This design comes from an exercise in tuning for small area on the open sky130 flow, not from production work.
Function was checked by simulation only, so behaviour that the tests miss may differ from the original.
Some runs may be left out. An edit can pass the tests and still lose a function that they never use.
Power is estimated from default activity; no workload was simulated.

Figure 1. Metal 1 (run 1).
Scale: 1.5 px per um. Supply wires on this layer in grey.
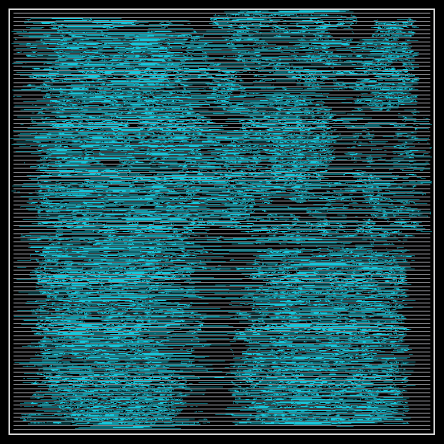
Figure 2. The metal 2 layer (run 1).
Scale: 1.5 px per um. Cells faint in the background.
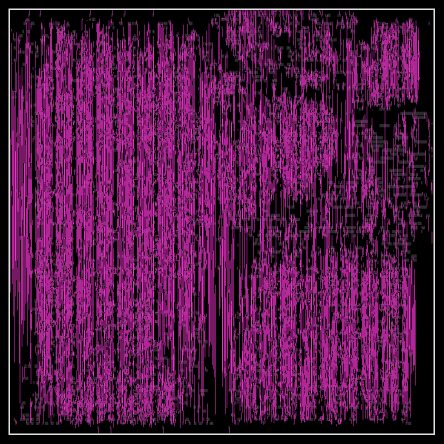
Figure 3. The metal 3 layer (run 1).
Scale: 2 px per um. Cells faint in the background.
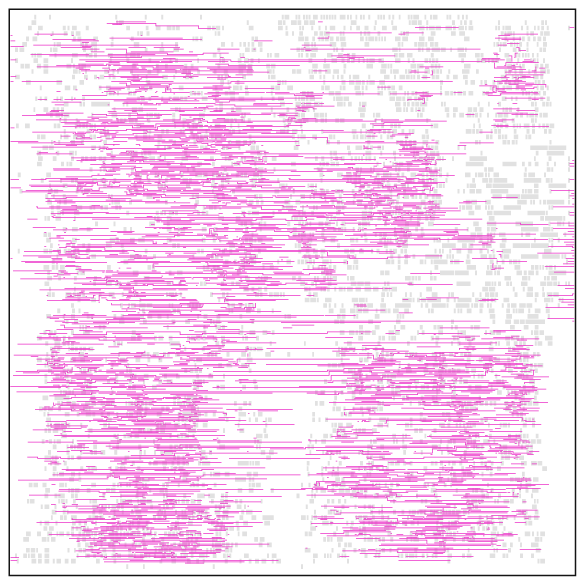
==> flow/design.v <==
module back_ground_draw (
	input  logic [9:0] x,
	input  logic [8:0] y,
	output logic [7:0] rgb
);
	wire nz    = (x != 10'd0);
	wire ylast = (y == 9'd479);
	wire border = nz & ((y < 9'd5) | (!ylast & ((x <= 10'd4) | ((x != 10'd639) & ((y >= 9'd475) | (x >= 10'd635))))));
	wire rods = !ylast & (((x >= 10'd44) & (x <= 10'd50)) | ((x >= 10'd144) & (x <= 10'd150)) |
	                      ((x >= 10'd364) & (x <= 10'd370)) | ((x >= 10'd590) & (x <= 10'd596)) |
	                      ((x >= 10'd490) & (x <= 10'd496)) | ((x >= 10'd270) & (x <= 10'd276)));
	wire xin = (x >= 10'd293) & (x <= 10'd347);
	wire yin = (y >= 9'd212) & (y <= 9'd266);
	wire [5:0] ex = x[5:0];                   
	wire [4:0] ax = x[6] ? ex[4:0] : 5'd0 - ex[4:0];
	wire [8:0] ey = y - 9'd239;
	wire [4:0] ay = (y >= 9'd239) ? ey[4:0] : 5'd0 - ey[4:0];
	wire rq;
	ring_rom u_ring (.a({ay, ax}), .r(rq));
	wire ring = xin & yin & rq;
	wire white = (!ylast & (x >= 10'd319) & (x <= 10'd322)) | ring;
	assign rgb = border ? 8'h00 : rods ? 8'hDF : white ? 8'hFF : 8'h0D;
endmodule
module ring_rom (
	input wire [9:0] a,
	output wire r
);
wire n0 = a[9] ? 1'b1 : 1'b0;
wire n1 = a[8] ? n0 : 1'b0;
wire n2 = a[7] ? 1'b0 : n1;
wire n3 = a[6] ? n2 : 1'b0;
wire n4 = a[0] ? 1'b0 : n0;
wire n5 = a[8] ? n4 : 1'b0;
wire n6 = a[7] ? 1'b0 : n5;
wire n7 = a[6] ? n6 : n2;
wire n8 = a[6] ? 1'b0 : n2;
wire n9 = a[1] ? n8 : n7;
wire n10 = a[5] ? n9 : n3;
wire n11 = a[0] ? n0 : 1'b0;
wire n12 = a[8] ? n11 : 1'b0;
wire n13 = a[7] ? 1'b0 : n12;
wire n14 = a[6] ? n2 : n13;
wire n15 = a[1] ? n14 : n3;
wire n16 = a[5] ? n8 : n15;
wire n17 = a[2] ? n16 : n10;
wire n18 = a[8] ? 1'b0 : n0;
wire n19 = a[7] ? n18 : 1'b0;
wire n20 = a[6] ? 1'b0 : n19;
wire n21 = a[8] ? 1'b0 : n4;
wire n22 = a[7] ? n21 : 1'b0;
wire n23 = a[7] ? 1'b0 : n18;
wire n24 = a[6] ? n23 : n22;
wire n25 = a[1] ? n24 : n20;
wire n26 = a[8] ? 1'b0 : n11;
wire n27 = a[7] ? 1'b0 : n26;
wire n28 = a[6] ? n27 : n22;
wire n29 = a[6] ? n23 : n27;
wire n30 = a[1] ? n29 : n28;
wire n31 = a[5] ? n30 : n25;
wire n32 = a[9] ? 1'b0 : 1'b1;
wire n33 = a[0] ? n32 : 1'b0;
wire n34 = a[8] ? n33 : 1'b0;
wire n35 = a[7] ? n34 : n21;
wire n36 = a[6] ? n35 : n23;
wire n37 = a[8] ? n32 : 1'b0;
wire n38 = a[7] ? n37 : 1'b0;
wire n39 = a[7] ? n37 : n34;
wire n40 = a[6] ? n39 : n38;
wire n41 = a[1] ? n40 : n36;
wire n42 = a[7] ? 1'b0 : n21;
wire n43 = a[6] ? n38 : n42;
wire n44 = a[0] ? 1'b0 : n32;
wire n45 = a[8] ? n44 : 1'b0;
wire n46 = a[7] ? n45 : n34;
wire n47 = a[6] ? n46 : n38;
wire n48 = a[1] ? n47 : n43;
wire n49 = a[5] ? n48 : n41;
wire n50 = a[2] ? n49 : n31;
wire n51 = a[4] ? n50 : n17;
wire n52 = a[6] ? n19 : n6;
wire n53 = a[1] ? n52 : n8;
wire n54 = a[5] ? n53 : n8;
wire n55 = a[7] ? n26 : 1'b0;
wire n56 = a[6] ? n19 : n55;
wire n57 = a[1] ? n56 : n52;
wire n58 = a[6] ? n19 : 1'b0;
wire n59 = a[6] ? n22 : n19;
wire n60 = a[1] ? n59 : n58;
wire n61 = a[5] ? n60 : n57;
wire n62 = a[2] ? n61 : n54;
wire n63 = a[8] ? n32 : n33;
wire n64 = a[8] ? n44 : n33;
wire n65 = a[7] ? n64 : n63;
wire n66 = a[8] ? 1'b0 : n33;
wire n67 = a[7] ? n66 : n63;
wire n68 = a[6] ? n67 : n65;
wire n69 = a[8] ? 1'b0 : n32;
wire n70 = a[8] ? 1'b0 : n44;
wire n71 = a[7] ? n70 : n69;
wire n72 = a[6] ? n70 : n71;
wire n73 = a[1] ? n72 : n68;
wire n74 = a[7] ? n69 : n64;
wire n75 = a[6] ? n74 : n67;
wire n76 = a[1] ? n70 : n75;
wire n77 = a[5] ? n76 : n73;
wire n78 = a[2] ? 1'b0 : n77;
wire n79 = a[4] ? n78 : n62;
wire n80 = a[3] ? n79 : n51;
assign r = n80;
endmodule
module player_object (
	input  logic [9:0] x,
	input  logic [8:0] y,
	input  logic [8:0] p1_y,
	input  logic [8:0] p2_y,
	input  logic       lie1,
	input  logic       lie2,
	output logic       p1_req,
	output logic       p2_req,
	output logic [7:0] rgb,
	output logic       xdir1,      
	output logic       xdir2
);
	wire r1 = (x >= 10'd20)  & (x < 10'd80);
	wire r2 = (x >= 10'd120) & (x < 10'd180);
	wire r3 = (x >= 10'd340) & (x < 10'd400);
	wire r4 = (x >= 10'd559) & (x < 10'd619);
	wire r5 = (x >= 10'd459) & (x < 10'd519);
	wire r6 = (x >= 10'd239) & (x < 10'd299);
	wire psel = r4 | r5 | r6;
	wire lie  = psel ? lie2 : lie1;
	logic [5:0] start;
	always_comb begin
		case (1'b1)
			r1: start = 6'd20;
			r2: start = 6'd56;
			r3: start = 6'd20;
			r4: start = 6'd47;
			r5: start = 6'd11;
			default: start = 6'd47;
		endcase
	end
	wire [5:0] u = x[5:0] - start - (lie ? 6'd0 : 6'd15);
	wire inx = lie | (u < 6'd30);
	wire dx1 = (r1 | r2 | r3) & inx;
	wire dx2 = psel & inx;
	wire [5:0] col = lie ? u : {u[4:0], 1'b0};
	wire [9:0] d1 = {1'b0, y} - {1'b0, p1_y};    
	wire [9:0] d2 = {1'b0, y} - {1'b0, p2_y};
	wire [9:0] d  = psel ? d2 : d1;
	wire dxs   = psel ? dx2 : dx1;
	wire two   = (r2 | r5) & dxs;
	wire three = (r3 | r6) & dxs;
	logic [9:0] s;                                 
	always_comb begin
		if (two)                 s = d[9] ? 10'd924 : 10'd100;    
		else if (three & d[9])   s = 10'd894;                     
		else if (three & d[7])   s = 10'd130;
		else                     s = 10'd0;
	end
	wire [9:0] v = d - s;
	wire iny = (v < 10'd20);
	wire [4:0] row = v[4:0];
	wire up = iny & (row > 5'd6);
	wire o1 = (d1 >= 10'd7) & (d1 < 10'd20);
	wire o2 = (d2 >= 10'd7) & (d2 < 10'd20);
	assign xdir1 = psel ? o1 : up;
	assign xdir2 = psel ? up : o2;
	wire m;
	player_rom u_rom (.a({psel, row, col}), .m(m), .c(rgb));
	assign p1_req = dx1 & iny & m;
	assign p2_req = dx2 & iny & m;
endmodule
module player_rom (
	input wire [11:0] a,
	output wire m,
	output wire [7:0] c
);
wire n0 = a[3] ? 1'b1 : 1'b0;
wire n1 = a[1] ? 1'b0 : n0;
wire n2 = a[0] ? 1'b0 : n1;
wire n3 = a[3] ? 1'b0 : 1'b1;
wire n4 = a[2] ? n3 : n2;
wire n5 = a[6] ? n4 : 1'b0;
wire n6 = a[4] ? n5 : 1'b0;
wire n7 = a[5] ? 1'b0 : n6;
wire n8 = a[7] ? n7 : 1'b0;
wire n9 = a[1] ? n0 : 1'b0;
wire n10 = a[0] ? n9 : 1'b0;
wire n11 = a[2] ? n10 : 1'b0;
wire n12 = a[6] ? n11 : 1'b0;
wire n13 = a[4] ? n12 : 1'b0;
wire n14 = a[1] ? n3 : 1'b1;
wire n15 = a[2] ? n3 : n14;
wire n16 = a[6] ? n15 : 1'b0;
wire n17 = a[4] ? 1'b0 : n16;
wire n18 = a[5] ? n17 : n13;
wire n19 = a[7] ? n18 : 1'b0;
wire n20 = a[11] ? n19 : n8;
wire n21 = a[1] ? 1'b1 : n0;
wire n22 = a[2] ? 1'b1 : n21;
wire n23 = a[4] ? 1'b1 : n22;
wire n24 = a[4] ? n14 : 1'b1;
wire n25 = a[5] ? n24 : n23;
wire n26 = a[0] ? n21 : n0;
wire n27 = a[2] ? 1'b1 : n26;
wire n28 = a[6] ? n27 : n22;
wire n29 = a[4] ? 1'b1 : n28;
wire n30 = a[5] ? n24 : n29;
wire n31 = a[7] ? n30 : n25;
wire n32 = a[11] ? n25 : n31;
wire n33 = a[9] ? n32 : n20;
wire n34 = a[0] ? n3 : n14;
wire n35 = a[2] ? n34 : n0;
wire n36 = a[6] ? n35 : 1'b0;
wire n37 = a[2] ? n3 : n26;
wire n38 = a[0] ? n14 : 1'b1;
wire n39 = a[2] ? n38 : n21;
wire n40 = a[6] ? n39 : n37;
wire n41 = a[4] ? n40 : n36;
wire n42 = a[1] ? 1'b0 : n3;
wire n43 = a[0] ? 1'b0 : n42;
wire n44 = a[2] ? n43 : n3;
wire n45 = a[6] ? n14 : n44;
wire n46 = a[4] ? n45 : n12;
wire n47 = a[5] ? n46 : n41;
wire n48 = a[6] ? n22 : n27;
wire n49 = a[4] ? 1'b1 : n48;
wire n50 = a[5] ? n24 : n49;
wire n51 = a[7] ? n50 : n47;
wire n52 = a[1] ? n3 : 1'b0;
wire n53 = a[0] ? n3 : n52;
wire n54 = a[2] ? n53 : n0;
wire n55 = a[2] ? n34 : n21;
wire n56 = a[6] ? n55 : n54;
wire n57 = a[2] ? n0 : 1'b0;
wire n58 = a[0] ? n0 : n9;
wire n59 = a[2] ? n0 : n58;
wire n60 = a[6] ? n59 : n57;
wire n61 = a[4] ? n60 : n56;
wire n62 = a[1] ? 1'b1 : n3;
wire n63 = a[0] ? n62 : n3;
wire n64 = a[2] ? n63 : n14;
wire n65 = a[6] ? n64 : n15;
wire n66 = a[6] ? n3 : 1'b0;
wire n67 = a[4] ? n66 : n65;
wire n68 = a[5] ? n67 : n61;
wire n69 = a[6] ? n14 : n34;
wire n70 = a[4] ? n69 : 1'b1;
wire n71 = a[5] ? n70 : n23;
wire n72 = a[7] ? n71 : n68;
wire n73 = a[11] ? n72 : n51;
wire n74 = a[2] ? n34 : n26;
wire n75 = a[6] ? 1'b0 : n74;
wire n76 = a[2] ? n14 : n21;
wire n77 = a[6] ? n76 : n22;
wire n78 = a[4] ? n77 : n75;
wire n79 = a[2] ? n62 : n3;
wire n80 = a[6] ? n11 : n79;
wire n81 = a[1] ? 1'b0 : 1'b1;
wire n82 = a[2] ? n81 : n3;
wire n83 = a[6] ? n82 : n14;
wire n84 = a[4] ? n83 : n80;
wire n85 = a[5] ? n84 : n78;
wire n86 = a[1] ? n3 : n0;
wire n87 = a[0] ? n52 : n86;
wire n88 = a[2] ? n3 : n87;
wire n89 = a[0] ? n52 : 1'b0;
wire n90 = a[0] ? n42 : n3;
wire n91 = a[2] ? n90 : n89;
wire n92 = a[6] ? n91 : n88;
wire n93 = a[4] ? n92 : 1'b0;
wire n94 = a[5] ? 1'b0 : n93;
wire n95 = a[7] ? n94 : n85;
wire n96 = a[0] ? n3 : n86;
wire n97 = a[2] ? n96 : n0;
wire n98 = a[6] ? n97 : n22;
wire n99 = a[2] ? n0 : n9;
wire n100 = a[6] ? n99 : 1'b1;
wire n101 = a[4] ? n100 : n98;
wire n102 = a[6] ? n15 : n64;
wire n103 = a[6] ? 1'b0 : n34;
wire n104 = a[4] ? n103 : n102;
wire n105 = a[5] ? n104 : n101;
wire n106 = a[2] ? n58 : 1'b0;
wire n107 = a[6] ? 1'b0 : n106;
wire n108 = a[4] ? n107 : 1'b0;
wire n109 = a[4] ? 1'b0 : n15;
wire n110 = a[5] ? n109 : n108;
wire n111 = a[7] ? n110 : n105;
wire n112 = a[11] ? n111 : n95;
wire n113 = a[9] ? n112 : n73;
wire n114 = a[8] ? n113 : n33;
wire n115 = a[10] ? 1'b0 : n114;
wire n116 = a[2] ? n0 : n10;
wire n117 = a[1] ? n0 : n3;
wire n118 = a[0] ? n117 : n81;
wire n119 = a[0] ? n52 : n1;
wire n120 = a[2] ? n119 : n118;
wire n121 = a[6] ? n120 : n116;
wire n122 = a[0] ? n117 : n3;
wire n123 = a[2] ? n122 : n3;
wire n124 = a[2] ? 1'b0 : n3;
wire n125 = a[6] ? n124 : n123;
wire n126 = a[4] ? n125 : n121;
wire n127 = a[1] ? n0 : 1'b1;
wire n128 = a[2] ? n21 : n127;
wire n129 = a[2] ? n10 : n90;
wire n130 = a[2] ? 1'b0 : n90;
wire n131 = a[6] ? n130 : n129;
wire n132 = a[4] ? n131 : n128;
wire n133 = a[2] ? 1'b1 : n38;
wire n134 = a[4] ? 1'b0 : n133;
wire n135 = a[5] ? n134 : n132;
wire n136 = a[6] ? n21 : n128;
wire n137 = a[2] ? 1'b0 : n42;
wire n138 = a[6] ? 1'b0 : n137;
wire n139 = a[4] ? n138 : n136;
wire n140 = a[6] ? n38 : n133;
wire n141 = a[4] ? 1'b0 : n140;
wire n142 = a[5] ? n141 : n139;
wire n143 = a[7] ? n142 : n135;
wire n144 = a[0] ? n62 : 1'b1;
wire n145 = a[2] ? n144 : 1'b1;
wire n146 = a[6] ? 1'b1 : n145;
wire n147 = a[4] ? n146 : n57;
wire n148 = a[4] ? n44 : 1'b1;
wire n149 = a[5] ? n148 : n147;
wire n150 = a[4] ? 1'b1 : n116;
wire n151 = a[0] ? n0 : n117;
wire n152 = a[2] ? n151 : n34;
wire n153 = a[0] ? n3 : n62;
wire n154 = a[2] ? n127 : n153;
wire n155 = a[6] ? n154 : n152;
wire n156 = a[4] ? n155 : 1'b1;
wire n157 = a[5] ? n156 : n150;
wire n158 = a[7] ? n157 : n149;
wire n159 = a[11] ? n158 : n143;
wire n160 = a[9] ? n159 : n126;
wire n161 = a[2] ? n1 : n151;
wire n162 = a[0] ? n1 : n9;
wire n163 = a[2] ? 1'b0 : n43;
wire n164 = a[6] ? n163 : n162;
wire n165 = a[4] ? n164 : n161;
wire n166 = a[0] ? n0 : n127;
wire n167 = a[0] ? n86 : 1'b1;
wire n168 = a[2] ? n167 : n166;
wire n169 = a[6] ? n128 : n168;
wire n170 = a[2] ? n10 : n42;
wire n171 = a[6] ? n170 : n11;
wire n172 = a[4] ? n171 : n169;
wire n173 = a[2] ? n62 : 1'b1;
wire n174 = a[6] ? 1'b1 : n173;
wire n175 = a[4] ? 1'b0 : n174;
wire n176 = a[5] ? n175 : n172;
wire n177 = a[7] ? n176 : n165;
wire n178 = a[0] ? n1 : 1'b1;
wire n179 = a[2] ? n14 : n178;
wire n180 = a[6] ? n37 : n179;
wire n181 = a[4] ? n180 : 1'b0;
wire n182 = a[6] ? n22 : n54;
wire n183 = a[4] ? n154 : n182;
wire n184 = a[5] ? n183 : n181;
wire n185 = a[2] ? n34 : 1'b1;
wire n186 = a[4] ? n185 : n57;
wire n187 = a[0] ? 1'b1 : n21;
wire n188 = a[2] ? 1'b1 : n187;
wire n189 = a[6] ? n188 : n22;
wire n190 = a[6] ? n44 : n154;
wire n191 = a[4] ? n190 : n189;
wire n192 = a[5] ? n191 : n186;
wire n193 = a[7] ? n192 : n184;
wire n194 = a[11] ? n193 : n177;
wire n195 = a[1] ? 1'b1 : 1'b0;
wire n196 = a[0] ? n117 : n195;
wire n197 = a[0] ? n1 : n127;
wire n198 = a[2] ? n197 : n196;
wire n199 = a[4] ? 1'b0 : n198;
wire n200 = a[0] ? n42 : 1'b1;
wire n201 = a[2] ? n200 : 1'b1;
wire n202 = a[0] ? n0 : n1;
wire n203 = a[2] ? n53 : n202;
wire n204 = a[6] ? n203 : n201;
wire n205 = a[0] ? 1'b0 : n9;
wire n206 = a[2] ? n205 : 1'b0;
wire n207 = a[6] ? n206 : n10;
wire n208 = a[4] ? n207 : n204;
wire n209 = a[5] ? n208 : n199;
wire n210 = a[0] ? n9 : n1;
wire n211 = a[2] ? n210 : n89;
wire n212 = a[6] ? n10 : n211;
wire n213 = a[7] ? n212 : n209;
wire n214 = a[2] ? n2 : n43;
wire n215 = a[6] ? n214 : n116;
wire n216 = a[4] ? 1'b1 : n215;
wire n217 = a[2] ? 1'b1 : n14;
wire n218 = a[6] ? 1'b1 : n217;
wire n219 = a[6] ? n152 : n154;
wire n220 = a[4] ? n219 : n218;
wire n221 = a[5] ? n220 : n216;
wire n222 = a[2] ? n62 : n34;
wire n223 = a[2] ? 1'b1 : n87;
wire n224 = a[6] ? n223 : n222;
wire n225 = a[7] ? n224 : n221;
wire n226 = a[11] ? n225 : n213;
wire n227 = a[9] ? n226 : n194;
wire n228 = a[8] ? n227 : n160;
wire n229 = a[0] ? n195 : n52;
wire n230 = a[2] ? n229 : n202;
wire n231 = a[2] ? n122 : n21;
wire n232 = a[6] ? n231 : n230;
wire n233 = a[0] ? n127 : n117;
wire n234 = a[2] ? n233 : n53;
wire n235 = a[0] ? n3 : n81;
wire n236 = a[2] ? n0 : n235;
wire n237 = a[6] ? n236 : n234;
wire n238 = a[4] ? n237 : n232;
wire n239 = a[0] ? 1'b1 : n127;
wire n240 = a[2] ? n239 : 1'b1;
wire n241 = a[2] ? n38 : n239;
wire n242 = a[6] ? 1'b1 : n241;
wire n243 = a[4] ? n242 : n240;
wire n244 = a[2] ? n52 : n202;
wire n245 = a[6] ? n244 : 1'b1;
wire n246 = a[0] ? n21 : n3;
wire n247 = a[2] ? 1'b1 : n246;
wire n248 = a[6] ? n161 : n247;
wire n249 = a[4] ? n248 : n245;
wire n250 = a[5] ? n249 : n243;
wire n251 = a[2] ? n187 : n0;
wire n252 = a[6] ? n251 : n240;
wire n253 = a[0] ? n21 : 1'b1;
wire n254 = a[2] ? 1'b1 : n253;
wire n255 = a[0] ? 1'b1 : n14;
wire n256 = a[2] ? n255 : 1'b1;
wire n257 = a[6] ? n256 : n254;
wire n258 = a[4] ? n257 : n252;
wire n259 = a[6] ? n230 : n244;
wire n260 = a[4] ? n161 : n259;
wire n261 = a[5] ? n260 : n258;
wire n262 = a[7] ? n261 : n250;
wire n263 = a[2] ? n0 : n122;
wire n264 = a[2] ? n127 : n122;
wire n265 = a[6] ? n264 : n263;
wire n266 = a[0] ? n42 : 1'b0;
wire n267 = a[0] ? n1 : n42;
wire n268 = a[2] ? n267 : n266;
wire n269 = a[0] ? 1'b1 : n62;
wire n270 = a[2] ? n269 : 1'b1;
wire n271 = a[6] ? n270 : n268;
wire n272 = a[4] ? n271 : n265;
wire n273 = a[2] ? n269 : n53;
wire n274 = a[0] ? n127 : 1'b1;
wire n275 = a[2] ? n274 : n269;
wire n276 = a[6] ? n275 : n273;
wire n277 = a[4] ? 1'b1 : n276;
wire n278 = a[5] ? n277 : n272;
wire n279 = a[4] ? 1'b1 : n133;
wire n280 = a[2] ? 1'b1 : n62;
wire n281 = a[0] ? n62 : n14;
wire n282 = a[2] ? 1'b1 : n281;
wire n283 = a[6] ? n282 : n280;
wire n284 = a[5] ? n283 : n279;
wire n285 = a[7] ? n284 : n278;
wire n286 = a[11] ? n285 : n262;
wire n287 = a[9] ? n286 : n238;
wire n288 = a[0] ? n62 : n21;
wire n289 = a[6] ? 1'b1 : n281;
wire n290 = a[4] ? n289 : n288;
wire n291 = a[6] ? n273 : n129;
wire n292 = a[5] ? n291 : n290;
wire n293 = a[0] ? n127 : n1;
wire n294 = a[2] ? n293 : n10;
wire n295 = a[6] ? n27 : n294;
wire n296 = a[2] ? n38 : n187;
wire n297 = a[2] ? n38 : n26;
wire n298 = a[6] ? n297 : n296;
wire n299 = a[4] ? n298 : n295;
wire n300 = a[2] ? n14 : n34;
wire n301 = a[6] ? n133 : n300;
wire n302 = a[6] ? n269 : 1'b1;
wire n303 = a[4] ? n302 : n301;
wire n304 = a[5] ? n303 : n299;
wire n305 = a[7] ? n304 : n292;
wire n306 = a[2] ? n2 : n122;
wire n307 = a[6] ? n306 : n122;
wire n308 = a[4] ? n224 : n307;
wire n309 = a[2] ? n167 : n34;
wire n310 = a[6] ? n241 : n309;
wire n311 = a[4] ? n244 : n310;
wire n312 = a[5] ? n311 : n308;
wire n313 = a[2] ? n205 : n122;
wire n314 = a[6] ? n306 : n313;
wire n315 = a[2] ? n58 : n266;
wire n316 = a[6] ? n106 : n315;
wire n317 = a[4] ? n316 : n314;
wire n318 = a[2] ? n281 : n34;
wire n319 = a[0] ? n52 : n3;
wire n320 = a[2] ? n62 : n319;
wire n321 = a[6] ? n320 : n318;
wire n322 = a[0] ? n86 : n81;
wire n323 = a[2] ? n63 : n322;
wire n324 = a[6] ? n323 : n168;
wire n325 = a[4] ? n324 : n321;
wire n326 = a[5] ? n325 : n317;
wire n327 = a[7] ? n326 : n312;
wire n328 = a[11] ? n327 : n305;
wire n329 = a[0] ? 1'b1 : n86;
wire n330 = a[2] ? n293 : 1'b1;
wire n331 = a[6] ? n330 : n133;
wire n332 = a[4] ? n331 : n329;
wire n333 = a[0] ? n0 : 1'b0;
wire n334 = a[0] ? n195 : 1'b0;
wire n335 = a[2] ? n334 : n333;
wire n336 = a[2] ? n86 : n166;
wire n337 = a[6] ? n179 : n336;
wire n338 = a[4] ? n337 : n335;
wire n339 = a[5] ? n338 : n332;
wire n340 = a[2] ? 1'b0 : n0;
wire n341 = a[6] ? n340 : n35;
wire n342 = a[7] ? n341 : n339;
wire n343 = a[2] ? n269 : n21;
wire n344 = a[6] ? 1'b1 : n343;
wire n345 = a[4] ? n344 : n180;
wire n346 = a[2] ? n167 : n3;
wire n347 = a[4] ? n346 : 1'b1;
wire n348 = a[5] ? n347 : n345;
wire n349 = a[2] ? 1'b1 : n96;
wire n350 = a[6] ? n349 : n255;
wire n351 = a[7] ? n350 : n348;
wire n352 = a[11] ? n351 : n342;
wire n353 = a[9] ? n352 : n328;
wire n354 = a[8] ? n353 : n287;
wire n355 = a[0] ? n86 : n127;
wire n356 = a[2] ? n355 : n26;
wire n357 = a[6] ? n356 : n253;
wire n358 = a[6] ? n11 : n130;
wire n359 = a[4] ? n358 : n357;
wire n360 = a[2] ? n26 : n151;
wire n361 = a[6] ? n360 : n244;
wire n362 = a[2] ? 1'b0 : n118;
wire n363 = a[6] ? n34 : n362;
wire n364 = a[4] ? n363 : n361;
wire n365 = a[5] ? n364 : n359;
wire n366 = a[0] ? n9 : n86;
wire n367 = a[2] ? n87 : n366;
wire n368 = a[6] ? n42 : n367;
wire n369 = a[2] ? n10 : n266;
wire n370 = a[6] ? n206 : n369;
wire n371 = a[4] ? n370 : n368;
wire n372 = a[2] ? 1'b0 : n205;
wire n373 = a[6] ? n335 : n372;
wire n374 = a[6] ? n349 : n34;
wire n375 = a[4] ? n374 : n373;
wire n376 = a[5] ? n375 : n371;
wire n377 = a[7] ? n376 : n365;
wire n378 = a[2] ? n21 : n26;
wire n379 = a[6] ? n378 : n37;
wire n380 = a[0] ? n14 : n52;
wire n381 = a[2] ? n380 : n253;
wire n382 = a[2] ? n2 : n205;
wire n383 = a[6] ? n382 : n381;
wire n384 = a[4] ? n383 : n379;
wire n385 = a[0] ? n0 : n62;
wire n386 = a[2] ? n366 : n385;
wire n387 = a[0] ? n21 : n195;
wire n388 = a[2] ? n387 : n42;
wire n389 = a[6] ? n388 : n386;
wire n390 = a[2] ? n235 : n119;
wire n391 = a[6] ? n34 : n390;
wire n392 = a[4] ? n391 : n389;
wire n393 = a[5] ? n392 : n384;
wire n394 = a[2] ? n380 : n274;
wire n395 = a[6] ? n394 : n270;
wire n396 = a[4] ? n395 : n57;
wire n397 = a[0] ? n21 : n9;
wire n398 = a[2] ? n397 : n0;
wire n399 = a[0] ? n195 : n1;
wire n400 = a[2] ? n399 : n162;
wire n401 = a[6] ? n400 : n398;
wire n402 = a[2] ? n42 : n151;
wire n403 = a[6] ? n309 : n402;
wire n404 = a[4] ? n403 : n401;
wire n405 = a[5] ? n404 : n396;
wire n406 = a[7] ? n405 : n393;
wire n407 = a[11] ? n406 : n377;
wire n408 = a[9] ? n407 : n254;
wire n409 = a[0] ? n195 : n117;
wire n410 = a[6] ? n10 : n236;
wire n411 = a[4] ? n410 : n409;
wire n412 = a[2] ? n366 : n0;
wire n413 = a[6] ? n412 : n26;
wire n414 = a[5] ? n413 : n411;
wire n415 = a[2] ? n288 : 1'b1;
wire n416 = a[2] ? n187 : n26;
wire n417 = a[6] ? n416 : n415;
wire n418 = a[0] ? 1'b0 : n52;
wire n419 = a[2] ? 1'b0 : n418;
wire n420 = a[0] ? 1'b0 : n3;
wire n421 = a[2] ? 1'b0 : n420;
wire n422 = a[6] ? n421 : n419;
wire n423 = a[4] ? n422 : n417;
wire n424 = a[0] ? n14 : n62;
wire n425 = a[2] ? 1'b1 : n424;
wire n426 = a[0] ? n1 : n0;
wire n427 = a[0] ? n86 : n21;
wire n428 = a[2] ? n427 : n426;
wire n429 = a[6] ? n428 : n425;
wire n430 = a[0] ? 1'b0 : n81;
wire n431 = a[2] ? 1'b0 : n430;
wire n432 = a[6] ? n431 : n161;
wire n433 = a[4] ? n432 : n429;
wire n434 = a[5] ? n433 : n423;
wire n435 = a[7] ? n434 : n414;
wire n436 = a[2] ? n409 : n38;
wire n437 = a[6] ? n27 : n436;
wire n438 = a[0] ? n81 : n117;
wire n439 = a[0] ? n0 : n195;
wire n440 = a[2] ? n439 : n438;
wire n441 = a[6] ? n440 : n436;
wire n442 = a[4] ? n163 : n441;
wire n443 = a[5] ? n442 : n437;
wire n444 = a[2] ? n255 : n26;
wire n445 = a[2] ? n269 : n26;
wire n446 = a[6] ? n445 : n444;
wire n447 = a[2] ? n269 : n187;
wire n448 = a[6] ? n447 : n343;
wire n449 = a[4] ? n448 : n446;
wire n450 = a[0] ? 1'b1 : n81;
wire n451 = a[2] ? n438 : n450;
wire n452 = a[0] ? n117 : 1'b1;
wire n453 = a[0] ? n21 : n1;
wire n454 = a[2] ? n453 : n452;
wire n455 = a[6] ? n454 : n451;
wire n456 = a[2] ? n266 : n53;
wire n457 = a[0] ? n42 : n86;
wire n458 = a[2] ? n42 : n457;
wire n459 = a[6] ? n458 : n456;
wire n460 = a[4] ? n459 : n455;
wire n461 = a[5] ? n460 : n449;
wire n462 = a[7] ? n461 : n443;
wire n463 = a[11] ? n462 : n435;
wire n464 = a[2] ? n52 : n1;
wire n465 = a[0] ? n52 : n14;
wire n466 = a[2] ? n465 : n122;
wire n467 = a[6] ? n466 : n10;
wire n468 = a[4] ? n467 : n464;
wire n469 = a[5] ? n238 : n468;
wire n470 = a[6] ? n90 : n198;
wire n471 = a[7] ? n470 : n469;
wire n472 = a[2] ? n205 : n89;
wire n473 = a[6] ? n10 : n472;
wire n474 = a[0] ? n86 : n0;
wire n475 = a[2] ? n34 : n474;
wire n476 = a[6] ? n58 : n475;
wire n477 = a[4] ? n476 : n473;
wire n478 = a[6] ? n2 : n162;
wire n479 = a[2] ? n53 : 1'b0;
wire n480 = a[4] ? n479 : n478;
wire n481 = a[5] ? n480 : n477;
wire n482 = a[2] ? n1 : n274;
wire n483 = a[0] ? n3 : n42;
wire n484 = a[2] ? n26 : n483;
wire n485 = a[6] ? n484 : n482;
wire n486 = a[7] ? n485 : n481;
wire n487 = a[11] ? n486 : n471;
wire n488 = a[9] ? n487 : n463;
wire n489 = a[8] ? n488 : n408;
wire n490 = a[2] ? n26 : n0;
wire n491 = a[2] ? n281 : n274;
wire n492 = a[6] ? n491 : 1'b1;
wire n493 = a[4] ? n492 : n490;
wire n494 = a[4] ? 1'b0 : 1'b1;
wire n495 = a[5] ? n494 : n493;
wire n496 = a[2] ? n21 : n10;
wire n497 = a[6] ? n496 : n490;
wire n498 = a[6] ? n88 : n323;
wire n499 = a[4] ? n498 : n497;
wire n500 = a[2] ? 1'b1 : n144;
wire n501 = a[6] ? n133 : n500;
wire n502 = a[4] ? 1'b0 : n501;
wire n503 = a[5] ? n502 : n499;
wire n504 = a[7] ? n503 : n495;
wire n505 = a[0] ? n127 : n0;
wire n506 = a[2] ? n53 : n505;
wire n507 = a[2] ? n3 : 1'b1;
wire n508 = a[6] ? n507 : n506;
wire n509 = a[4] ? n508 : n57;
wire n510 = a[6] ? n59 : n106;
wire n511 = a[4] ? n44 : n510;
wire n512 = a[5] ? n511 : n509;
wire n513 = a[4] ? n185 : n116;
wire n514 = a[6] ? n116 : n99;
wire n515 = a[6] ? n154 : n44;
wire n516 = a[4] ? n515 : n514;
wire n517 = a[5] ? n516 : n513;
wire n518 = a[7] ? n517 : n512;
wire n519 = a[11] ? n518 : n504;
wire n520 = a[9] ? n519 : n163;
wire n521 = a[6] ? n76 : n38;
wire n522 = a[4] ? n521 : n99;
wire n523 = a[5] ? n164 : n522;
wire n524 = a[2] ? n427 : n0;
wire n525 = a[6] ? n128 : n524;
wire n526 = a[6] ? 1'b1 : n22;
wire n527 = a[4] ? n526 : n525;
wire n528 = a[5] ? n175 : n527;
wire n529 = a[7] ? n528 : n523;
wire n530 = a[4] ? n341 : 1'b0;
wire n531 = a[2] ? n52 : n505;
wire n532 = a[6] ? n506 : n531;
wire n533 = a[4] ? n532 : n57;
wire n534 = a[2] ? n210 : n9;
wire n535 = a[6] ? n11 : n534;
wire n536 = a[0] ? n9 : n42;
wire n537 = a[2] ? n426 : n536;
wire n538 = a[0] ? n52 : n42;
wire n539 = a[2] ? n166 : n538;
wire n540 = a[6] ? n539 : n537;
wire n541 = a[4] ? n540 : n535;
wire n542 = a[5] ? n541 : n533;
wire n543 = a[7] ? n542 : n530;
wire n544 = a[11] ? n543 : n529;
wire n545 = a[5] ? n208 : n126;
wire n546 = a[6] ? 1'b0 : n409;
wire n547 = a[7] ? n546 : n545;
wire n548 = a[2] ? n3 : n21;
wire n549 = a[6] ? n35 : n548;
wire n550 = a[4] ? n549 : n540;
wire n551 = a[4] ? n137 : n60;
wire n552 = a[5] ? n551 : n550;
wire n553 = a[2] ? 1'b0 : n366;
wire n554 = a[6] ? n553 : n163;
wire n555 = a[7] ? n554 : n552;
wire n556 = a[11] ? n555 : n547;
wire n557 = a[9] ? n556 : n544;
wire n558 = a[8] ? n557 : n520;
wire n559 = a[2] ? n90 : n3;
wire n560 = a[6] ? n319 : n559;
wire n561 = a[2] ? n162 : n89;
wire n562 = a[6] ? n561 : 1'b0;
wire n563 = a[4] ? n562 : n560;
wire n564 = a[2] ? n162 : 1'b0;
wire n565 = a[6] ? n564 : n154;
wire n566 = a[6] ? n161 : n269;
wire n567 = a[4] ? n566 : n565;
wire n568 = a[5] ? n567 : n563;
wire n569 = a[2] ? n266 : n38;
wire n570 = a[6] ? n569 : n418;
wire n571 = a[2] ? n426 : n196;
wire n572 = a[2] ? n0 : n233;
wire n573 = a[6] ? n572 : n571;
wire n574 = a[4] ? n573 : n570;
wire n575 = a[0] ? n1 : 1'b0;
wire n576 = a[2] ? 1'b0 : n575;
wire n577 = a[2] ? 1'b0 : n10;
wire n578 = a[6] ? n577 : n576;
wire n579 = a[4] ? n161 : n578;
wire n580 = a[5] ? n579 : n574;
wire n581 = a[7] ? n580 : n568;
wire n582 = a[2] ? 1'b0 : n122;
wire n583 = a[2] ? n38 : n274;
wire n584 = a[6] ? n583 : n582;
wire n585 = a[2] ? n166 : n319;
wire n586 = a[0] ? n0 : n21;
wire n587 = a[2] ? n586 : n205;
wire n588 = a[6] ? n587 : n585;
wire n589 = a[4] ? n588 : n584;
wire n590 = a[2] ? n3 : n34;
wire n591 = a[6] ? n590 : n185;
wire n592 = a[0] ? n62 : n9;
wire n593 = a[2] ? n592 : n2;
wire n594 = a[6] ? n54 : n593;
wire n595 = a[4] ? n594 : n591;
wire n596 = a[5] ? n595 : n589;
wire n597 = a[0] ? n14 : n21;
wire n598 = a[2] ? 1'b1 : n597;
wire n599 = a[6] ? n598 : n38;
wire n600 = a[2] ? n387 : n0;
wire n601 = a[4] ? n600 : n599;
wire n602 = a[2] ? n3 : n38;
wire n603 = a[6] ? n602 : n15;
wire n604 = a[2] ? n53 : n2;
wire n605 = a[2] ? n21 : n2;
wire n606 = a[6] ? n605 : n604;
wire n607 = a[4] ? n606 : n603;
wire n608 = a[5] ? n607 : n601;
wire n609 = a[7] ? n608 : n596;
wire n610 = a[11] ? n609 : n581;
wire n611 = a[9] ? n610 : n188;
wire n612 = a[0] ? n14 : n3;
wire n613 = a[2] ? n266 : n612;
wire n614 = a[6] ? n273 : n613;
wire n615 = a[5] ? n614 : n208;
wire n616 = a[0] ? n117 : n42;
wire n617 = a[2] ? n616 : 1'b0;
wire n618 = a[2] ? n117 : n89;
wire n619 = a[6] ? n618 : n617;
wire n620 = a[2] ? 1'b0 : n266;
wire n621 = a[6] ? 1'b0 : n620;
wire n622 = a[4] ? n621 : n619;
wire n623 = a[2] ? n14 : n3;
wire n624 = a[6] ? n154 : n623;
wire n625 = a[4] ? 1'b1 : n624;
wire n626 = a[5] ? n625 : n622;
wire n627 = a[7] ? n626 : n615;
wire n628 = a[6] ? n306 : n616;
wire n629 = a[4] ? n237 : n628;
wire n630 = a[5] ? n156 : n629;
wire n631 = a[2] ? n127 : n319;
wire n632 = a[6] ? n585 : n631;
wire n633 = a[4] ? n632 : n582;
wire n634 = a[2] ? n424 : n14;
wire n635 = a[2] ? n38 : 1'b1;
wire n636 = a[6] ? n635 : n634;
wire n637 = a[2] ? n266 : n457;
wire n638 = a[6] ? n637 : n234;
wire n639 = a[4] ? n638 : n636;
wire n640 = a[5] ? n639 : n633;
wire n641 = a[7] ? n640 : n630;
wire n642 = a[11] ? n641 : n627;
wire n643 = a[0] ? n3 : 1'b1;
wire n644 = a[2] ? n409 : n643;
wire n645 = a[2] ? n474 : n0;
wire n646 = a[2] ? 1'b1 : n0;
wire n647 = a[6] ? n646 : n645;
wire n648 = a[4] ? n647 : n644;
wire n649 = a[5] ? n338 : n648;
wire n650 = a[0] ? n81 : n21;
wire n651 = a[2] ? n650 : n0;
wire n652 = a[6] ? 1'b0 : n651;
wire n653 = a[7] ? n652 : n649;
wire n654 = a[0] ? 1'b1 : n3;
wire n655 = a[2] ? n654 : n178;
wire n656 = a[6] ? n37 : n655;
wire n657 = a[6] ? n58 : n128;
wire n658 = a[4] ? n657 : n656;
wire n659 = a[2] ? n38 : n387;
wire n660 = a[4] ? n659 : n591;
wire n661 = a[5] ? n660 : n658;
wire n662 = a[2] ? n269 : n592;
wire n663 = a[6] ? n662 : n188;
wire n664 = a[7] ? n663 : n661;
wire n665 = a[11] ? n664 : n653;
wire n666 = a[9] ? n665 : n642;
wire n667 = a[8] ? n666 : n611;
wire n668 = a[0] ? n117 : n0;
wire n669 = a[2] ? n0 : n668;
wire n670 = a[2] ? n21 : n274;
wire n671 = a[6] ? n651 : n670;
wire n672 = a[6] ? n561 : n170;
wire n673 = a[4] ? n672 : n671;
wire n674 = a[2] ? n118 : n153;
wire n675 = a[6] ? n674 : n244;
wire n676 = a[6] ? n34 : n431;
wire n677 = a[4] ? n676 : n675;
wire n678 = a[5] ? n677 : n673;
wire n679 = a[2] ? n34 : n399;
wire n680 = a[2] ? 1'b0 : n38;
wire n681 = a[6] ? n680 : n679;
wire n682 = a[0] ? n127 : n9;
wire n683 = a[2] ? n0 : n682;
wire n684 = a[6] ? n683 : n571;
wire n685 = a[4] ? n684 : n681;
wire n686 = a[2] ? n127 : n424;
wire n687 = a[0] ? n81 : n42;
wire n688 = a[2] ? n687 : n654;
wire n689 = a[6] ? n688 : n686;
wire n690 = a[4] ? n374 : n689;
wire n691 = a[5] ? n690 : n685;
wire n692 = a[7] ? n691 : n678;
wire n693 = a[2] ? n10 : n334;
wire n694 = a[6] ? n693 : n241;
wire n695 = a[0] ? 1'b0 : n14;
wire n696 = a[2] ? n695 : n319;
wire n697 = a[0] ? n195 : n0;
wire n698 = a[2] ? n697 : n293;
wire n699 = a[6] ? n698 : n696;
wire n700 = a[4] ? n699 : n694;
wire n701 = a[0] ? 1'b1 : n195;
wire n702 = a[2] ? n34 : n701;
wire n703 = a[2] ? n90 : n34;
wire n704 = a[6] ? n703 : n702;
wire n705 = a[2] ? n366 : n58;
wire n706 = a[6] ? 1'b0 : n705;
wire n707 = a[4] ? n706 : n704;
wire n708 = a[5] ? n707 : n700;
wire n709 = a[2] ? n682 : n266;
wire n710 = a[4] ? n709 : n370;
wire n711 = a[2] ? n3 : n612;
wire n712 = a[2] ? n3 : n643;
wire n713 = a[6] ? n712 : n711;
wire n714 = a[6] ? n2 : n0;
wire n715 = a[4] ? n714 : n713;
wire n716 = a[5] ? n715 : n710;
wire n717 = a[7] ? n716 : n708;
wire n718 = a[11] ? n717 : n692;
wire n719 = a[9] ? n718 : n669;
wire n720 = a[2] ? n166 : n162;
wire n721 = a[6] ? n9 : n255;
wire n722 = a[4] ? n721 : n720;
wire n723 = a[5] ? n412 : n722;
wire n724 = a[2] ? n430 : n63;
wire n725 = a[6] ? n336 : n724;
wire n726 = a[0] ? n42 : n52;
wire n727 = a[2] ? n9 : n726;
wire n728 = a[6] ? 1'b0 : n727;
wire n729 = a[4] ? n728 : n725;
wire n730 = a[2] ? n127 : n643;
wire n731 = a[2] ? n427 : n202;
wire n732 = a[6] ? n731 : n730;
wire n733 = a[6] ? n163 : n161;
wire n734 = a[4] ? n733 : n732;
wire n735 = a[5] ? n734 : n729;
wire n736 = a[7] ? n735 : n723;
wire n737 = a[2] ? 1'b1 : n474;
wire n738 = a[6] ? n737 : n428;
wire n739 = a[2] ? n87 : n43;
wire n740 = a[6] ? n739 : n162;
wire n741 = a[4] ? n740 : n738;
wire n742 = a[2] ? n153 : n26;
wire n743 = a[6] ? n241 : n742;
wire n744 = a[0] ? n42 : n81;
wire n745 = a[2] ? n744 : n319;
wire n746 = a[2] ? n465 : n253;
wire n747 = a[6] ? n746 : n745;
wire n748 = a[4] ? n747 : n743;
wire n749 = a[2] ? n424 : n87;
wire n750 = a[6] ? n659 : n749;
wire n751 = a[0] ? n81 : n52;
wire n752 = a[2] ? n21 : n751;
wire n753 = a[6] ? n752 : n188;
wire n754 = a[4] ? n753 : n750;
wire n755 = a[5] ? n754 : n748;
wire n756 = a[7] ? n755 : n741;
wire n757 = a[11] ? n756 : n736;
wire n758 = a[0] ? n81 : n3;
wire n759 = a[6] ? n74 : n645;
wire n760 = a[4] ? n759 : n758;
wire n761 = a[6] ? n263 : n256;
wire n762 = a[4] ? n237 : n761;
wire n763 = a[5] ? n762 : n760;
wire n764 = a[2] ? n196 : n3;
wire n765 = a[6] ? n90 : n764;
wire n766 = a[7] ? n765 : n763;
wire n767 = a[2] ? n668 : n483;
wire n768 = a[6] ? 1'b1 : n767;
wire n769 = a[4] ? n768 : n212;
wire n770 = a[6] ? n349 : n14;
wire n771 = a[2] ? n235 : n52;
wire n772 = a[4] ? n771 : n770;
wire n773 = a[5] ? n772 : n769;
wire n774 = a[0] ? 1'b1 : n0;
wire n775 = a[2] ? n274 : n774;
wire n776 = a[2] ? n26 : n319;
wire n777 = a[6] ? n776 : n775;
wire n778 = a[7] ? n777 : n773;
wire n779 = a[11] ? n778 : n766;
wire n780 = a[9] ? n779 : n757;
wire n781 = a[8] ? n780 : n719;
wire n782 = a[2] ? n474 : n58;
wire n783 = a[6] ? n120 : n782;
wire n784 = a[0] ? n21 : n127;
wire n785 = a[2] ? 1'b1 : n784;
wire n786 = a[6] ? n646 : n785;
wire n787 = a[4] ? n786 : n783;
wire n788 = a[2] ? n274 : n144;
wire n789 = a[2] ? n127 : n62;
wire n790 = a[6] ? n789 : n788;
wire n791 = a[4] ? 1'b0 : n790;
wire n792 = a[5] ? n791 : n787;
wire n793 = a[2] ? n89 : n10;
wire n794 = a[6] ? n11 : n793;
wire n795 = a[2] ? n63 : n474;
wire n796 = a[2] ? n3 : n86;
wire n797 = a[6] ? n796 : n795;
wire n798 = a[4] ? n797 : n794;
wire n799 = a[2] ? n274 : 1'b1;
wire n800 = a[6] ? n799 : n789;
wire n801 = a[4] ? 1'b0 : n800;
wire n802 = a[5] ? n801 : n798;
wire n803 = a[7] ? n802 : n792;
wire n804 = a[2] ? n52 : n127;
wire n805 = a[4] ? n804 : n57;
wire n806 = a[5] ? 1'b0 : n805;
wire n807 = a[4] ? n804 : n116;
wire n808 = a[5] ? 1'b0 : n807;
wire n809 = a[7] ? n808 : n806;
wire n810 = a[11] ? n809 : n803;
wire n811 = a[9] ? n810 : n137;
wire n812 = a[6] ? 1'b1 : n38;
wire n813 = a[4] ? n812 : n99;
wire n814 = a[5] ? n164 : n813;
wire n815 = a[6] ? n398 : n214;
wire n816 = a[4] ? n189 : n815;
wire n817 = a[6] ? n799 : n173;
wire n818 = a[4] ? n215 : n817;
wire n819 = a[5] ? n818 : n816;
wire n820 = a[7] ? n819 : n814;
wire n821 = a[2] ? n52 : n0;
wire n822 = a[6] ? n821 : n804;
wire n823 = a[4] ? n822 : n57;
wire n824 = a[2] ? 1'b0 : n9;
wire n825 = a[6] ? 1'b0 : n824;
wire n826 = a[5] ? n825 : n823;
wire n827 = a[7] ? n826 : n530;
wire n828 = a[11] ? n827 : n820;
wire n829 = a[2] ? n63 : n3;
wire n830 = a[6] ? n44 : n829;
wire n831 = a[4] ? n830 : 1'b0;
wire n832 = a[5] ? n208 : n831;
wire n833 = a[2] ? n167 : n89;
wire n834 = a[6] ? 1'b0 : n833;
wire n835 = a[7] ? n834 : n832;
wire n836 = a[6] ? n35 : n821;
wire n837 = a[4] ? n836 : n537;
wire n838 = a[5] ? 1'b0 : n837;
wire n839 = a[6] ? n553 : 1'b0;
wire n840 = a[7] ? n839 : n838;
wire n841 = a[11] ? n840 : n835;
wire n842 = a[9] ? n841 : n828;
wire n843 = a[8] ? n842 : n811;
wire n844 = a[0] ? n9 : n52;
wire n845 = a[2] ? n844 : n34;
wire n846 = a[6] ? n440 : n845;
wire n847 = a[6] ? n613 : n198;
wire n848 = a[4] ? n847 : n846;
wire n849 = a[2] ? n239 : n654;
wire n850 = a[2] ? n21 : n1;
wire n851 = a[6] ? n850 : n849;
wire n852 = a[4] ? n302 : n851;
wire n853 = a[5] ? n852 : n848;
wire n854 = a[2] ? n586 : n178;
wire n855 = a[2] ? n597 : 1'b1;
wire n856 = a[6] ? n855 : n854;
wire n857 = a[0] ? n127 : n14;
wire n858 = a[2] ? n197 : n857;
wire n859 = a[0] ? n62 : n117;
wire n860 = a[2] ? n187 : n859;
wire n861 = a[6] ? n860 : n858;
wire n862 = a[4] ? n861 : n856;
wire n863 = a[2] ? n89 : 1'b0;
wire n864 = a[6] ? n863 : n464;
wire n865 = a[2] ? n26 : n246;
wire n866 = a[6] ? n161 : n865;
wire n867 = a[4] ? n866 : n864;
wire n868 = a[5] ? n867 : n862;
wire n869 = a[7] ? n868 : n853;
wire n870 = a[2] ? n3 : n274;
wire n871 = a[6] ? n39 : n870;
wire n872 = a[2] ? n127 : n52;
wire n873 = a[2] ? n127 : n89;
wire n874 = a[6] ? n873 : n872;
wire n875 = a[4] ? n874 : n871;
wire n876 = a[2] ? n151 : 1'b1;
wire n877 = a[6] ? n876 : n44;
wire n878 = a[4] ? n877 : 1'b1;
wire n879 = a[5] ? n878 : n875;
wire n880 = a[4] ? n416 : n38;
wire n881 = a[6] ? n145 : 1'b1;
wire n882 = a[2] ? n235 : n34;
wire n883 = a[6] ? n882 : n152;
wire n884 = a[4] ? n883 : n881;
wire n885 = a[5] ? n884 : n880;
wire n886 = a[7] ? n885 : n879;
wire n887 = a[11] ? n886 : n869;
wire n888 = a[9] ? n887 : n22;
wire n889 = a[2] ? 1'b0 : n397;
wire n890 = a[6] ? n889 : n255;
wire n891 = a[4] ? n890 : n464;
wire n892 = a[6] ? n349 : n613;
wire n893 = a[5] ? n892 : n891;
wire n894 = a[2] ? n269 : n0;
wire n895 = a[2] ? n457 : n89;
wire n896 = a[6] ? n895 : n894;
wire n897 = a[2] ? n426 : n457;
wire n898 = a[2] ? 1'b0 : n538;
wire n899 = a[6] ? n898 : n897;
wire n900 = a[4] ? n899 : n896;
wire n901 = a[2] ? n239 : n62;
wire n902 = a[6] ? n901 : n82;
wire n903 = a[4] ? n599 : n902;
wire n904 = a[5] ? n903 : n900;
wire n905 = a[7] ? n904 : n893;
wire n906 = a[5] ? n156 : n762;
wire n907 = a[2] ? n43 : n452;
wire n908 = a[6] ? n907 : n582;
wire n909 = a[2] ? n127 : n3;
wire n910 = a[6] ? n909 : n872;
wire n911 = a[4] ? n910 : n908;
wire n912 = a[5] ? n220 : n911;
wire n913 = a[7] ? n912 : n906;
wire n914 = a[11] ? n913 : n905;
wire n915 = a[2] ? n197 : n26;
wire n916 = a[6] ? n416 : n915;
wire n917 = a[4] ? n916 : 1'b1;
wire n918 = a[6] ? n179 : n323;
wire n919 = a[4] ? n918 : n335;
wire n920 = a[5] ? n919 : n917;
wire n921 = a[6] ? 1'b0 : n293;
wire n922 = a[7] ? n921 : n920;
wire n923 = a[2] ? n654 : n38;
wire n924 = a[6] ? n662 : n133;
wire n925 = a[4] ? n924 : n923;
wire n926 = a[4] ? n849 : 1'b1;
wire n927 = a[5] ? n926 : n925;
wire n928 = a[7] ? n924 : n927;
wire n929 = a[11] ? n928 : n922;
wire n930 = a[9] ? n929 : n914;
wire n931 = a[8] ? n930 : n888;
assign m = n115;
assign c = {n228, n354, n489, n558, n667, n781, n843, n931};
endmodule
module static_rom (
	input wire [14:0] a,
	output wire goal,
	output wire go
);
wire n0 = a[2] ? 1'b1 : 1'b0;
wire n1 = a[2] ? 1'b0 : 1'b1;
wire n2 = a[1] ? n1 : n0;
wire n3 = a[0] ? n1 : n2;
wire n4 = a[1] ? 1'b0 : 1'b1;
wire n5 = a[1] ? 1'b0 : n0;
wire n6 = a[0] ? n5 : n4;
wire n7 = a[7] ? n6 : n3;
wire n8 = a[8] ? n7 : 1'b0;
wire n9 = a[9] ? n8 : 1'b0;
wire n10 = a[3] ? n9 : 1'b0;
wire n11 = a[4] ? n10 : 1'b0;
wire n12 = a[5] ? n11 : 1'b0;
wire n13 = a[1] ? n1 : 1'b0;
wire n14 = a[1] ? 1'b1 : 1'b0;
wire n15 = a[0] ? n14 : n13;
wire n16 = a[7] ? n15 : n0;
wire n17 = a[1] ? 1'b1 : n0;
wire n18 = a[1] ? n0 : 1'b1;
wire n19 = a[0] ? n18 : n17;
wire n20 = a[0] ? 1'b1 : n18;
wire n21 = a[7] ? n20 : n19;
wire n22 = a[8] ? n21 : n16;
wire n23 = a[9] ? n22 : 1'b0;
wire n24 = a[3] ? n23 : 1'b0;
wire n25 = a[1] ? 1'b0 : n1;
wire n26 = a[0] ? 1'b0 : n25;
wire n27 = a[7] ? n26 : 1'b0;
wire n28 = a[0] ? n25 : 1'b0;
wire n29 = a[0] ? 1'b0 : n1;
wire n30 = a[7] ? n29 : n28;
wire n31 = a[8] ? n30 : n27;
wire n32 = a[9] ? n31 : 1'b0;
wire n33 = a[3] ? 1'b0 : n32;
wire n34 = a[4] ? n33 : n24;
wire n35 = a[5] ? 1'b0 : n34;
wire n36 = a[6] ? n35 : n12;
wire n37 = a[1] ? n0 : 1'b0;
wire n38 = a[0] ? n37 : 1'b0;
wire n39 = a[0] ? 1'b0 : n37;
wire n40 = a[7] ? n39 : n38;
wire n41 = a[8] ? n40 : 1'b0;
wire n42 = a[9] ? n41 : 1'b0;
wire n43 = a[1] ? n1 : 1'b1;
wire n44 = a[0] ? n43 : n2;
wire n45 = a[1] ? n0 : n1;
wire n46 = a[7] ? n45 : n44;
wire n47 = a[8] ? n46 : n27;
wire n48 = a[9] ? n47 : 1'b0;
wire n49 = a[3] ? n48 : n42;
wire n50 = a[0] ? n0 : 1'b0;
wire n51 = a[8] ? n50 : n40;
wire n52 = a[0] ? n37 : n0;
wire n53 = a[0] ? n17 : n37;
wire n54 = a[7] ? n53 : n52;
wire n55 = a[0] ? n18 : 1'b1;
wire n56 = a[7] ? n55 : n53;
wire n57 = a[8] ? n56 : n54;
wire n58 = a[9] ? n57 : n51;
wire n59 = a[1] ? 1'b1 : n1;
wire n60 = a[0] ? n59 : n17;
wire n61 = a[7] ? n43 : n60;
wire n62 = a[8] ? 1'b1 : n61;
wire n63 = a[0] ? 1'b1 : n45;
wire n64 = a[7] ? n63 : 1'b1;
wire n65 = a[0] ? 1'b1 : n4;
wire n66 = a[0] ? n0 : n59;
wire n67 = a[7] ? n66 : n65;
wire n68 = a[8] ? n67 : n64;
wire n69 = a[9] ? n68 : n62;
wire n70 = a[3] ? n69 : n58;
wire n71 = a[4] ? n70 : n49;
wire n72 = a[5] ? n71 : 1'b0;
wire n73 = a[0] ? n25 : n45;
wire n74 = a[7] ? n73 : n38;
wire n75 = a[0] ? 1'b1 : n13;
wire n76 = a[0] ? n59 : n18;
wire n77 = a[7] ? n76 : n75;
wire n78 = a[8] ? n77 : n74;
wire n79 = a[0] ? 1'b1 : n59;
wire n80 = a[7] ? 1'b1 : n79;
wire n81 = a[0] ? 1'b1 : n17;
wire n82 = a[7] ? n81 : 1'b1;
wire n83 = a[8] ? n82 : n80;
wire n84 = a[9] ? n83 : n78;
wire n85 = a[7] ? 1'b1 : n81;
wire n86 = a[0] ? n59 : 1'b1;
wire n87 = a[0] ? 1'b1 : n1;
wire n88 = a[7] ? n87 : n86;
wire n89 = a[8] ? n88 : n85;
wire n90 = a[0] ? n25 : 1'b1;
wire n91 = a[0] ? n59 : n25;
wire n92 = a[7] ? n91 : n90;
wire n93 = a[7] ? n28 : n29;
wire n94 = a[8] ? n93 : n92;
wire n95 = a[9] ? n94 : n89;
wire n96 = a[3] ? n95 : n84;
wire n97 = a[0] ? n1 : n25;
wire n98 = a[0] ? n25 : n43;
wire n99 = a[7] ? n98 : n97;
wire n100 = a[0] ? n43 : n1;
wire n101 = a[7] ? 1'b1 : n100;
wire n102 = a[8] ? n101 : n99;
wire n103 = a[0] ? 1'b1 : n2;
wire n104 = a[7] ? n103 : n86;
wire n105 = a[0] ? n17 : 1'b1;
wire n106 = a[0] ? 1'b1 : n0;
wire n107 = a[7] ? n106 : n105;
wire n108 = a[8] ? n107 : n104;
wire n109 = a[9] ? n108 : n102;
wire n110 = a[0] ? n0 : n37;
wire n111 = a[7] ? n110 : 1'b0;
wire n112 = a[0] ? n13 : n2;
wire n113 = a[0] ? n18 : n45;
wire n114 = a[7] ? n113 : n112;
wire n115 = a[8] ? n114 : n111;
wire n116 = a[7] ? 1'b1 : n17;
wire n117 = a[0] ? n43 : 1'b1;
wire n118 = a[7] ? n117 : 1'b1;
wire n119 = a[8] ? n118 : n116;
wire n120 = a[9] ? n119 : n115;
wire n121 = a[3] ? n120 : n109;
wire n122 = a[4] ? n121 : n96;
wire n123 = a[0] ? n25 : n13;
wire n124 = a[7] ? n123 : n26;
wire n125 = a[7] ? n98 : n1;
wire n126 = a[8] ? n125 : n124;
wire n127 = a[9] ? n100 : n126;
wire n128 = a[3] ? 1'b0 : n127;
wire n129 = a[4] ? 1'b0 : n128;
wire n130 = a[5] ? n129 : n122;
wire n131 = a[6] ? n130 : n72;
wire n132 = a[10] ? n131 : n36;
wire n133 = a[7] ? n52 : n37;
wire n134 = a[8] ? n54 : n133;
wire n135 = a[0] ? n0 : n17;
wire n136 = a[7] ? n135 : n110;
wire n137 = a[8] ? n136 : n53;
wire n138 = a[9] ? n137 : n134;
wire n139 = a[7] ? 1'b1 : n43;
wire n140 = a[8] ? 1'b1 : n139;
wire n141 = a[0] ? n13 : n43;
wire n142 = a[7] ? n141 : n66;
wire n143 = a[7] ? n29 : n66;
wire n144 = a[8] ? n143 : n142;
wire n145 = a[9] ? n144 : n140;
wire n146 = a[3] ? n145 : n138;
wire n147 = a[7] ? n20 : n135;
wire n148 = a[8] ? n117 : n147;
wire n149 = a[0] ? 1'b1 : n43;
wire n150 = a[0] ? n1 : n17;
wire n151 = a[7] ? n150 : n149;
wire n152 = a[7] ? n3 : n6;
wire n153 = a[8] ? n152 : n151;
wire n154 = a[9] ? n153 : n148;
wire n155 = a[0] ? n45 : 1'b0;
wire n156 = a[7] ? n28 : n155;
wire n157 = a[8] ? n26 : n156;
wire n158 = a[9] ? 1'b0 : n157;
wire n159 = a[3] ? n158 : n154;
wire n160 = a[4] ? n159 : n146;
wire n161 = a[5] ? n160 : 1'b0;
wire n162 = a[0] ? n2 : n18;
wire n163 = a[0] ? n45 : n14;
wire n164 = a[7] ? n163 : n162;
wire n165 = a[0] ? n2 : n0;
wire n166 = a[7] ? 1'b0 : n165;
wire n167 = a[8] ? n166 : n164;
wire n168 = a[9] ? 1'b0 : n167;
wire n169 = a[7] ? 1'b0 : n26;
wire n170 = a[8] ? 1'b0 : n169;
wire n171 = a[9] ? 1'b0 : n170;
wire n172 = a[3] ? n171 : n168;
wire n173 = a[7] ? n17 : n19;
wire n174 = a[0] ? n13 : n5;
wire n175 = a[7] ? n110 : n174;
wire n176 = a[8] ? n175 : n173;
wire n177 = a[9] ? n41 : n176;
wire n178 = a[0] ? n1 : n59;
wire n179 = a[0] ? n17 : n18;
wire n180 = a[7] ? n179 : n178;
wire n181 = a[0] ? n45 : n1;
wire n182 = a[7] ? n38 : n181;
wire n183 = a[8] ? n182 : n180;
wire n184 = a[0] ? n25 : n1;
wire n185 = a[7] ? n184 : n38;
wire n186 = a[0] ? n13 : n1;
wire n187 = a[7] ? n98 : n186;
wire n188 = a[8] ? n187 : n185;
wire n189 = a[9] ? n188 : n183;
wire n190 = a[3] ? n189 : n177;
wire n191 = a[4] ? n190 : n172;
wire n192 = a[0] ? n1 : 1'b1;
wire n193 = a[7] ? n150 : n192;
wire n194 = a[8] ? n150 : n193;
wire n195 = a[0] ? n17 : n43;
wire n196 = a[7] ? n195 : n103;
wire n197 = a[8] ? n105 : n196;
wire n198 = a[9] ? n197 : n194;
wire n199 = a[7] ? n25 : 1'b0;
wire n200 = a[0] ? n2 : n43;
wire n201 = a[7] ? n113 : n200;
wire n202 = a[8] ? n201 : n199;
wire n203 = a[9] ? n202 : 1'b0;
wire n204 = a[3] ? n203 : n198;
wire n205 = a[4] ? 1'b0 : n204;
wire n206 = a[5] ? n205 : n191;
wire n207 = a[6] ? n206 : n161;
wire n208 = a[7] ? n38 : 1'b0;
wire n209 = a[8] ? n208 : 1'b0;
wire n210 = a[7] ? n50 : n39;
wire n211 = a[8] ? n50 : n210;
wire n212 = a[9] ? n211 : n209;
wire n213 = a[7] ? n37 : 1'b0;
wire n214 = a[0] ? n37 : n45;
wire n215 = a[7] ? n214 : n43;
wire n216 = a[8] ? n215 : n213;
wire n217 = a[9] ? 1'b1 : n216;
wire n218 = a[3] ? n217 : n212;
wire n219 = a[4] ? n218 : 1'b0;
wire n220 = a[7] ? n55 : n135;
wire n221 = a[7] ? 1'b1 : n106;
wire n222 = a[8] ? n221 : n220;
wire n223 = a[0] ? n5 : n45;
wire n224 = a[7] ? n223 : n149;
wire n225 = a[8] ? n224 : n117;
wire n226 = a[9] ? n225 : n222;
wire n227 = a[8] ? 1'b0 : n26;
wire n228 = a[9] ? n227 : n28;
wire n229 = a[3] ? n228 : n226;
wire n230 = a[4] ? 1'b0 : n229;
wire n231 = a[5] ? n230 : n219;
wire n232 = a[7] ? n123 : 1'b0;
wire n233 = a[8] ? n232 : 1'b0;
wire n234 = a[9] ? n233 : 1'b0;
wire n235 = a[7] ? n165 : 1'b0;
wire n236 = a[8] ? n235 : 1'b0;
wire n237 = a[0] ? n43 : n0;
wire n238 = a[7] ? n237 : n39;
wire n239 = a[0] ? n2 : 1'b1;
wire n240 = a[7] ? n237 : n239;
wire n241 = a[8] ? n240 : n238;
wire n242 = a[9] ? n241 : n236;
wire n243 = a[3] ? n242 : n234;
wire n244 = a[8] ? n39 : n50;
wire n245 = a[0] ? n37 : n25;
wire n246 = a[7] ? n245 : n38;
wire n247 = a[8] ? n26 : n246;
wire n248 = a[9] ? n247 : n244;
wire n249 = a[7] ? n192 : n100;
wire n250 = a[8] ? n249 : n100;
wire n251 = a[7] ? n103 : n150;
wire n252 = a[8] ? n195 : n251;
wire n253 = a[9] ? n252 : n250;
wire n254 = a[3] ? n253 : n248;
wire n255 = a[4] ? n254 : n243;
wire n256 = a[0] ? n17 : n0;
wire n257 = a[7] ? n106 : n256;
wire n258 = a[0] ? n17 : n5;
wire n259 = a[7] ? n258 : n14;
wire n260 = a[8] ? n259 : n257;
wire n261 = a[7] ? 1'b0 : n37;
wire n262 = a[8] ? 1'b0 : n261;
wire n263 = a[9] ? n262 : n260;
wire n264 = a[8] ? n82 : n139;
wire n265 = a[0] ? n17 : n45;
wire n266 = a[0] ? 1'b1 : n14;
wire n267 = a[7] ? n266 : n265;
wire n268 = a[7] ? n0 : n135;
wire n269 = a[8] ? n268 : n267;
wire n270 = a[9] ? n269 : n264;
wire n271 = a[3] ? n270 : n263;
wire n272 = a[7] ? n28 : n26;
wire n273 = a[7] ? n25 : n26;
wire n274 = a[8] ? n273 : n272;
wire n275 = a[7] ? n26 : n25;
wire n276 = a[8] ? n272 : n275;
wire n277 = a[9] ? n276 : n274;
wire n278 = a[3] ? 1'b0 : n277;
wire n279 = a[4] ? n278 : n271;
wire n280 = a[5] ? n279 : n255;
wire n281 = a[6] ? n280 : n231;
wire n282 = a[10] ? n281 : n207;
wire n283 = a[11] ? n282 : n132;
wire n284 = a[7] ? n55 : n98;
wire n285 = a[8] ? n98 : n284;
wire n286 = a[7] ? n100 : n98;
wire n287 = a[8] ? n100 : n286;
wire n288 = a[9] ? n287 : n285;
wire n289 = a[3] ? n288 : n50;
wire n290 = a[4] ? n289 : 1'b0;
wire n291 = a[7] ? n26 : n44;
wire n292 = a[8] ? 1'b0 : n291;
wire n293 = a[9] ? 1'b0 : n292;
wire n294 = a[9] ? n209 : 1'b0;
wire n295 = a[3] ? n294 : n293;
wire n296 = a[7] ? n245 : n266;
wire n297 = a[8] ? n296 : 1'b0;
wire n298 = a[9] ? n297 : 1'b0;
wire n299 = a[7] ? 1'b0 : n38;
wire n300 = a[8] ? n50 : n299;
wire n301 = a[0] ? n0 : n25;
wire n302 = a[7] ? n301 : n50;
wire n303 = a[8] ? n302 : n50;
wire n304 = a[9] ? n303 : n300;
wire n305 = a[3] ? n304 : n298;
wire n306 = a[4] ? n305 : n295;
wire n307 = a[5] ? n306 : n290;
wire n308 = a[0] ? n13 : n25;
wire n309 = a[0] ? n1 : n43;
wire n310 = a[7] ? n309 : n308;
wire n311 = a[8] ? n249 : n310;
wire n312 = a[7] ? n117 : n149;
wire n313 = a[8] ? 1'b1 : n312;
wire n314 = a[9] ? n313 : n311;
wire n315 = a[8] ? n135 : n106;
wire n316 = a[7] ? n265 : n53;
wire n317 = a[0] ? n45 : n0;
wire n318 = a[0] ? n45 : 1'b1;
wire n319 = a[7] ? n318 : n317;
wire n320 = a[8] ? n319 : n316;
wire n321 = a[9] ? n320 : n315;
wire n322 = a[3] ? n321 : n314;
wire n323 = a[8] ? n29 : n28;
wire n324 = a[8] ? n99 : n97;
wire n325 = a[9] ? n324 : n323;
wire n326 = a[7] ? n135 : n106;
wire n327 = a[8] ? n326 : n240;
wire n328 = a[7] ? n53 : n135;
wire n329 = a[7] ? n37 : n53;
wire n330 = a[8] ? n329 : n328;
wire n331 = a[9] ? n330 : n327;
wire n332 = a[3] ? n331 : n325;
wire n333 = a[4] ? n332 : n322;
wire n334 = a[8] ? n28 : n26;
wire n335 = a[0] ? n37 : n1;
wire n336 = a[7] ? n335 : n155;
wire n337 = a[0] ? n45 : n13;
wire n338 = a[7] ? n337 : n335;
wire n339 = a[8] ? n338 : n336;
wire n340 = a[9] ? n339 : n334;
wire n341 = a[7] ? n237 : n106;
wire n342 = a[0] ? n17 : n2;
wire n343 = a[7] ? n342 : n239;
wire n344 = a[8] ? n343 : n341;
wire n345 = a[7] ? n150 : n103;
wire n346 = a[8] ? n251 : n345;
wire n347 = a[9] ? n346 : n344;
wire n348 = a[3] ? n347 : n340;
wire n349 = a[7] ? n26 : n28;
wire n350 = a[8] ? n169 : n349;
wire n351 = a[9] ? 1'b0 : n350;
wire n352 = a[3] ? 1'b0 : n351;
wire n353 = a[4] ? n352 : n348;
wire n354 = a[5] ? n353 : n333;
wire n355 = a[6] ? n354 : n307;
wire n356 = a[7] ? n38 : n39;
wire n357 = a[8] ? n37 : n356;
wire n358 = a[9] ? n357 : n209;
wire n359 = a[3] ? n358 : 1'b0;
wire n360 = a[7] ? n37 : n39;
wire n361 = a[0] ? n14 : 1'b1;
wire n362 = a[7] ? n361 : n317;
wire n363 = a[8] ? n362 : n360;
wire n364 = a[0] ? n45 : n17;
wire n365 = a[0] ? n4 : n1;
wire n366 = a[7] ? n365 : n364;
wire n367 = a[7] ? n98 : n79;
wire n368 = a[8] ? n367 : n366;
wire n369 = a[9] ? n368 : n363;
wire n370 = a[7] ? n98 : n100;
wire n371 = a[8] ? n370 : n100;
wire n372 = a[7] ? n123 : n97;
wire n373 = a[0] ? n45 : n25;
wire n374 = a[7] ? n37 : n373;
wire n375 = a[8] ? n374 : n372;
wire n376 = a[9] ? n375 : n371;
wire n377 = a[3] ? n376 : n369;
wire n378 = a[4] ? n377 : n359;
wire n379 = a[7] ? n337 : n256;
wire n380 = a[7] ? n81 : n179;
wire n381 = a[8] ? n380 : n379;
wire n382 = a[9] ? n381 : 1'b0;
wire n383 = a[7] ? n50 : n37;
wire n384 = a[8] ? n54 : n383;
wire n385 = a[0] ? n17 : n59;
wire n386 = a[7] ? n385 : n19;
wire n387 = a[8] ? n386 : n316;
wire n388 = a[9] ? n387 : n384;
wire n389 = a[3] ? n388 : n382;
wire n390 = a[8] ? 1'b1 : n85;
wire n391 = a[7] ? n245 : n45;
wire n392 = a[8] ? n245 : n391;
wire n393 = a[9] ? n392 : n390;
wire n394 = a[0] ? n18 : 1'b0;
wire n395 = a[7] ? n29 : n394;
wire n396 = a[0] ? n1 : n45;
wire n397 = a[7] ? n90 : n396;
wire n398 = a[8] ? n397 : n395;
wire n399 = a[0] ? n43 : n59;
wire n400 = a[8] ? n399 : n90;
wire n401 = a[9] ? n400 : n398;
wire n402 = a[3] ? n401 : n393;
wire n403 = a[4] ? n402 : n389;
wire n404 = a[5] ? n403 : n378;
wire n405 = a[7] ? n79 : 1'b1;
wire n406 = a[8] ? n59 : n405;
wire n407 = a[0] ? n59 : n1;
wire n408 = a[7] ? n1 : n407;
wire n409 = a[7] ? n79 : n407;
wire n410 = a[8] ? n409 : n408;
wire n411 = a[9] ? n410 : n406;
wire n412 = a[0] ? n37 : 1'b1;
wire n413 = a[0] ? 1'b1 : n25;
wire n414 = a[7] ? n413 : n412;
wire n415 = a[0] ? n18 : n43;
wire n416 = a[7] ? n399 : n415;
wire n417 = a[8] ? n416 : n414;
wire n418 = a[7] ? n149 : n192;
wire n419 = a[8] ? n312 : n418;
wire n420 = a[9] ? n419 : n417;
wire n421 = a[3] ? n420 : n411;
wire n422 = a[7] ? n86 : n100;
wire n423 = a[8] ? n422 : n286;
wire n424 = a[7] ? n60 : n192;
wire n425 = a[8] ? n85 : n424;
wire n426 = a[9] ? n425 : n423;
wire n427 = a[0] ? n5 : n37;
wire n428 = a[7] ? n342 : n427;
wire n429 = a[0] ? n18 : n1;
wire n430 = a[7] ? n342 : n429;
wire n431 = a[8] ? n430 : n428;
wire n432 = a[7] ? 1'b1 : n117;
wire n433 = a[7] ? n365 : n149;
wire n434 = a[8] ? n433 : n432;
wire n435 = a[9] ? n434 : n431;
wire n436 = a[3] ? n435 : n426;
wire n437 = a[4] ? n436 : n421;
wire n438 = a[7] ? n98 : n25;
wire n439 = a[8] ? n98 : n438;
wire n440 = a[7] ? n29 : n184;
wire n441 = a[7] ? 1'b0 : n25;
wire n442 = a[8] ? n441 : n440;
wire n443 = a[9] ? n442 : n439;
wire n444 = a[0] ? n13 : 1'b1;
wire n445 = a[7] ? n444 : n195;
wire n446 = a[7] ? n112 : n19;
wire n447 = a[8] ? n446 : n445;
wire n448 = a[0] ? n14 : n17;
wire n449 = a[7] ? n448 : n53;
wire n450 = a[8] ? n449 : n54;
wire n451 = a[9] ? n450 : n447;
wire n452 = a[3] ? n451 : n443;
wire n453 = a[8] ? n273 : 1'b0;
wire n454 = a[8] ? n25 : n273;
wire n455 = a[9] ? n454 : n453;
wire n456 = a[3] ? 1'b0 : n455;
wire n457 = a[4] ? n456 : n452;
wire n458 = a[5] ? n457 : n437;
wire n459 = a[6] ? n458 : n404;
wire n460 = a[10] ? n459 : n355;
wire n461 = a[7] ? n38 : n37;
wire n462 = a[8] ? n461 : n37;
wire n463 = a[8] ? n299 : n39;
wire n464 = a[9] ? n463 : n462;
wire n465 = a[3] ? n464 : 1'b0;
wire n466 = a[8] ? n286 : n99;
wire n467 = a[7] ? n192 : n43;
wire n468 = a[8] ? n196 : n467;
wire n469 = a[9] ? n468 : n466;
wire n470 = a[7] ? n52 : n50;
wire n471 = a[8] ? n54 : n470;
wire n472 = a[8] ? n329 : n53;
wire n473 = a[9] ? n472 : n471;
wire n474 = a[3] ? n473 : n469;
wire n475 = a[4] ? n474 : n465;
wire n476 = a[7] ? n18 : 1'b1;
wire n477 = a[8] ? n476 : 1'b1;
wire n478 = a[7] ? n373 : n45;
wire n479 = a[7] ? n373 : n25;
wire n480 = a[8] ? n479 : n478;
wire n481 = a[9] ? n480 : n477;
wire n482 = a[0] ? n18 : n59;
wire n483 = a[7] ? n482 : n63;
wire n484 = a[0] ? n45 : n59;
wire n485 = a[8] ? n484 : n483;
wire n486 = a[7] ? n181 : n59;
wire n487 = a[7] ? n192 : n38;
wire n488 = a[8] ? n487 : n486;
wire n489 = a[9] ? n488 : n485;
wire n490 = a[3] ? n489 : n481;
wire n491 = a[7] ? n184 : n25;
wire n492 = a[8] ? n491 : n273;
wire n493 = a[7] ? n1 : n184;
wire n494 = a[8] ? n1 : n493;
wire n495 = a[9] ? n494 : n492;
wire n496 = a[7] ? n103 : n44;
wire n497 = a[8] ? n496 : n192;
wire n498 = a[0] ? n2 : n17;
wire n499 = a[7] ? n498 : n342;
wire n500 = a[7] ? n165 : n498;
wire n501 = a[8] ? n500 : n499;
wire n502 = a[9] ? n501 : n497;
wire n503 = a[3] ? n502 : n495;
wire n504 = a[4] ? n503 : n490;
wire n505 = a[5] ? n504 : n475;
wire n506 = a[7] ? n60 : 1'b1;
wire n507 = a[8] ? n506 : 1'b1;
wire n508 = a[7] ? n150 : n60;
wire n509 = a[8] ? n251 : n508;
wire n510 = a[9] ? n509 : n507;
wire n511 = a[7] ? n20 : 1'b1;
wire n512 = a[8] ? n328 : n511;
wire n513 = a[7] ? n50 : n52;
wire n514 = a[8] ? n261 : n513;
wire n515 = a[9] ? n514 : n512;
wire n516 = a[3] ? n515 : n510;
wire n517 = a[7] ? n239 : n17;
wire n518 = a[0] ? n37 : n59;
wire n519 = a[7] ? n239 : n518;
wire n520 = a[8] ? n519 : n517;
wire n521 = a[8] ? 1'b0 : n27;
wire n522 = a[9] ? n521 : n520;
wire n523 = a[7] ? n123 : n200;
wire n524 = a[8] ? n169 : n523;
wire n525 = a[9] ? 1'b0 : n524;
wire n526 = a[3] ? n525 : n522;
wire n527 = a[4] ? n526 : n516;
wire n528 = a[7] ? n52 : n427;
wire n529 = a[8] ? n528 : n213;
wire n530 = a[7] ? n135 : n53;
wire n531 = a[8] ? n135 : n530;
wire n532 = a[9] ? n531 : n529;
wire n533 = a[7] ? n105 : n55;
wire n534 = a[8] ? n118 : n533;
wire n535 = a[0] ? n59 : n43;
wire n536 = a[7] ? n399 : n535;
wire n537 = a[0] ? n1 : n4;
wire n538 = a[7] ? n123 : n537;
wire n539 = a[8] ? n538 : n536;
wire n540 = a[9] ? n539 : n534;
wire n541 = a[3] ? n540 : n532;
wire n542 = a[8] ? n273 : n25;
wire n543 = a[9] ? n170 : n542;
wire n544 = a[3] ? 1'b0 : n543;
wire n545 = a[4] ? n544 : n541;
wire n546 = a[5] ? n545 : n527;
wire n547 = a[6] ? n546 : n505;
wire n548 = a[8] ? n40 : n208;
wire n549 = a[9] ? n548 : 1'b0;
wire n550 = a[3] ? n549 : 1'b0;
wire n551 = a[7] ? n239 : n237;
wire n552 = a[8] ? n551 : n240;
wire n553 = a[7] ? n103 : n200;
wire n554 = a[7] ? n192 : n150;
wire n555 = a[8] ? n554 : n553;
wire n556 = a[9] ? n555 : n552;
wire n557 = a[0] ? n37 : n18;
wire n558 = a[8] ? n301 : n557;
wire n559 = a[8] ? n356 : n39;
wire n560 = a[9] ? n559 : n558;
wire n561 = a[3] ? n560 : n556;
wire n562 = a[4] ? n561 : n550;
wire n563 = a[8] ? n59 : n484;
wire n564 = a[7] ? n86 : n59;
wire n565 = a[7] ? n44 : n309;
wire n566 = a[8] ? n565 : n564;
wire n567 = a[9] ? n566 : n563;
wire n568 = a[7] ? n149 : n43;
wire n569 = a[7] ? n239 : n117;
wire n570 = a[8] ? n569 : n568;
wire n571 = a[0] ? n43 : n18;
wire n572 = a[7] ? n20 : n571;
wire n573 = a[8] ? n256 : n572;
wire n574 = a[9] ? n573 : n570;
wire n575 = a[3] ? n574 : n567;
wire n576 = a[7] ? n105 : n81;
wire n577 = a[8] ? n576 : n565;
wire n578 = a[0] ? n43 : n5;
wire n579 = a[7] ? n578 : n266;
wire n580 = a[8] ? n579 : n107;
wire n581 = a[9] ? n580 : n577;
wire n582 = a[7] ? n498 : n165;
wire n583 = a[8] ? n149 : n582;
wire n584 = a[0] ? n4 : n43;
wire n585 = a[7] ? n584 : n192;
wire n586 = a[0] ? n13 : n4;
wire n587 = a[7] ? n184 : n586;
wire n588 = a[8] ? n587 : n585;
wire n589 = a[9] ? n588 : n583;
wire n590 = a[3] ? n589 : n581;
wire n591 = a[4] ? n590 : n575;
wire n592 = a[5] ? n591 : n562;
wire n593 = a[7] ? n186 : n150;
wire n594 = a[0] ? n25 : n2;
wire n595 = a[7] ? n13 : n594;
wire n596 = a[8] ? n595 : n593;
wire n597 = a[9] ? 1'b0 : n596;
wire n598 = a[3] ? 1'b0 : n597;
wire n599 = a[7] ? n498 : n38;
wire n600 = a[8] ? n599 : 1'b0;
wire n601 = a[9] ? n600 : 1'b0;
wire n602 = a[3] ? n601 : 1'b0;
wire n603 = a[4] ? n602 : n598;
wire n604 = a[8] ? n328 : n135;
wire n605 = a[7] ? n53 : n79;
wire n606 = a[8] ? n605 : n53;
wire n607 = a[9] ? n606 : n604;
wire n608 = a[3] ? n29 : n607;
wire n609 = a[4] ? 1'b0 : n608;
wire n610 = a[5] ? n609 : n603;
wire n611 = a[6] ? n610 : n592;
wire n612 = a[10] ? n611 : n547;
wire n613 = a[11] ? n612 : n460;
wire n614 = a[12] ? n613 : n283;
wire n615 = a[13] ? n614 : 1'b0;
wire n616 = a[7] ? n37 : n38;
wire n617 = a[8] ? n616 : n356;
wire n618 = a[8] ? n356 : n461;
wire n619 = a[9] ? n618 : n617;
wire n620 = a[3] ? n619 : 1'b0;
wire n621 = a[7] ? n100 : n1;
wire n622 = a[0] ? n4 : 1'b1;
wire n623 = a[0] ? n45 : n43;
wire n624 = a[7] ? n623 : n622;
wire n625 = a[8] ? n624 : n621;
wire n626 = a[7] ? n17 : 1'b1;
wire n627 = a[8] ? n626 : n432;
wire n628 = a[9] ? n627 : n625;
wire n629 = a[8] ? n199 : n299;
wire n630 = a[7] ? n4 : n141;
wire n631 = a[7] ? n309 : n192;
wire n632 = a[8] ? n631 : n630;
wire n633 = a[9] ? n632 : n629;
wire n634 = a[3] ? n633 : n628;
wire n635 = a[4] ? n634 : n620;
wire n636 = a[7] ? n105 : n44;
wire n637 = a[8] ? n107 : n636;
wire n638 = a[0] ? n13 : 1'b0;
wire n639 = a[7] ? n638 : n135;
wire n640 = a[7] ? 1'b0 : n110;
wire n641 = a[8] ? n640 : n639;
wire n642 = a[9] ? n641 : n637;
wire n643 = a[7] ? n117 : n498;
wire n644 = a[7] ? n192 : n149;
wire n645 = a[8] ? n644 : n643;
wire n646 = a[7] ? n174 : n584;
wire n647 = a[7] ? 1'b0 : n184;
wire n648 = a[8] ? n647 : n646;
wire n649 = a[9] ? n648 : n645;
wire n650 = a[3] ? n649 : n642;
wire n651 = a[0] ? n0 : n45;
wire n652 = a[7] ? n26 : n651;
wire n653 = a[8] ? 1'b0 : n652;
wire n654 = a[9] ? 1'b0 : n653;
wire n655 = a[3] ? 1'b0 : n654;
wire n656 = a[4] ? n655 : n650;
wire n657 = a[5] ? n656 : n635;
wire n658 = a[8] ? n38 : 1'b0;
wire n659 = a[9] ? n39 : n658;
wire n660 = a[7] ? n105 : n337;
wire n661 = a[8] ? n81 : n660;
wire n662 = a[7] ? n192 : 1'b1;
wire n663 = a[7] ? n100 : n79;
wire n664 = a[8] ? n663 : n662;
wire n665 = a[9] ? n664 : n661;
wire n666 = a[3] ? n665 : n659;
wire n667 = a[4] ? n666 : 1'b0;
wire n668 = a[7] ? n17 : n373;
wire n669 = a[8] ? n441 : n668;
wire n670 = a[9] ? n669 : 1'b1;
wire n671 = a[8] ? n93 : n29;
wire n672 = a[9] ? n170 : n671;
wire n673 = a[3] ? n672 : n670;
wire n674 = a[4] ? 1'b0 : n673;
wire n675 = a[5] ? n674 : n667;
wire n676 = a[6] ? n675 : n657;
wire n677 = a[7] ? n342 : n484;
wire n678 = a[8] ? n261 : n677;
wire n679 = a[9] ? 1'b0 : n678;
wire n680 = a[7] ? n239 : n195;
wire n681 = a[8] ? n680 : n149;
wire n682 = a[7] ? n106 : n237;
wire n683 = a[8] ? n682 : n237;
wire n684 = a[9] ? n683 : n681;
wire n685 = a[3] ? n684 : n679;
wire n686 = a[4] ? n685 : 1'b0;
wire n687 = a[8] ? n27 : 1'b0;
wire n688 = a[7] ? n651 : n26;
wire n689 = a[0] ? n18 : n0;
wire n690 = a[7] ? n689 : n535;
wire n691 = a[8] ? n690 : n688;
wire n692 = a[9] ? n691 : n687;
wire n693 = a[7] ? n174 : n184;
wire n694 = a[7] ? n399 : n43;
wire n695 = a[8] ? n694 : n693;
wire n696 = a[9] ? n695 : 1'b0;
wire n697 = a[3] ? n696 : n692;
wire n698 = a[7] ? n3 : 1'b0;
wire n699 = a[0] ? n4 : n45;
wire n700 = a[0] ? n59 : n2;
wire n701 = a[7] ? n700 : n699;
wire n702 = a[8] ? n701 : n698;
wire n703 = a[9] ? n702 : 1'b0;
wire n704 = a[3] ? n703 : n294;
wire n705 = a[4] ? n704 : n697;
wire n706 = a[5] ? n705 : n686;
wire n707 = a[0] ? 1'b0 : n45;
wire n708 = a[7] ? n707 : n39;
wire n709 = a[8] ? n708 : n38;
wire n710 = a[9] ? n709 : 1'b0;
wire n711 = a[7] ? n15 : n165;
wire n712 = a[7] ? n105 : n237;
wire n713 = a[8] ? n712 : n711;
wire n714 = a[7] ? n100 : n86;
wire n715 = a[8] ? n714 : n81;
wire n716 = a[9] ? n715 : n713;
wire n717 = a[3] ? n716 : n710;
wire n718 = a[7] ? n429 : n50;
wire n719 = a[7] ? n429 : n258;
wire n720 = a[8] ? n719 : n718;
wire n721 = a[8] ? n626 : 1'b1;
wire n722 = a[9] ? n721 : n720;
wire n723 = a[7] ? n184 : n100;
wire n724 = a[8] ? n98 : n723;
wire n725 = a[7] ? n97 : n98;
wire n726 = a[7] ? n25 : n97;
wire n727 = a[8] ? n726 : n725;
wire n728 = a[9] ? n727 : n724;
wire n729 = a[3] ? n728 : n722;
wire n730 = a[4] ? n729 : n717;
wire n731 = a[5] ? 1'b0 : n730;
wire n732 = a[6] ? n731 : n706;
wire n733 = a[10] ? n732 : n676;
wire n734 = a[7] ? n0 : n53;
wire n735 = a[7] ? n38 : n427;
wire n736 = a[8] ? n735 : n734;
wire n737 = a[9] ? n736 : n135;
wire n738 = a[3] ? n737 : 1'b0;
wire n739 = a[4] ? n738 : 1'b0;
wire n740 = a[7] ? n43 : 1'b1;
wire n741 = a[8] ? n740 : n85;
wire n742 = a[0] ? n2 : n5;
wire n743 = a[7] ? n742 : n484;
wire n744 = a[8] ? n647 : n743;
wire n745 = a[9] ? n744 : n741;
wire n746 = a[7] ? n20 : n239;
wire n747 = a[8] ? n746 : n418;
wire n748 = a[7] ? n135 : 1'b1;
wire n749 = a[7] ? n52 : n53;
wire n750 = a[8] ? n749 : n748;
wire n751 = a[9] ? n750 : n747;
wire n752 = a[3] ? n751 : n745;
wire n753 = a[0] ? 1'b1 : n37;
wire n754 = a[7] ? n753 : n557;
wire n755 = a[8] ? n754 : n210;
wire n756 = a[0] ? n0 : 1'b1;
wire n757 = a[7] ? n20 : n756;
wire n758 = a[8] ? n118 : n757;
wire n759 = a[9] ? n758 : n755;
wire n760 = a[7] ? n55 : 1'b1;
wire n761 = a[8] ? n760 : n432;
wire n762 = a[0] ? n5 : 1'b1;
wire n763 = a[7] ? n762 : n76;
wire n764 = a[0] ? n45 : n37;
wire n765 = a[7] ? n26 : n764;
wire n766 = a[8] ? n765 : n763;
wire n767 = a[9] ? n766 : n761;
wire n768 = a[3] ? n767 : n759;
wire n769 = a[4] ? n768 : n752;
wire n770 = a[5] ? n769 : n739;
wire n771 = a[7] ? n361 : n429;
wire n772 = a[7] ? 1'b1 : n318;
wire n773 = a[8] ? n772 : n771;
wire n774 = a[7] ? n571 : n17;
wire n775 = a[8] ? n774 : 1'b1;
wire n776 = a[9] ? n775 : n773;
wire n777 = a[8] ? n725 : n367;
wire n778 = a[8] ? n349 : n29;
wire n779 = a[9] ? n778 : n777;
wire n780 = a[3] ? n779 : n776;
wire n781 = a[7] ? n498 : n45;
wire n782 = a[8] ? n299 : n781;
wire n783 = a[9] ? 1'b0 : n782;
wire n784 = a[8] ? 1'b0 : n349;
wire n785 = a[9] ? 1'b0 : n784;
wire n786 = a[3] ? n785 : n783;
wire n787 = a[4] ? n786 : n780;
wire n788 = a[5] ? 1'b0 : n787;
wire n789 = a[6] ? n788 : n770;
wire n790 = a[7] ? n39 : n50;
wire n791 = a[8] ? n299 : n790;
wire n792 = a[9] ? 1'b0 : n791;
wire n793 = a[3] ? n792 : 1'b0;
wire n794 = a[7] ? n399 : n86;
wire n795 = a[7] ? n1 : n6;
wire n796 = a[8] ? n795 : n794;
wire n797 = a[9] ? 1'b0 : n796;
wire n798 = a[3] ? 1'b0 : n797;
wire n799 = a[4] ? n798 : n793;
wire n800 = a[5] ? n799 : 1'b0;
wire n801 = a[7] ? n165 : n15;
wire n802 = a[8] ? 1'b0 : n801;
wire n803 = a[9] ? 1'b0 : n802;
wire n804 = a[3] ? 1'b0 : n803;
wire n805 = a[4] ? 1'b0 : n804;
wire n806 = a[5] ? 1'b0 : n805;
wire n807 = a[6] ? n806 : n800;
wire n808 = a[10] ? n807 : n789;
wire n809 = a[11] ? n808 : n733;
wire n810 = a[12] ? 1'b0 : n809;
wire n811 = a[13] ? 1'b0 : n810;
wire n812 = a[14] ? n811 : n615;
wire n813 = a[8] ? n210 : n40;
wire n814 = a[9] ? n813 : 1'b0;
wire n815 = a[3] ? n814 : 1'b0;
wire n816 = a[7] ? 1'b1 : n26;
wire n817 = a[8] ? 1'b1 : n816;
wire n818 = a[9] ? n817 : 1'b0;
wire n819 = a[7] ? n192 : n5;
wire n820 = a[8] ? n312 : n819;
wire n821 = a[9] ? n820 : 1'b0;
wire n822 = a[3] ? n821 : n818;
wire n823 = a[4] ? n822 : n815;
wire n824 = a[9] ? n687 : 1'b0;
wire n825 = a[3] ? 1'b0 : n824;
wire n826 = a[9] ? n38 : 1'b0;
wire n827 = a[3] ? n826 : 1'b0;
wire n828 = a[4] ? n827 : n825;
wire n829 = a[5] ? n828 : n823;
wire n830 = a[9] ? n81 : 1'b0;
wire n831 = a[9] ? n323 : 1'b0;
wire n832 = a[3] ? n831 : n830;
wire n833 = a[0] ? n1 : n13;
wire n834 = a[7] ? n1 : n833;
wire n835 = a[8] ? n1 : n834;
wire n836 = a[9] ? n835 : 1'b0;
wire n837 = a[3] ? n836 : n814;
wire n838 = a[4] ? n837 : n832;
wire n839 = a[0] ? 1'b0 : n13;
wire n840 = a[7] ? n839 : 1'b0;
wire n841 = a[8] ? n840 : 1'b0;
wire n842 = a[9] ? n841 : 1'b0;
wire n843 = a[3] ? n842 : 1'b0;
wire n844 = a[4] ? n843 : 1'b0;
wire n845 = a[5] ? n844 : n838;
wire n846 = a[6] ? n845 : n829;
wire n847 = a[8] ? n53 : n52;
wire n848 = a[8] ? n106 : n135;
wire n849 = a[9] ? n848 : n847;
wire n850 = a[3] ? n849 : 1'b0;
wire n851 = a[4] ? 1'b1 : n850;
wire n852 = a[8] ? n29 : n30;
wire n853 = a[9] ? n29 : n852;
wire n854 = a[7] ? n50 : n38;
wire n855 = a[8] ? n52 : n854;
wire n856 = a[9] ? n855 : n41;
wire n857 = a[3] ? n856 : n853;
wire n858 = a[7] ? n29 : n123;
wire n859 = a[7] ? n98 : n123;
wire n860 = a[8] ? n859 : n858;
wire n861 = a[8] ? n418 : n249;
wire n862 = a[9] ? n861 : n860;
wire n863 = a[3] ? n38 : n862;
wire n864 = a[4] ? n863 : n857;
wire n865 = a[5] ? n864 : n851;
wire n866 = a[8] ? n98 : n97;
wire n867 = a[8] ? n249 : n286;
wire n868 = a[9] ? n867 : n866;
wire n869 = a[3] ? n868 : n81;
wire n870 = a[7] ? n106 : n135;
wire n871 = a[8] ? n870 : n530;
wire n872 = a[9] ? n871 : n471;
wire n873 = a[8] ? n621 : n1;
wire n874 = a[7] ? n87 : n100;
wire n875 = a[8] ? n874 : n100;
wire n876 = a[9] ? n875 : n873;
wire n877 = a[3] ? n876 : n872;
wire n878 = a[4] ? n877 : n869;
wire n879 = a[7] ? n265 : n833;
wire n880 = a[8] ? n879 : n111;
wire n881 = a[9] ? n880 : 1'b0;
wire n882 = a[0] ? n5 : n0;
wire n883 = a[7] ? n882 : n38;
wire n884 = a[8] ? n883 : 1'b0;
wire n885 = a[7] ? n0 : n407;
wire n886 = a[8] ? 1'b1 : n885;
wire n887 = a[9] ? n886 : n884;
wire n888 = a[3] ? n887 : n881;
wire n889 = a[7] ? n742 : n37;
wire n890 = a[7] ? n256 : n484;
wire n891 = a[8] ? n890 : n889;
wire n892 = a[9] ? 1'b1 : n891;
wire n893 = a[7] ? n839 : n25;
wire n894 = a[8] ? n1 : n893;
wire n895 = a[9] ? n1 : n894;
wire n896 = a[3] ? n895 : n892;
wire n897 = a[4] ? n896 : n888;
wire n898 = a[5] ? n897 : n878;
wire n899 = a[6] ? n898 : n865;
wire n900 = a[10] ? n899 : n846;
wire n901 = a[11] ? n900 : 1'b0;
wire n902 = a[12] ? n901 : 1'b0;
wire n903 = a[8] ? n470 : n210;
wire n904 = a[9] ? n903 : n41;
wire n905 = a[8] ? n85 : n105;
wire n906 = a[9] ? 1'b1 : n905;
wire n907 = a[3] ? n906 : n904;
wire n908 = a[7] ? n192 : n86;
wire n909 = a[8] ? n908 : 1'b1;
wire n910 = a[7] ? n87 : n79;
wire n911 = a[8] ? n98 : n910;
wire n912 = a[9] ? n911 : n909;
wire n913 = a[7] ? n20 : n81;
wire n914 = a[7] ? n742 : n163;
wire n915 = a[8] ? n914 : n913;
wire n916 = a[9] ? n915 : 1'b1;
wire n917 = a[3] ? n916 : n912;
wire n918 = a[4] ? n917 : n907;
wire n919 = a[7] ? n38 : n26;
wire n920 = a[8] ? n919 : n29;
wire n921 = a[9] ? n920 : n29;
wire n922 = a[8] ? n870 : n53;
wire n923 = a[7] ? n105 : n106;
wire n924 = a[7] ? n81 : n105;
wire n925 = a[8] ? n924 : n923;
wire n926 = a[9] ? n925 : n922;
wire n927 = a[3] ? n926 : n921;
wire n928 = a[9] ? 1'b1 : n313;
wire n929 = a[8] ? n155 : n246;
wire n930 = a[7] ? n91 : n335;
wire n931 = a[7] ? n623 : n91;
wire n932 = a[8] ? n931 : n930;
wire n933 = a[9] ? n932 : n929;
wire n934 = a[3] ? n933 : n928;
wire n935 = a[4] ? n934 : n927;
wire n936 = a[5] ? n935 : n918;
wire n937 = a[9] ? 1'b1 : n419;
wire n938 = a[3] ? n937 : n81;
wire n939 = a[9] ? 1'b1 : n925;
wire n940 = a[7] ? n79 : n399;
wire n941 = a[8] ? n79 : n940;
wire n942 = a[9] ? n79 : n941;
wire n943 = a[3] ? n942 : n939;
wire n944 = a[4] ? n943 : n938;
wire n945 = a[9] ? 1'b1 : n390;
wire n946 = a[3] ? 1'b1 : n945;
wire n947 = a[3] ? n1 : 1'b1;
wire n948 = a[4] ? n947 : n946;
wire n949 = a[5] ? n948 : n944;
wire n950 = a[6] ? n949 : n936;
wire n951 = a[7] ? n110 : n52;
wire n952 = a[7] ? n0 : n110;
wire n953 = a[8] ? n952 : n951;
wire n954 = a[9] ? n0 : n953;
wire n955 = a[3] ? 1'b1 : n954;
wire n956 = a[8] ? n143 : n97;
wire n957 = a[9] ? n753 : n956;
wire n958 = a[7] ? n110 : n309;
wire n959 = a[8] ? n958 : n461;
wire n960 = a[9] ? 1'b1 : n959;
wire n961 = a[3] ? n960 : n957;
wire n962 = a[4] ? n961 : n955;
wire n963 = a[7] ? n429 : n39;
wire n964 = a[8] ? n963 : n74;
wire n965 = a[7] ? n318 : n415;
wire n966 = a[8] ? n965 : n415;
wire n967 = a[9] ? n966 : n964;
wire n968 = a[3] ? n945 : n967;
wire n969 = a[7] ? n87 : n623;
wire n970 = a[8] ? n86 : n969;
wire n971 = a[8] ? n117 : n312;
wire n972 = a[9] ? n971 : n970;
wire n973 = a[3] ? n972 : 1'b1;
wire n974 = a[4] ? n973 : n968;
wire n975 = a[5] ? n974 : n962;
wire n976 = a[3] ? 1'b1 : n81;
wire n977 = a[3] ? n79 : 1'b1;
wire n978 = a[4] ? n977 : n976;
wire n979 = a[8] ? n740 : 1'b1;
wire n980 = a[9] ? n979 : 1'b1;
wire n981 = a[3] ? n980 : 1'b1;
wire n982 = a[8] ? n647 : 1'b1;
wire n983 = a[9] ? n982 : 1'b1;
wire n984 = a[8] ? 1'b0 : n647;
wire n985 = a[9] ? n984 : n1;
wire n986 = a[3] ? n985 : n983;
wire n987 = a[4] ? n986 : n981;
wire n988 = a[5] ? n987 : n978;
wire n989 = a[6] ? n988 : n975;
wire n990 = a[10] ? n989 : n950;
wire n991 = a[3] ? 1'b1 : n0;
wire n992 = a[0] ? n18 : n37;
wire n993 = a[7] ? n992 : n28;
wire n994 = a[8] ? n993 : n753;
wire n995 = a[9] ? n994 : n753;
wire n996 = a[7] ? n106 : 1'b1;
wire n997 = a[8] ? n996 : 1'b1;
wire n998 = a[9] ? n997 : 1'b1;
wire n999 = a[3] ? n998 : n995;
wire n1000 = a[4] ? n999 : n991;
wire n1001 = a[9] ? n482 : n318;
wire n1002 = a[3] ? 1'b1 : n1001;
wire n1003 = a[8] ? n511 : 1'b1;
wire n1004 = a[7] ? n0 : n256;
wire n1005 = a[8] ? n256 : n1004;
wire n1006 = a[9] ? n1005 : n1003;
wire n1007 = a[8] ? n117 : n432;
wire n1008 = a[9] ? n1007 : n117;
wire n1009 = a[3] ? n1008 : n1006;
wire n1010 = a[4] ? n1009 : n1002;
wire n1011 = a[5] ? n1010 : n1000;
wire n1012 = a[7] ? n17 : n81;
wire n1013 = a[8] ? n81 : n1012;
wire n1014 = a[9] ? n1013 : n81;
wire n1015 = a[3] ? 1'b1 : n1014;
wire n1016 = a[4] ? n977 : n1015;
wire n1017 = a[7] ? n309 : n25;
wire n1018 = a[8] ? n43 : n1017;
wire n1019 = a[9] ? n43 : n1018;
wire n1020 = a[3] ? 1'b0 : n1019;
wire n1021 = a[4] ? n1020 : 1'b1;
wire n1022 = a[5] ? n1021 : n1016;
wire n1023 = a[6] ? n1022 : n1011;
wire n1024 = a[0] ? n14 : n1;
wire n1025 = a[7] ? n20 : n1024;
wire n1026 = a[8] ? n101 : n1025;
wire n1027 = a[9] ? 1'b1 : n1026;
wire n1028 = a[8] ? n221 : n20;
wire n1029 = a[9] ? 1'b1 : n1028;
wire n1030 = a[3] ? n1029 : n1027;
wire n1031 = a[4] ? n1030 : n991;
wire n1032 = a[7] ? 1'b1 : n55;
wire n1033 = a[8] ? 1'b1 : n1032;
wire n1034 = a[9] ? n1033 : n55;
wire n1035 = a[3] ? 1'b1 : n1034;
wire n1036 = a[8] ? 1'b1 : n256;
wire n1037 = a[9] ? 1'b1 : n1036;
wire n1038 = a[3] ? n117 : n1037;
wire n1039 = a[4] ? n1038 : n1035;
wire n1040 = a[5] ? n1039 : n1031;
wire n1041 = a[9] ? n390 : n81;
wire n1042 = a[8] ? n20 : 1'b1;
wire n1043 = a[9] ? n1042 : 1'b1;
wire n1044 = a[3] ? n1043 : n1041;
wire n1045 = a[8] ? n405 : 1'b1;
wire n1046 = a[7] ? n63 : n482;
wire n1047 = a[8] ? n1046 : n79;
wire n1048 = a[9] ? n1047 : n1045;
wire n1049 = a[3] ? n79 : n1048;
wire n1050 = a[4] ? n1049 : n1044;
wire n1051 = a[7] ? n1 : n117;
wire n1052 = a[8] ? n1051 : 1'b1;
wire n1053 = a[9] ? n1052 : 1'b1;
wire n1054 = a[3] ? n1053 : 1'b1;
wire n1055 = a[7] ? n309 : n43;
wire n1056 = a[8] ? n1055 : n43;
wire n1057 = a[7] ? n25 : n309;
wire n1058 = a[8] ? n169 : n1057;
wire n1059 = a[9] ? n1058 : n1056;
wire n1060 = a[3] ? 1'b0 : n1059;
wire n1061 = a[4] ? n1060 : n1054;
wire n1062 = a[5] ? n1061 : n1050;
wire n1063 = a[6] ? n1062 : n1040;
wire n1064 = a[10] ? n1063 : n1023;
wire n1065 = a[11] ? n1064 : n990;
wire n1066 = a[8] ? n110 : n0;
wire n1067 = a[8] ? n790 : n52;
wire n1068 = a[9] ? n1067 : n1066;
wire n1069 = a[3] ? 1'b1 : n1068;
wire n1070 = a[4] ? 1'b1 : n1069;
wire n1071 = a[8] ? 1'b1 : n432;
wire n1072 = a[9] ? n1071 : n117;
wire n1073 = a[3] ? n1072 : 1'b1;
wire n1074 = a[4] ? n1073 : 1'b1;
wire n1075 = a[5] ? n1074 : n1070;
wire n1076 = a[7] ? n18 : n20;
wire n1077 = a[8] ? n18 : n1076;
wire n1078 = a[7] ? n385 : n265;
wire n1079 = a[0] ? n5 : n59;
wire n1080 = a[7] ? n518 : n1079;
wire n1081 = a[8] ? n1080 : n1078;
wire n1082 = a[9] ? n1081 : n1077;
wire n1083 = a[3] ? n1082 : 1'b1;
wire n1084 = a[7] ? n385 : n63;
wire n1085 = a[7] ? n753 : n385;
wire n1086 = a[8] ? n1085 : n1084;
wire n1087 = a[8] ? n53 : n753;
wire n1088 = a[9] ? n1087 : n1086;
wire n1089 = a[3] ? n79 : n1088;
wire n1090 = a[4] ? n1089 : n1083;
wire n1091 = a[7] ? 1'b1 : n1;
wire n1092 = a[8] ? 1'b1 : n1091;
wire n1093 = a[9] ? 1'b1 : n1092;
wire n1094 = a[3] ? n1093 : 1'b1;
wire n1095 = a[7] ? 1'b1 : 1'b0;
wire n1096 = a[8] ? 1'b1 : n1095;
wire n1097 = a[9] ? 1'b1 : n1096;
wire n1098 = a[8] ? n97 : n27;
wire n1099 = a[9] ? n97 : n1098;
wire n1100 = a[3] ? n1099 : n1097;
wire n1101 = a[4] ? n1100 : n1094;
wire n1102 = a[5] ? n1101 : n1090;
wire n1103 = a[6] ? n1102 : n1075;
wire n1104 = a[8] ? n299 : n356;
wire n1105 = a[9] ? 1'b0 : n1104;
wire n1106 = a[8] ? n576 : n82;
wire n1107 = a[8] ? n135 : n107;
wire n1108 = a[9] ? n1107 : n1106;
wire n1109 = a[3] ? n1108 : n1105;
wire n1110 = a[8] ? n118 : 1'b1;
wire n1111 = a[8] ? n568 : n117;
wire n1112 = a[9] ? n1111 : n1110;
wire n1113 = a[3] ? n1112 : 1'b1;
wire n1114 = a[4] ? n1113 : n1109;
wire n1115 = a[8] ? 1'b1 : n81;
wire n1116 = a[7] ? 1'b0 : 1'b1;
wire n1117 = a[8] ? n1116 : 1'b1;
wire n1118 = a[9] ? n1117 : n1115;
wire n1119 = a[7] ? n149 : n117;
wire n1120 = a[8] ? n1119 : n118;
wire n1121 = a[7] ? n638 : n192;
wire n1122 = a[8] ? n1121 : n149;
wire n1123 = a[9] ? n1122 : n1120;
wire n1124 = a[3] ? n1123 : n1118;
wire n1125 = a[7] ? n256 : n105;
wire n1126 = a[8] ? n1125 : n105;
wire n1127 = a[9] ? n1126 : n105;
wire n1128 = a[9] ? n1110 : 1'b1;
wire n1129 = a[3] ? n1128 : n1127;
wire n1130 = a[4] ? n1129 : n1124;
wire n1131 = a[5] ? n1130 : n1114;
wire n1132 = a[8] ? n82 : 1'b1;
wire n1133 = a[9] ? n1132 : 1'b1;
wire n1134 = a[0] ? 1'b0 : n59;
wire n1135 = a[7] ? n29 : n1134;
wire n1136 = a[8] ? n29 : n1135;
wire n1137 = a[7] ? 1'b0 : n29;
wire n1138 = a[7] ? 1'b0 : n28;
wire n1139 = a[8] ? n1138 : n1137;
wire n1140 = a[9] ? n1139 : n1136;
wire n1141 = a[3] ? n1140 : n1133;
wire n1142 = a[0] ? n5 : 1'b0;
wire n1143 = a[7] ? n1142 : n110;
wire n1144 = a[8] ? n1143 : n53;
wire n1145 = a[9] ? n1144 : n53;
wire n1146 = a[7] ? n399 : n79;
wire n1147 = a[7] ? 1'b0 : n399;
wire n1148 = a[8] ? n1147 : n1146;
wire n1149 = a[9] ? n1148 : n79;
wire n1150 = a[3] ? n1149 : n1145;
wire n1151 = a[4] ? n1150 : n1141;
wire n1152 = a[8] ? n726 : n97;
wire n1153 = a[9] ? n1152 : n97;
wire n1154 = a[3] ? n1153 : 1'b1;
wire n1155 = a[4] ? n1154 : 1'b1;
wire n1156 = a[5] ? n1155 : n1151;
wire n1157 = a[6] ? n1156 : n1131;
wire n1158 = a[10] ? n1157 : n1103;
wire n1159 = a[0] ? 1'b0 : n0;
wire n1160 = a[0] ? n0 : n5;
wire n1161 = a[7] ? n1160 : n1159;
wire n1162 = a[8] ? n470 : n1161;
wire n1163 = a[8] ? n530 : n54;
wire n1164 = a[9] ? n1163 : n1162;
wire n1165 = a[3] ? n1164 : 1'b0;
wire n1166 = a[0] ? n5 : n1;
wire n1167 = a[7] ? n200 : n1166;
wire n1168 = a[8] ? n99 : n1167;
wire n1169 = a[7] ? n399 : n623;
wire n1170 = a[7] ? n192 : n399;
wire n1171 = a[8] ? n1170 : n1169;
wire n1172 = a[9] ? n1171 : n1168;
wire n1173 = a[3] ? n1172 : 1'b1;
wire n1174 = a[4] ? n1173 : n1165;
wire n1175 = a[7] ? n448 : n117;
wire n1176 = a[7] ? n105 : n19;
wire n1177 = a[8] ? n1176 : n1175;
wire n1178 = a[9] ? n390 : n1177;
wire n1179 = a[7] ? n535 : n192;
wire n1180 = a[8] ? n1179 : n192;
wire n1181 = a[9] ? n149 : n1180;
wire n1182 = a[3] ? n1181 : n1178;
wire n1183 = a[0] ? 1'b1 : n5;
wire n1184 = a[7] ? n1183 : n839;
wire n1185 = a[8] ? n682 : n1184;
wire n1186 = a[9] ? n106 : n1185;
wire n1187 = a[7] ? n43 : n38;
wire n1188 = a[8] ? n272 : n1187;
wire n1189 = a[7] ? n97 : n29;
wire n1190 = a[7] ? n100 : n318;
wire n1191 = a[8] ? n1190 : n1189;
wire n1192 = a[9] ? n1191 : n1188;
wire n1193 = a[3] ? n1192 : n1186;
wire n1194 = a[4] ? n1193 : n1182;
wire n1195 = a[5] ? n1194 : n1174;
wire n1196 = a[0] ? n43 : n17;
wire n1197 = a[7] ? n1196 : n26;
wire n1198 = a[8] ? n208 : n1197;
wire n1199 = a[7] ? n407 : n165;
wire n1200 = a[7] ? 1'b1 : n256;
wire n1201 = a[8] ? n1200 : n1199;
wire n1202 = a[9] ? n1201 : n1198;
wire n1203 = a[7] ? n484 : n2;
wire n1204 = a[8] ? n1203 : n208;
wire n1205 = a[8] ? 1'b1 : n116;
wire n1206 = a[9] ? n1205 : n1204;
wire n1207 = a[3] ? n1206 : n1202;
wire n1208 = a[7] ? n265 : n3;
wire n1209 = a[8] ? n85 : n1208;
wire n1210 = a[9] ? 1'b1 : n1209;
wire n1211 = a[8] ? n86 : n192;
wire n1212 = a[9] ? n1211 : n192;
wire n1213 = a[3] ? n1212 : n1210;
wire n1214 = a[4] ? n1213 : n1207;
wire n1215 = a[8] ? n616 : n1095;
wire n1216 = a[0] ? n14 : n5;
wire n1217 = a[7] ? n266 : n1216;
wire n1218 = a[7] ? n81 : n20;
wire n1219 = a[8] ? n1218 : n1217;
wire n1220 = a[9] ? n1219 : n1215;
wire n1221 = a[7] ? n535 : 1'b0;
wire n1222 = a[7] ? n17 : n55;
wire n1223 = a[8] ? n1222 : n1221;
wire n1224 = a[9] ? 1'b1 : n1223;
wire n1225 = a[3] ? n1224 : n1220;
wire n1226 = a[0] ? n43 : n13;
wire n1227 = a[7] ? n79 : n1226;
wire n1228 = a[8] ? n192 : n1227;
wire n1229 = a[8] ? n432 : n312;
wire n1230 = a[9] ? n1229 : n1228;
wire n1231 = a[8] ? n272 : n27;
wire n1232 = a[9] ? n1231 : n521;
wire n1233 = a[3] ? n1232 : n1230;
wire n1234 = a[4] ? n1233 : n1225;
wire n1235 = a[5] ? n1234 : n1214;
wire n1236 = a[6] ? n1235 : n1195;
wire n1237 = a[8] ? n39 : n38;
wire n1238 = a[9] ? n1237 : 1'b0;
wire n1239 = a[8] ? n105 : n106;
wire n1240 = a[9] ? n1115 : n1239;
wire n1241 = a[3] ? n1240 : n1238;
wire n1242 = a[9] ? n1045 : 1'b1;
wire n1243 = a[7] ? n149 : n86;
wire n1244 = a[8] ? n117 : n1243;
wire n1245 = a[9] ? 1'b1 : n1244;
wire n1246 = a[3] ? n1245 : n1242;
wire n1247 = a[4] ? n1246 : n1241;
wire n1248 = a[7] ? 1'b1 : n105;
wire n1249 = a[8] ? n1248 : n17;
wire n1250 = a[9] ? n1249 : n81;
wire n1251 = a[8] ? n117 : n149;
wire n1252 = a[9] ? n117 : n1251;
wire n1253 = a[3] ? n1252 : n1250;
wire n1254 = a[8] ? n105 : n923;
wire n1255 = a[9] ? n105 : n1254;
wire n1256 = a[8] ? 1'b1 : n86;
wire n1257 = a[9] ? 1'b1 : n1256;
wire n1258 = a[3] ? n1257 : n1255;
wire n1259 = a[4] ? n1258 : n1253;
wire n1260 = a[5] ? n1259 : n1247;
wire n1261 = a[7] ? n86 : n535;
wire n1262 = a[8] ? 1'b1 : n1261;
wire n1263 = a[9] ? 1'b1 : n1262;
wire n1264 = a[3] ? n1263 : 1'b1;
wire n1265 = a[4] ? n1264 : 1'b1;
wire n1266 = a[8] ? n1189 : n30;
wire n1267 = a[7] ? n184 : n97;
wire n1268 = a[8] ? n1 : n1267;
wire n1269 = a[9] ? n1268 : n1266;
wire n1270 = a[3] ? n1269 : 1'b1;
wire n1271 = a[4] ? n1270 : 1'b1;
wire n1272 = a[5] ? n1271 : n1265;
wire n1273 = a[6] ? n1272 : n1260;
wire n1274 = a[10] ? n1273 : n1236;
wire n1275 = a[11] ? n1274 : n1158;
wire n1276 = a[12] ? n1275 : n1065;
wire n1277 = a[13] ? n1276 : n902;
wire n1278 = a[8] ? n52 : n50;
wire n1279 = a[8] ? n0 : n110;
wire n1280 = a[9] ? n1279 : n1278;
wire n1281 = a[3] ? 1'b1 : n1280;
wire n1282 = a[7] ? n318 : n59;
wire n1283 = a[0] ? n59 : n4;
wire n1284 = a[7] ? n1283 : n318;
wire n1285 = a[8] ? n1284 : n1282;
wire n1286 = a[0] ? n0 : n1;
wire n1287 = a[7] ? n1286 : n413;
wire n1288 = a[0] ? n25 : n37;
wire n1289 = a[7] ? n1288 : n301;
wire n1290 = a[8] ? n1289 : n1287;
wire n1291 = a[9] ? n1290 : n1285;
wire n1292 = a[3] ? 1'b1 : n1291;
wire n1293 = a[4] ? n1292 : n1281;
wire n1294 = a[7] ? 1'b1 : n20;
wire n1295 = a[8] ? 1'b1 : n1294;
wire n1296 = a[9] ? n55 : n1295;
wire n1297 = a[8] ? 1'b1 : n117;
wire n1298 = a[9] ? 1'b1 : n1297;
wire n1299 = a[3] ? n1298 : n1296;
wire n1300 = a[8] ? n17 : n105;
wire n1301 = a[8] ? n81 : n17;
wire n1302 = a[9] ? n1301 : n1300;
wire n1303 = a[7] ? n149 : 1'b1;
wire n1304 = a[8] ? n149 : n1303;
wire n1305 = a[8] ? n535 : n149;
wire n1306 = a[9] ? n1305 : n1304;
wire n1307 = a[3] ? n1306 : n1302;
wire n1308 = a[4] ? n1307 : n1299;
wire n1309 = a[5] ? n1308 : n1293;
wire n1310 = a[7] ? n651 : n43;
wire n1311 = a[7] ? n117 : n28;
wire n1312 = a[8] ? n1311 : n1310;
wire n1313 = a[9] ? n1312 : 1'b1;
wire n1314 = a[7] ? n79 : n53;
wire n1315 = a[8] ? n316 : n1314;
wire n1316 = a[9] ? n1315 : n1045;
wire n1317 = a[3] ? n1316 : n1313;
wire n1318 = a[4] ? n1317 : 1'b1;
wire n1319 = a[8] ? n1076 : 1'b1;
wire n1320 = a[7] ? n76 : n63;
wire n1321 = a[8] ? n413 : n1320;
wire n1322 = a[9] ? n1321 : n1319;
wire n1323 = a[3] ? n1322 : 1'b1;
wire n1324 = a[4] ? n947 : n1323;
wire n1325 = a[5] ? n1324 : n1318;
wire n1326 = a[6] ? n1325 : n1309;
wire n1327 = a[8] ? n1286 : n1288;
wire n1328 = a[7] ? n76 : n413;
wire n1329 = a[7] ? n86 : n318;
wire n1330 = a[8] ? n1329 : n1328;
wire n1331 = a[9] ? n1330 : n1327;
wire n1332 = a[3] ? 1'b1 : n1331;
wire n1333 = a[4] ? n1332 : n991;
wire n1334 = a[7] ? n482 : n55;
wire n1335 = a[8] ? n482 : n1334;
wire n1336 = a[7] ? n318 : n482;
wire n1337 = a[8] ? n318 : n1336;
wire n1338 = a[9] ? n1337 : n1335;
wire n1339 = a[3] ? 1'b1 : n1338;
wire n1340 = a[9] ? 1'b1 : n1115;
wire n1341 = a[8] ? n87 : n535;
wire n1342 = a[7] ? n415 : n87;
wire n1343 = a[8] ? n1342 : n87;
wire n1344 = a[9] ? n1343 : n1341;
wire n1345 = a[3] ? n1344 : n1340;
wire n1346 = a[4] ? n1345 : n1339;
wire n1347 = a[5] ? n1346 : n1333;
wire n1348 = a[3] ? n265 : n117;
wire n1349 = a[4] ? n1348 : 1'b1;
wire n1350 = a[7] ? n65 : n413;
wire n1351 = a[8] ? n1350 : n413;
wire n1352 = a[9] ? n1351 : n413;
wire n1353 = a[3] ? n1352 : 1'b1;
wire n1354 = a[7] ? n29 : n97;
wire n1355 = a[8] ? n1354 : n184;
wire n1356 = a[9] ? n1355 : n1;
wire n1357 = a[3] ? n1356 : 1'b1;
wire n1358 = a[4] ? n1357 : n1353;
wire n1359 = a[5] ? n1358 : n1349;
wire n1360 = a[6] ? n1359 : n1347;
wire n1361 = a[10] ? n1360 : n1326;
wire n1362 = a[7] ? n110 : n0;
wire n1363 = a[8] ? n1362 : n0;
wire n1364 = a[7] ? n52 : n110;
wire n1365 = a[8] ? n513 : n1364;
wire n1366 = a[9] ? n1365 : n1363;
wire n1367 = a[3] ? 1'b1 : n1366;
wire n1368 = a[8] ? 1'b1 : n80;
wire n1369 = a[9] ? 1'b1 : n1368;
wire n1370 = a[3] ? 1'b1 : n1369;
wire n1371 = a[4] ? n1370 : n1367;
wire n1372 = a[7] ? n415 : n318;
wire n1373 = a[8] ? n415 : n1372;
wire n1374 = a[7] ? n90 : n415;
wire n1375 = a[8] ? n396 : n1374;
wire n1376 = a[9] ? n1375 : n1373;
wire n1377 = a[3] ? 1'b1 : n1376;
wire n1378 = a[7] ? n90 : n584;
wire n1379 = a[7] ? n396 : n90;
wire n1380 = a[8] ? n1379 : n1378;
wire n1381 = a[7] ? n1134 : n396;
wire n1382 = a[8] ? n1381 : n396;
wire n1383 = a[9] ? n1382 : n1380;
wire n1384 = a[3] ? n1383 : 1'b1;
wire n1385 = a[4] ? n1384 : n1377;
wire n1386 = a[5] ? n1385 : n1371;
wire n1387 = a[7] ? 1'b1 : n86;
wire n1388 = a[8] ? n1387 : n118;
wire n1389 = a[9] ? n1388 : 1'b1;
wire n1390 = a[3] ? n1389 : 1'b1;
wire n1391 = a[8] ? n467 : n117;
wire n1392 = a[0] ? n5 : n43;
wire n1393 = a[7] ? n3 : n1392;
wire n1394 = a[8] ? n1116 : n1393;
wire n1395 = a[9] ? n1394 : n1391;
wire n1396 = a[8] ? n53 : n265;
wire n1397 = a[7] ? n52 : n318;
wire n1398 = a[8] ? n1397 : n53;
wire n1399 = a[9] ? n1398 : n1396;
wire n1400 = a[3] ? n1399 : n1395;
wire n1401 = a[4] ? n1400 : n1390;
wire n1402 = a[7] ? n20 : n76;
wire n1403 = a[8] ? 1'b1 : n1402;
wire n1404 = a[9] ? 1'b1 : n1403;
wire n1405 = a[3] ? n1404 : 1'b1;
wire n1406 = a[8] ? n192 : n1119;
wire n1407 = a[9] ? n1406 : n1110;
wire n1408 = a[8] ? n349 : n93;
wire n1409 = a[9] ? 1'b0 : n1408;
wire n1410 = a[3] ? n1409 : n1407;
wire n1411 = a[4] ? n1410 : n1405;
wire n1412 = a[5] ? n1411 : n1401;
wire n1413 = a[6] ? n1412 : n1386;
wire n1414 = a[8] ? n356 : n790;
wire n1415 = a[8] ? 1'b0 : n299;
wire n1416 = a[9] ? n1415 : n1414;
wire n1417 = a[8] ? n107 : n576;
wire n1418 = a[9] ? n1417 : n1132;
wire n1419 = a[3] ? n1418 : n1416;
wire n1420 = a[8] ? n644 : n1119;
wire n1421 = a[9] ? n1420 : 1'b1;
wire n1422 = a[3] ? n1421 : 1'b1;
wire n1423 = a[4] ? n1422 : n1419;
wire n1424 = a[7] ? n38 : n155;
wire n1425 = a[8] ? n1424 : n1135;
wire n1426 = a[7] ? n38 : n245;
wire n1427 = a[8] ? 1'b0 : n1426;
wire n1428 = a[9] ? n1427 : n1425;
wire n1429 = a[8] ? n81 : n82;
wire n1430 = a[8] ? n105 : n81;
wire n1431 = a[9] ? n1430 : n1429;
wire n1432 = a[3] ? n1431 : n1428;
wire n1433 = a[9] ? n1288 : n1134;
wire n1434 = a[3] ? n1433 : 1'b1;
wire n1435 = a[4] ? n1434 : n1432;
wire n1436 = a[5] ? n1435 : n1423;
wire n1437 = a[8] ? n86 : n1329;
wire n1438 = a[9] ? n1437 : n318;
wire n1439 = a[3] ? n1438 : 1'b1;
wire n1440 = a[4] ? n1439 : 1'b1;
wire n1441 = a[9] ? n313 : n250;
wire n1442 = a[8] ? n1189 : n273;
wire n1443 = a[9] ? n1442 : 1'b0;
wire n1444 = a[3] ? n1443 : n1441;
wire n1445 = a[4] ? n1444 : 1'b1;
wire n1446 = a[5] ? n1445 : n1440;
wire n1447 = a[6] ? n1446 : n1436;
wire n1448 = a[10] ? n1447 : n1413;
wire n1449 = a[11] ? n1448 : n1361;
wire n1450 = a[7] ? n135 : n0;
wire n1451 = a[7] ? n110 : n53;
wire n1452 = a[8] ? n1451 : n1450;
wire n1453 = a[7] ? n110 : n1142;
wire n1454 = a[8] ? 1'b0 : n1453;
wire n1455 = a[9] ? n1454 : n1452;
wire n1456 = a[3] ? n1455 : 1'b0;
wire n1457 = a[8] ? 1'b0 : n1095;
wire n1458 = a[9] ? n1457 : 1'b1;
wire n1459 = a[7] ? n100 : n192;
wire n1460 = a[8] ? n98 : n1459;
wire n1461 = a[7] ? n184 : n839;
wire n1462 = a[8] ? 1'b0 : n1461;
wire n1463 = a[9] ? n1462 : n1460;
wire n1464 = a[3] ? n1463 : n1458;
wire n1465 = a[4] ? n1464 : n1456;
wire n1466 = a[8] ? n106 : n105;
wire n1467 = a[9] ? n315 : n1466;
wire n1468 = a[3] ? n1467 : 1'b0;
wire n1469 = a[8] ? n149 : n1119;
wire n1470 = a[9] ? n1469 : n117;
wire n1471 = a[7] ? n245 : n26;
wire n1472 = a[8] ? n245 : n1471;
wire n1473 = a[7] ? 1'b0 : n245;
wire n1474 = a[8] ? 1'b0 : n1473;
wire n1475 = a[9] ? n1474 : n1472;
wire n1476 = a[3] ? n1475 : n1470;
wire n1477 = a[4] ? n1476 : n1468;
wire n1478 = a[5] ? n1477 : n1465;
wire n1479 = a[7] ? n17 : 1'b0;
wire n1480 = a[8] ? n1479 : n81;
wire n1481 = a[9] ? n1480 : n81;
wire n1482 = a[8] ? n1095 : 1'b1;
wire n1483 = a[9] ? n1482 : 1'b1;
wire n1484 = a[3] ? n1483 : n1481;
wire n1485 = a[8] ? n318 : n86;
wire n1486 = a[7] ? n318 : n52;
wire n1487 = a[8] ? n1486 : n318;
wire n1488 = a[9] ? n1487 : n1485;
wire n1489 = a[3] ? n1488 : n1483;
wire n1490 = a[4] ? n1489 : n1484;
wire n1491 = a[7] ? n385 : n18;
wire n1492 = a[8] ? n1491 : n511;
wire n1493 = a[9] ? n1492 : 1'b1;
wire n1494 = a[3] ? n1493 : 1'b1;
wire n1495 = a[8] ? n1 : n184;
wire n1496 = a[9] ? n1 : n1495;
wire n1497 = a[3] ? n1496 : 1'b1;
wire n1498 = a[4] ? n1497 : n1494;
wire n1499 = a[5] ? n1498 : n1490;
wire n1500 = a[6] ? n1499 : n1478;
wire n1501 = a[8] ? n53 : n135;
wire n1502 = a[9] ? 1'b0 : n1501;
wire n1503 = a[3] ? n1502 : 1'b0;
wire n1504 = a[8] ? n192 : n644;
wire n1505 = a[9] ? 1'b0 : n1504;
wire n1506 = a[3] ? 1'b0 : n1505;
wire n1507 = a[4] ? n1506 : n1503;
wire n1508 = a[5] ? n1507 : 1'b0;
wire n1509 = a[8] ? n513 : n52;
wire n1510 = a[9] ? 1'b0 : n1509;
wire n1511 = a[3] ? n1510 : 1'b0;
wire n1512 = a[4] ? n1511 : 1'b0;
wire n1513 = a[9] ? 1'b0 : 1'b1;
wire n1514 = a[7] ? n1286 : n412;
wire n1515 = a[7] ? n155 : n1288;
wire n1516 = a[8] ? n1515 : n1514;
wire n1517 = a[9] ? 1'b0 : n1516;
wire n1518 = a[3] ? n1517 : n1513;
wire n1519 = a[9] ? 1'b0 : n1117;
wire n1520 = a[7] ? 1'b0 : n1;
wire n1521 = a[8] ? n1520 : n1;
wire n1522 = a[9] ? 1'b0 : n1521;
wire n1523 = a[3] ? n1522 : n1519;
wire n1524 = a[4] ? n1523 : n1518;
wire n1525 = a[5] ? n1524 : n1512;
wire n1526 = a[6] ? n1525 : n1508;
wire n1527 = a[10] ? n1526 : n1500;
wire n1528 = a[11] ? 1'b0 : n1527;
wire n1529 = a[12] ? n1528 : n1449;
wire n1530 = a[13] ? 1'b0 : n1529;
wire n1531 = a[14] ? n1530 : n1277;
assign goal = n812;
assign go = n1531;
endmodule
module double_ball_object (
	input  logic [9:0] x,
	input  logic [8:0] y,
	input  logic       ena,
	output logic       req,
	output logic [7:0] rgb
);
	assign req = ena & (y[8:3] == 6'd59) & (y[2:0] != 3'd7) & (x >= 10'd279) & (x <= 10'd358);
	wire [5:0] col = x[5:0] - ((x >= 10'd319) ? 6'd63 : 6'd23);    
	db_rom u_rom (.a({y[2:0], col}), .c(rgb));
endmodule
module db_rom (
	input wire [8:0] a,
	output wire [7:0] c
);
wire n0 = a[0] ? 1'b0 : 1'b1;
wire n1 = a[1] ? 1'b1 : n0;
wire n2 = a[6] ? n1 : 1'b1;
wire n3 = a[4] ? 1'b1 : n2;
wire n4 = a[1] ? 1'b0 : n0;
wire n5 = a[1] ? 1'b1 : 1'b0;
wire n6 = a[6] ? n5 : n4;
wire n7 = a[0] ? 1'b1 : 1'b0;
wire n8 = a[1] ? n7 : 1'b1;
wire n9 = a[6] ? 1'b1 : n8;
wire n10 = a[4] ? n9 : n6;
wire n11 = a[3] ? n10 : n3;
wire n12 = a[1] ? n0 : 1'b1;
wire n13 = a[6] ? n4 : n12;
wire n14 = a[5] ? n13 : n11;
wire n15 = a[1] ? n7 : n0;
wire n16 = a[6] ? n15 : n4;
wire n17 = a[4] ? n16 : 1'b1;
wire n18 = a[1] ? 1'b1 : n7;
wire n19 = a[6] ? 1'b1 : n18;
wire n20 = a[4] ? 1'b1 : n19;
wire n21 = a[3] ? n20 : n17;
wire n22 = a[6] ? 1'b1 : n7;
wire n23 = a[5] ? n22 : n21;
wire n24 = a[2] ? n23 : n14;
wire n25 = a[4] ? n9 : 1'b1;
wire n26 = a[3] ? n20 : n25;
wire n27 = a[1] ? 1'b0 : 1'b1;
wire n28 = a[6] ? 1'b1 : n27;
wire n29 = a[5] ? n28 : n26;
wire n30 = a[6] ? n8 : n12;
wire n31 = a[4] ? n30 : 1'b1;
wire n32 = a[3] ? n31 : 1'b1;
wire n33 = a[2] ? n32 : n29;
wire n34 = a[7] ? n33 : n24;
wire n35 = a[8] ? 1'b1 : n34;
wire n36 = a[1] ? n7 : 1'b0;
wire n37 = a[6] ? n18 : n36;
wire n38 = a[1] ? n0 : n7;
wire n39 = a[6] ? n38 : n8;
wire n40 = a[4] ? n39 : n37;
wire n41 = a[6] ? n27 : n18;
wire n42 = a[1] ? n0 : 1'b0;
wire n43 = a[6] ? 1'b0 : n42;
wire n44 = a[4] ? n43 : n41;
wire n45 = a[3] ? n44 : n40;
wire n46 = a[6] ? n18 : n15;
wire n47 = a[5] ? n46 : n45;
wire n48 = a[6] ? n27 : n0;
wire n49 = a[6] ? n38 : n18;
wire n50 = a[4] ? n49 : n48;
wire n51 = a[4] ? n18 : n4;
wire n52 = a[3] ? n51 : n50;
wire n53 = a[6] ? 1'b0 : n0;
wire n54 = a[5] ? n53 : n52;
wire n55 = a[2] ? n54 : n47;
wire n56 = a[6] ? n1 : n5;
wire n57 = a[4] ? n13 : n56;
wire n58 = a[6] ? n5 : n15;
wire n59 = a[6] ? n42 : n4;
wire n60 = a[4] ? n59 : n58;
wire n61 = a[3] ? n60 : n57;
wire n62 = a[6] ? 1'b0 : n5;
wire n63 = a[5] ? n62 : n61;
wire n64 = a[6] ? n36 : 1'b0;
wire n65 = a[4] ? n64 : n59;
wire n66 = a[6] ? n7 : n1;
wire n67 = a[6] ? n12 : n5;
wire n68 = a[4] ? n67 : n66;
wire n69 = a[3] ? n68 : n65;
wire n70 = a[6] ? n27 : n38;
wire n71 = a[5] ? n70 : n69;
wire n72 = a[2] ? n71 : n63;
wire n73 = a[7] ? n72 : n55;
wire n74 = a[1] ? 1'b0 : n7;
wire n75 = a[4] ? n43 : n74;
wire n76 = a[6] ? n4 : n74;
wire n77 = a[4] ? n19 : n76;
wire n78 = a[3] ? n77 : n75;
wire n79 = a[6] ? n38 : n36;
wire n80 = a[5] ? n79 : n78;
wire n81 = a[6] ? n36 : n74;
wire n82 = a[6] ? n74 : n42;
wire n83 = a[4] ? n82 : n81;
wire n84 = a[6] ? n38 : n1;
wire n85 = a[6] ? 1'b0 : n15;
wire n86 = a[4] ? n85 : n84;
wire n87 = a[3] ? n86 : n83;
wire n88 = a[5] ? n66 : n87;
wire n89 = a[2] ? n88 : n80;
wire n90 = a[3] ? 1'b1 : n25;
wire n91 = a[2] ? n90 : 1'b1;
wire n92 = a[7] ? n91 : n89;
wire n93 = a[8] ? n92 : n73;
wire n94 = a[6] ? n0 : n42;
wire n95 = a[4] ? n94 : n70;
wire n96 = a[6] ? n74 : n7;
wire n97 = a[4] ? n82 : n96;
wire n98 = a[3] ? n97 : n95;
wire n99 = a[6] ? n38 : n7;
wire n100 = a[5] ? n99 : n98;
wire n101 = a[6] ? 1'b0 : n74;
wire n102 = a[4] ? n49 : n101;
wire n103 = a[6] ? n36 : n12;
wire n104 = a[6] ? n4 : n27;
wire n105 = a[4] ? n104 : n103;
wire n106 = a[3] ? n105 : n102;
wire n107 = a[6] ? n5 : n0;
wire n108 = a[5] ? n107 : n106;
wire n109 = a[2] ? n108 : n100;
wire n110 = a[6] ? n74 : n27;
wire n111 = a[6] ? n36 : n42;
wire n112 = a[4] ? n111 : n110;
wire n113 = a[6] ? n0 : n4;
wire n114 = a[6] ? n15 : n7;
wire n115 = a[4] ? n114 : n113;
wire n116 = a[3] ? n115 : n112;
wire n117 = a[6] ? n4 : n18;
wire n118 = a[5] ? n117 : n116;
wire n119 = a[6] ? n74 : n36;
wire n120 = a[6] ? 1'b1 : n4;
wire n121 = a[4] ? n120 : n119;
wire n122 = a[6] ? n0 : 1'b0;
wire n123 = a[6] ? n42 : n8;
wire n124 = a[4] ? n123 : n122;
wire n125 = a[3] ? n124 : n121;
wire n126 = a[5] ? n16 : n125;
wire n127 = a[2] ? n126 : n118;
wire n128 = a[7] ? n127 : n109;
wire n129 = a[6] ? n4 : n0;
wire n130 = a[4] ? n37 : n129;
wire n131 = a[6] ? n36 : n1;
wire n132 = a[6] ? n36 : n4;
wire n133 = a[4] ? n132 : n131;
wire n134 = a[3] ? n133 : n130;
wire n135 = a[6] ? n15 : n12;
wire n136 = a[5] ? n135 : n134;
wire n137 = a[6] ? n12 : n1;
wire n138 = a[6] ? n12 : 1'b1;
wire n139 = a[4] ? n138 : n137;
wire n140 = a[6] ? n5 : 1'b0;
wire n141 = a[4] ? n140 : n76;
wire n142 = a[3] ? n141 : n139;
wire n143 = a[6] ? n0 : n74;
wire n144 = a[5] ? n143 : n142;
wire n145 = a[2] ? n144 : n136;
wire n146 = a[4] ? n64 : n104;
wire n147 = a[6] ? n42 : n36;
wire n148 = a[4] ? n84 : n147;
wire n149 = a[3] ? n148 : n146;
wire n150 = a[5] ? n12 : n149;
wire n151 = a[3] ? n146 : n68;
wire n152 = a[5] ? 1'b1 : n151;
wire n153 = a[2] ? n152 : n150;
wire n154 = a[7] ? n153 : n145;
wire n155 = a[8] ? n154 : n128;
wire n156 = a[4] ? n147 : n4;
wire n157 = a[6] ? 1'b0 : n4;
wire n158 = a[6] ? n38 : n5;
wire n159 = a[4] ? n158 : n157;
wire n160 = a[3] ? n159 : n156;
wire n161 = a[6] ? n74 : n12;
wire n162 = a[5] ? n161 : n160;
wire n163 = a[6] ? n18 : n5;
wire n164 = a[4] ? n104 : n163;
wire n165 = a[4] ? n64 : n76;
wire n166 = a[3] ? n165 : n164;
wire n167 = a[6] ? n5 : n36;
wire n168 = a[5] ? n167 : n166;
wire n169 = a[2] ? n168 : n162;
wire n170 = a[6] ? n1 : n7;
wire n171 = a[4] ? n170 : n64;
wire n172 = a[6] ? n0 : n36;
wire n173 = a[6] ? 1'b0 : n27;
wire n174 = a[4] ? n173 : n172;
wire n175 = a[3] ? n174 : n171;
wire n176 = a[5] ? n12 : n175;
wire n177 = a[6] ? n18 : n1;
wire n178 = a[4] ? n16 : n177;
wire n179 = a[6] ? n7 : n42;
wire n180 = a[4] ? n179 : n157;
wire n181 = a[3] ? n180 : n178;
wire n182 = a[6] ? n4 : n38;
wire n183 = a[5] ? n182 : n181;
wire n184 = a[2] ? n183 : n176;
wire n185 = a[7] ? n184 : n169;
wire n186 = a[6] ? n18 : n42;
wire n187 = a[4] ? n41 : n186;
wire n188 = a[3] ? n146 : n187;
wire n189 = a[5] ? n84 : n188;
wire n190 = a[6] ? n15 : n27;
wire n191 = a[6] ? n27 : n42;
wire n192 = a[4] ? n191 : n190;
wire n193 = a[3] ? n148 : n192;
wire n194 = a[5] ? 1'b0 : n193;
wire n195 = a[2] ? n194 : n189;
wire n196 = a[4] ? n1 : 1'b1;
wire n197 = a[3] ? n196 : 1'b1;
wire n198 = a[2] ? n90 : n197;
wire n199 = a[7] ? n198 : n195;
wire n200 = a[8] ? n199 : n185;
wire n201 = a[6] ? n7 : n0;
wire n202 = a[4] ? n201 : n81;
wire n203 = a[4] ? n190 : n19;
wire n204 = a[3] ? n203 : n202;
wire n205 = a[6] ? n1 : n36;
wire n206 = a[5] ? n205 : n204;
wire n207 = a[4] ? n163 : n76;
wire n208 = a[6] ? n38 : n0;
wire n209 = a[4] ? n147 : n208;
wire n210 = a[3] ? n209 : n207;
wire n211 = a[6] ? n27 : n12;
wire n212 = a[5] ? n211 : n210;
wire n213 = a[2] ? n212 : n206;
wire n214 = a[6] ? n42 : n18;
wire n215 = a[6] ? n74 : n0;
wire n216 = a[4] ? n215 : n214;
wire n217 = a[6] ? n7 : n12;
wire n218 = a[6] ? n12 : n36;
wire n219 = a[4] ? n218 : n217;
wire n220 = a[3] ? n219 : n216;
wire n221 = a[5] ? n36 : n220;
wire n222 = a[4] ? n49 : n143;
wire n223 = a[6] ? n0 : n7;
wire n224 = a[4] ? n223 : n179;
wire n225 = a[3] ? n224 : n222;
wire n226 = a[6] ? n7 : n15;
wire n227 = a[5] ? n226 : n225;
wire n228 = a[2] ? n227 : n221;
wire n229 = a[7] ? n228 : n213;
wire n230 = a[6] ? n4 : n8;
wire n231 = a[4] ? n6 : n230;
wire n232 = a[6] ? n12 : n18;
wire n233 = a[4] ? n232 : n179;
wire n234 = a[3] ? n233 : n231;
wire n235 = a[6] ? n15 : n74;
wire n236 = a[5] ? n235 : n234;
wire n237 = a[4] ? n123 : n158;
wire n238 = a[4] ? n235 : n30;
wire n239 = a[3] ? n238 : n237;
wire n240 = a[5] ? n66 : n239;
wire n241 = a[2] ? n240 : n236;
wire n242 = a[4] ? 1'b0 : n8;
wire n243 = a[4] ? n18 : 1'b0;
wire n244 = a[3] ? n243 : n242;
wire n245 = a[5] ? n42 : n244;
wire n246 = a[4] ? n38 : n36;
wire n247 = a[4] ? n27 : n74;
wire n248 = a[3] ? n247 : n246;
wire n249 = a[2] ? n248 : n245;
wire n250 = a[7] ? n249 : n241;
wire n251 = a[8] ? n250 : n229;
wire n252 = a[4] ? n114 : n49;
wire n253 = a[4] ? n104 : n170;
wire n254 = a[3] ? n253 : n252;
wire n255 = a[6] ? n0 : n8;
wire n256 = a[5] ? n255 : n254;
wire n257 = a[6] ? n36 : 1'b1;
wire n258 = a[6] ? n7 : n4;
wire n259 = a[4] ? n258 : n257;
wire n260 = a[6] ? n8 : n1;
wire n261 = a[4] ? n211 : n260;
wire n262 = a[3] ? n261 : n259;
wire n263 = a[5] ? n70 : n262;
wire n264 = a[2] ? n263 : n256;
wire n265 = a[6] ? n12 : n15;
wire n266 = a[4] ? n66 : n265;
wire n267 = a[6] ? n18 : n12;
wire n268 = a[6] ? n15 : n0;
wire n269 = a[4] ? n268 : n267;
wire n270 = a[3] ? n269 : n266;
wire n271 = a[5] ? n114 : n270;
wire n272 = a[6] ? n4 : n7;
wire n273 = a[6] ? n38 : 1'b1;
wire n274 = a[4] ? n273 : n272;
wire n275 = a[4] ? n1 : n170;
wire n276 = a[3] ? n275 : n274;
wire n277 = a[6] ? n38 : n4;
wire n278 = a[5] ? n277 : n276;
wire n279 = a[2] ? n278 : n271;
wire n280 = a[7] ? n279 : n264;
wire n281 = a[6] ? n27 : n7;
wire n282 = a[4] ? n6 : n281;
wire n283 = a[6] ? n42 : n15;
wire n284 = a[4] ? n283 : n49;
wire n285 = a[3] ? n284 : n282;
wire n286 = a[5] ? n114 : n285;
wire n287 = a[6] ? n18 : n8;
wire n288 = a[4] ? n287 : n49;
wire n289 = a[4] ? n114 : n186;
wire n290 = a[3] ? n289 : n288;
wire n291 = a[6] ? n0 : n27;
wire n292 = a[5] ? n291 : n290;
wire n293 = a[2] ? n292 : n286;
wire n294 = a[4] ? 1'b1 : n0;
wire n295 = a[4] ? n74 : n15;
wire n296 = a[3] ? n295 : n294;
wire n297 = a[5] ? n27 : n296;
wire n298 = a[3] ? n5 : n269;
wire n299 = a[5] ? 1'b0 : n298;
wire n300 = a[2] ? n299 : n297;
wire n301 = a[7] ? n300 : n293;
wire n302 = a[8] ? n301 : n280;
wire n303 = a[4] ? n147 : n104;
wire n304 = a[6] ? n5 : n27;
wire n305 = a[4] ? n158 : n304;
wire n306 = a[3] ? n305 : n303;
wire n307 = a[5] ? n138 : n306;
wire n308 = a[6] ? n7 : n5;
wire n309 = a[4] ? n211 : n308;
wire n310 = a[6] ? n15 : n18;
wire n311 = a[4] ? n64 : n310;
wire n312 = a[3] ? n311 : n309;
wire n313 = a[6] ? n18 : 1'b0;
wire n314 = a[5] ? n313 : n312;
wire n315 = a[2] ? n314 : n307;
wire n316 = a[4] ? n170 : 1'b0;
wire n317 = a[4] ? n104 : n167;
wire n318 = a[3] ? n317 : n316;
wire n319 = a[5] ? n101 : n318;
wire n320 = a[6] ? n38 : n15;
wire n321 = a[4] ? n132 : n320;
wire n322 = a[3] ? n180 : n321;
wire n323 = a[6] ? n8 : n38;
wire n324 = a[5] ? n323 : n322;
wire n325 = a[2] ? n324 : n319;
wire n326 = a[7] ? n325 : n315;
wire n327 = a[4] ? n70 : n179;
wire n328 = a[6] ? n36 : n38;
wire n329 = a[4] ? n235 : n328;
wire n330 = a[3] ? n329 : n327;
wire n331 = a[5] ? n147 : n330;
wire n332 = a[4] ? n158 : n76;
wire n333 = a[6] ? n74 : n15;
wire n334 = a[4] ? n333 : n147;
wire n335 = a[3] ? n334 : n332;
wire n336 = a[5] ? n43 : n335;
wire n337 = a[2] ? n336 : n331;
wire n338 = a[7] ? 1'b1 : n337;
wire n339 = a[8] ? n338 : n326;
wire n340 = a[4] ? n30 : n177;
wire n341 = a[6] ? n27 : n5;
wire n342 = a[4] ? n190 : n341;
wire n343 = a[3] ? n342 : n340;
wire n344 = a[5] ? n132 : n343;
wire n345 = a[4] ? n167 : n291;
wire n346 = a[4] ? n138 : n277;
wire n347 = a[3] ? n346 : n345;
wire n348 = a[6] ? n4 : 1'b1;
wire n349 = a[5] ? n348 : n347;
wire n350 = a[2] ? n349 : n344;
wire n351 = a[4] ? n215 : 1'b1;
wire n352 = a[4] ? n163 : n211;
wire n353 = a[3] ? n352 : n351;
wire n354 = a[6] ? 1'b1 : n1;
wire n355 = a[5] ? n354 : n353;
wire n356 = a[6] ? n15 : n38;
wire n357 = a[4] ? n232 : n356;
wire n358 = a[4] ? n255 : n19;
wire n359 = a[3] ? n358 : n357;
wire n360 = a[5] ? n283 : n359;
wire n361 = a[2] ? n360 : n355;
wire n362 = a[7] ? n361 : n350;
wire n363 = a[4] ? n58 : n255;
wire n364 = a[4] ? n84 : n265;
wire n365 = a[3] ? n364 : n363;
wire n366 = a[5] ? n30 : n365;
wire n367 = a[4] ? n190 : n177;
wire n368 = a[6] ? n1 : n38;
wire n369 = a[4] ? n368 : n30;
wire n370 = a[3] ? n369 : n367;
wire n371 = a[5] ? n9 : n370;
wire n372 = a[2] ? n371 : n366;
wire n373 = a[4] ? 1'b0 : n36;
wire n374 = a[3] ? 1'b0 : n373;
wire n375 = a[5] ? n42 : n374;
wire n376 = a[4] ? n36 : 1'b0;
wire n377 = a[3] ? n141 : n376;
wire n378 = a[5] ? n8 : n377;
wire n379 = a[2] ? n378 : n375;
wire n380 = a[7] ? n379 : n372;
wire n381 = a[8] ? n380 : n362;
assign c = {n35, n93, n155, n200, n251, n302, n339, n381};
endmodule
module gate_object (
	input  logic [9:0] x,
	input  logic [8:0] y,
	output logic       req1,
	output logic       req2,
	output logic [7:0] rgb
);
	wire iny   = (y >= 9'd169) & (y <= 9'd308);
	wire left  = (x[9:4] == 6'd0)  & (x[3:0] != 4'd15);
	wire right = (x[9:4] == 6'd39) & (x[3:0] != 4'd15);
	wire [3:0] col = right ? 4'd14 - x[3:0] : x[3:0];
	wire m;
	gate_rom u_rom (.a({y[8], y[6:0], col}), .m(m), .c(rgb));
	assign req1 = iny & left & m;
	assign req2 = iny & right & m;
endmodule
module gate_rom (
	input wire [11:0] a,
	output wire m,
	output wire [7:0] c
);
wire n0 = a[0] ? 1'b1 : 1'b0;
wire n1 = a[2] ? 1'b1 : n0;
wire n2 = a[1] ? 1'b1 : n1;
wire n3 = a[3] ? 1'b1 : n2;
wire n4 = a[4] ? n3 : 1'b0;
wire n5 = a[5] ? n4 : 1'b0;
wire n6 = a[2] ? 1'b1 : 1'b0;
wire n7 = a[0] ? 1'b0 : 1'b1;
wire n8 = a[2] ? n7 : 1'b0;
wire n9 = a[1] ? n8 : n6;
wire n10 = a[2] ? n7 : 1'b1;
wire n11 = a[1] ? n10 : n6;
wire n12 = a[3] ? n11 : n9;
wire n13 = a[2] ? 1'b0 : n0;
wire n14 = a[2] ? n0 : 1'b1;
wire n15 = a[1] ? n14 : n13;
wire n16 = a[1] ? n6 : n14;
wire n17 = a[3] ? n16 : n15;
wire n18 = a[4] ? n17 : n12;
wire n19 = a[6] ? n18 : n5;
wire n20 = a[8] ? n18 : n19;
wire n21 = a[10] ? n18 : n20;
wire n22 = a[4] ? 1'b0 : n3;
wire n23 = a[5] ? n22 : n18;
wire n24 = a[6] ? 1'b0 : n23;
wire n25 = a[8] ? n24 : n18;
wire n26 = a[9] ? n25 : n18;
wire n27 = a[11] ? n26 : n21;
wire n28 = a[1] ? n7 : 1'b1;
wire n29 = a[3] ? n28 : 1'b1;
wire n30 = a[2] ? n0 : n7;
wire n31 = a[1] ? n6 : n30;
wire n32 = a[3] ? n31 : 1'b1;
wire n33 = a[4] ? 1'b1 : n32;
wire n34 = a[5] ? n33 : n29;
wire n35 = a[8] ? 1'b1 : n34;
wire n36 = a[10] ? 1'b1 : n35;
wire n37 = a[2] ? 1'b1 : n7;
wire n38 = a[1] ? n37 : n14;
wire n39 = a[3] ? n38 : 1'b1;
wire n40 = a[5] ? n29 : n39;
wire n41 = a[8] ? n40 : 1'b1;
wire n42 = a[9] ? n41 : 1'b1;
wire n43 = a[11] ? n42 : n36;
wire n44 = a[2] ? n7 : n0;
wire n45 = a[1] ? n44 : 1'b0;
wire n46 = a[3] ? n45 : 1'b0;
wire n47 = a[2] ? 1'b0 : 1'b1;
wire n48 = a[3] ? n7 : n47;
wire n49 = a[1] ? 1'b1 : n6;
wire n50 = a[3] ? 1'b1 : n49;
wire n51 = a[4] ? n50 : n48;
wire n52 = a[5] ? n51 : n46;
wire n53 = a[6] ? n52 : n29;
wire n54 = a[8] ? 1'b1 : n53;
wire n55 = a[10] ? 1'b1 : n54;
wire n56 = a[5] ? 1'b1 : n2;
wire n57 = a[6] ? 1'b1 : n56;
wire n58 = a[8] ? 1'b1 : n57;
wire n59 = a[8] ? n57 : 1'b1;
wire n60 = a[7] ? n59 : n58;
wire n61 = a[5] ? n50 : 1'b1;
wire n62 = a[6] ? n61 : 1'b1;
wire n63 = a[1] ? n1 : n8;
wire n64 = a[3] ? n63 : 1'b0;
wire n65 = a[1] ? n1 : n14;
wire n66 = a[3] ? n65 : 1'b1;
wire n67 = a[5] ? n66 : n64;
wire n68 = a[8] ? n67 : n62;
wire n69 = a[4] ? n8 : 1'b1;
wire n70 = a[5] ? n69 : n50;
wire n71 = a[6] ? n70 : n50;
wire n72 = a[7] ? n71 : n68;
wire n73 = a[9] ? n72 : n60;
wire n74 = a[11] ? n73 : n55;
wire n75 = a[1] ? n30 : n7;
wire n76 = a[1] ? n6 : n44;
wire n77 = a[3] ? n76 : n75;
wire n78 = a[3] ? n31 : n45;
wire n79 = a[5] ? n78 : n77;
wire n80 = a[1] ? n10 : n30;
wire n81 = a[1] ? n7 : n6;
wire n82 = a[1] ? 1'b1 : n13;
wire n83 = a[3] ? n82 : n81;
wire n84 = a[4] ? n83 : n80;
wire n85 = a[5] ? n77 : n84;
wire n86 = a[6] ? n85 : n79;
wire n87 = a[1] ? n37 : n30;
wire n88 = a[1] ? 1'b1 : n0;
wire n89 = a[3] ? n88 : n87;
wire n90 = a[5] ? n77 : n89;
wire n91 = a[1] ? n44 : n0;
wire n92 = a[3] ? n87 : n91;
wire n93 = a[1] ? n37 : 1'b0;
wire n94 = a[3] ? n91 : n93;
wire n95 = a[5] ? n94 : n92;
wire n96 = a[6] ? n95 : n90;
wire n97 = a[8] ? n96 : n86;
wire n98 = a[3] ? n10 : n0;
wire n99 = a[1] ? n44 : n30;
wire n100 = a[4] ? n99 : n98;
wire n101 = a[1] ? n10 : n8;
wire n102 = a[4] ? n101 : n14;
wire n103 = a[5] ? n102 : n100;
wire n104 = a[1] ? n30 : n6;
wire n105 = a[3] ? n44 : n104;
wire n106 = a[1] ? 1'b1 : n44;
wire n107 = a[3] ? n106 : n104;
wire n108 = a[1] ? n13 : n30;
wire n109 = a[4] ? n108 : n107;
wire n110 = a[5] ? n109 : n105;
wire n111 = a[6] ? n110 : n103;
wire n112 = a[1] ? n44 : n13;
wire n113 = a[3] ? n31 : n112;
wire n114 = a[5] ? n113 : n77;
wire n115 = a[1] ? n37 : n13;
wire n116 = a[4] ? n115 : n78;
wire n117 = a[1] ? n30 : 1'b1;
wire n118 = a[3] ? n76 : n117;
wire n119 = a[5] ? n118 : n116;
wire n120 = a[6] ? n119 : n114;
wire n121 = a[8] ? n120 : n111;
wire n122 = a[7] ? n121 : n97;
wire n123 = a[3] ? n80 : n99;
wire n124 = a[5] ? n123 : n109;
wire n125 = a[4] ? n99 : n105;
wire n126 = a[5] ? n125 : n105;
wire n127 = a[6] ? n126 : n124;
wire n128 = a[1] ? 1'b0 : n13;
wire n129 = a[3] ? n45 : n128;
wire n130 = a[1] ? n0 : n14;
wire n131 = a[3] ? n130 : 1'b1;
wire n132 = a[1] ? n44 : 1'b1;
wire n133 = a[1] ? n14 : n37;
wire n134 = a[3] ? n133 : n132;
wire n135 = a[4] ? n115 : n134;
wire n136 = a[5] ? n135 : n131;
wire n137 = a[6] ? n136 : n129;
wire n138 = a[1] ? 1'b1 : n14;
wire n139 = a[3] ? n138 : n87;
wire n140 = a[5] ? n77 : n139;
wire n141 = a[1] ? n6 : n13;
wire n142 = a[3] ? n141 : n75;
wire n143 = a[4] ? n99 : n142;
wire n144 = a[1] ? n7 : 1'b0;
wire n145 = a[3] ? n87 : n144;
wire n146 = a[5] ? n145 : n143;
wire n147 = a[6] ? n146 : n140;
wire n148 = a[8] ? n147 : n137;
wire n149 = a[7] ? n148 : n127;
wire n150 = a[3] ? n80 : n91;
wire n151 = a[3] ? 1'b1 : n0;
wire n152 = a[4] ? n115 : n151;
wire n153 = a[5] ? n152 : n150;
wire n154 = a[1] ? n47 : n7;
wire n155 = a[3] ? n44 : n154;
wire n156 = a[4] ? n108 : n80;
wire n157 = a[5] ? n156 : n155;
wire n158 = a[6] ? n157 : n153;
wire n159 = a[4] ? n38 : n77;
wire n160 = a[5] ? n78 : n159;
wire n161 = a[4] ? n77 : n78;
wire n162 = a[1] ? n13 : n6;
wire n163 = a[3] ? n76 : n162;
wire n164 = a[5] ? n163 : n161;
wire n165 = a[6] ? n164 : n160;
wire n166 = a[8] ? n165 : n158;
wire n167 = a[4] ? n77 : n80;
wire n168 = a[4] ? n139 : n77;
wire n169 = a[5] ? n168 : n167;
wire n170 = a[3] ? n87 : n112;
wire n171 = a[5] ? n161 : n170;
wire n172 = a[6] ? n171 : n169;
wire n173 = a[5] ? n107 : n156;
wire n174 = a[4] ? n11 : n107;
wire n175 = a[3] ? n80 : n108;
wire n176 = a[5] ? n175 : n174;
wire n177 = a[6] ? n176 : n173;
wire n178 = a[8] ? n177 : n172;
wire n179 = a[7] ? n178 : n166;
wire n180 = a[10] ? n179 : n149;
wire n181 = a[9] ? n180 : n122;
wire n182 = a[3] ? n10 : n37;
wire n183 = a[4] ? n37 : n77;
wire n184 = a[5] ? n183 : n182;
wire n185 = a[3] ? n87 : n45;
wire n186 = a[3] ? n141 : n93;
wire n187 = a[5] ? n186 : n185;
wire n188 = a[6] ? n187 : n184;
wire n189 = a[5] ? n107 : n123;
wire n190 = a[4] ? n99 : n107;
wire n191 = a[5] ? n123 : n190;
wire n192 = a[6] ? n191 : n189;
wire n193 = a[8] ? n192 : n188;
wire n194 = a[3] ? n87 : n99;
wire n195 = a[5] ? n194 : n183;
wire n196 = a[3] ? n76 : n104;
wire n197 = a[1] ? n44 : n6;
wire n198 = a[4] ? n197 : n196;
wire n199 = a[5] ? n198 : n161;
wire n200 = a[6] ? n199 : n195;
wire n201 = a[1] ? n7 : n10;
wire n202 = a[3] ? n201 : n104;
wire n203 = a[4] ? n99 : n77;
wire n204 = a[5] ? n203 : n202;
wire n205 = a[3] ? n31 : n7;
wire n206 = a[4] ? n77 : n205;
wire n207 = a[5] ? n206 : n87;
wire n208 = a[6] ? n207 : n204;
wire n209 = a[8] ? n208 : n200;
wire n210 = a[7] ? n209 : n193;
wire n211 = a[4] ? n80 : n8;
wire n212 = a[3] ? n87 : n80;
wire n213 = a[5] ? n212 : n211;
wire n214 = a[3] ? n82 : n7;
wire n215 = a[4] ? n92 : n214;
wire n216 = a[5] ? n215 : n77;
wire n217 = a[6] ? n216 : n213;
wire n218 = a[1] ? n0 : n7;
wire n219 = a[3] ? n218 : n0;
wire n220 = a[1] ? 1'b0 : n0;
wire n221 = a[4] ? n220 : n219;
wire n222 = a[3] ? n101 : 1'b0;
wire n223 = a[5] ? n222 : n221;
wire n224 = a[8] ? n223 : n217;
wire n225 = a[4] ? n48 : n14;
wire n226 = a[1] ? n30 : n10;
wire n227 = a[3] ? n44 : n226;
wire n228 = a[5] ? n227 : n225;
wire n229 = a[3] ? n37 : n104;
wire n230 = a[4] ? n134 : n229;
wire n231 = a[4] ? n14 : n83;
wire n232 = a[5] ? n231 : n230;
wire n233 = a[6] ? n232 : n228;
wire n234 = a[7] ? n233 : n224;
wire n235 = a[9] ? n234 : n210;
wire n236 = a[11] ? n235 : n181;
wire n237 = a[7] ? n59 : 1'b1;
wire n238 = a[9] ? n72 : n237;
wire n239 = a[11] ? n238 : n55;
wire n240 = a[5] ? n196 : n84;
wire n241 = a[6] ? n240 : n79;
wire n242 = a[3] ? n88 : n38;
wire n243 = a[5] ? n77 : n242;
wire n244 = a[6] ? n95 : n243;
wire n245 = a[8] ? n244 : n241;
wire n246 = a[4] ? n11 : n14;
wire n247 = a[5] ? n246 : n100;
wire n248 = a[3] ? 1'b1 : n104;
wire n249 = a[4] ? n108 : n248;
wire n250 = a[5] ? n249 : n105;
wire n251 = a[6] ? n250 : n247;
wire n252 = a[5] ? n113 : n118;
wire n253 = a[4] ? n115 : n80;
wire n254 = a[5] ? n118 : n253;
wire n255 = a[6] ? n254 : n252;
wire n256 = a[8] ? n255 : n251;
wire n257 = a[7] ? n256 : n245;
wire n258 = a[5] ? n80 : n190;
wire n259 = a[5] ? n190 : n107;
wire n260 = a[6] ? n259 : n258;
wire n261 = a[5] ? n87 : n143;
wire n262 = a[6] ? n261 : n140;
wire n263 = a[8] ? n262 : n137;
wire n264 = a[7] ? n263 : n260;
wire n265 = a[4] ? n115 : n248;
wire n266 = a[5] ? n265 : n150;
wire n267 = a[3] ? n44 : n133;
wire n268 = a[5] ? n156 : n267;
wire n269 = a[6] ? n268 : n266;
wire n270 = a[1] ? n47 : n6;
wire n271 = a[3] ? n76 : n270;
wire n272 = a[5] ? n271 : n161;
wire n273 = a[6] ? n272 : n160;
wire n274 = a[8] ? n273 : n269;
wire n275 = a[4] ? n139 : n8;
wire n276 = a[5] ? n275 : n167;
wire n277 = a[3] ? n80 : n112;
wire n278 = a[5] ? n161 : n277;
wire n279 = a[6] ? n278 : n276;
wire n280 = a[4] ? n80 : n107;
wire n281 = a[5] ? n175 : n280;
wire n282 = a[6] ? n281 : n173;
wire n283 = a[8] ? n282 : n279;
wire n284 = a[7] ? n283 : n274;
wire n285 = a[10] ? n284 : n264;
wire n286 = a[9] ? n285 : n257;
wire n287 = a[3] ? n106 : n37;
wire n288 = a[5] ? n183 : n287;
wire n289 = a[3] ? n112 : n93;
wire n290 = a[5] ? n289 : n185;
wire n291 = a[6] ? n290 : n288;
wire n292 = a[8] ? n192 : n291;
wire n293 = a[4] ? n99 : n202;
wire n294 = a[5] ? n293 : n161;
wire n295 = a[6] ? n294 : n195;
wire n296 = a[3] ? n10 : n104;
wire n297 = a[5] ? n211 : n296;
wire n298 = a[1] ? 1'b1 : n30;
wire n299 = a[3] ? n87 : n298;
wire n300 = a[5] ? n206 : n299;
wire n301 = a[6] ? n300 : n297;
wire n302 = a[8] ? n301 : n295;
wire n303 = a[7] ? n302 : n292;
wire n304 = a[5] ? n299 : n211;
wire n305 = a[4] ? n92 : n83;
wire n306 = a[5] ? n305 : n77;
wire n307 = a[6] ? n306 : n304;
wire n308 = a[8] ? n223 : n307;
wire n309 = a[3] ? n14 : n87;
wire n310 = a[4] ? n48 : n309;
wire n311 = a[3] ? n44 : n117;
wire n312 = a[5] ? n311 : n310;
wire n313 = a[6] ? n232 : n312;
wire n314 = a[7] ? n313 : n308;
wire n315 = a[9] ? n314 : n303;
wire n316 = a[11] ? n315 : n286;
wire n317 = a[5] ? n69 : 1'b1;
wire n318 = a[6] ? n317 : n50;
wire n319 = a[7] ? n318 : n68;
wire n320 = a[9] ? n319 : n60;
wire n321 = a[11] ? n320 : n55;
assign m = n27;
assign c = {n43, n74, n236, n43, n239, n316, n43, n321};
endmodule
module ball_object (
	input  logic [9:0] x,
	input  logic [8:0] y,
	input  logic [9:0] bx,
	input  logic [8:0] by,
	input  logic       ena,
	output logic       req,
	output logic [9:0] pos       
);
	wire [5:0] dxl = {1'b0, x[4:0]} - {1'b0, bx[4:0]};
	wire [5:0] dyl = {1'b0, y[4:0]} - {1'b0, by[4:0]};
	wire inx = (dxl[5] ? (x[9:5] == bx[9:5] + 5'd1) : (x[9:5] == bx[9:5])) & (dxl[4:0] < 5'd26);
	wire iny = (dyl[5] ? (y[8:5] == by[8:5] + 4'd1) : (y[8:5] == by[8:5])) & (dyl[4:0] < 5'd26);
	wire m;
	assign pos = {dyl[4:0], dxl[4:0]};
	ball_mask_rom u_mask (.a(pos), .m(m));
	assign req = ena & inx & iny & m;
endmodule
module ball_mask_rom (
	input wire [9:0] a,
	output wire m
);
wire n0 = a[3] ? 1'b1 : 1'b0;
wire n1 = a[2] ? 1'b1 : n0;
wire n2 = a[1] ? n1 : n0;
wire n3 = a[3] ? 1'b0 : 1'b1;
wire n4 = a[2] ? 1'b0 : n3;
wire n5 = a[4] ? n4 : n2;
wire n6 = a[5] ? n5 : 1'b0;
wire n7 = a[0] ? n1 : n2;
wire n8 = a[1] ? n4 : n3;
wire n9 = a[0] ? n4 : n8;
wire n10 = a[4] ? n9 : n7;
wire n11 = a[4] ? n8 : n1;
wire n12 = a[5] ? n11 : n10;
wire n13 = a[6] ? n12 : n6;
wire n14 = a[1] ? 1'b1 : n1;
wire n15 = a[0] ? n14 : n1;
wire n16 = a[0] ? n8 : n3;
wire n17 = a[4] ? n16 : n15;
wire n18 = a[4] ? n3 : n14;
wire n19 = a[5] ? n18 : n17;
wire n20 = a[0] ? n3 : 1'b1;
wire n21 = a[4] ? n20 : n14;
wire n22 = a[0] ? 1'b1 : n14;
wire n23 = a[4] ? 1'b1 : n22;
wire n24 = a[5] ? n23 : n21;
wire n25 = a[6] ? n24 : n19;
wire n26 = a[7] ? n25 : n13;
wire n27 = a[8] ? 1'b1 : n26;
wire n28 = a[4] ? n20 : n22;
wire n29 = a[5] ? n28 : 1'b1;
wire n30 = a[6] ? n29 : 1'b1;
wire n31 = a[5] ? n17 : n18;
wire n32 = a[5] ? n10 : n11;
wire n33 = a[6] ? n32 : n31;
wire n34 = a[7] ? n33 : n30;
wire n35 = a[5] ? 1'b0 : n5;
wire n36 = a[8] ? n35 : n34;
wire n37 = a[9] ? n36 : n27;
assign m = n37;
endmodule
module ball_color_rom (
	input wire [9:0] a,
	output wire [2:0] g
);
wire n0 = a[1] ? 1'b1 : 1'b0;
wire n1 = a[2] ? 1'b1 : 1'b0;
wire n2 = a[2] ? 1'b0 : 1'b1;
wire n3 = a[1] ? n2 : n1;
wire n4 = a[0] ? n3 : n0;
wire n5 = a[5] ? 1'b1 : n4;
wire n6 = a[5] ? 1'b0 : n1;
wire n7 = a[6] ? n6 : n5;
wire n8 = a[1] ? n1 : 1'b1;
wire n9 = a[0] ? 1'b1 : n8;
wire n10 = a[5] ? n8 : n9;
wire n11 = a[1] ? 1'b1 : n2;
wire n12 = a[0] ? 1'b1 : n11;
wire n13 = a[0] ? n11 : 1'b1;
wire n14 = a[5] ? n13 : n12;
wire n15 = a[6] ? n14 : n10;
wire n16 = a[4] ? n15 : n7;
wire n17 = a[1] ? 1'b1 : n1;
wire n18 = a[6] ? n17 : 1'b1;
wire n19 = a[3] ? n18 : n16;
wire n20 = a[0] ? 1'b1 : n17;
wire n21 = a[5] ? n20 : 1'b1;
wire n22 = a[6] ? 1'b1 : n21;
wire n23 = a[1] ? 1'b0 : n2;
wire n24 = a[1] ? n1 : 1'b0;
wire n25 = a[0] ? n24 : n23;
wire n26 = a[1] ? n1 : n2;
wire n27 = a[0] ? n26 : n23;
wire n28 = a[5] ? n27 : n25;
wire n29 = a[5] ? n13 : n27;
wire n30 = a[6] ? n29 : n28;
wire n31 = a[4] ? n30 : n22;
wire n32 = a[0] ? 1'b0 : n2;
wire n33 = a[5] ? n32 : n2;
wire n34 = a[5] ? n2 : n32;
wire n35 = a[6] ? n34 : n33;
wire n36 = a[4] ? n35 : 1'b1;
wire n37 = a[3] ? n36 : n31;
wire n38 = a[8] ? n37 : n19;
wire n39 = a[0] ? n2 : n23;
wire n40 = a[6] ? n33 : n39;
wire n41 = a[1] ? n2 : 1'b1;
wire n42 = a[0] ? n8 : n41;
wire n43 = a[1] ? 1'b0 : n1;
wire n44 = a[0] ? n43 : n26;
wire n45 = a[5] ? n44 : n42;
wire n46 = a[0] ? n24 : n26;
wire n47 = a[5] ? n25 : n46;
wire n48 = a[6] ? n47 : n45;
wire n49 = a[4] ? n48 : n40;
wire n50 = a[0] ? n17 : n1;
wire n51 = a[5] ? n17 : n50;
wire n52 = a[5] ? 1'b1 : n20;
wire n53 = a[6] ? n52 : n51;
wire n54 = a[4] ? n21 : n53;
wire n55 = a[3] ? n54 : n49;
wire n56 = a[5] ? n17 : n20;
wire n57 = a[6] ? n56 : n20;
wire n58 = a[4] ? 1'b1 : n57;
wire n59 = a[0] ? n1 : n24;
wire n60 = a[0] ? n24 : 1'b0;
wire n61 = a[5] ? n60 : n59;
wire n62 = a[6] ? n61 : 1'b1;
wire n63 = a[4] ? n40 : n62;
wire n64 = a[3] ? n63 : n58;
wire n65 = a[8] ? n64 : n55;
wire n66 = a[7] ? n65 : n38;
wire n67 = a[0] ? n3 : n17;
wire n68 = a[0] ? n3 : n1;
wire n69 = a[5] ? n68 : n67;
wire n70 = a[0] ? n41 : n1;
wire n71 = a[5] ? n70 : n68;
wire n72 = a[6] ? n71 : n69;
wire n73 = a[0] ? n41 : 1'b1;
wire n74 = a[5] ? n73 : 1'b1;
wire n75 = a[0] ? n2 : n41;
wire n76 = a[5] ? n75 : n41;
wire n77 = a[6] ? n76 : n74;
wire n78 = a[4] ? n77 : n72;
wire n79 = a[0] ? n43 : n41;
wire n80 = a[5] ? n17 : n79;
wire n81 = a[6] ? n67 : n80;
wire n82 = a[4] ? n81 : n60;
wire n83 = a[3] ? n82 : n78;
wire n84 = a[8] ? n19 : n83;
wire n85 = a[0] ? n26 : n2;
wire n86 = a[6] ? n85 : n2;
wire n87 = a[4] ? n86 : n15;
wire n88 = a[0] ? n1 : n8;
wire n89 = a[5] ? n88 : n24;
wire n90 = a[6] ? 1'b1 : n89;
wire n91 = a[3] ? n90 : n87;
wire n92 = a[7] ? n91 : n84;
wire n93 = a[9] ? n92 : n66;
wire n94 = a[0] ? n1 : n41;
wire n95 = a[0] ? n0 : 1'b1;
wire n96 = a[5] ? n95 : n94;
wire n97 = a[1] ? 1'b0 : 1'b1;
wire n98 = a[0] ? n97 : n2;
wire n99 = a[5] ? n41 : n98;
wire n100 = a[6] ? n99 : n96;
wire n101 = a[0] ? n17 : n8;
wire n102 = a[5] ? 1'b1 : n101;
wire n103 = a[5] ? n50 : n20;
wire n104 = a[6] ? n103 : n102;
wire n105 = a[3] ? n104 : n100;
wire n106 = a[0] ? n11 : n2;
wire n107 = a[5] ? n20 : n106;
wire n108 = a[6] ? n20 : n107;
wire n109 = a[5] ? n27 : n23;
wire n110 = a[0] ? 1'b1 : n2;
wire n111 = a[5] ? n110 : n85;
wire n112 = a[6] ? n111 : n109;
wire n113 = a[4] ? n112 : n108;
wire n114 = a[0] ? n23 : n3;
wire n115 = a[1] ? n2 : 1'b0;
wire n116 = a[0] ? n115 : n23;
wire n117 = a[5] ? n116 : n114;
wire n118 = a[0] ? n0 : n2;
wire n119 = a[5] ? n118 : n23;
wire n120 = a[6] ? n119 : n117;
wire n121 = a[4] ? n120 : 1'b1;
wire n122 = a[3] ? n121 : n113;
wire n123 = a[8] ? n122 : n105;
wire n124 = a[0] ? n97 : n26;
wire n125 = a[0] ? 1'b0 : n26;
wire n126 = a[5] ? n125 : n124;
wire n127 = a[5] ? n25 : n24;
wire n128 = a[6] ? n127 : n126;
wire n129 = a[4] ? n128 : n35;
wire n130 = a[6] ? n52 : n17;
wire n131 = a[4] ? n25 : n130;
wire n132 = a[3] ? n131 : n129;
wire n133 = a[5] ? n20 : n17;
wire n134 = a[6] ? n133 : n21;
wire n135 = a[4] ? 1'b1 : n134;
wire n136 = a[0] ? n0 : n8;
wire n137 = a[5] ? n24 : n136;
wire n138 = a[6] ? n137 : 1'b1;
wire n139 = a[5] ? n27 : n88;
wire n140 = a[6] ? n139 : n101;
wire n141 = a[4] ? n140 : n138;
wire n142 = a[3] ? n141 : n135;
wire n143 = a[8] ? n142 : n132;
wire n144 = a[7] ? n143 : n123;
wire n145 = a[5] ? n3 : n17;
wire n146 = a[5] ? 1'b1 : n3;
wire n147 = a[6] ? n146 : n145;
wire n148 = a[6] ? n41 : n74;
wire n149 = a[4] ? n148 : n147;
wire n150 = a[3] ? n82 : n149;
wire n151 = a[5] ? n20 : n50;
wire n152 = a[6] ? 1'b1 : n151;
wire n153 = a[4] ? n45 : n152;
wire n154 = a[8] ? n153 : n150;
wire n155 = a[5] ? n85 : n75;
wire n156 = a[6] ? n2 : n155;
wire n157 = a[4] ? n156 : n140;
wire n158 = a[0] ? 1'b1 : n26;
wire n159 = a[5] ? n158 : n25;
wire n160 = a[6] ? 1'b1 : n159;
wire n161 = a[3] ? n160 : n157;
wire n162 = a[7] ? n161 : n154;
wire n163 = a[9] ? n162 : n144;
wire n164 = a[6] ? n126 : 1'b0;
wire n165 = a[5] ? n13 : n39;
wire n166 = a[6] ? n165 : n25;
wire n167 = a[4] ? n166 : n164;
wire n168 = a[5] ? n17 : 1'b1;
wire n169 = a[6] ? n168 : n50;
wire n170 = a[3] ? n169 : n167;
wire n171 = a[5] ? n25 : n27;
wire n172 = a[0] ? n17 : n41;
wire n173 = a[5] ? n172 : n26;
wire n174 = a[6] ? n173 : n171;
wire n175 = a[4] ? n174 : n81;
wire n176 = a[4] ? n33 : 1'b1;
wire n177 = a[3] ? n176 : n175;
wire n178 = a[8] ? n177 : n170;
wire n179 = a[0] ? n97 : n24;
wire n180 = a[5] ? n179 : n97;
wire n181 = a[0] ? 1'b0 : n23;
wire n182 = a[5] ? n125 : n181;
wire n183 = a[6] ? n182 : n180;
wire n184 = a[4] ? n183 : n120;
wire n185 = a[3] ? n153 : n184;
wire n186 = a[5] ? n67 : n17;
wire n187 = a[6] ? n186 : n17;
wire n188 = a[6] ? 1'b1 : n52;
wire n189 = a[4] ? n188 : n187;
wire n190 = a[0] ? n41 : n17;
wire n191 = a[5] ? n190 : n20;
wire n192 = a[5] ? n24 : n94;
wire n193 = a[6] ? n192 : n191;
wire n194 = a[5] ? n12 : n8;
wire n195 = a[5] ? n11 : n136;
wire n196 = a[6] ? n195 : n194;
wire n197 = a[4] ? n196 : n193;
wire n198 = a[3] ? n197 : n189;
wire n199 = a[8] ? n198 : n185;
wire n200 = a[7] ? n199 : n178;
wire n201 = a[5] ? n67 : n68;
wire n202 = a[6] ? n5 : n201;
wire n203 = a[5] ? n41 : n73;
wire n204 = a[5] ? n75 : n73;
wire n205 = a[6] ? n204 : n203;
wire n206 = a[4] ? n205 : n202;
wire n207 = a[5] ? 1'b0 : n60;
wire n208 = a[6] ? n207 : n24;
wire n209 = a[4] ? n7 : n208;
wire n210 = a[3] ? n209 : n206;
wire n211 = a[8] ? n105 : n210;
wire n212 = a[0] ? n23 : n115;
wire n213 = a[5] ? n2 : n212;
wire n214 = a[5] ? n98 : n2;
wire n215 = a[6] ? n214 : n213;
wire n216 = a[4] ? n215 : n196;
wire n217 = a[5] ? n8 : n60;
wire n218 = a[5] ? 1'b1 : n9;
wire n219 = a[6] ? n218 : n217;
wire n220 = a[3] ? n219 : n216;
wire n221 = a[7] ? n220 : n211;
wire n222 = a[9] ? n221 : n200;
assign g = {n93, n163, n222};
endmodule
module hit (
	input  logic clk,
	input  logic resetN,
	input  logic b, p1, p2, db, g1, g2,
	input  logic lie1, lie2, xd1, xd2,
	output logic collision,
	output logic doubleball,
	output logic goal_left,
	output logic goal_right,
	output logic x_dir,
	output logic y_dir
);
	always_ff @(posedge clk or negedge resetN) begin
		if (!resetN) begin
			collision <= 1'b0; doubleball <= 1'b0; goal_left <= 1'b0; goal_right <= 1'b0;
			x_dir <= 1'b0; y_dir <= 1'b0;
		end else if (b && p1 && !collision && !lie1) begin
			collision <= 1'b1; y_dir <= 1'b1; x_dir <= xd1;
		end else if (b && p2 && !collision && !lie2) begin
			collision <= 1'b1; y_dir <= 1'b1; x_dir <= xd2;
		end else if (b && db)
			doubleball <= 1'b1;
		else if (b && g1)
			goal_left <= 1'b1;
		else if (b && g2)
			goal_right <= 1'b1;
		else begin
			collision <= 1'b0; doubleball <= 1'b0; goal_left <= 1'b0; goal_right <= 1'b0;
		end
	end
endmodule
module objects_mux (
	input  logic       clk,
	input  logic       resetN,
	input  logic       obj,
	input  logic [7:0] obj_rgb,
	input  logic [7:0] bck_rgb,
	output logic [7:0] vga_r,
	output logic [7:0] vga_g,
	output logic [7:0] vga_b
);
	logic [7:0] t;
	always_ff @(posedge clk or negedge resetN) begin
		if (!resetN) t <= 8'b0;
		else         t <= obj ? obj_rgb : bck_rgb;
	end
	assign vga_r = {t[7:5], 5'b0};
	assign vga_g = {t[4:2], 5'b0};
	assign vga_b = {t[1:0], 6'b0};
endmodule
module foosball_renderer (
	input  logic        clk,
	input  logic        resetN,
	input  logic [10:0] pixel_x,         
	input  logic [10:0] pixel_y,         
	input  logic [10:0] p1_y,            
	input  logic [10:0] p2_y,            
	input  logic        p1_lie,          
	input  logic        p2_lie,          
	input  logic [10:0] ball1_x,
	input  logic [10:0] ball1_y,
	input  logic [10:0] ball2_x,
	input  logic [10:0] ball2_y,
	input  logic        double_ball_ena,
	input  logic        goal_ena,
	input  logic        game_over_ena,
	output logic [7:0]  vga_r,
	output logic [7:0]  vga_g,
	output logic [7:0]  vga_b,
	output logic        collision1,
	output logic        doubleball1,
	output logic        goal_left1,
	output logic        goal_right1,
	output logic        x_dir1,
	output logic        y_dir1,
	output logic        collision2,
	output logic        doubleball2,
	output logic        goal_left2,
	output logic        goal_right2,
	output logic        x_dir2,
	output logic        y_dir2
);
	wire [9:0] x = pixel_x[9:0];
	wire [8:0] y = pixel_y[8:0];
	wire st_in = (x[9:7] == 3'b010) & (y[8] ^ y[7]);
	wire goal_m, go_m;
	static_rom u_static (.a({y[8], y[6:0], x[6:0]}), .goal(goal_m), .go(go_m));
	wire goal_req = st_in & goal_m & goal_ena;
	wire go_req   = st_in & go_m & game_over_ena;
	wire [7:0] bck_rgb;
	back_ground_draw u_bck (.x(x), .y(y),  .rgb(bck_rgb));
	wire p1_req, p2_req, xd1, xd2;
	wire [7:0] p_rgb;
	player_object u_players (.x(x), .y(y), .p1_y(p1_y[8:0]), .p2_y(p2_y[8:0]),
		.lie1(p1_lie), .lie2(p2_lie),
		.p1_req(p1_req), .p2_req(p2_req), .rgb(p_rgb), .xdir1(xd1), .xdir2(xd2));
	wire b1_req, b2_req;
	wire [9:0] b1_pos, b2_pos;
	ball_object u_ball1 (.x(x), .y(y), .bx(ball1_x[9:0]), .by(ball1_y[8:0]), .ena(1'b1),
		.req(b1_req), .pos(b1_pos));
	ball_object u_ball2 (.x(x), .y(y), .bx(ball2_x[9:0]), .by(ball2_y[8:0]), .ena(double_ball_ena),
		.req(b2_req), .pos(b2_pos));
	wire [2:0] ball_g;
	ball_color_rom u_ball_color (.a(b1_req ? b1_pos : b2_pos), .g(ball_g));
	wire db_req;
	wire [7:0] db_rgb;
	double_ball_object u_db (.x(x), .y(y), .ena(~double_ball_ena), .req(db_req), .rgb(db_rgb));
	wire g1_req, g2_req;
	wire [7:0] g_rgb;
	gate_object u_gates (.x(x), .y(y), .req1(g1_req), .req2(g2_req), .rgb(g_rgb));
	logic       any_r;
	logic [7:0] rgb_r;
	logic       b1_r, b2_r, p1_r, p2_r, db_r, g1_r, g2_r;
	wire any = goal_req | go_req | p1_req | p2_req | b1_req | b2_req | db_req | g1_req | g2_req;
	wire [7:0] obj_rgb =
		goal_req            ? 8'hF9 :
		go_req              ? 8'hE0 :
		(p1_req | p2_req)   ? p_rgb :
		(b1_req | b2_req)   ? {ball_g, ball_g, ball_g[2:1]} :
		db_req              ? db_rgb : g_rgb;
	always_ff @(posedge clk or negedge resetN) begin
		if (!resetN) begin
			any_r <= 1'b0; b1_r <= 1'b0; b2_r <= 1'b0;
		end else begin
			any_r <= any; b1_r <= b1_req; b2_r <= b2_req;
		end
	end
	always_ff @(posedge clk) begin
		rgb_r <= obj_rgb;
		p1_r <= p1_req; p2_r <= p2_req; db_r <= db_req; g1_r <= g1_req; g2_r <= g2_req;
	end
	objects_mux u_mux (.clk(clk), .resetN(resetN), .obj(any_r), .obj_rgb(rgb_r), .bck_rgb(bck_rgb),
		.vga_r(vga_r), .vga_g(vga_g), .vga_b(vga_b));
	hit hit1 (.clk(clk), .resetN(resetN), .b(b1_r), .p1(p1_r), .p2(p2_r), .db(db_r), .g1(g1_r), .g2(g2_r),
		.lie1(p1_lie), .lie2(p2_lie), .xd1(xd1), .xd2(xd2),
		.collision(collision1), .doubleball(doubleball1), .goal_left(goal_left1), .goal_right(goal_right1),
		.x_dir(x_dir1), .y_dir(y_dir1));
	hit hit2 (.clk(clk), .resetN(resetN), .b(b2_r), .p1(p1_r), .p2(p2_r), .db(db_r), .g1(g1_r), .g2(g2_r),
		.lie1(p1_lie), .lie2(p2_lie), .xd1(xd1), .xd2(xd2),
		.collision(collision2), .doubleball(doubleball2), .goal_left(goal_left2), .goal_right(goal_right2),
		.x_dir(x_dir2), .y_dir(y_dir2));
endmodule
==> flow/flow/run.sh <==
#!/bin/bash
# Own layout flow: the standard ORFS flow (standard.sh) with two changes
# in synthesis only:
#  - ABC maps the logic with flow/area.abc (area-oriented &nf mapping with
#    mfs2 resynthesis) instead of ORFS's abc_area.script;
#  - no full/half-adder extraction (ADDER_MAP_FILE empty), so adders are
#    mapped by ABC like the rest of the logic.
# Registers, their names and cell types come from the same Yosys steps as the
# standard synthesis. Everything after synthesis is the standard flow.
set -euo pipefail
W=$(pwd)

# ORFS synth.tcl, with the abc call pointed at our script
sed 's#log_cmd abc {\*}\$abc_args#log_cmd abc {*}[lreplace $abc_args 1 1 '"$W"'/flow/area.abc]#' \
	"$FLOW_HOME/scripts/synth.tcl" > "$W/own_synth.tcl"
grep -q "flow/area.abc" "$W/own_synth.tcl"

# The standard flow's synthesis wrapper, sourcing that synth.tcl
sed 's#source \$::env(SCRIPTS_DIR)/synth.tcl#source '"$W"'/own_synth.tcl#' synth_recipe.tcl > "$W/own_synth_recipe.tcl"
grep -q "own_synth.tcl" "$W/own_synth_recipe.tcl"

# standard.sh with that synthesis script, no adder extraction and the extra
# make variables in flow/make_vars (one NAME=VALUE per line)
EXTRA="ADDER_MAP_FILE="
if [[ -f flow/make_vars ]]; then EXTRA="$EXTRA $(grep -v '^#' flow/make_vars | tr '\n' ' ')"; fi
sed 's#SYNTH_SCRIPT=[^ ]*#SYNTH_SCRIPT='"$W"'/own_synth_recipe.tcl '"$EXTRA"'#' standard.sh > "$W/own_standard.sh"
grep -q "own_synth_recipe.tcl ADDER_MAP_FILE=" "$W/own_standard.sh"

# ORFS writes each step's log under orfs/logs/; make's own output goes here
bash "$W/own_standard.sh" > "$W/own_standard.log" 2>&1
==> flow/flow/area.abc <==
strash
&get -n
&deepsyn -T 300
&put
strash
&get -n
&dch -f
&nf -R 1000
&put
mfs2
strash
&get -n
&dch -f
&nf -R 1000
&put
mfs2
strash
&get -n
&dch -f
&nf -R 1000
&put
mfs2
strash
&get -n
&dch -f
&nf -R 1000
&put
mfs2
strash
&get -n
&deepsyn -T 300
&put
strash
&get -n
&dch -f
&nf -R 1000
&put
mfs2
strash
&get -n
&dch -f
&nf -R 1000
&put
mfs2
strash
&get -n
&deepsyn -T 300
&put
strash
&get -n
&dch -f
&nf -R 1000
&put
mfs2
strash
&get -n
&dch -f
&nf -R 1000
&put
mfs2
strash
&get -n
&dch -f
&nf -R 1000
&put
==> flow/flow/make_vars <==
'BUFFER_PORTS_ARGS=-buffer_cell sky130_fd_sc_hd__buf_1'
==> flow/standard.sh <==
#!/bin/bash
# synth_recipe.tcl (not shown) runs the flow's synth.tcl, then flattens the netlist and writes it again
# the make line also repeats each setting of config.mk as NAME=value (left out here)
make -C /OpenROAD-flow-scripts/flow DESIGN_CONFIG=/design/flow/config.mk WORK_HOME=/design/flow/orfs CLKGATE_MAP_FILE= SYNTH_SCRIPT=/design/flow/synth_recipe.tcl "${@:-finish}"
==> flow/config.mk <==
export PLATFORM = sky130hd
export DESIGN_NAME = foosball_renderer
export DESIGN_NICKNAME = foosball_renderer
export VERILOG_FILES = /design/flow/design.v
export SDC_FILE = /design/flow/constraint.sdc
export NUM_CORES = 8
export LEC_CHECK = 0
export ABC_AREA = 1
export CAP_MARGIN = 20
export CORE_MARGIN = 2
export CORE_UTILIZATION = 25
export CTS_BUF_LIST = sky130_fd_sc_hd__clkbuf_2 sky130_fd_sc_hd__clkbuf_4 sky130_fd_sc_hd__clkbuf_8
export CTS_CLUSTER_SIZE = 40
export PLACE_DENSITY = 0.35
export SLEW_MARGIN = 20
export SYNTH_MEMORY_MAX_BITS = 32768
==> flow/constraint.sdc <==
create_clock -name core_clock -period 20.0 [get_ports {clk}]
set_input_delay 4.0000 -clock core_clock [delete_from_list [all_inputs] [get_ports {clk}]]
set_output_delay 4.0000 -clock core_clock [all_outputs]
set_load 0.01 [all_outputs]
==> impl_results.md, run 1 <==
* Status: timing/DRC/antenna clean
* CTS clk-pin slew, worst paths at approximately 80 ps
* Most common library cells after synthesis: nand2_1, nor2_1, a21oi_1, o21ai_0, a31oi_1
* Flop2flop setup slack at between 15000 and 20000 ps
* N_taps at around 1000
* Max Slew Vio Count at 0
* CP Class: input pin to register
* Setup crit end kind: register
* Worst r2r path cells at 5
* Nonclk inv count at between 40 and 50
* Deepest clock path buffer count at 2
* Antenna violations before repair at 36
* DRT iter0 DRCs at slightly below 8000
* Met2 wire length at a little over 80 mm
* Fraction of area in multi-input gates at between 70% and 80%
* WL met1 at about 75 mm
* Total core area at 77100 um^2
* CTS Hold Bufs at 0
* ClkCell Share at 0.479%
* Max layer used: met5
* Crit-path max cell delay at approximately 900 ps
* Antenna cells at 38
* Slew of the pin with the lowest slew margin at 1450 ps
* Final period util at between 70 and 80%
* Finished Core Util at a little under a third
* Clock Latency Late Sink at just under 300 ps
* Static leakage at between 7 and 8 nW
* Die Y at roughly 280 um
* Hold Path Class: register to register
* Peak VDD IR at just under 60 uV
* Number of buffers created by CTS at 5
* Slowest CP cell: nor2_1
* Most common cell in the netlist: nand2_1
* Worst-path maximum fanout at 36
* Critical Path AT at between 10000 and 15000 ps
* Buf/Inv on CP at 5
* Ys async rst share at between 60% and 70%
* Vias in the first global route at roughly 33000
* Antenna Nets Post-Route at 0
* Pwr Total at 2.08 mW
About Figure 1:
main direction: horizontal
longest straight run: 107 um
wire length on this layer: 75.2 mm
share of all routed wire: 35%

About Figure 2:
share of all routed wire: 38%
nets with wire on the layer: 3150
main direction: vertical
via count: 37200
met2 Usage GRT: 71.4%
Post-Route WL: 216 mm

About Figure 3:
wire length on this layer: 34.1 mm
share of all routed wire: 16%
main direction: horizontal
nets with wire on the layer: 975
longest straight run: 200 um

run 1: layout by cell type (no fill, tap or decap), types with 42 or more instances in the layout:
cell type | synthesis | final
a211oi_1 | 56 | 56
xnor2_1 | 95 | 92
a31oi_1 | 158 | 156
buf_1 | 0 | 91
nor2_1 | 525 | 499
buf_4 | 16 | 228
nand2_1 | 535 | 534
o21ai_0 | 476 | 464
clkinv_1 | 42 | 42
a21oi_1 | 488 | 486
nor3_1 | 139 | 136
nand3_1 | 134 | 134
o22ai_1 | 63 | 63
o211ai_1 | 55 | 55
run 1: worst min path at each step:
stage                     from         end  cells past startpoint
floorplan             rgb_r[5]  u_mux.t[5]                      2
global placement    hit1.y_dir  hit1.y_dir                      1
detailed placement  hit2.y_dir  hit2.y_dir                      1
CTS                   rgb_r[3]  u_mux.t[3]                      2
global route        hit2.y_dir  hit2.y_dir                      1
finish              hit1.y_dir  hit1.y_dir                      1
run 1: power breakdown:
group | internal [mW] | total [mW] | switching [mW]
Combinational | 0.468 | 1.93 | 1.46
Clock | 0.0369 | 0.0640 | 0.0271
Sequential | 0.0771 | 0.0790 | 0.00199
==> run 1 -> run 2 <==
removed: flow/flow/make_vars
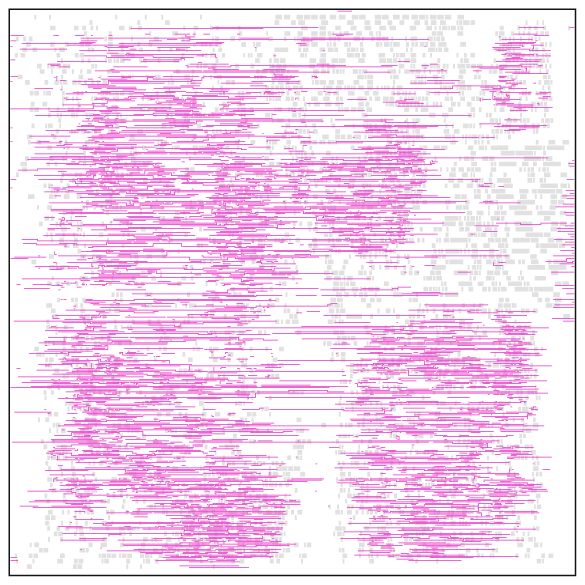
Figure 4: run 2, the metal 3 layer.
Scale: 2 px per um. Cells faint in the background.
longest straight run: 146 um
nets with wire on the layer: 970

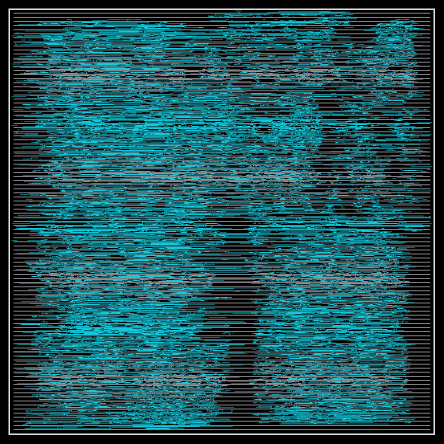
Figure 5: run 2, metal 1.
Scale: 1.5 px per um. Supply wires on this layer in grey.
longest straight run: 89.2 um
wire length on this layer: 74.4 mm
share of all routed wire: 34%

==> impl_results.md, run 2 <==
* CTS Hold Bufs at 0
* Via count at around 37000
* Most common cell after layout, fill and taps aside: nand2_1
* Setup crit end kind: register
* Most frequent cells in the layout: nand2_1, nor2_1, a21oi_1
* Antenna Nets Post-Route at 0
* Pwr Total at about 2.1 mW
* Worst-path maximum fanout at 36
* Status: timing/DRC/antenna clean
* Hold Path Class: register to register
* Peak VDD IR at around 87 uV
* Most common cell in the netlist: nand2_1
* Deepest clock path buffer count at 2
* Slew of the pin with the lowest slew margin at 1400 ps
* Max layer used: met5
* Slowest CP cell: nor2_1
* N_taps at 1040
* DRT iter0 DRCs at approximately 7900
* CP Class: input pin to register
* WL met1 at between 70 and 80 mm
* Post-Route WL at between 200 and 250 mm
* Final Hold Vio Count at 0
* Plain + repair buffers at 341
* Critical Path AT at about 14000 ps
* Most common library cells after synthesis: nand2_1, nor2_1, a21oi_1, o21ai_0, a31oi_1
* Footprint of the multi-input gates at 18600 um^2
* Vias in the first global route at ~33000
* Max Slew Vio Count at 0
* RSZ-0062 raised after global routing: false
* Static leakage at 8.06 nW
* Die area at about 80000 um^2
* CTS clk-pin slew, worst paths at around 80 ps
* Nonclk inv count at 42
* Die Y at 282 um
* Number of buffers created by CTS at 5
* Antenna cells at 37
* Leading cell kind: multi-input gates
* Met2 wire length at 84.4 mm
* Buf/Inv on CP at 8
* Multi-input combinational gate total at between 3000 and 4000
* Fraction of area in multi-input gates at slightly below 80%
* Layout clock buffers at 5
* ClkCell Share at less than 1%
* Clock Latency Late Sink at 290 ps
* Met2 Usage GRT at approximately 73%
* Ys async rst share at between 60% and 70%
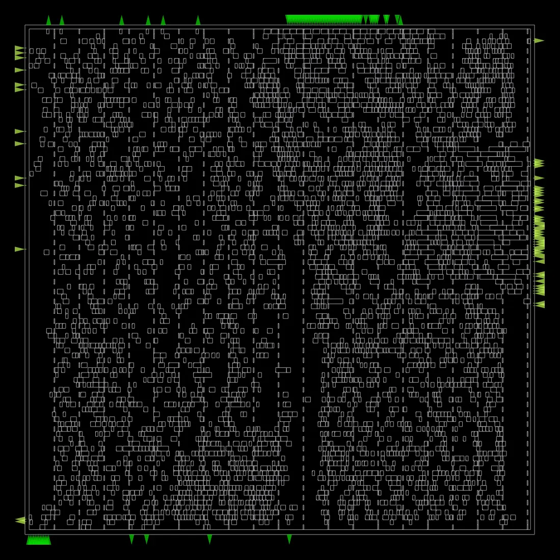
Figure 6: run 2, placement view.
Finished Core Util: 31.0%
Post-Layout Cell Count: 4880
total core area: 77100 um^2
FP Rows: 102

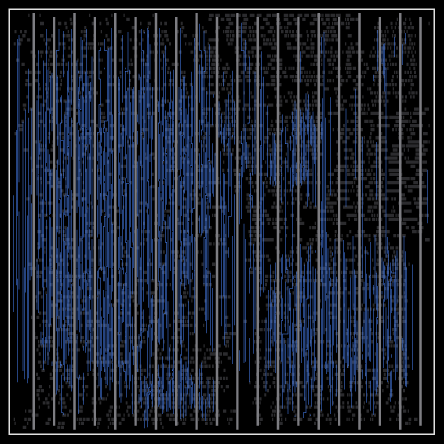
Figure 7: run 2, M4 wires.
Scale: 1.5 px per um. Supply wires on this layer in grey. Cells faint in the background.
wire length on this layer: 26.8 mm
nets with wire on the layer: 455
main direction: vertical

[run 2: cell families after synthesis]
| logic type | Yosys count | synth area share (%) |
|---|---|---|
| compound gates | 1657 | 52.2 |
| xor+xnor | 130 | 5.88 |
| fa+ha+maj | 16 | 0.827 |
| buf+inv | 58 | 1.43 |
| flops | 36 | 4.31 |
| mux | 17 | 0.904 |
| other cells | 1 | 0.0194 |
| simple gates | 1540 | 34.5 |
[run 2: path summary, 6_finish.rpt]
check | startpoint | to | slack (ps) | cells past startpoint
max | pixel_x[1] | rgb_r[3] | 5910 | 38
min | rgb_r[3] | u_mux.t[3] | 460 | 2
max reg2reg | any_r | u_mux.t[6] | 17630 | 5
min reg2reg | rgb_r[3] | u_mux.t[3] | 460 | 2
max in group asynchronous | resetN | hit1.x_dir | 15950 | 1
min in group asynchronous | resetN | any_r | 3690 | 1
[run 2: power by group]
| part | total (mW) | internal (mW) | switching [mW] |
|---|---|---|---|
| Sequential | 0.0792 | 0.0771 | 0.00209 |
| Combinational | 1.95 | 0.482 | 1.47 |
| Clock | 0.0496 | 0.0236 | 0.0260 |
==> run 2 -> run 3 <==
==> flow/flow/area.abc (replaced) <==
strash
&get -n
&deepsyn -T 300
&put
strash
&get -n
&dch -f
&nf -R 1000
&put
mfs2
strash
&get -n
&dch -f
&nf -R 1000
&put
mfs2
strash
&get -n
&dch -f
&nf -R 1000
&put
--- a/flow/config.mk
+++ b/flow/config.mk
@@ -11,5 +11,5 @@
 export CORE_UTILIZATION = 25
 export CTS_BUF_LIST = sky130_fd_sc_hd__clkbuf_2 sky130_fd_sc_hd__clkbuf_4 sky130_fd_sc_hd__clkbuf_8
-export CTS_CLUSTER_SIZE = 40
+export GPL_TIMING_DRIVEN = 0
 export PLACE_DENSITY = 0.35
 export SLEW_MARGIN = 20
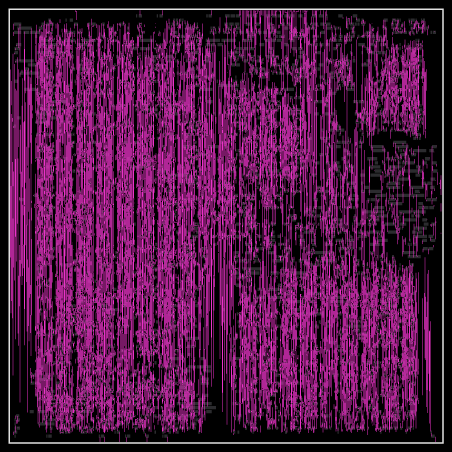
Figure 8: run 3, the metal 2 layer.
Scale: 1.5 px per um. Cells faint in the background.
wire length on this layer: 84.4 mm
longest straight run: 181 um
nets with wire on the layer: 3167
via count: 37700
Post-Route WL: 218 mm

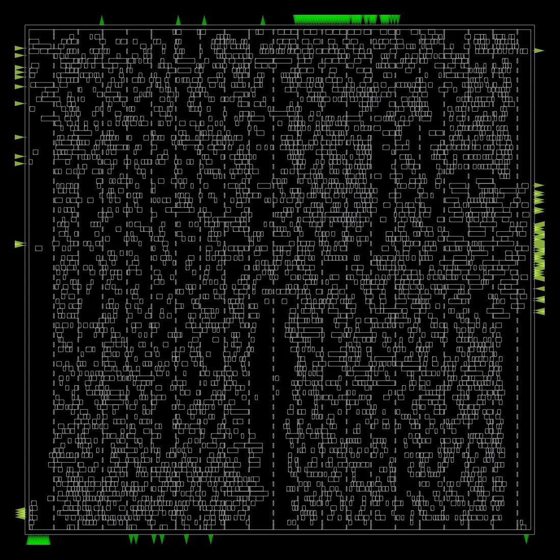
Figure 9: run 3, placement view.
Finished Core Util: 31.4%
Seq/total area: 3.32%
seq_cells: 36
n_taps: 1060

==> impl_results.md, run 3 <==
* Most frequent cells in the layout: nand2_1, nor2_1, a21oi_1
* Post-synthesis xor/xnor area fraction at 5.38%
* Leading cell kind: multi-input gates
* DRT iter0 DRCs at around 7400
* Die Y at about 290 um
* Antenna violations before repair at 36
* Setup crit end kind: register
* Final period util at between 90% and 100%
* Simple-gate portion of the synthesized area at roughly a third
* CTS clk-pin slew, worst paths at about 70 ps
* CP Class: input pin to register
* Critical Path AT at about 19000 ps
* Flop2flop setup slack at roughly 18000 ps
* Slowest CP cell: and2_1
* Ys async rst share at 63.9%
* Worst Hold Path EP: u_mux.t[0]
* Final Hold Vio Count at 0
* Total core area at between 80000 and 90000 um^2
* Mux share of post-synthesis cell area at less than 1%
* Peak VDD IR at 41.5 uV
* Critical path origin: pixel_x[0]
* Fraction of area in multi-input gates at about four fifths
* Vias in the first global route at roughly 34000
* Most common library cells after synthesis: nor2_1, nand2_1, o21ai_0, a21oi_1, nor3_1
* Most common cell after layout, fill and taps aside: nand2_1
* Deepest clock path buffer count at 2
* Largest family of logic cells by synthesized area: compound AO/OA/AOI/OAI gates
* Hold Crit Start: rgb_r[0]
* Compound-cell area share of the yosys netlist at about 53%
* Pwr Total at ~2.1 mW
* Antenna cells at 23
* Levels on crit path at 35
* Multi-input combinational gate total at between 3000 and 4000
* Post-Layout Cell Count at between 4000 and 5000
* ClkCell Share at less than 1%
* Slew of the pin with the lowest slew margin at between 1000 and 1500 ps
* Plain + repair buffers at about 220
* RSZ-0062 raised after global routing: false
* Status: timing/DRC/antenna clean
* Hold Path Depth at 2
* Worst-path maximum fanout at 46
* Buf/Inv on CP at 3
* Hold Path Class: register to register
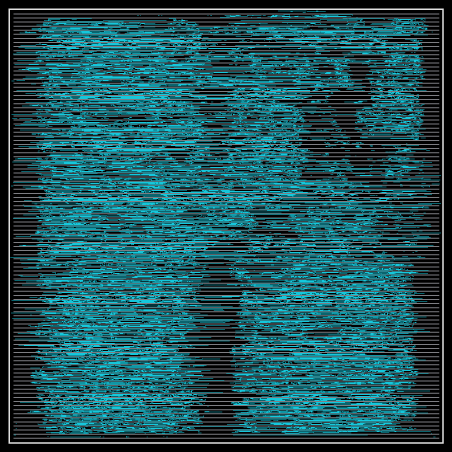
Figure 10: run 3, metal 1.
Scale: 1.5 px per um. Supply wires on this layer in grey.
nets with wire on the layer: 3693
wire length on this layer: 76.7 mm
main direction: horizontal
longest straight run: 115 um
share of all routed wire: 35%

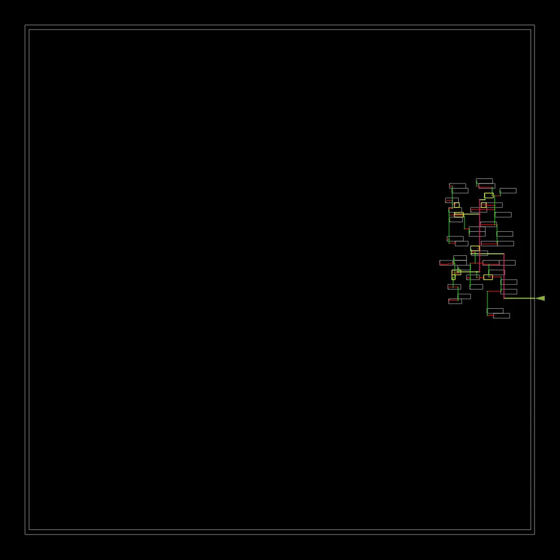
Figure 11: run 3, clock routing.
Clock Latency Late Sink: 290 ps
number of buffers created by CTS: 5
clock skew: 9.24 ps
Layout clock buffers: 7
# clock sinks: 36

run 3: kinds of logic (layout without fill, tap and decap cells):
family                     after synthesis  after routing
AOI/OAI and AO/OA                     1741           1741
and+or+nand+nor                       1612           1612
xor gates and xnor gates               124            124
buffers and inverters                   45            258
DFF                                     36             36
muxes                                   19             19
adders and majority gates                9              9
other                                    1             39
run 3: metrics by stage:
step / TNS, ps / area (um^2) / worst slack (ps)
finish: 0 / 25200 / 1570
global route: 0 / 25100 / 1770
CTS: 0 / 24900 / 2750
detailed placement: 0 / 24800 / 2480
global placement: -170650 / 22600 / -13880
floorplan: 0 / 20300 / 5230
run 3: per-layer routing:
metal / track usage, % / routed length, um
met1: 58.6 / 76700
met5: 1.82 / 237
met4: 42.2 / 23700
met2: 70.0 / 84400
met3: 26.8 / 33300
run 3: report_power, final:
group	switching [mW]	leakage, nW	internal, mW	total, mW
Sequential	0.00170	0.417	0.0765	0.0782
Clock	0.0239	0.0492	0.0271	0.0510
Combinational	1.45	7.74	0.496	1.95
run 3: worst reg2reg max path, cell delays in order (launching register included):
cell and delay (ps):
dfrtp_1 600, o21bai_1 430, o21bai_1 400, o31a_1 450, nand2_1 120
==> run 3 -> run 4 <==
--- a/flow/flow/run.sh
+++ b/flow/flow/run.sh
@@ -2,10 +2,12 @@
 # Own layout flow: the standard ORFS flow (standard.sh) with two changes
 # in synthesis only:
-#  - ABC maps the logic with flow/area.abc (area-oriented &nf mapping with
-#    mfs2 resynthesis) instead of ORFS's abc_area.script;
+#  - ABC maps the logic with flow/area.abc (&deepsyn restructuring, then
+#    area-oriented &nf mapping with mfs2 resynthesis, repeated) instead of
+#    ORFS's abc_area.script;
 #  - no full/half-adder extraction (ADDER_MAP_FILE empty), so adders are
 #    mapped by ABC like the rest of the logic.
 # Registers, their names and cell types come from the same Yosys steps as the
-# standard synthesis. Everything after synthesis is the standard flow.
+# standard synthesis. Everything after synthesis is the standard flow, with
+# the extra ORFS make variables listed in flow/make_vars, if any.
 set -euo pipefail
 W=$(pwd)
--- a/flow/flow/area.abc
+++ b/flow/flow/area.abc
@@ -20,2 +20,78 @@
 &nf -R 1000
 &put
+mfs2
+strash
+&get -n
+&dch -f
+&nf -R 1000
+&put
+mfs2
+strash
+&get -n
+&deepsyn -T 300
+&put
+strash
+&get -n
+&dch -f
+&nf -R 1000
+&put
+mfs2
+strash
+&get -n
+&dch -f
+&nf -R 1000
+&put
+mfs2
+strash
+&get -n
+&deepsyn -T 300
+&put
+strash
+&get -n
+&dch -f
+&nf -R 1000
+&put
+mfs2
+strash
+&get -n
+&dch -f
+&nf -R 1000
+&put
+mfs2
+strash
+&get -n
+&deepsyn -T 300
+&put
+strash
+&get -n
+&dch -f
+&nf -R 1000
+&put
+mfs2
+strash
+&get -n
+&dch -f
+&nf -R 1000
+&put
+mfs2
+strash
+&get -n
+&deepsyn -T 300
+&put
+strash
+&get -n
+&dch -f
+&nf -R 1000
+&put
+mfs2
+strash
+&get -n
+&dch -f
+&nf -R 1000
+&put
+mfs2
+strash
+&get -n
+&dch -f
+&nf -R 1000
+&put
==> flow/flow/make_vars (new file) <==
'BUFFER_PORTS_ARGS=-buffer_cell sky130_fd_sc_hd__buf_1'
--- a/flow/config.mk
+++ b/flow/config.mk
@@ -11,5 +11,5 @@
 export CORE_UTILIZATION = 25
 export CTS_BUF_LIST = sky130_fd_sc_hd__clkbuf_2 sky130_fd_sc_hd__clkbuf_4 sky130_fd_sc_hd__clkbuf_8
-export GPL_TIMING_DRIVEN = 0
+export CTS_CLUSTER_SIZE = 40
 export PLACE_DENSITY = 0.35
 export SLEW_MARGIN = 20
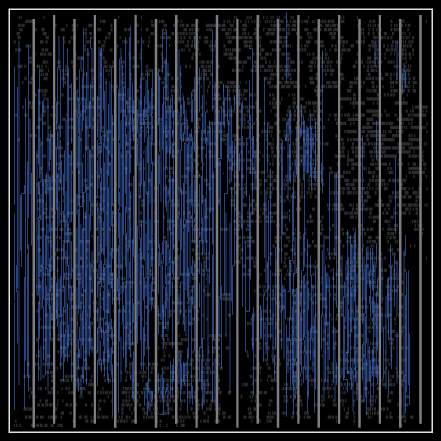
Figure 12: run 4, M4 wires.
Scale: 1.5 px per um. Supply wires on this layer in grey. Cells faint in the background.
longest straight run: 229 um
nets with wire on the layer: 420
wire length on this layer: 25.5 mm
via count: 36600
Post-Route WL: 216 mm

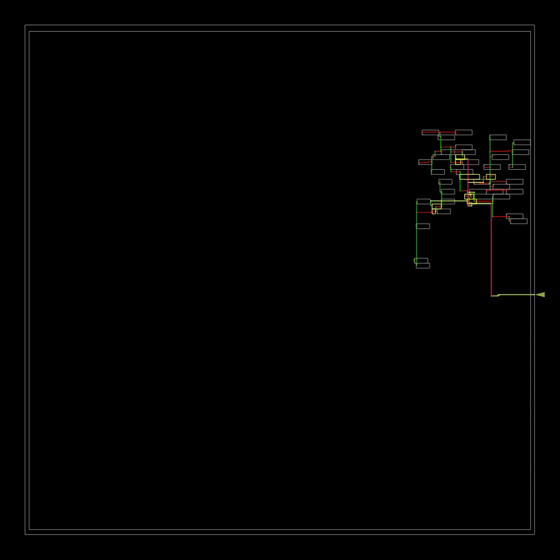
Figure 13: run 4, clock routing.
clock skew: 7.30 ps
clock network power: 64.5 uW

==> impl_results.md, run 4 <==
* GRT Max-Usage Layer: met2
* Placed cell areas at about 23000 um^2
* Sequential power at 79.2 uW
* Die area at 78900 um^2
* Final Hold Vio Count at 0
* Slowest CP cell: nor2_1
* FP Rows at 101
* Max Slew Vio Count at 0
* RSZ-0062 raised after global routing: false
* Placement Setup Slack at around 5200 ps
* Final period util at around 75%
* Most common cell in the netlist: nor2_1
* Flop2flop setup slack at between 15000 and 20000 ps
* CTS tree: yes
* Compound-cell area share of the yosys netlist at between 50% and 60%
* Simple-gate portion of the synthesized area at a little over a third
* Ys async rst share at between 60% and 70%
* Comb pwr share at between 90 and 100%
* Deepest clock path buffer count at 2
* Critical Path AT at around 15000 ps
* Status: timing/DRC/antenna clean
* End point of the critical path: rgb_r[6]
* CTS Hold Bufs at 0
* Antenna violations before repair at 28
* Setup crit end kind: register
* Met1 Usage GRT at 58.7%
* Hold Path Class: register to register
* Hold Path Depth at 1
* Die Y at between 200 and 300 um
* Most frequent cells in the layout: nand2_1, nor2_1, o21ai_0
* Mux share of post-synthesis cell area at less than 1%
* Vias in the first global route at ~33000
* Internal power at approximately 540 uW
* Reg2reg end: u_mux.t[7]
* Met2 Usage GRT at between 70 and 80%
* Critical path origin: pixel_x[2]
* Finished Core Util at 30.4%
* Worst r2r path cells at 4
* Worst-path maximum fanout at 33
* Antenna Nets Post-Route at 0
* Peak VDD IR at between 50 and 60 uV
* Crit-path max cell delay at 890 ps
* Synth Area in Adders at approximately 1.1%
* Slew of the pin with the lowest slew margin at about 1300 ps
* # clock sinks at 36
* Cell area after layout at 23100 um^2
* Switching share of power at a little under three quarters
* CP Class: input pin to register
* DRT iter0 DRCs at between 7000 and 8000
* Largest family of logic cells by synthesized area: compound AO/OA/AOI/OAI gates
* Clock Latency Late Sink at 290 ps
* Total core area at 75900 um^2
* Net Switching at approximately 1.3 mW
* Post-synthesis xor/xnor area fraction at around 6.0%
* Most common cell after layout, fill and taps aside: nand2_1
* Pwr Total at 1.89 mW
* Reg2reg start: any_r
* GR Util met3 at 28.0%
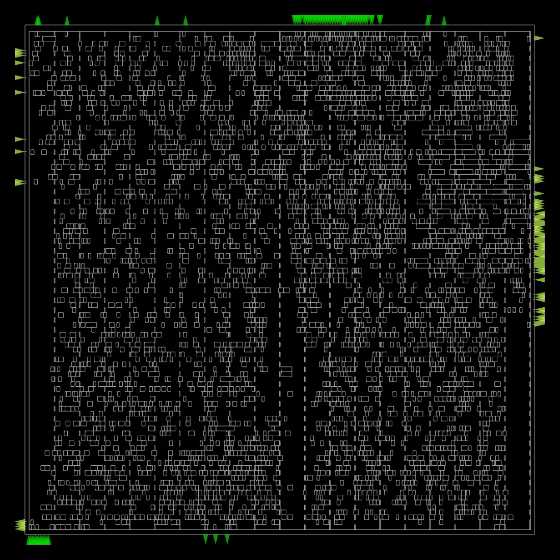
Figure 14: run 4, placement view.
n_taps: 1030
Post-Layout Cell Count: 4817

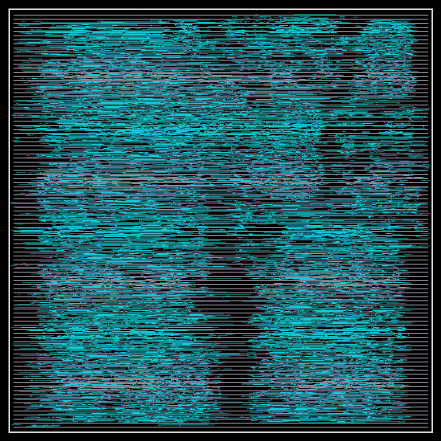
Figure 15: run 4, metal 1.
Scale: 1.5 px per um. Supply wires on this layer in grey.
wire length on this layer: 74.0 mm
nets with wire on the layer: 3652
share of all routed wire: 34%
longest straight run: 78.7 um

-- run 4: worst min-delay path by stage --
stage	from	to	slack, ps
floorplan	rgb_r[6]	u_mux.t[6]	410
global placement	rgb_r[6]	u_mux.t[6]	420
detailed placement	rgb_r[6]	u_mux.t[6]	420
CTS	rgb_r[6]	u_mux.t[6]	440
global route	rgb_r[6]	u_mux.t[6]	470
finish	rgb_r[6]	u_mux.t[6]	440
-- run 4: routing by layer --
layer	share of wire [%]	up-vias
met5	0.037	-
met4	12	10
met3	15	1480
met2	39	4058
met1	34	17000
li1	-	14000
-- run 4: worst max-delay path: cells and delay by family --
family          cells  cell delay [ps]
simple gates       15             4010
buf+inv             6             1900
compound gates     11             3080
mux                 1              880
xor+xnor            1              620
fa+ha+maj           2              650
-- run 4: area by class of cell --
| cell class | instances | area (um^2) | share of cell area, % |
|---|---|---|---|
| clock buffers | 6 | 76.3 | 0.330 |
| repair buffers | 348 | 2300 | 9.98 |
| clock inverters | 2 | 35.0 | 0.152 |
| flip-flops and latches | 36 | 836 | 3.62 |
| inverters | 36 | 135 | 0.585 |
| well taps | 1030 | 1290 | 5.58 |
| diodes | 26 | 65.1 | 0.282 |
| multi-input cells | 3333 | 18400 | 79.5 |
==> run 4 -> run 5 <==
removed: flow/flow/make_vars
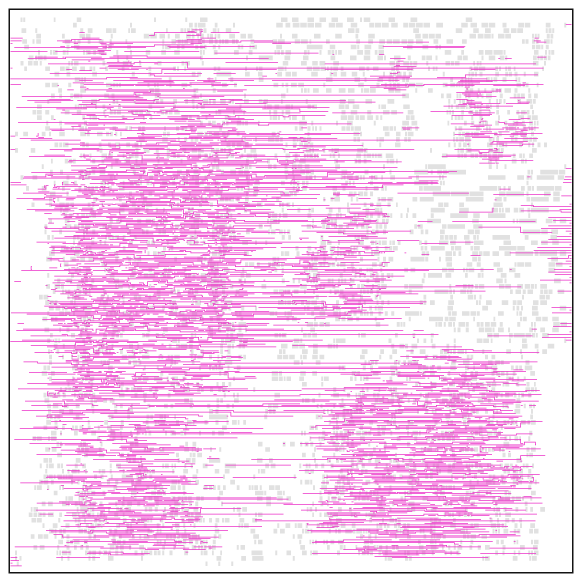
Figure 16: run 5, the metal 3 layer.
Scale: 2 px per um. Cells faint in the background.
longest straight run: 178 um
nets with wire on the layer: 943
main direction: horizontal
wire length on this layer: 36.9 mm
GR Util met3: 35.7%
via count: 36600
Post-Route WL: 211 mm

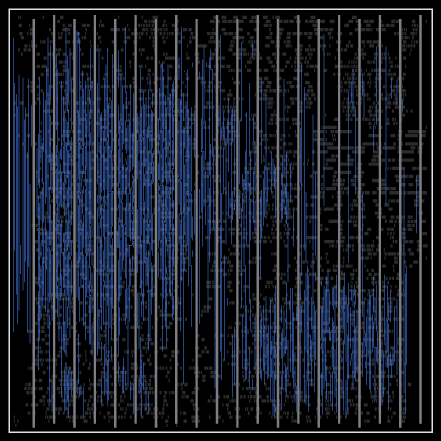
Figure 17: run 5, M4 wires.
Scale: 1.5 px per um. Supply wires on this layer in grey. Cells faint in the background.

==> impl_results.md, run 5 <==
* Setup crit end kind: register
* CTS Hold Bufs at 0
* Flop2flop setup slack at ~18000 ps
* Most common cell in the netlist: nor2_1
* Clock skew at roughly 8.1 ps
* Net Switching at 1.35 mW
* Hold Path Depth at 2
* # clock sinks at 36
* Final period util at between 70% and 80%
* Largest family of logic cells by synthesized area: compound AO/OA/AOI/OAI gates
* Antenna violations before repair at 41
* Buf/Inv on CP at 8
* Peak VDD IR at roughly 50 uV
* Comb pwr share at between 90 and 100%
* DRT iter0 DRCs at 8043
* Status: timing/DRC/antenna clean
* GRT Max-Usage Layer: met2
* Internal power at between 500 and 600 uW
* Worst r2r path cells at 4
* CTS clk-pin slew, worst paths at about 80 ps
* FP Rows at around 100
* Clock power share at 2.8%
* Most common library cells after synthesis: nor2_1, nand2_1, o21ai_0, a21oi_1, nor3_1
* Met3 wire length at around 37 mm
* Critical path origin: pixel_x[1]
* Static leakage at 7.93 nW
* End point of the critical path: rgb_r[5]
* Hold Crit Start: rgb_r[0]
* Mux share of post-synthesis cell area at less than 1%
* Reg2reg start: any_r
* Final TNS setup at 0 ps
* Post-synthesis xor/xnor area fraction at under 10%
* Simple-gate portion of the synthesized area at a little over a third
* Crit-path max cell delay at around 720 ps
* Met2 Usage GRT at about two thirds
* Placed cell areas at around 23000 um^2
* Levels on crit path at 42
* Ys async rst share at a little under two thirds
* Cell area after layout at approximately 23000 um^2
* Clock Latency Late Sink at roughly 280 ps
* CP delay by family, top: compound AO/OA/AOI/OAI gates
* Worst Hold Path EP: u_mux.t[0]
* CTS tree: yes
* Slowest CP cell: a21oi_1
* CP Class: input pin to register
* Final Hold Vio Count at 0
* Vias in the first global route at roughly 34000
* WL met1 at around 73 mm
* Compound-cell area share of the yosys netlist at about 50%
* Worst-path maximum fanout at 33
* Max layer used: met5
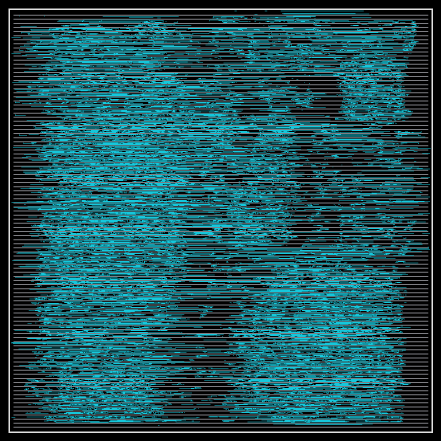
Figure 18: run 5, metal 1.
Scale: 1.5 px per um. Supply wires on this layer in grey.
met1 Usage GRT: 57.8%

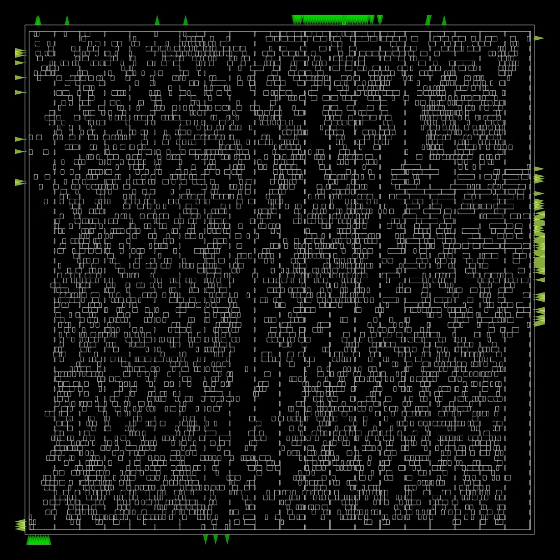
Figure 19: run 5, placement view.
Post-Layout Cell Count: 4790
total core area: 75900 um^2
Finished Core Util: 30.9%

## run 5: cell types whose count changed in the layout (fill, tap and decap cells not counted), sizes merged
cell and change:
clkbuf -7, diode +2, buf -112, bufinv -1
clkinvlp +1, clkdlybuf4s50 +90
## run 5: power groups by stage
| stage | sequential (mW) | clock, mW | combinational [mW] |
|---|---|---|---|
| finish | 0.0794 | 0.0524 | 1.76 |
| global route | 0.0797 | 0.0570 | 1.76 |
| CTS | 0.0794 | 0.0542 | 1.57 |
| detailed placement | 0.0810 | 0 | 1.57 |
| global placement | 0.0810 | 0 | 1.62 |
| floorplan | 0.0809 | 0 | 0.841 |
## run 5: cell type report
| class | instances | area (um^2) | area share [%] |
|---|---|---|---|
| clock inverters | 2 | 11.3 | 0.0480 |
| repair buffers | 319 | 2650 | 11.3 |
| diodes | 28 | 70.1 | 0.299 |
| multi-input cells | 3333 | 18400 | 78.4 |
| clock buffers | 6 | 76.3 | 0.325 |
| well taps | 1030 | 1290 | 5.49 |
| flip-flops and latches | 36 | 836 | 3.56 |
| inverters | 36 | 135 | 0.576 |
==> run 5 -> run 6 <==
--- a/flow/flow/run.sh
+++ b/flow/flow/run.sh
@@ -23,7 +23,8 @@
 
 # standard.sh with that synthesis script, no adder extraction and the extra
-# make variables in flow/make_vars (one NAME=VALUE per line)
+# make variables in flow/make_vars (one NAME=VALUE per line, @W@ standing
+# for the work folder)
 EXTRA="ADDER_MAP_FILE="
-if [[ -f flow/make_vars ]]; then EXTRA="$EXTRA $(grep -v '^#' flow/make_vars | tr '\n' ' ')"; fi
+if [[ -f flow/make_vars ]]; then EXTRA="$EXTRA $(grep -v '^#' flow/make_vars | sed "s#@W@#$W#g" | tr '\n' ' ')"; fi
 sed 's#SYNTH_SCRIPT=[^ ]*#SYNTH_SCRIPT='"$W"'/own_synth_recipe.tcl '"$EXTRA"'#' standard.sh > "$W/own_standard.sh"
 grep -q "own_synth_recipe.tcl ADDER_MAP_FILE=" "$W/own_standard.sh"
--- a/flow/flow/area.abc
+++ b/flow/flow/area.abc
@@ -93,5 +93,37 @@
 strash
 &get -n
+&deepsyn -T 300
+&put
+strash
+&get -n
 &dch -f
 &nf -R 1000
 &put
+mfs2
+strash
+&get -n
+&dch -f
+&nf -R 1000
+&put
+mfs2
+strash
+&get -n
+&deepsyn -T 300
+&put
+strash
+&get -n
+&dch -f
+&nf -R 1000
+&put
+mfs2
+strash
+&get -n
+&dch -f
+&nf -R 1000
+&put
+mfs2
+strash
+&get -n
+&dch -f
+&nf -R 1000
+&put
==> flow/flow/make_vars (new file) <==
'BUFFER_PORTS_ARGS=-buffer_cell sky130_fd_sc_hd__buf_1'
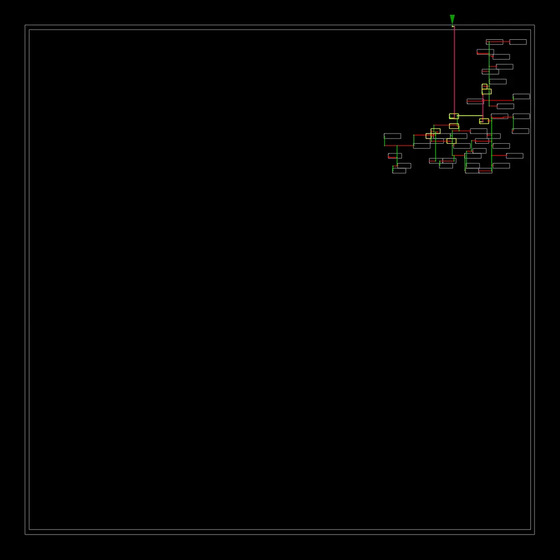
Figure 20: run 6, clock routing.
clock skew: 6.00 ps
clock network power: 54.9 uW
Clock Latency Late Sink: 280 ps

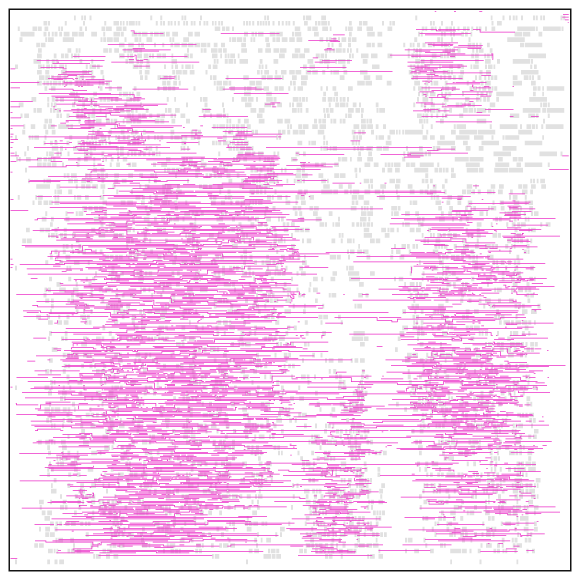
Figure 21: run 6, the metal 3 layer.
Scale: 2 px per um. Cells faint in the background.
nets with wire on the layer: 913
longest straight run: 133 um
main direction: horizontal
GR Util met3: 31.3%
Post-Route WL: 211 mm
via count: 36800

==> impl_results.md, run 6 <==
* N_taps at just under 1000
* Number of buffers created by CTS at 5
* Status: timing/DRC/antenna clean
* Met2 wire length at 81.1 mm
* Peak VDD IR at a little over 60 uV
* Final period util at roughly three quarters
* Reg2reg end: hit2.collision
* Hold Crit Start: rgb_r[2]
* Buf/Inv on CP at 8
* Compound-cell area share of the yosys netlist at 50.5%
* Ys async rst share at 63.9%
* Deepest clock path buffer count at 2
* Post-Layout Cell Count at around 4700
* ClkCell Share at less than 1%
* RSZ-0062 raised after global routing: false
* Net Switching at 1.56 mW
* Non-clock buffer share at slightly below 9%
* Critical Path AT at roughly 15000 ps
* Worst Hold Path EP: u_mux.t[2]
* Antenna violations before repair at 29
* Logic power comb at approximately 2.0 mW
* Switching share of power at around 73%
* Seq_cells at 36
* Clock power share at under 10%
* Nonclk inv count at 29
* Most frequent cells in the layout: nand2_1, nor2_1, o21ai_0
* Antenna Nets Post-Route at 0
* Met1 Usage GRT at approximately three fifths
* Synth Area in Adders at less than 1%
* Comb pwr share at between 90% and 100%
* Slew of the pin with the lowest slew margin at 1340 ps
* Layout clock buffers at 7
* Power share of the sequential group at 3.7%
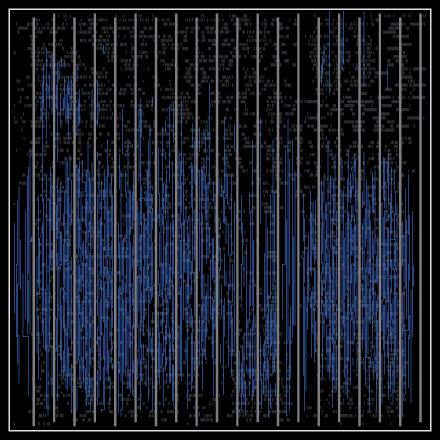
Figure 22: run 6, M4 wires.
Scale: 1.5 px per um. Supply wires on this layer in grey. Cells faint in the background.
wire length on this layer: 22.8 mm
nets with wire on the layer: 417
share of all routed wire: 11%
longest straight run: 148 um

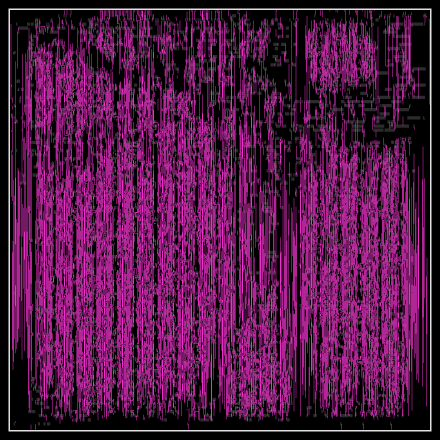
Figure 23: run 6, the metal 2 layer.
Scale: 1.5 px per um. Cells faint in the background.
met2 Usage GRT: 70.2%

## run 6: cell count changes after synthesis, moves of 14 or more
cell      before  now
o221ai_1      37   21
o21ai_0      485  468
o211ai_1      49   63
a21oi_1      428  442
xnor2_1       95   81
o22ai_1       62   82
nand2_1      523  542
## run 6: worst max-delay path by stage
| stage | startpoint | end | cells past startpoint | slack (ps) |
|---|---|---|---|---|
| 3_5_place_dp | pixel_x[2] | rgb_r[2] | 45 | 5150 |
| 2_1_floorplan | pixel_x[0] | rgb_r[2] | 36 | 5210 |
| 3_3_place_gp | pixel_x[2] | rgb_r[2] | 45 | 4990 |
| 5_1_grt | pixel_x[2] | rgb_r[2] | 45 | 4250 |
| 6_report | pixel_x[0] | rgb_r[2] | 45 | 4910 |
| 4_1_cts | pixel_x[2] | rgb_r[2] | 45 | 5370 |
## run 6: metrics by stage
step	hold slack, ps	utilization, %	worst slack [ps]	cell area, um^2
2_1_floorplan	410	-	5210	19100
6_report	440	29.9	4910	22600
3_5_place_dp	425	29.5	5150	22300
3_3_place_gp	421	29.4	4990	22300
5_1_grt	466	29.8	4250	22500
4_1_cts	444	29.6	5370	22400
==> run 6 -> run 7 <==
--- a/flow/flow/area.abc
+++ b/flow/flow/area.abc
@@ -125,5 +125,53 @@
 strash
 &get -n
+&deepsyn -T 300
+&put
+strash
+&get -n
 &dch -f
 &nf -R 1000
 &put
+mfs2
+strash
+&get -n
+&dch -f
+&nf -R 1000
+&put
+mfs2
+strash
+&get -n
+&deepsyn -T 300
+&put
+strash
+&get -n
+&dch -f
+&nf -R 1000
+&put
+mfs2
+strash
+&get -n
+&dch -f
+&nf -R 1000
+&put
+mfs2
+strash
+&get -n
+&deepsyn -T 300
+&put
+strash
+&get -n
+&dch -f
+&nf -R 1000
+&put
+mfs2
+strash
+&get -n
+&dch -f
+&nf -R 1000
+&put
+mfs2
+strash
+&get -n
+&dch -f
+&nf -R 1000
+&put
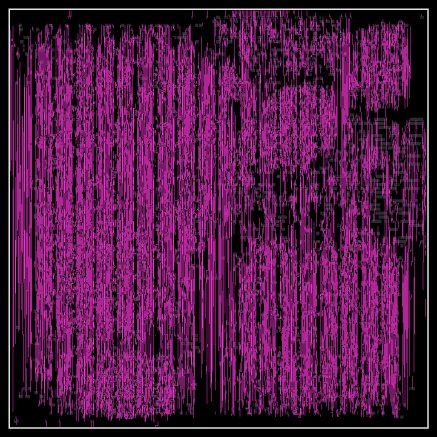
Figure 24: run 7, the metal 2 layer.
Scale: 1.5 px per um. Cells faint in the background.
nets with wire on the layer: 3132
longest straight run: 158 um

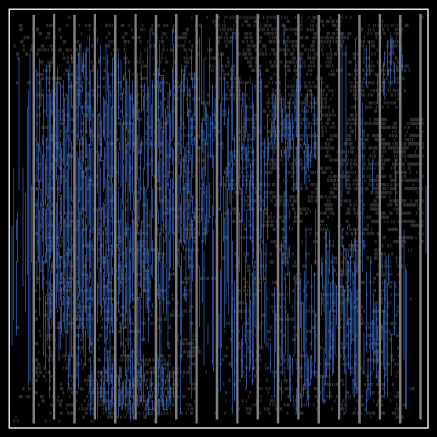
Figure 25: run 7, M4 wires.
Scale: 1.5 px per um. Supply wires on this layer in grey. Cells faint in the background.
nets with wire on the layer: 442
main direction: vertical
share of all routed wire: 12%
wire length on this layer: 25.1 mm
longest straight run: 218 um

==> impl_results.md, run 7 <==
* Total core area at roughly 74000 um^2
* Vias in the first global route at 33000
* CTS Hold Bufs at 0
* Peak VDD IR at around 52 uV
* Die Y at between 200 and 300 um
* Final period util at between 70% and 80%
* RSZ-0062 raised after global routing: false
* Internal power at around 560 uW
* Sequential power at 79.6 uW
* Post-synthesis xor/xnor area fraction at under 10%
* Die area at 77400 um^2
* Antenna violations before repair at 46
* Comb pwr share at between 90% and 100%
* Clock Latency Late Sink at about 280 ps
* Top Consumer: combinational logic
* Logic power comb at approximately 1.9 mW
* Critical Path AT at 15340 ps
* Most common cell in the netlist: nor2_1
* DRT iter0 DRCs at about 7900
* Max Slew Vio Count at 0
* Switching share of power at between 70% and 80%
* Synth Area in Adders at less than 1%
* Setup crit end kind: register
* Status: timing/DRC/antenna clean
* Final worst slack at ~4800 ps
* Slew of the pin with the lowest slew margin at around 1400 ps
* Net Switching at ~1.5 mW
* Crit-path max cell delay at about 850 ps
* Simple-gate portion of the synthesized area at 36.6%
* Final Hold Vio Count at 0
* Final TNS setup at 0 ps
* Slowest CP cell: xnor2_1
* Cell area after layout at approximately 22000 um^2
* CTS clk-pin slew, worst paths at approximately 60 ps
* Deepest clock path buffer count at 2
* Largest family of logic cells by synthesized area: compound AO/OA/AOI/OAI gates
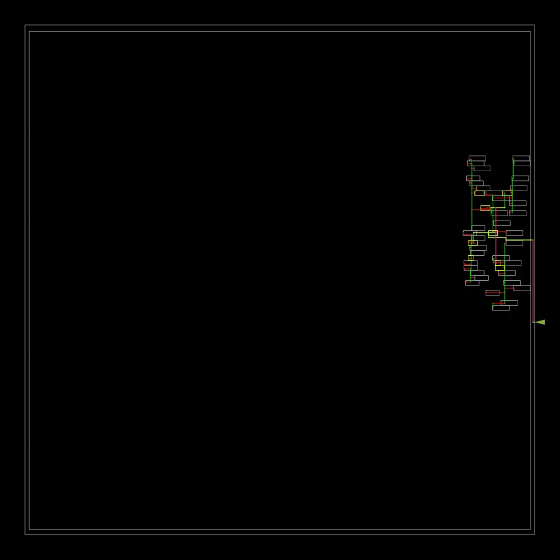
Figure 26: run 7, clock routing.
clock skew: 5.71 ps
clock network power: 53.9 uW
Layout clock buffers: 8

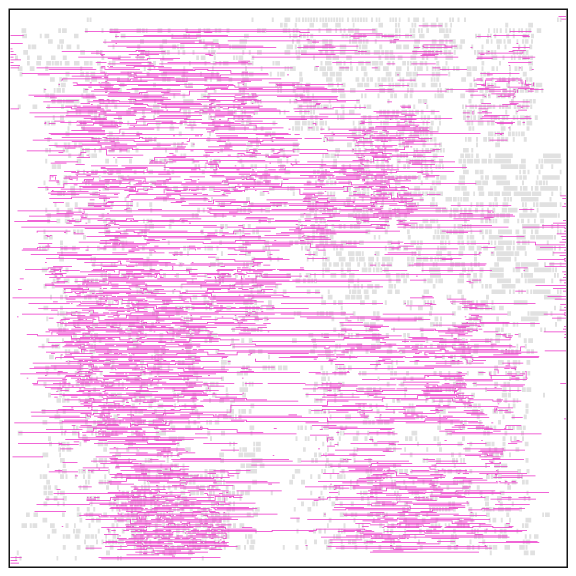
Figure 27: run 7, the metal 3 layer.
Scale: 2 px per um. Cells faint in the background.
main direction: horizontal
share of all routed wire: 16%
wire length on this layer: 34.6 mm
longest straight run: 134 um
nets with wire on the layer: 991
via count: 36600
Post-Route WL: 215 mm
GR Util met3: 32.3%

[run 7: worst max-delay path: cells and delay by family]
kind	cells	cell delay [ps]
adders and majority gates	1	420
AOI/OAI and AO/OA	11	3100
xor gates and xnor gates	3	1830
and+or+nand+nor	15	3340
buffers and inverters	9	2310
muxes	1	260
[run 7: final timing paths]
path                                        end  slack [ps]  startpoint  cells after the start
worst min register to register       u_mux.t[6]         430    rgb_r[6]                      2
worst min-delay path                 u_mux.t[6]         430    rgb_r[6]                      2
max in group asynchronous                 any_r       16090      resetN                      2
worst max-delay path                   rgb_r[4]        4790  pixel_x[2]                     40
min in group asynchronous            u_mux.t[7]        3680      resetN                      2
worst max register to register  hit2.doubleball       18300        p1_r                      6
[run 7: area by class of cell]
cell class	instances	area [um^2]
Timing Repair Buffer	325	2130
Clock buffer	8	97.6
Sequential cell	36	836
Inverter	34	128
Tap cell	969	1210
Antenna cell	32	80.1
Fill cell	8779	52000
Multi-Input combinational cell	3327	18000
[run 7: metal layers]
layer | vias up | global-route usage, % | share of wire [%]
met5 | - | 4.00 | 0.26
met3 | 1552 | 32.3 | 16
met2 | 4171 | 72.6 | 38
li1 | 13900 | - | -
met4 | 40 | 47.1 | 12
met1 | 16900 | 58.1 | 34
==> run 7 -> run 8 <==
--- a/flow/flow/area.abc
+++ b/flow/flow/area.abc
@@ -173,5 +173,85 @@
 strash
 &get -n
-&dch -f
-&nf -R 1000
-&put
+&deepsyn -T 300
+&put
+strash
+&get -n
+&dch -f
+&nf -R 1000
+&put
+mfs2
+strash
+&get -n
+&dch -f
+&nf -R 1000
+&put
+mfs2
+strash
+&get -n
+&deepsyn -T 300
+&put
+strash
+&get -n
+&dch -f
+&nf -R 1000
+&put
+mfs2
+strash
+&get -n
+&dch -f
+&nf -R 1000
+&put
+mfs2
+strash
+&get -n
+&deepsyn -T 300
+&put
+strash
+&get -n
+&dch -f
+&nf -R 1000
+&put
+mfs2
+strash
+&get -n
+&dch -f
+&nf -R 1000
+&put
+mfs2
+strash
+&get -n
+&deepsyn -T 300
+&put
+strash
+&get -n
+&dch -f
+&nf -R 1000
+&put
+mfs2
+strash
+&get -n
+&dch -f
+&nf -R 1000
+&put
+mfs2
+strash
+&get -n
+&deepsyn -T 300
+&put
+strash
+&get -n
+&dch -f
+&nf -R 1000
+&put
+mfs2
+strash
+&get -n
+&dch -f
+&nf -R 1000
+&put
+mfs2
+strash
+&get -n
+&dch -f
+&nf -R 1000
+&put
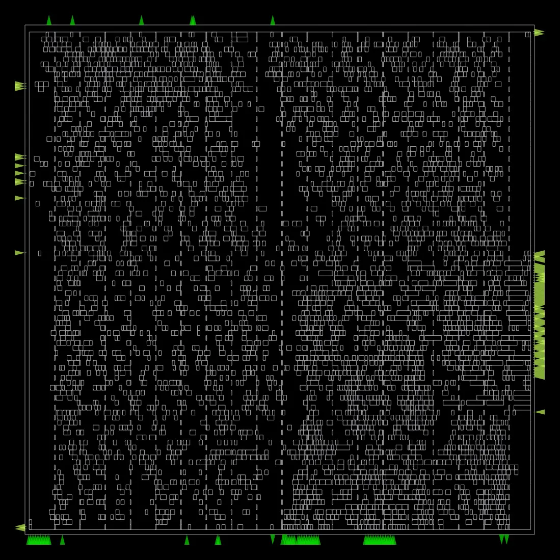
Figure 28: run 8, placement view.
total core area: 74600 um^2
n_taps: 969
Seq/total area: 3.72%
FP Rows: 100
filler instances: 8776

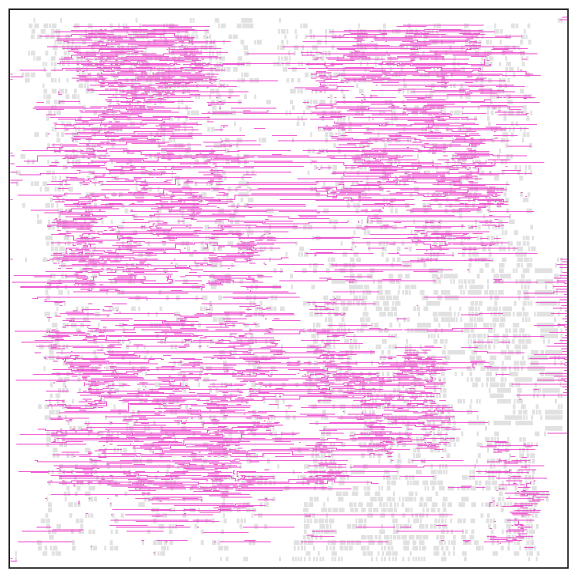
Figure 29: run 8, the metal 3 layer.
Scale: 2 px per um. Cells faint in the background.
main direction: horizontal
share of all routed wire: 15%
Post-Route WL: 212 mm
via count: 36000
GR Util met3: 26.5%

==> impl_results.md, run 8 <==
* Post-Layout Cell Count at about 4700
* Die Y at about 280 um
* CP startpoint kind: input pin
* Final Hold Vio Count at 0
* Crit-path max cell delay at 960 ps
* Slew of the pin with the lowest slew margin at approximately 1300 ps
* Clock skew at slightly above 10 ps
* Deepest clock path buffer count at 2
* Most common library cells after synthesis: nor2_1, nand2_1, o21ai_0, a21oi_1
* # clock sinks at 36
* CTS Hold Bufs at 0
* Setup violators final at 0
* Most common cell after layout, fill and taps aside: nor2_1
* Setup crit end kind: register
* Compound-cell area share of the yosys netlist at between 40% and 50%
* Critical Path AT at approximately 15000 ps
* Simple-gate portion of the synthesized area at between 30% and 40%
* Finished Core Util at between 30 and 40%
* Static leakage at between 7 and 8 nW
* Clock Latency Late Sink at just under 300 ps
* Antenna Nets Post-Route at 0
* CP delay by family, top: simple AND/OR/NAND/NOR gates
* GRT Max-Usage Layer: met2
* Hold_ws at 484 ps
* Placement Setup Slack at 5440 ps
* Final period util at 73.6%
* Met1 Usage GRT at between 50 and 60%
* CP Class: input pin to register
* Met2 Usage GRT at between 70 and 80%
* Final TNS setup at 0 ps
* WL met1 at approximately 74 mm
* Final worst slack at 5290 ps
* Peak VDD IR at 57.5 uV
* Largest family of logic cells by synthesized area: compound AO/OA/AOI/OAI gates
* Buf/Inv on CP at 8
* Cell area after layout at approximately 22000 um^2
* Most common cell in the netlist: nor2_1
* Hold Path Class: register to register
* DRT iter0 DRCs at ~7000
* Most frequent cells in the layout: nor2_1, nand2_1, o21ai_0
* Max layer used: met5
* Post-synthesis xor/xnor area fraction at under 10%
* Slowest CP cell: xnor2_1
* Met3 wire length at roughly 33 mm
* Status: timing/DRC/antenna clean
* Worst-path maximum fanout at 31
* RSZ-0062 raised after global routing: false
* Antenna violations before repair at 25
* Ys async rst share at a little under two thirds
* Flop2flop setup slack at about 18000 ps
* Pwr Total at approximately 2.0 mW
* Mux share of post-synthesis cell area at less than 1%
* Die area at 77600 um^2
* CTS tree: yes
* Placed cell areas at 22200 um^2
* CTS clk-pin slew, worst paths at ~80 ps
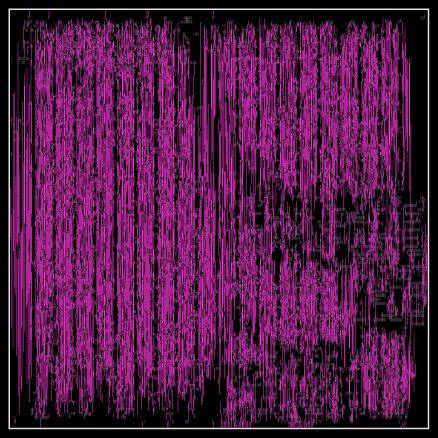
Figure 30: run 8, the metal 2 layer.
Scale: 1.5 px per um. Cells faint in the background.
main direction: vertical
nets with wire on the layer: 3121
share of all routed wire: 38%
longest straight run: 164 um

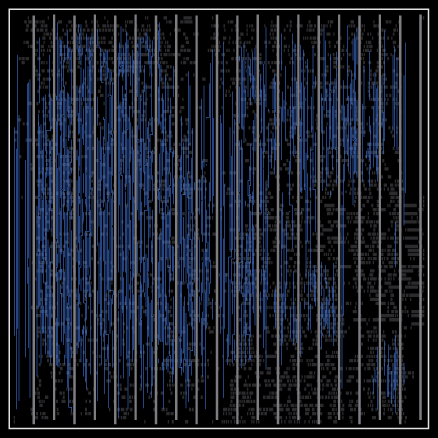
Figure 31: run 8, M4 wires.
Scale: 1.5 px per um. Supply wires on this layer in grey. Cells faint in the background.

[run 8: cell types whose count changed after synthesis, moves of 11 or more]
cell      change
nor2_1       -12
a311oi_1     -16
nand3_1      +17
nor3_1       -11
nand2b_1     +15
nand2_1      -25
a21oi_1      -20
[run 8: worst paths after layout]
kind | cells past startpoint | endpoint | startpoint
worst max-delay path | 42 | rgb_r[3] | pixel_x[0]
min in group asynchronous | 2 | any_r | resetN
worst max register to register | 4 | u_mux.t[1] | any_r
worst min register to register | 1 | hit1.y_dir | hit1.y_dir
worst min-delay path | 1 | hit1.y_dir | hit1.y_dir
max in group asynchronous | 2 | u_mux.t[5] | resetN
[run 8: where the power goes]
group / internal, mW / switching (mW) / total (mW)
Sequential: 0.0776 / 0.00183 / 0.0794
Combinational: 0.448 / 1.43 / 1.88
Clock: 0.0328 / 0.0267 / 0.0595
[run 8: cell type report]
cell class	count	share of cell area (%)
antenna	26	0.289
clock buffer	8	0.462
inverter	33	0.551
multi-input combinational	3308	80.2
sequential	36	3.72
tap	969	5.39
timing repair buffer	321	9.39
==> run 8 -> run 9 <==
==> flow/flow/area.abc (replaced) <==
strash
&get -n
&deepsyn -T 300
&put
strash
&get -n
&dch -f
&nf -R 1000
&put
mfs2
strash
&get -n
&dch -f
&nf -R 1000
&put
mfs2
strash
&get -n
&dch -f
&nf -R 1000
&put
mfs2
strash
&get -n
&dch -f
&nf -R 1000
&put
mfs2
strash
&get -n
&deepsyn -T 300
&put
strash
&get -n
&dch -f
&nf -R 1000
&put
mfs2
strash
&get -n
&dch -f
&nf -R 1000
&put
mfs2
strash
&get -n
&deepsyn -T 300
&put
strash
&get -n
&dch -f
&nf -R 1000
&put
mfs2
strash
&get -n
&dch -f
&nf -R 1000
&put
mfs2
strash
&get -n
&deepsyn -T 300
&put
strash
&get -n
&dch -f
&nf -R 1000
&put
mfs2
strash
&get -n
&dch -f
&nf -R 1000
&put
mfs2
strash
&get -n
&deepsyn -T 300
&put
strash
&get -n
&dch -f
&nf -R 1000
&put
mfs2
strash
&get -n
&dch -f
&nf -R 1000
&put
mfs2
strash
&get -n
&deepsyn -T 300
&put
strash
&get -n
&dch -f
&nf -R 1000
&put
mfs2
strash
&get -n
&dch -f
&nf -R 1000
&put
mfs2
strash
&get -n
&deepsyn -T 300
&put
strash
&get -n
&dch -f
&nf -R 1000
&put
mfs2
strash
&get -n
&dch -f
&nf -R 1000
&put
mfs2
strash
&get -n
&dch -f
&nf -R 1000
&put
removed: flow/flow/make_vars
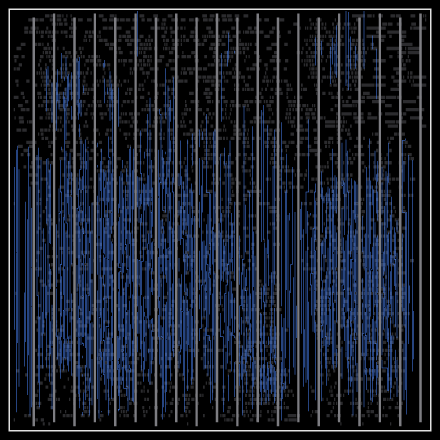
Figure 32: run 9, M4 wires.
Scale: 1.5 px per um. Supply wires on this layer in grey. Cells faint in the background.
nets with wire on the layer: 441
main direction: vertical

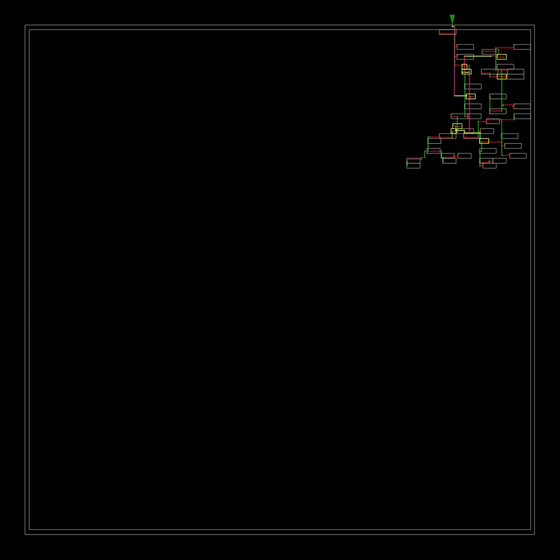
Figure 33: run 9, clock routing.
Clock Latency Late Sink: 290 ps
Layout clock buffers: 7
clock network power: 56.6 uW

==> impl_results.md, run 9 <==
* Status: timing/DRC/antenna clean
* Deepest clock path buffer count at 2
* Met2 wire length at 79.2 mm
* Compound-cell area share of the yosys netlist at approximately half
* Hold Path Class: register to register
* Met2 Usage GRT at 69.9%
* WL met1 at 73.1 mm
* Final worst slack at 5590 ps
* Mux share of post-synthesis cell area at less than 1%
* Slew of the pin with the lowest slew margin at 1320 ps
* RSZ-0062 raised after global routing: false
* Post-Layout Cell Count at between 4000 and 5000
* Most common cell after layout, fill and taps aside: nand2_1
* Max Slew Vio Count at 0
* Max layer used: met5
* CP Class: input pin to register
* Ys async rst share at a little under two thirds
* Switching share of power at a little over 70%
* CTS clk-pin slew, worst paths at 80 ps
* Most frequent cells in the layout: nand2_1, nor2_1, o21ai_0
* Most common cell in the netlist: nand2_1
* Final Hold Vio Count at 0
* Setup crit end kind: register
* Final TNS setup at 0 ps
* Internal power at 588 uW
* Placed cell areas at 23000 um^2
* Worst r2r path cells at 4
* Most common library cells after synthesis: nand2_1, nor2_1, o21ai_0, a21oi_1, a31oi_1
* Crit-path max cell delay at ~750 ps
* Die Y at roughly 280 um
* Post-synthesis xor/xnor area fraction at approximately 5.6%
* Clock skew at about 9.8 ps
* Worst Hold Path EP: u_mux.t[6]
* Met3 wire length at about 35 mm
* Comb pwr share at 93.7%
* Critical path origin: pixel_x[0]
* Synth Area in Adders at less than 1%
* GR Util met3 at slightly above 30%
* Net Switching at between 1.5 and 2 mW
* Hold_ws at roughly 440 ps
* Pwr Total at around 2.2 mW
* Antenna Nets Post-Route at 0
* GRT Max-Usage Layer: met2
* Die area at roughly 78000 um^2
* Cell area after layout at about 23000 um^2
* Largest family of logic cells by synthesized area: compound AO/OA/AOI/OAI gates
* Hold Crit Start: rgb_r[6]
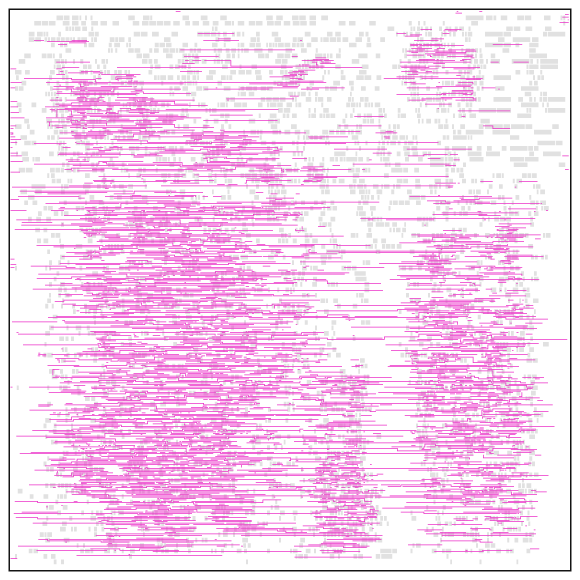
Figure 34: run 9, the metal 3 layer.
Scale: 2 px per um. Cells faint in the background.
main direction: horizontal
nets with wire on the layer: 940
share of all routed wire: 16%
wire length on this layer: 34.7 mm

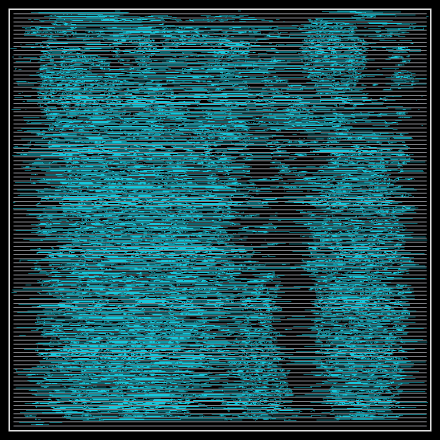
Figure 35: run 9, metal 1.
Scale: 1.5 px per um. Supply wires on this layer in grey.
via count: 36600
Post-Route WL: 212 mm
met1 Usage GRT: 58.3%

==> run 9: cell count changes after synthesis, sizes merged, moves of 8 or more <==
| cell | delta |
|---|---|
| nand2 | +28 |
| nor2 | -18 |
| a31oi | +15 |
| nand3 | -15 |
| o211ai | +14 |
| xnor2 | -14 |
| nand2b | -13 |
| a32oi | +11 |
| o21ai | +10 |
| and2 | +9 |
| nor2b | +8 |
==> run 9: layout make-up <==
type	count	area (um^2)
Fill cell	8787	52500
Multi-Input combinational cell	3342	18200
Timing Repair Buffer	328	2700
Tap cell	978	1220
Sequential cell	36	836
Inverter	29	109
Clock buffer	7	90.1
Antenna cell	17	42.5
Clock inverter	1	7.51
==> run 9: power by group through the flow <==
stage / logic (mW) / clock network, mW / registers [mW]
final: 2.02 / 0.0566 / 0.0798
after global routing: 2.02 / 0.0605 / 0.0803
after CTS: 1.78 / 0.0577 / 0.0799
after detailed placement: 1.78 / 0 / 0.0813
after global placement: 1.85 / 0 / 0.0813
after floorplan: 0.930 / 0 / 0.0822
==> run 9: worst max-delay path: cells and delay by family <==
kind                      cells  cell delay, ps
and+or+nand+nor              20            3440
AOI/OAI and AO/OA            12            2740
xor gates and xnor gates      4            1660
buffers and inverters         8            2450
muxes                         1             240
==> run 9 -> run 10 <==
--- a/flow/flow/area.abc
+++ b/flow/flow/area.abc
@@ -125,5 +125,53 @@
 strash
 &get -n
+&deepsyn -T 300
+&put
+strash
+&get -n
 &dch -f
 &nf -R 1000
 &put
+mfs2
+strash
+&get -n
+&dch -f
+&nf -R 1000
+&put
+mfs2
+strash
+&get -n
+&deepsyn -T 300
+&put
+strash
+&get -n
+&dch -f
+&nf -R 1000
+&put
+mfs2
+strash
+&get -n
+&dch -f
+&nf -R 1000
+&put
+mfs2
+strash
+&get -n
+&deepsyn -T 300
+&put
+strash
+&get -n
+&dch -f
+&nf -R 1000
+&put
+mfs2
+strash
+&get -n
+&dch -f
+&nf -R 1000
+&put
+mfs2
+strash
+&get -n
+&dch -f
+&nf -R 1000
+&put
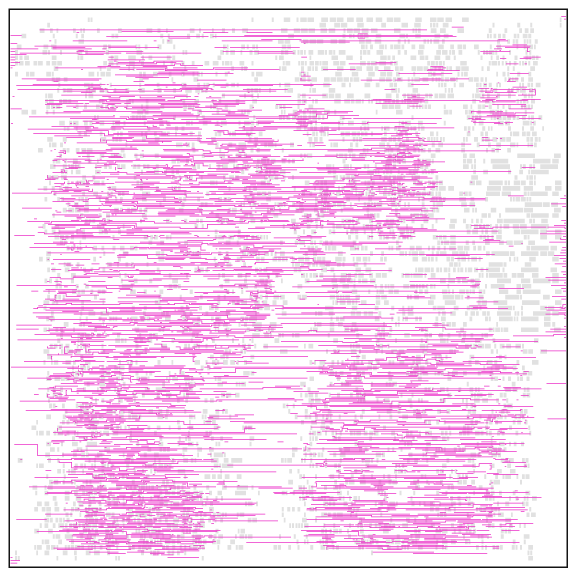
Figure 36: run 10, the metal 3 layer.
Scale: 2 px per um. Cells faint in the background.
longest straight run: 193 um
wire length on this layer: 34.5 mm

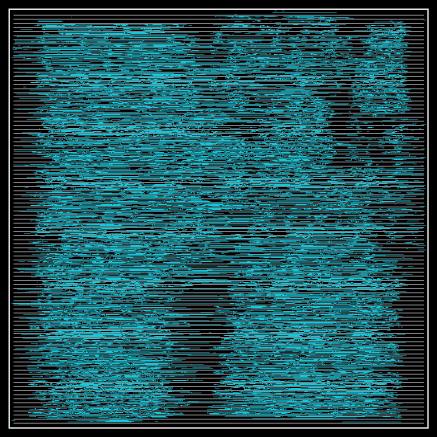
Figure 37: run 10, metal 1.
Scale: 1.5 px per um. Supply wires on this layer in grey.
via count: 36400
Post-Route WL: 213 mm

==> impl_results.md, run 10 <==
* CTS Hold Bufs at 0
* Finished Core Util at ~31%
* Peak VDD IR at 45.8 uV
* Final TNS setup at 0 ps
* Most common cell in the netlist: nor2_1
* Worst-path maximum fanout at 30
* Net Switching at between 1 and 1.5 mW
* GR Util met3 at between 30% and 40%
* Switching share of power at 71.3%
* Most frequent cells in the layout: nor2_1, nand2_1, a21oi_1
* RSZ-0062 raised after global routing: false
* Met2 wire length at approximately 80 mm
* WL met1 at about 73 mm
* # clock sinks at 36
* Status: timing/DRC/antenna clean
* Buf/Inv on CP at 8
* DRT iter0 DRCs at ~7700
* Slew of the pin with the lowest slew margin at 1440 ps
* Footprint of the multi-input gates at between 15000 and 20000 um^2
* Max layer used: met5
* Internal power at 593 uW
* Max Slew Vio Count at 0
* Cell area after layout at 23200 um^2
* Hold Crit Start: rgb_r[7]
* Met3 wire length at around 34 mm
* Ys async rst share at 63.9%
* Top Consumer: combinational logic
* Filler instances at about 8700
* Register area at approximately 840 um^2
* Deepest clock path buffer count at 2
* Most common library cells after synthesis: nor2_1, nand2_1, a21oi_1, o21ai_0, nor3_1
* Vias in the first global route at between 30000 and 40000
* CP Class: input pin to register
* Antenna Nets Post-Route at 0
* Slowest CP cell: mux2i_2
* Met1 Usage GRT at 58.8%
* Post-Layout Cell Count at roughly 4800
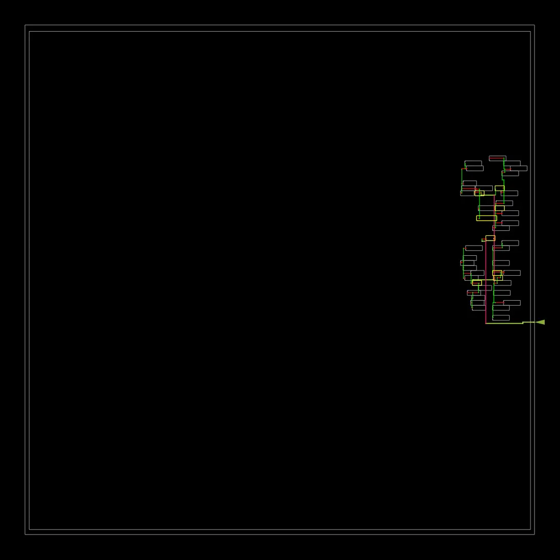
Figure 38: run 10, clock routing.
clock network power: 67.2 uW
Clock Latency Late Sink: 280 ps
clock skew: 4.16 ps

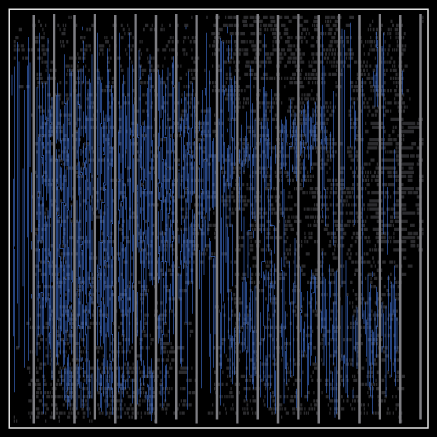
Figure 39: run 10, M4 wires.
Scale: 1.5 px per um. Supply wires on this layer in grey. Cells faint in the background.
wire length on this layer: 24.7 mm
nets with wire on the layer: 423
longest straight run: 216 um
main direction: vertical

-- run 10: area by class of cell --
| type | count | area share, % |
|---|---|---|
| clock inverter | 1 | 0.130 |
| inverter | 34 | 0.551 |
| multi-input combinational | 3327 | 77.7 |
| antenna | 45 | 0.486 |
| timing repair buffer | 334 | 11.9 |
| clock buffer | 7 | 0.416 |
| tap | 969 | 5.23 |
| sequential | 36 | 3.61 |
-- run 10: cell families after synthesis --
group	count (synthesis)	share of synthesized area, %
and+or+nand+nor	1593	36.6
AOI/OAI and AO/OA	1569	50.5
xor gates and xnor gates	124	5.78
buffers and inverters	50	1.32
DFF	36	4.45
adders and majority gates	18	0.958
muxes	7	0.379
other	1	0.0199
-- run 10: final timing paths --
| check | to | slack (ps) | cells past startpoint |
|---|---|---|---|
| worst min register to register | u_mux.t[7] | 430 | 2 |
| max in group asynchronous | b2_r | 15970 | 1 |
| worst max-delay path | rgb_r[4] | 4600 | 38 |
| worst max register to register | hit2.goal_left | 18340 | 6 |
| min in group asynchronous | u_mux.t[6] | 3680 | 1 |
| worst min-delay path | u_mux.t[7] | 430 | 2 |
-- run 10: tightest hold or removal path: stages, from the launching register on --
cell and delay, ps:
dfxtp_1 300, nand2_1 50, nand2_1 40

[separate check: timing with driven ports]
The flow's constraints put no driver on any port. The routed layouts listed below were extracted and timed again, unchanged, in two steps.
Step 1 (the two cells are an assumption about what drives the block):
set clk [get_ports {clk}]
set_driving_cell -lib_cell sky130_fd_sc_hd__clkbuf_16 $clk
set_driving_cell -lib_cell sky130_fd_sc_hd__buf_2 [delete_from_list [all_inputs] $clk]
Step 2 times the ports against the registers' clock, not the clock port: input delays grow and output delays shrink by t, the midpoint of the rising clock arrivals with the driver on.
a / b / c = no drivers / after step 1 / after step 2; a / b = the first two.
run	t, ns	setup slack, ns	hold slack, ns	slew at the worst register clock pin (ns)
run 1	0.312	5.453 / 5.460 / 5.148	0.467 / 0.467 / 0.467	0.08 / 0.08
run 2	0.315	5.911 / 5.922 / 5.607	0.462 / 0.462 / 0.462	0.08 / 0.08
run 3	0.309	1.568 / 1.558 / 1.249	0.423 / 0.423 / 0.423	0.07 / 0.07
run 4	0.317	4.926 / 4.930 / 4.613	0.442 / 0.442 / 0.442	0.07 / 0.07
run 5	0.310	5.525 / 5.536 / 5.226	0.452 / 0.452 / 0.452	0.08 / 0.08
run 6	0.302	4.906 / 4.911 / 4.609	0.440 / 0.440 / 0.440	0.07 / 0.07
run 7	0.306	4.788 / 4.795 / 4.489	0.427 / 0.427 / 0.427	0.07 / 0.07
run 8	0.317	5.286 / 5.290 / 4.973	0.484 / 0.484 / 0.484	0.08 / 0.08
run 9	0.312	5.595 / 5.596 / 5.284	0.442 / 0.442 / 0.442	0.08 / 0.08
run 10	0.306	4.601 / 4.610 / 4.304	0.426 / 0.426 / 0.426	0.07 / 0.07
After both steps every run listed still meets setup and hold. The setup slack of run 3, which loses most, moves by -0.010 ns with the drivers and by -0.319 ns with both steps.
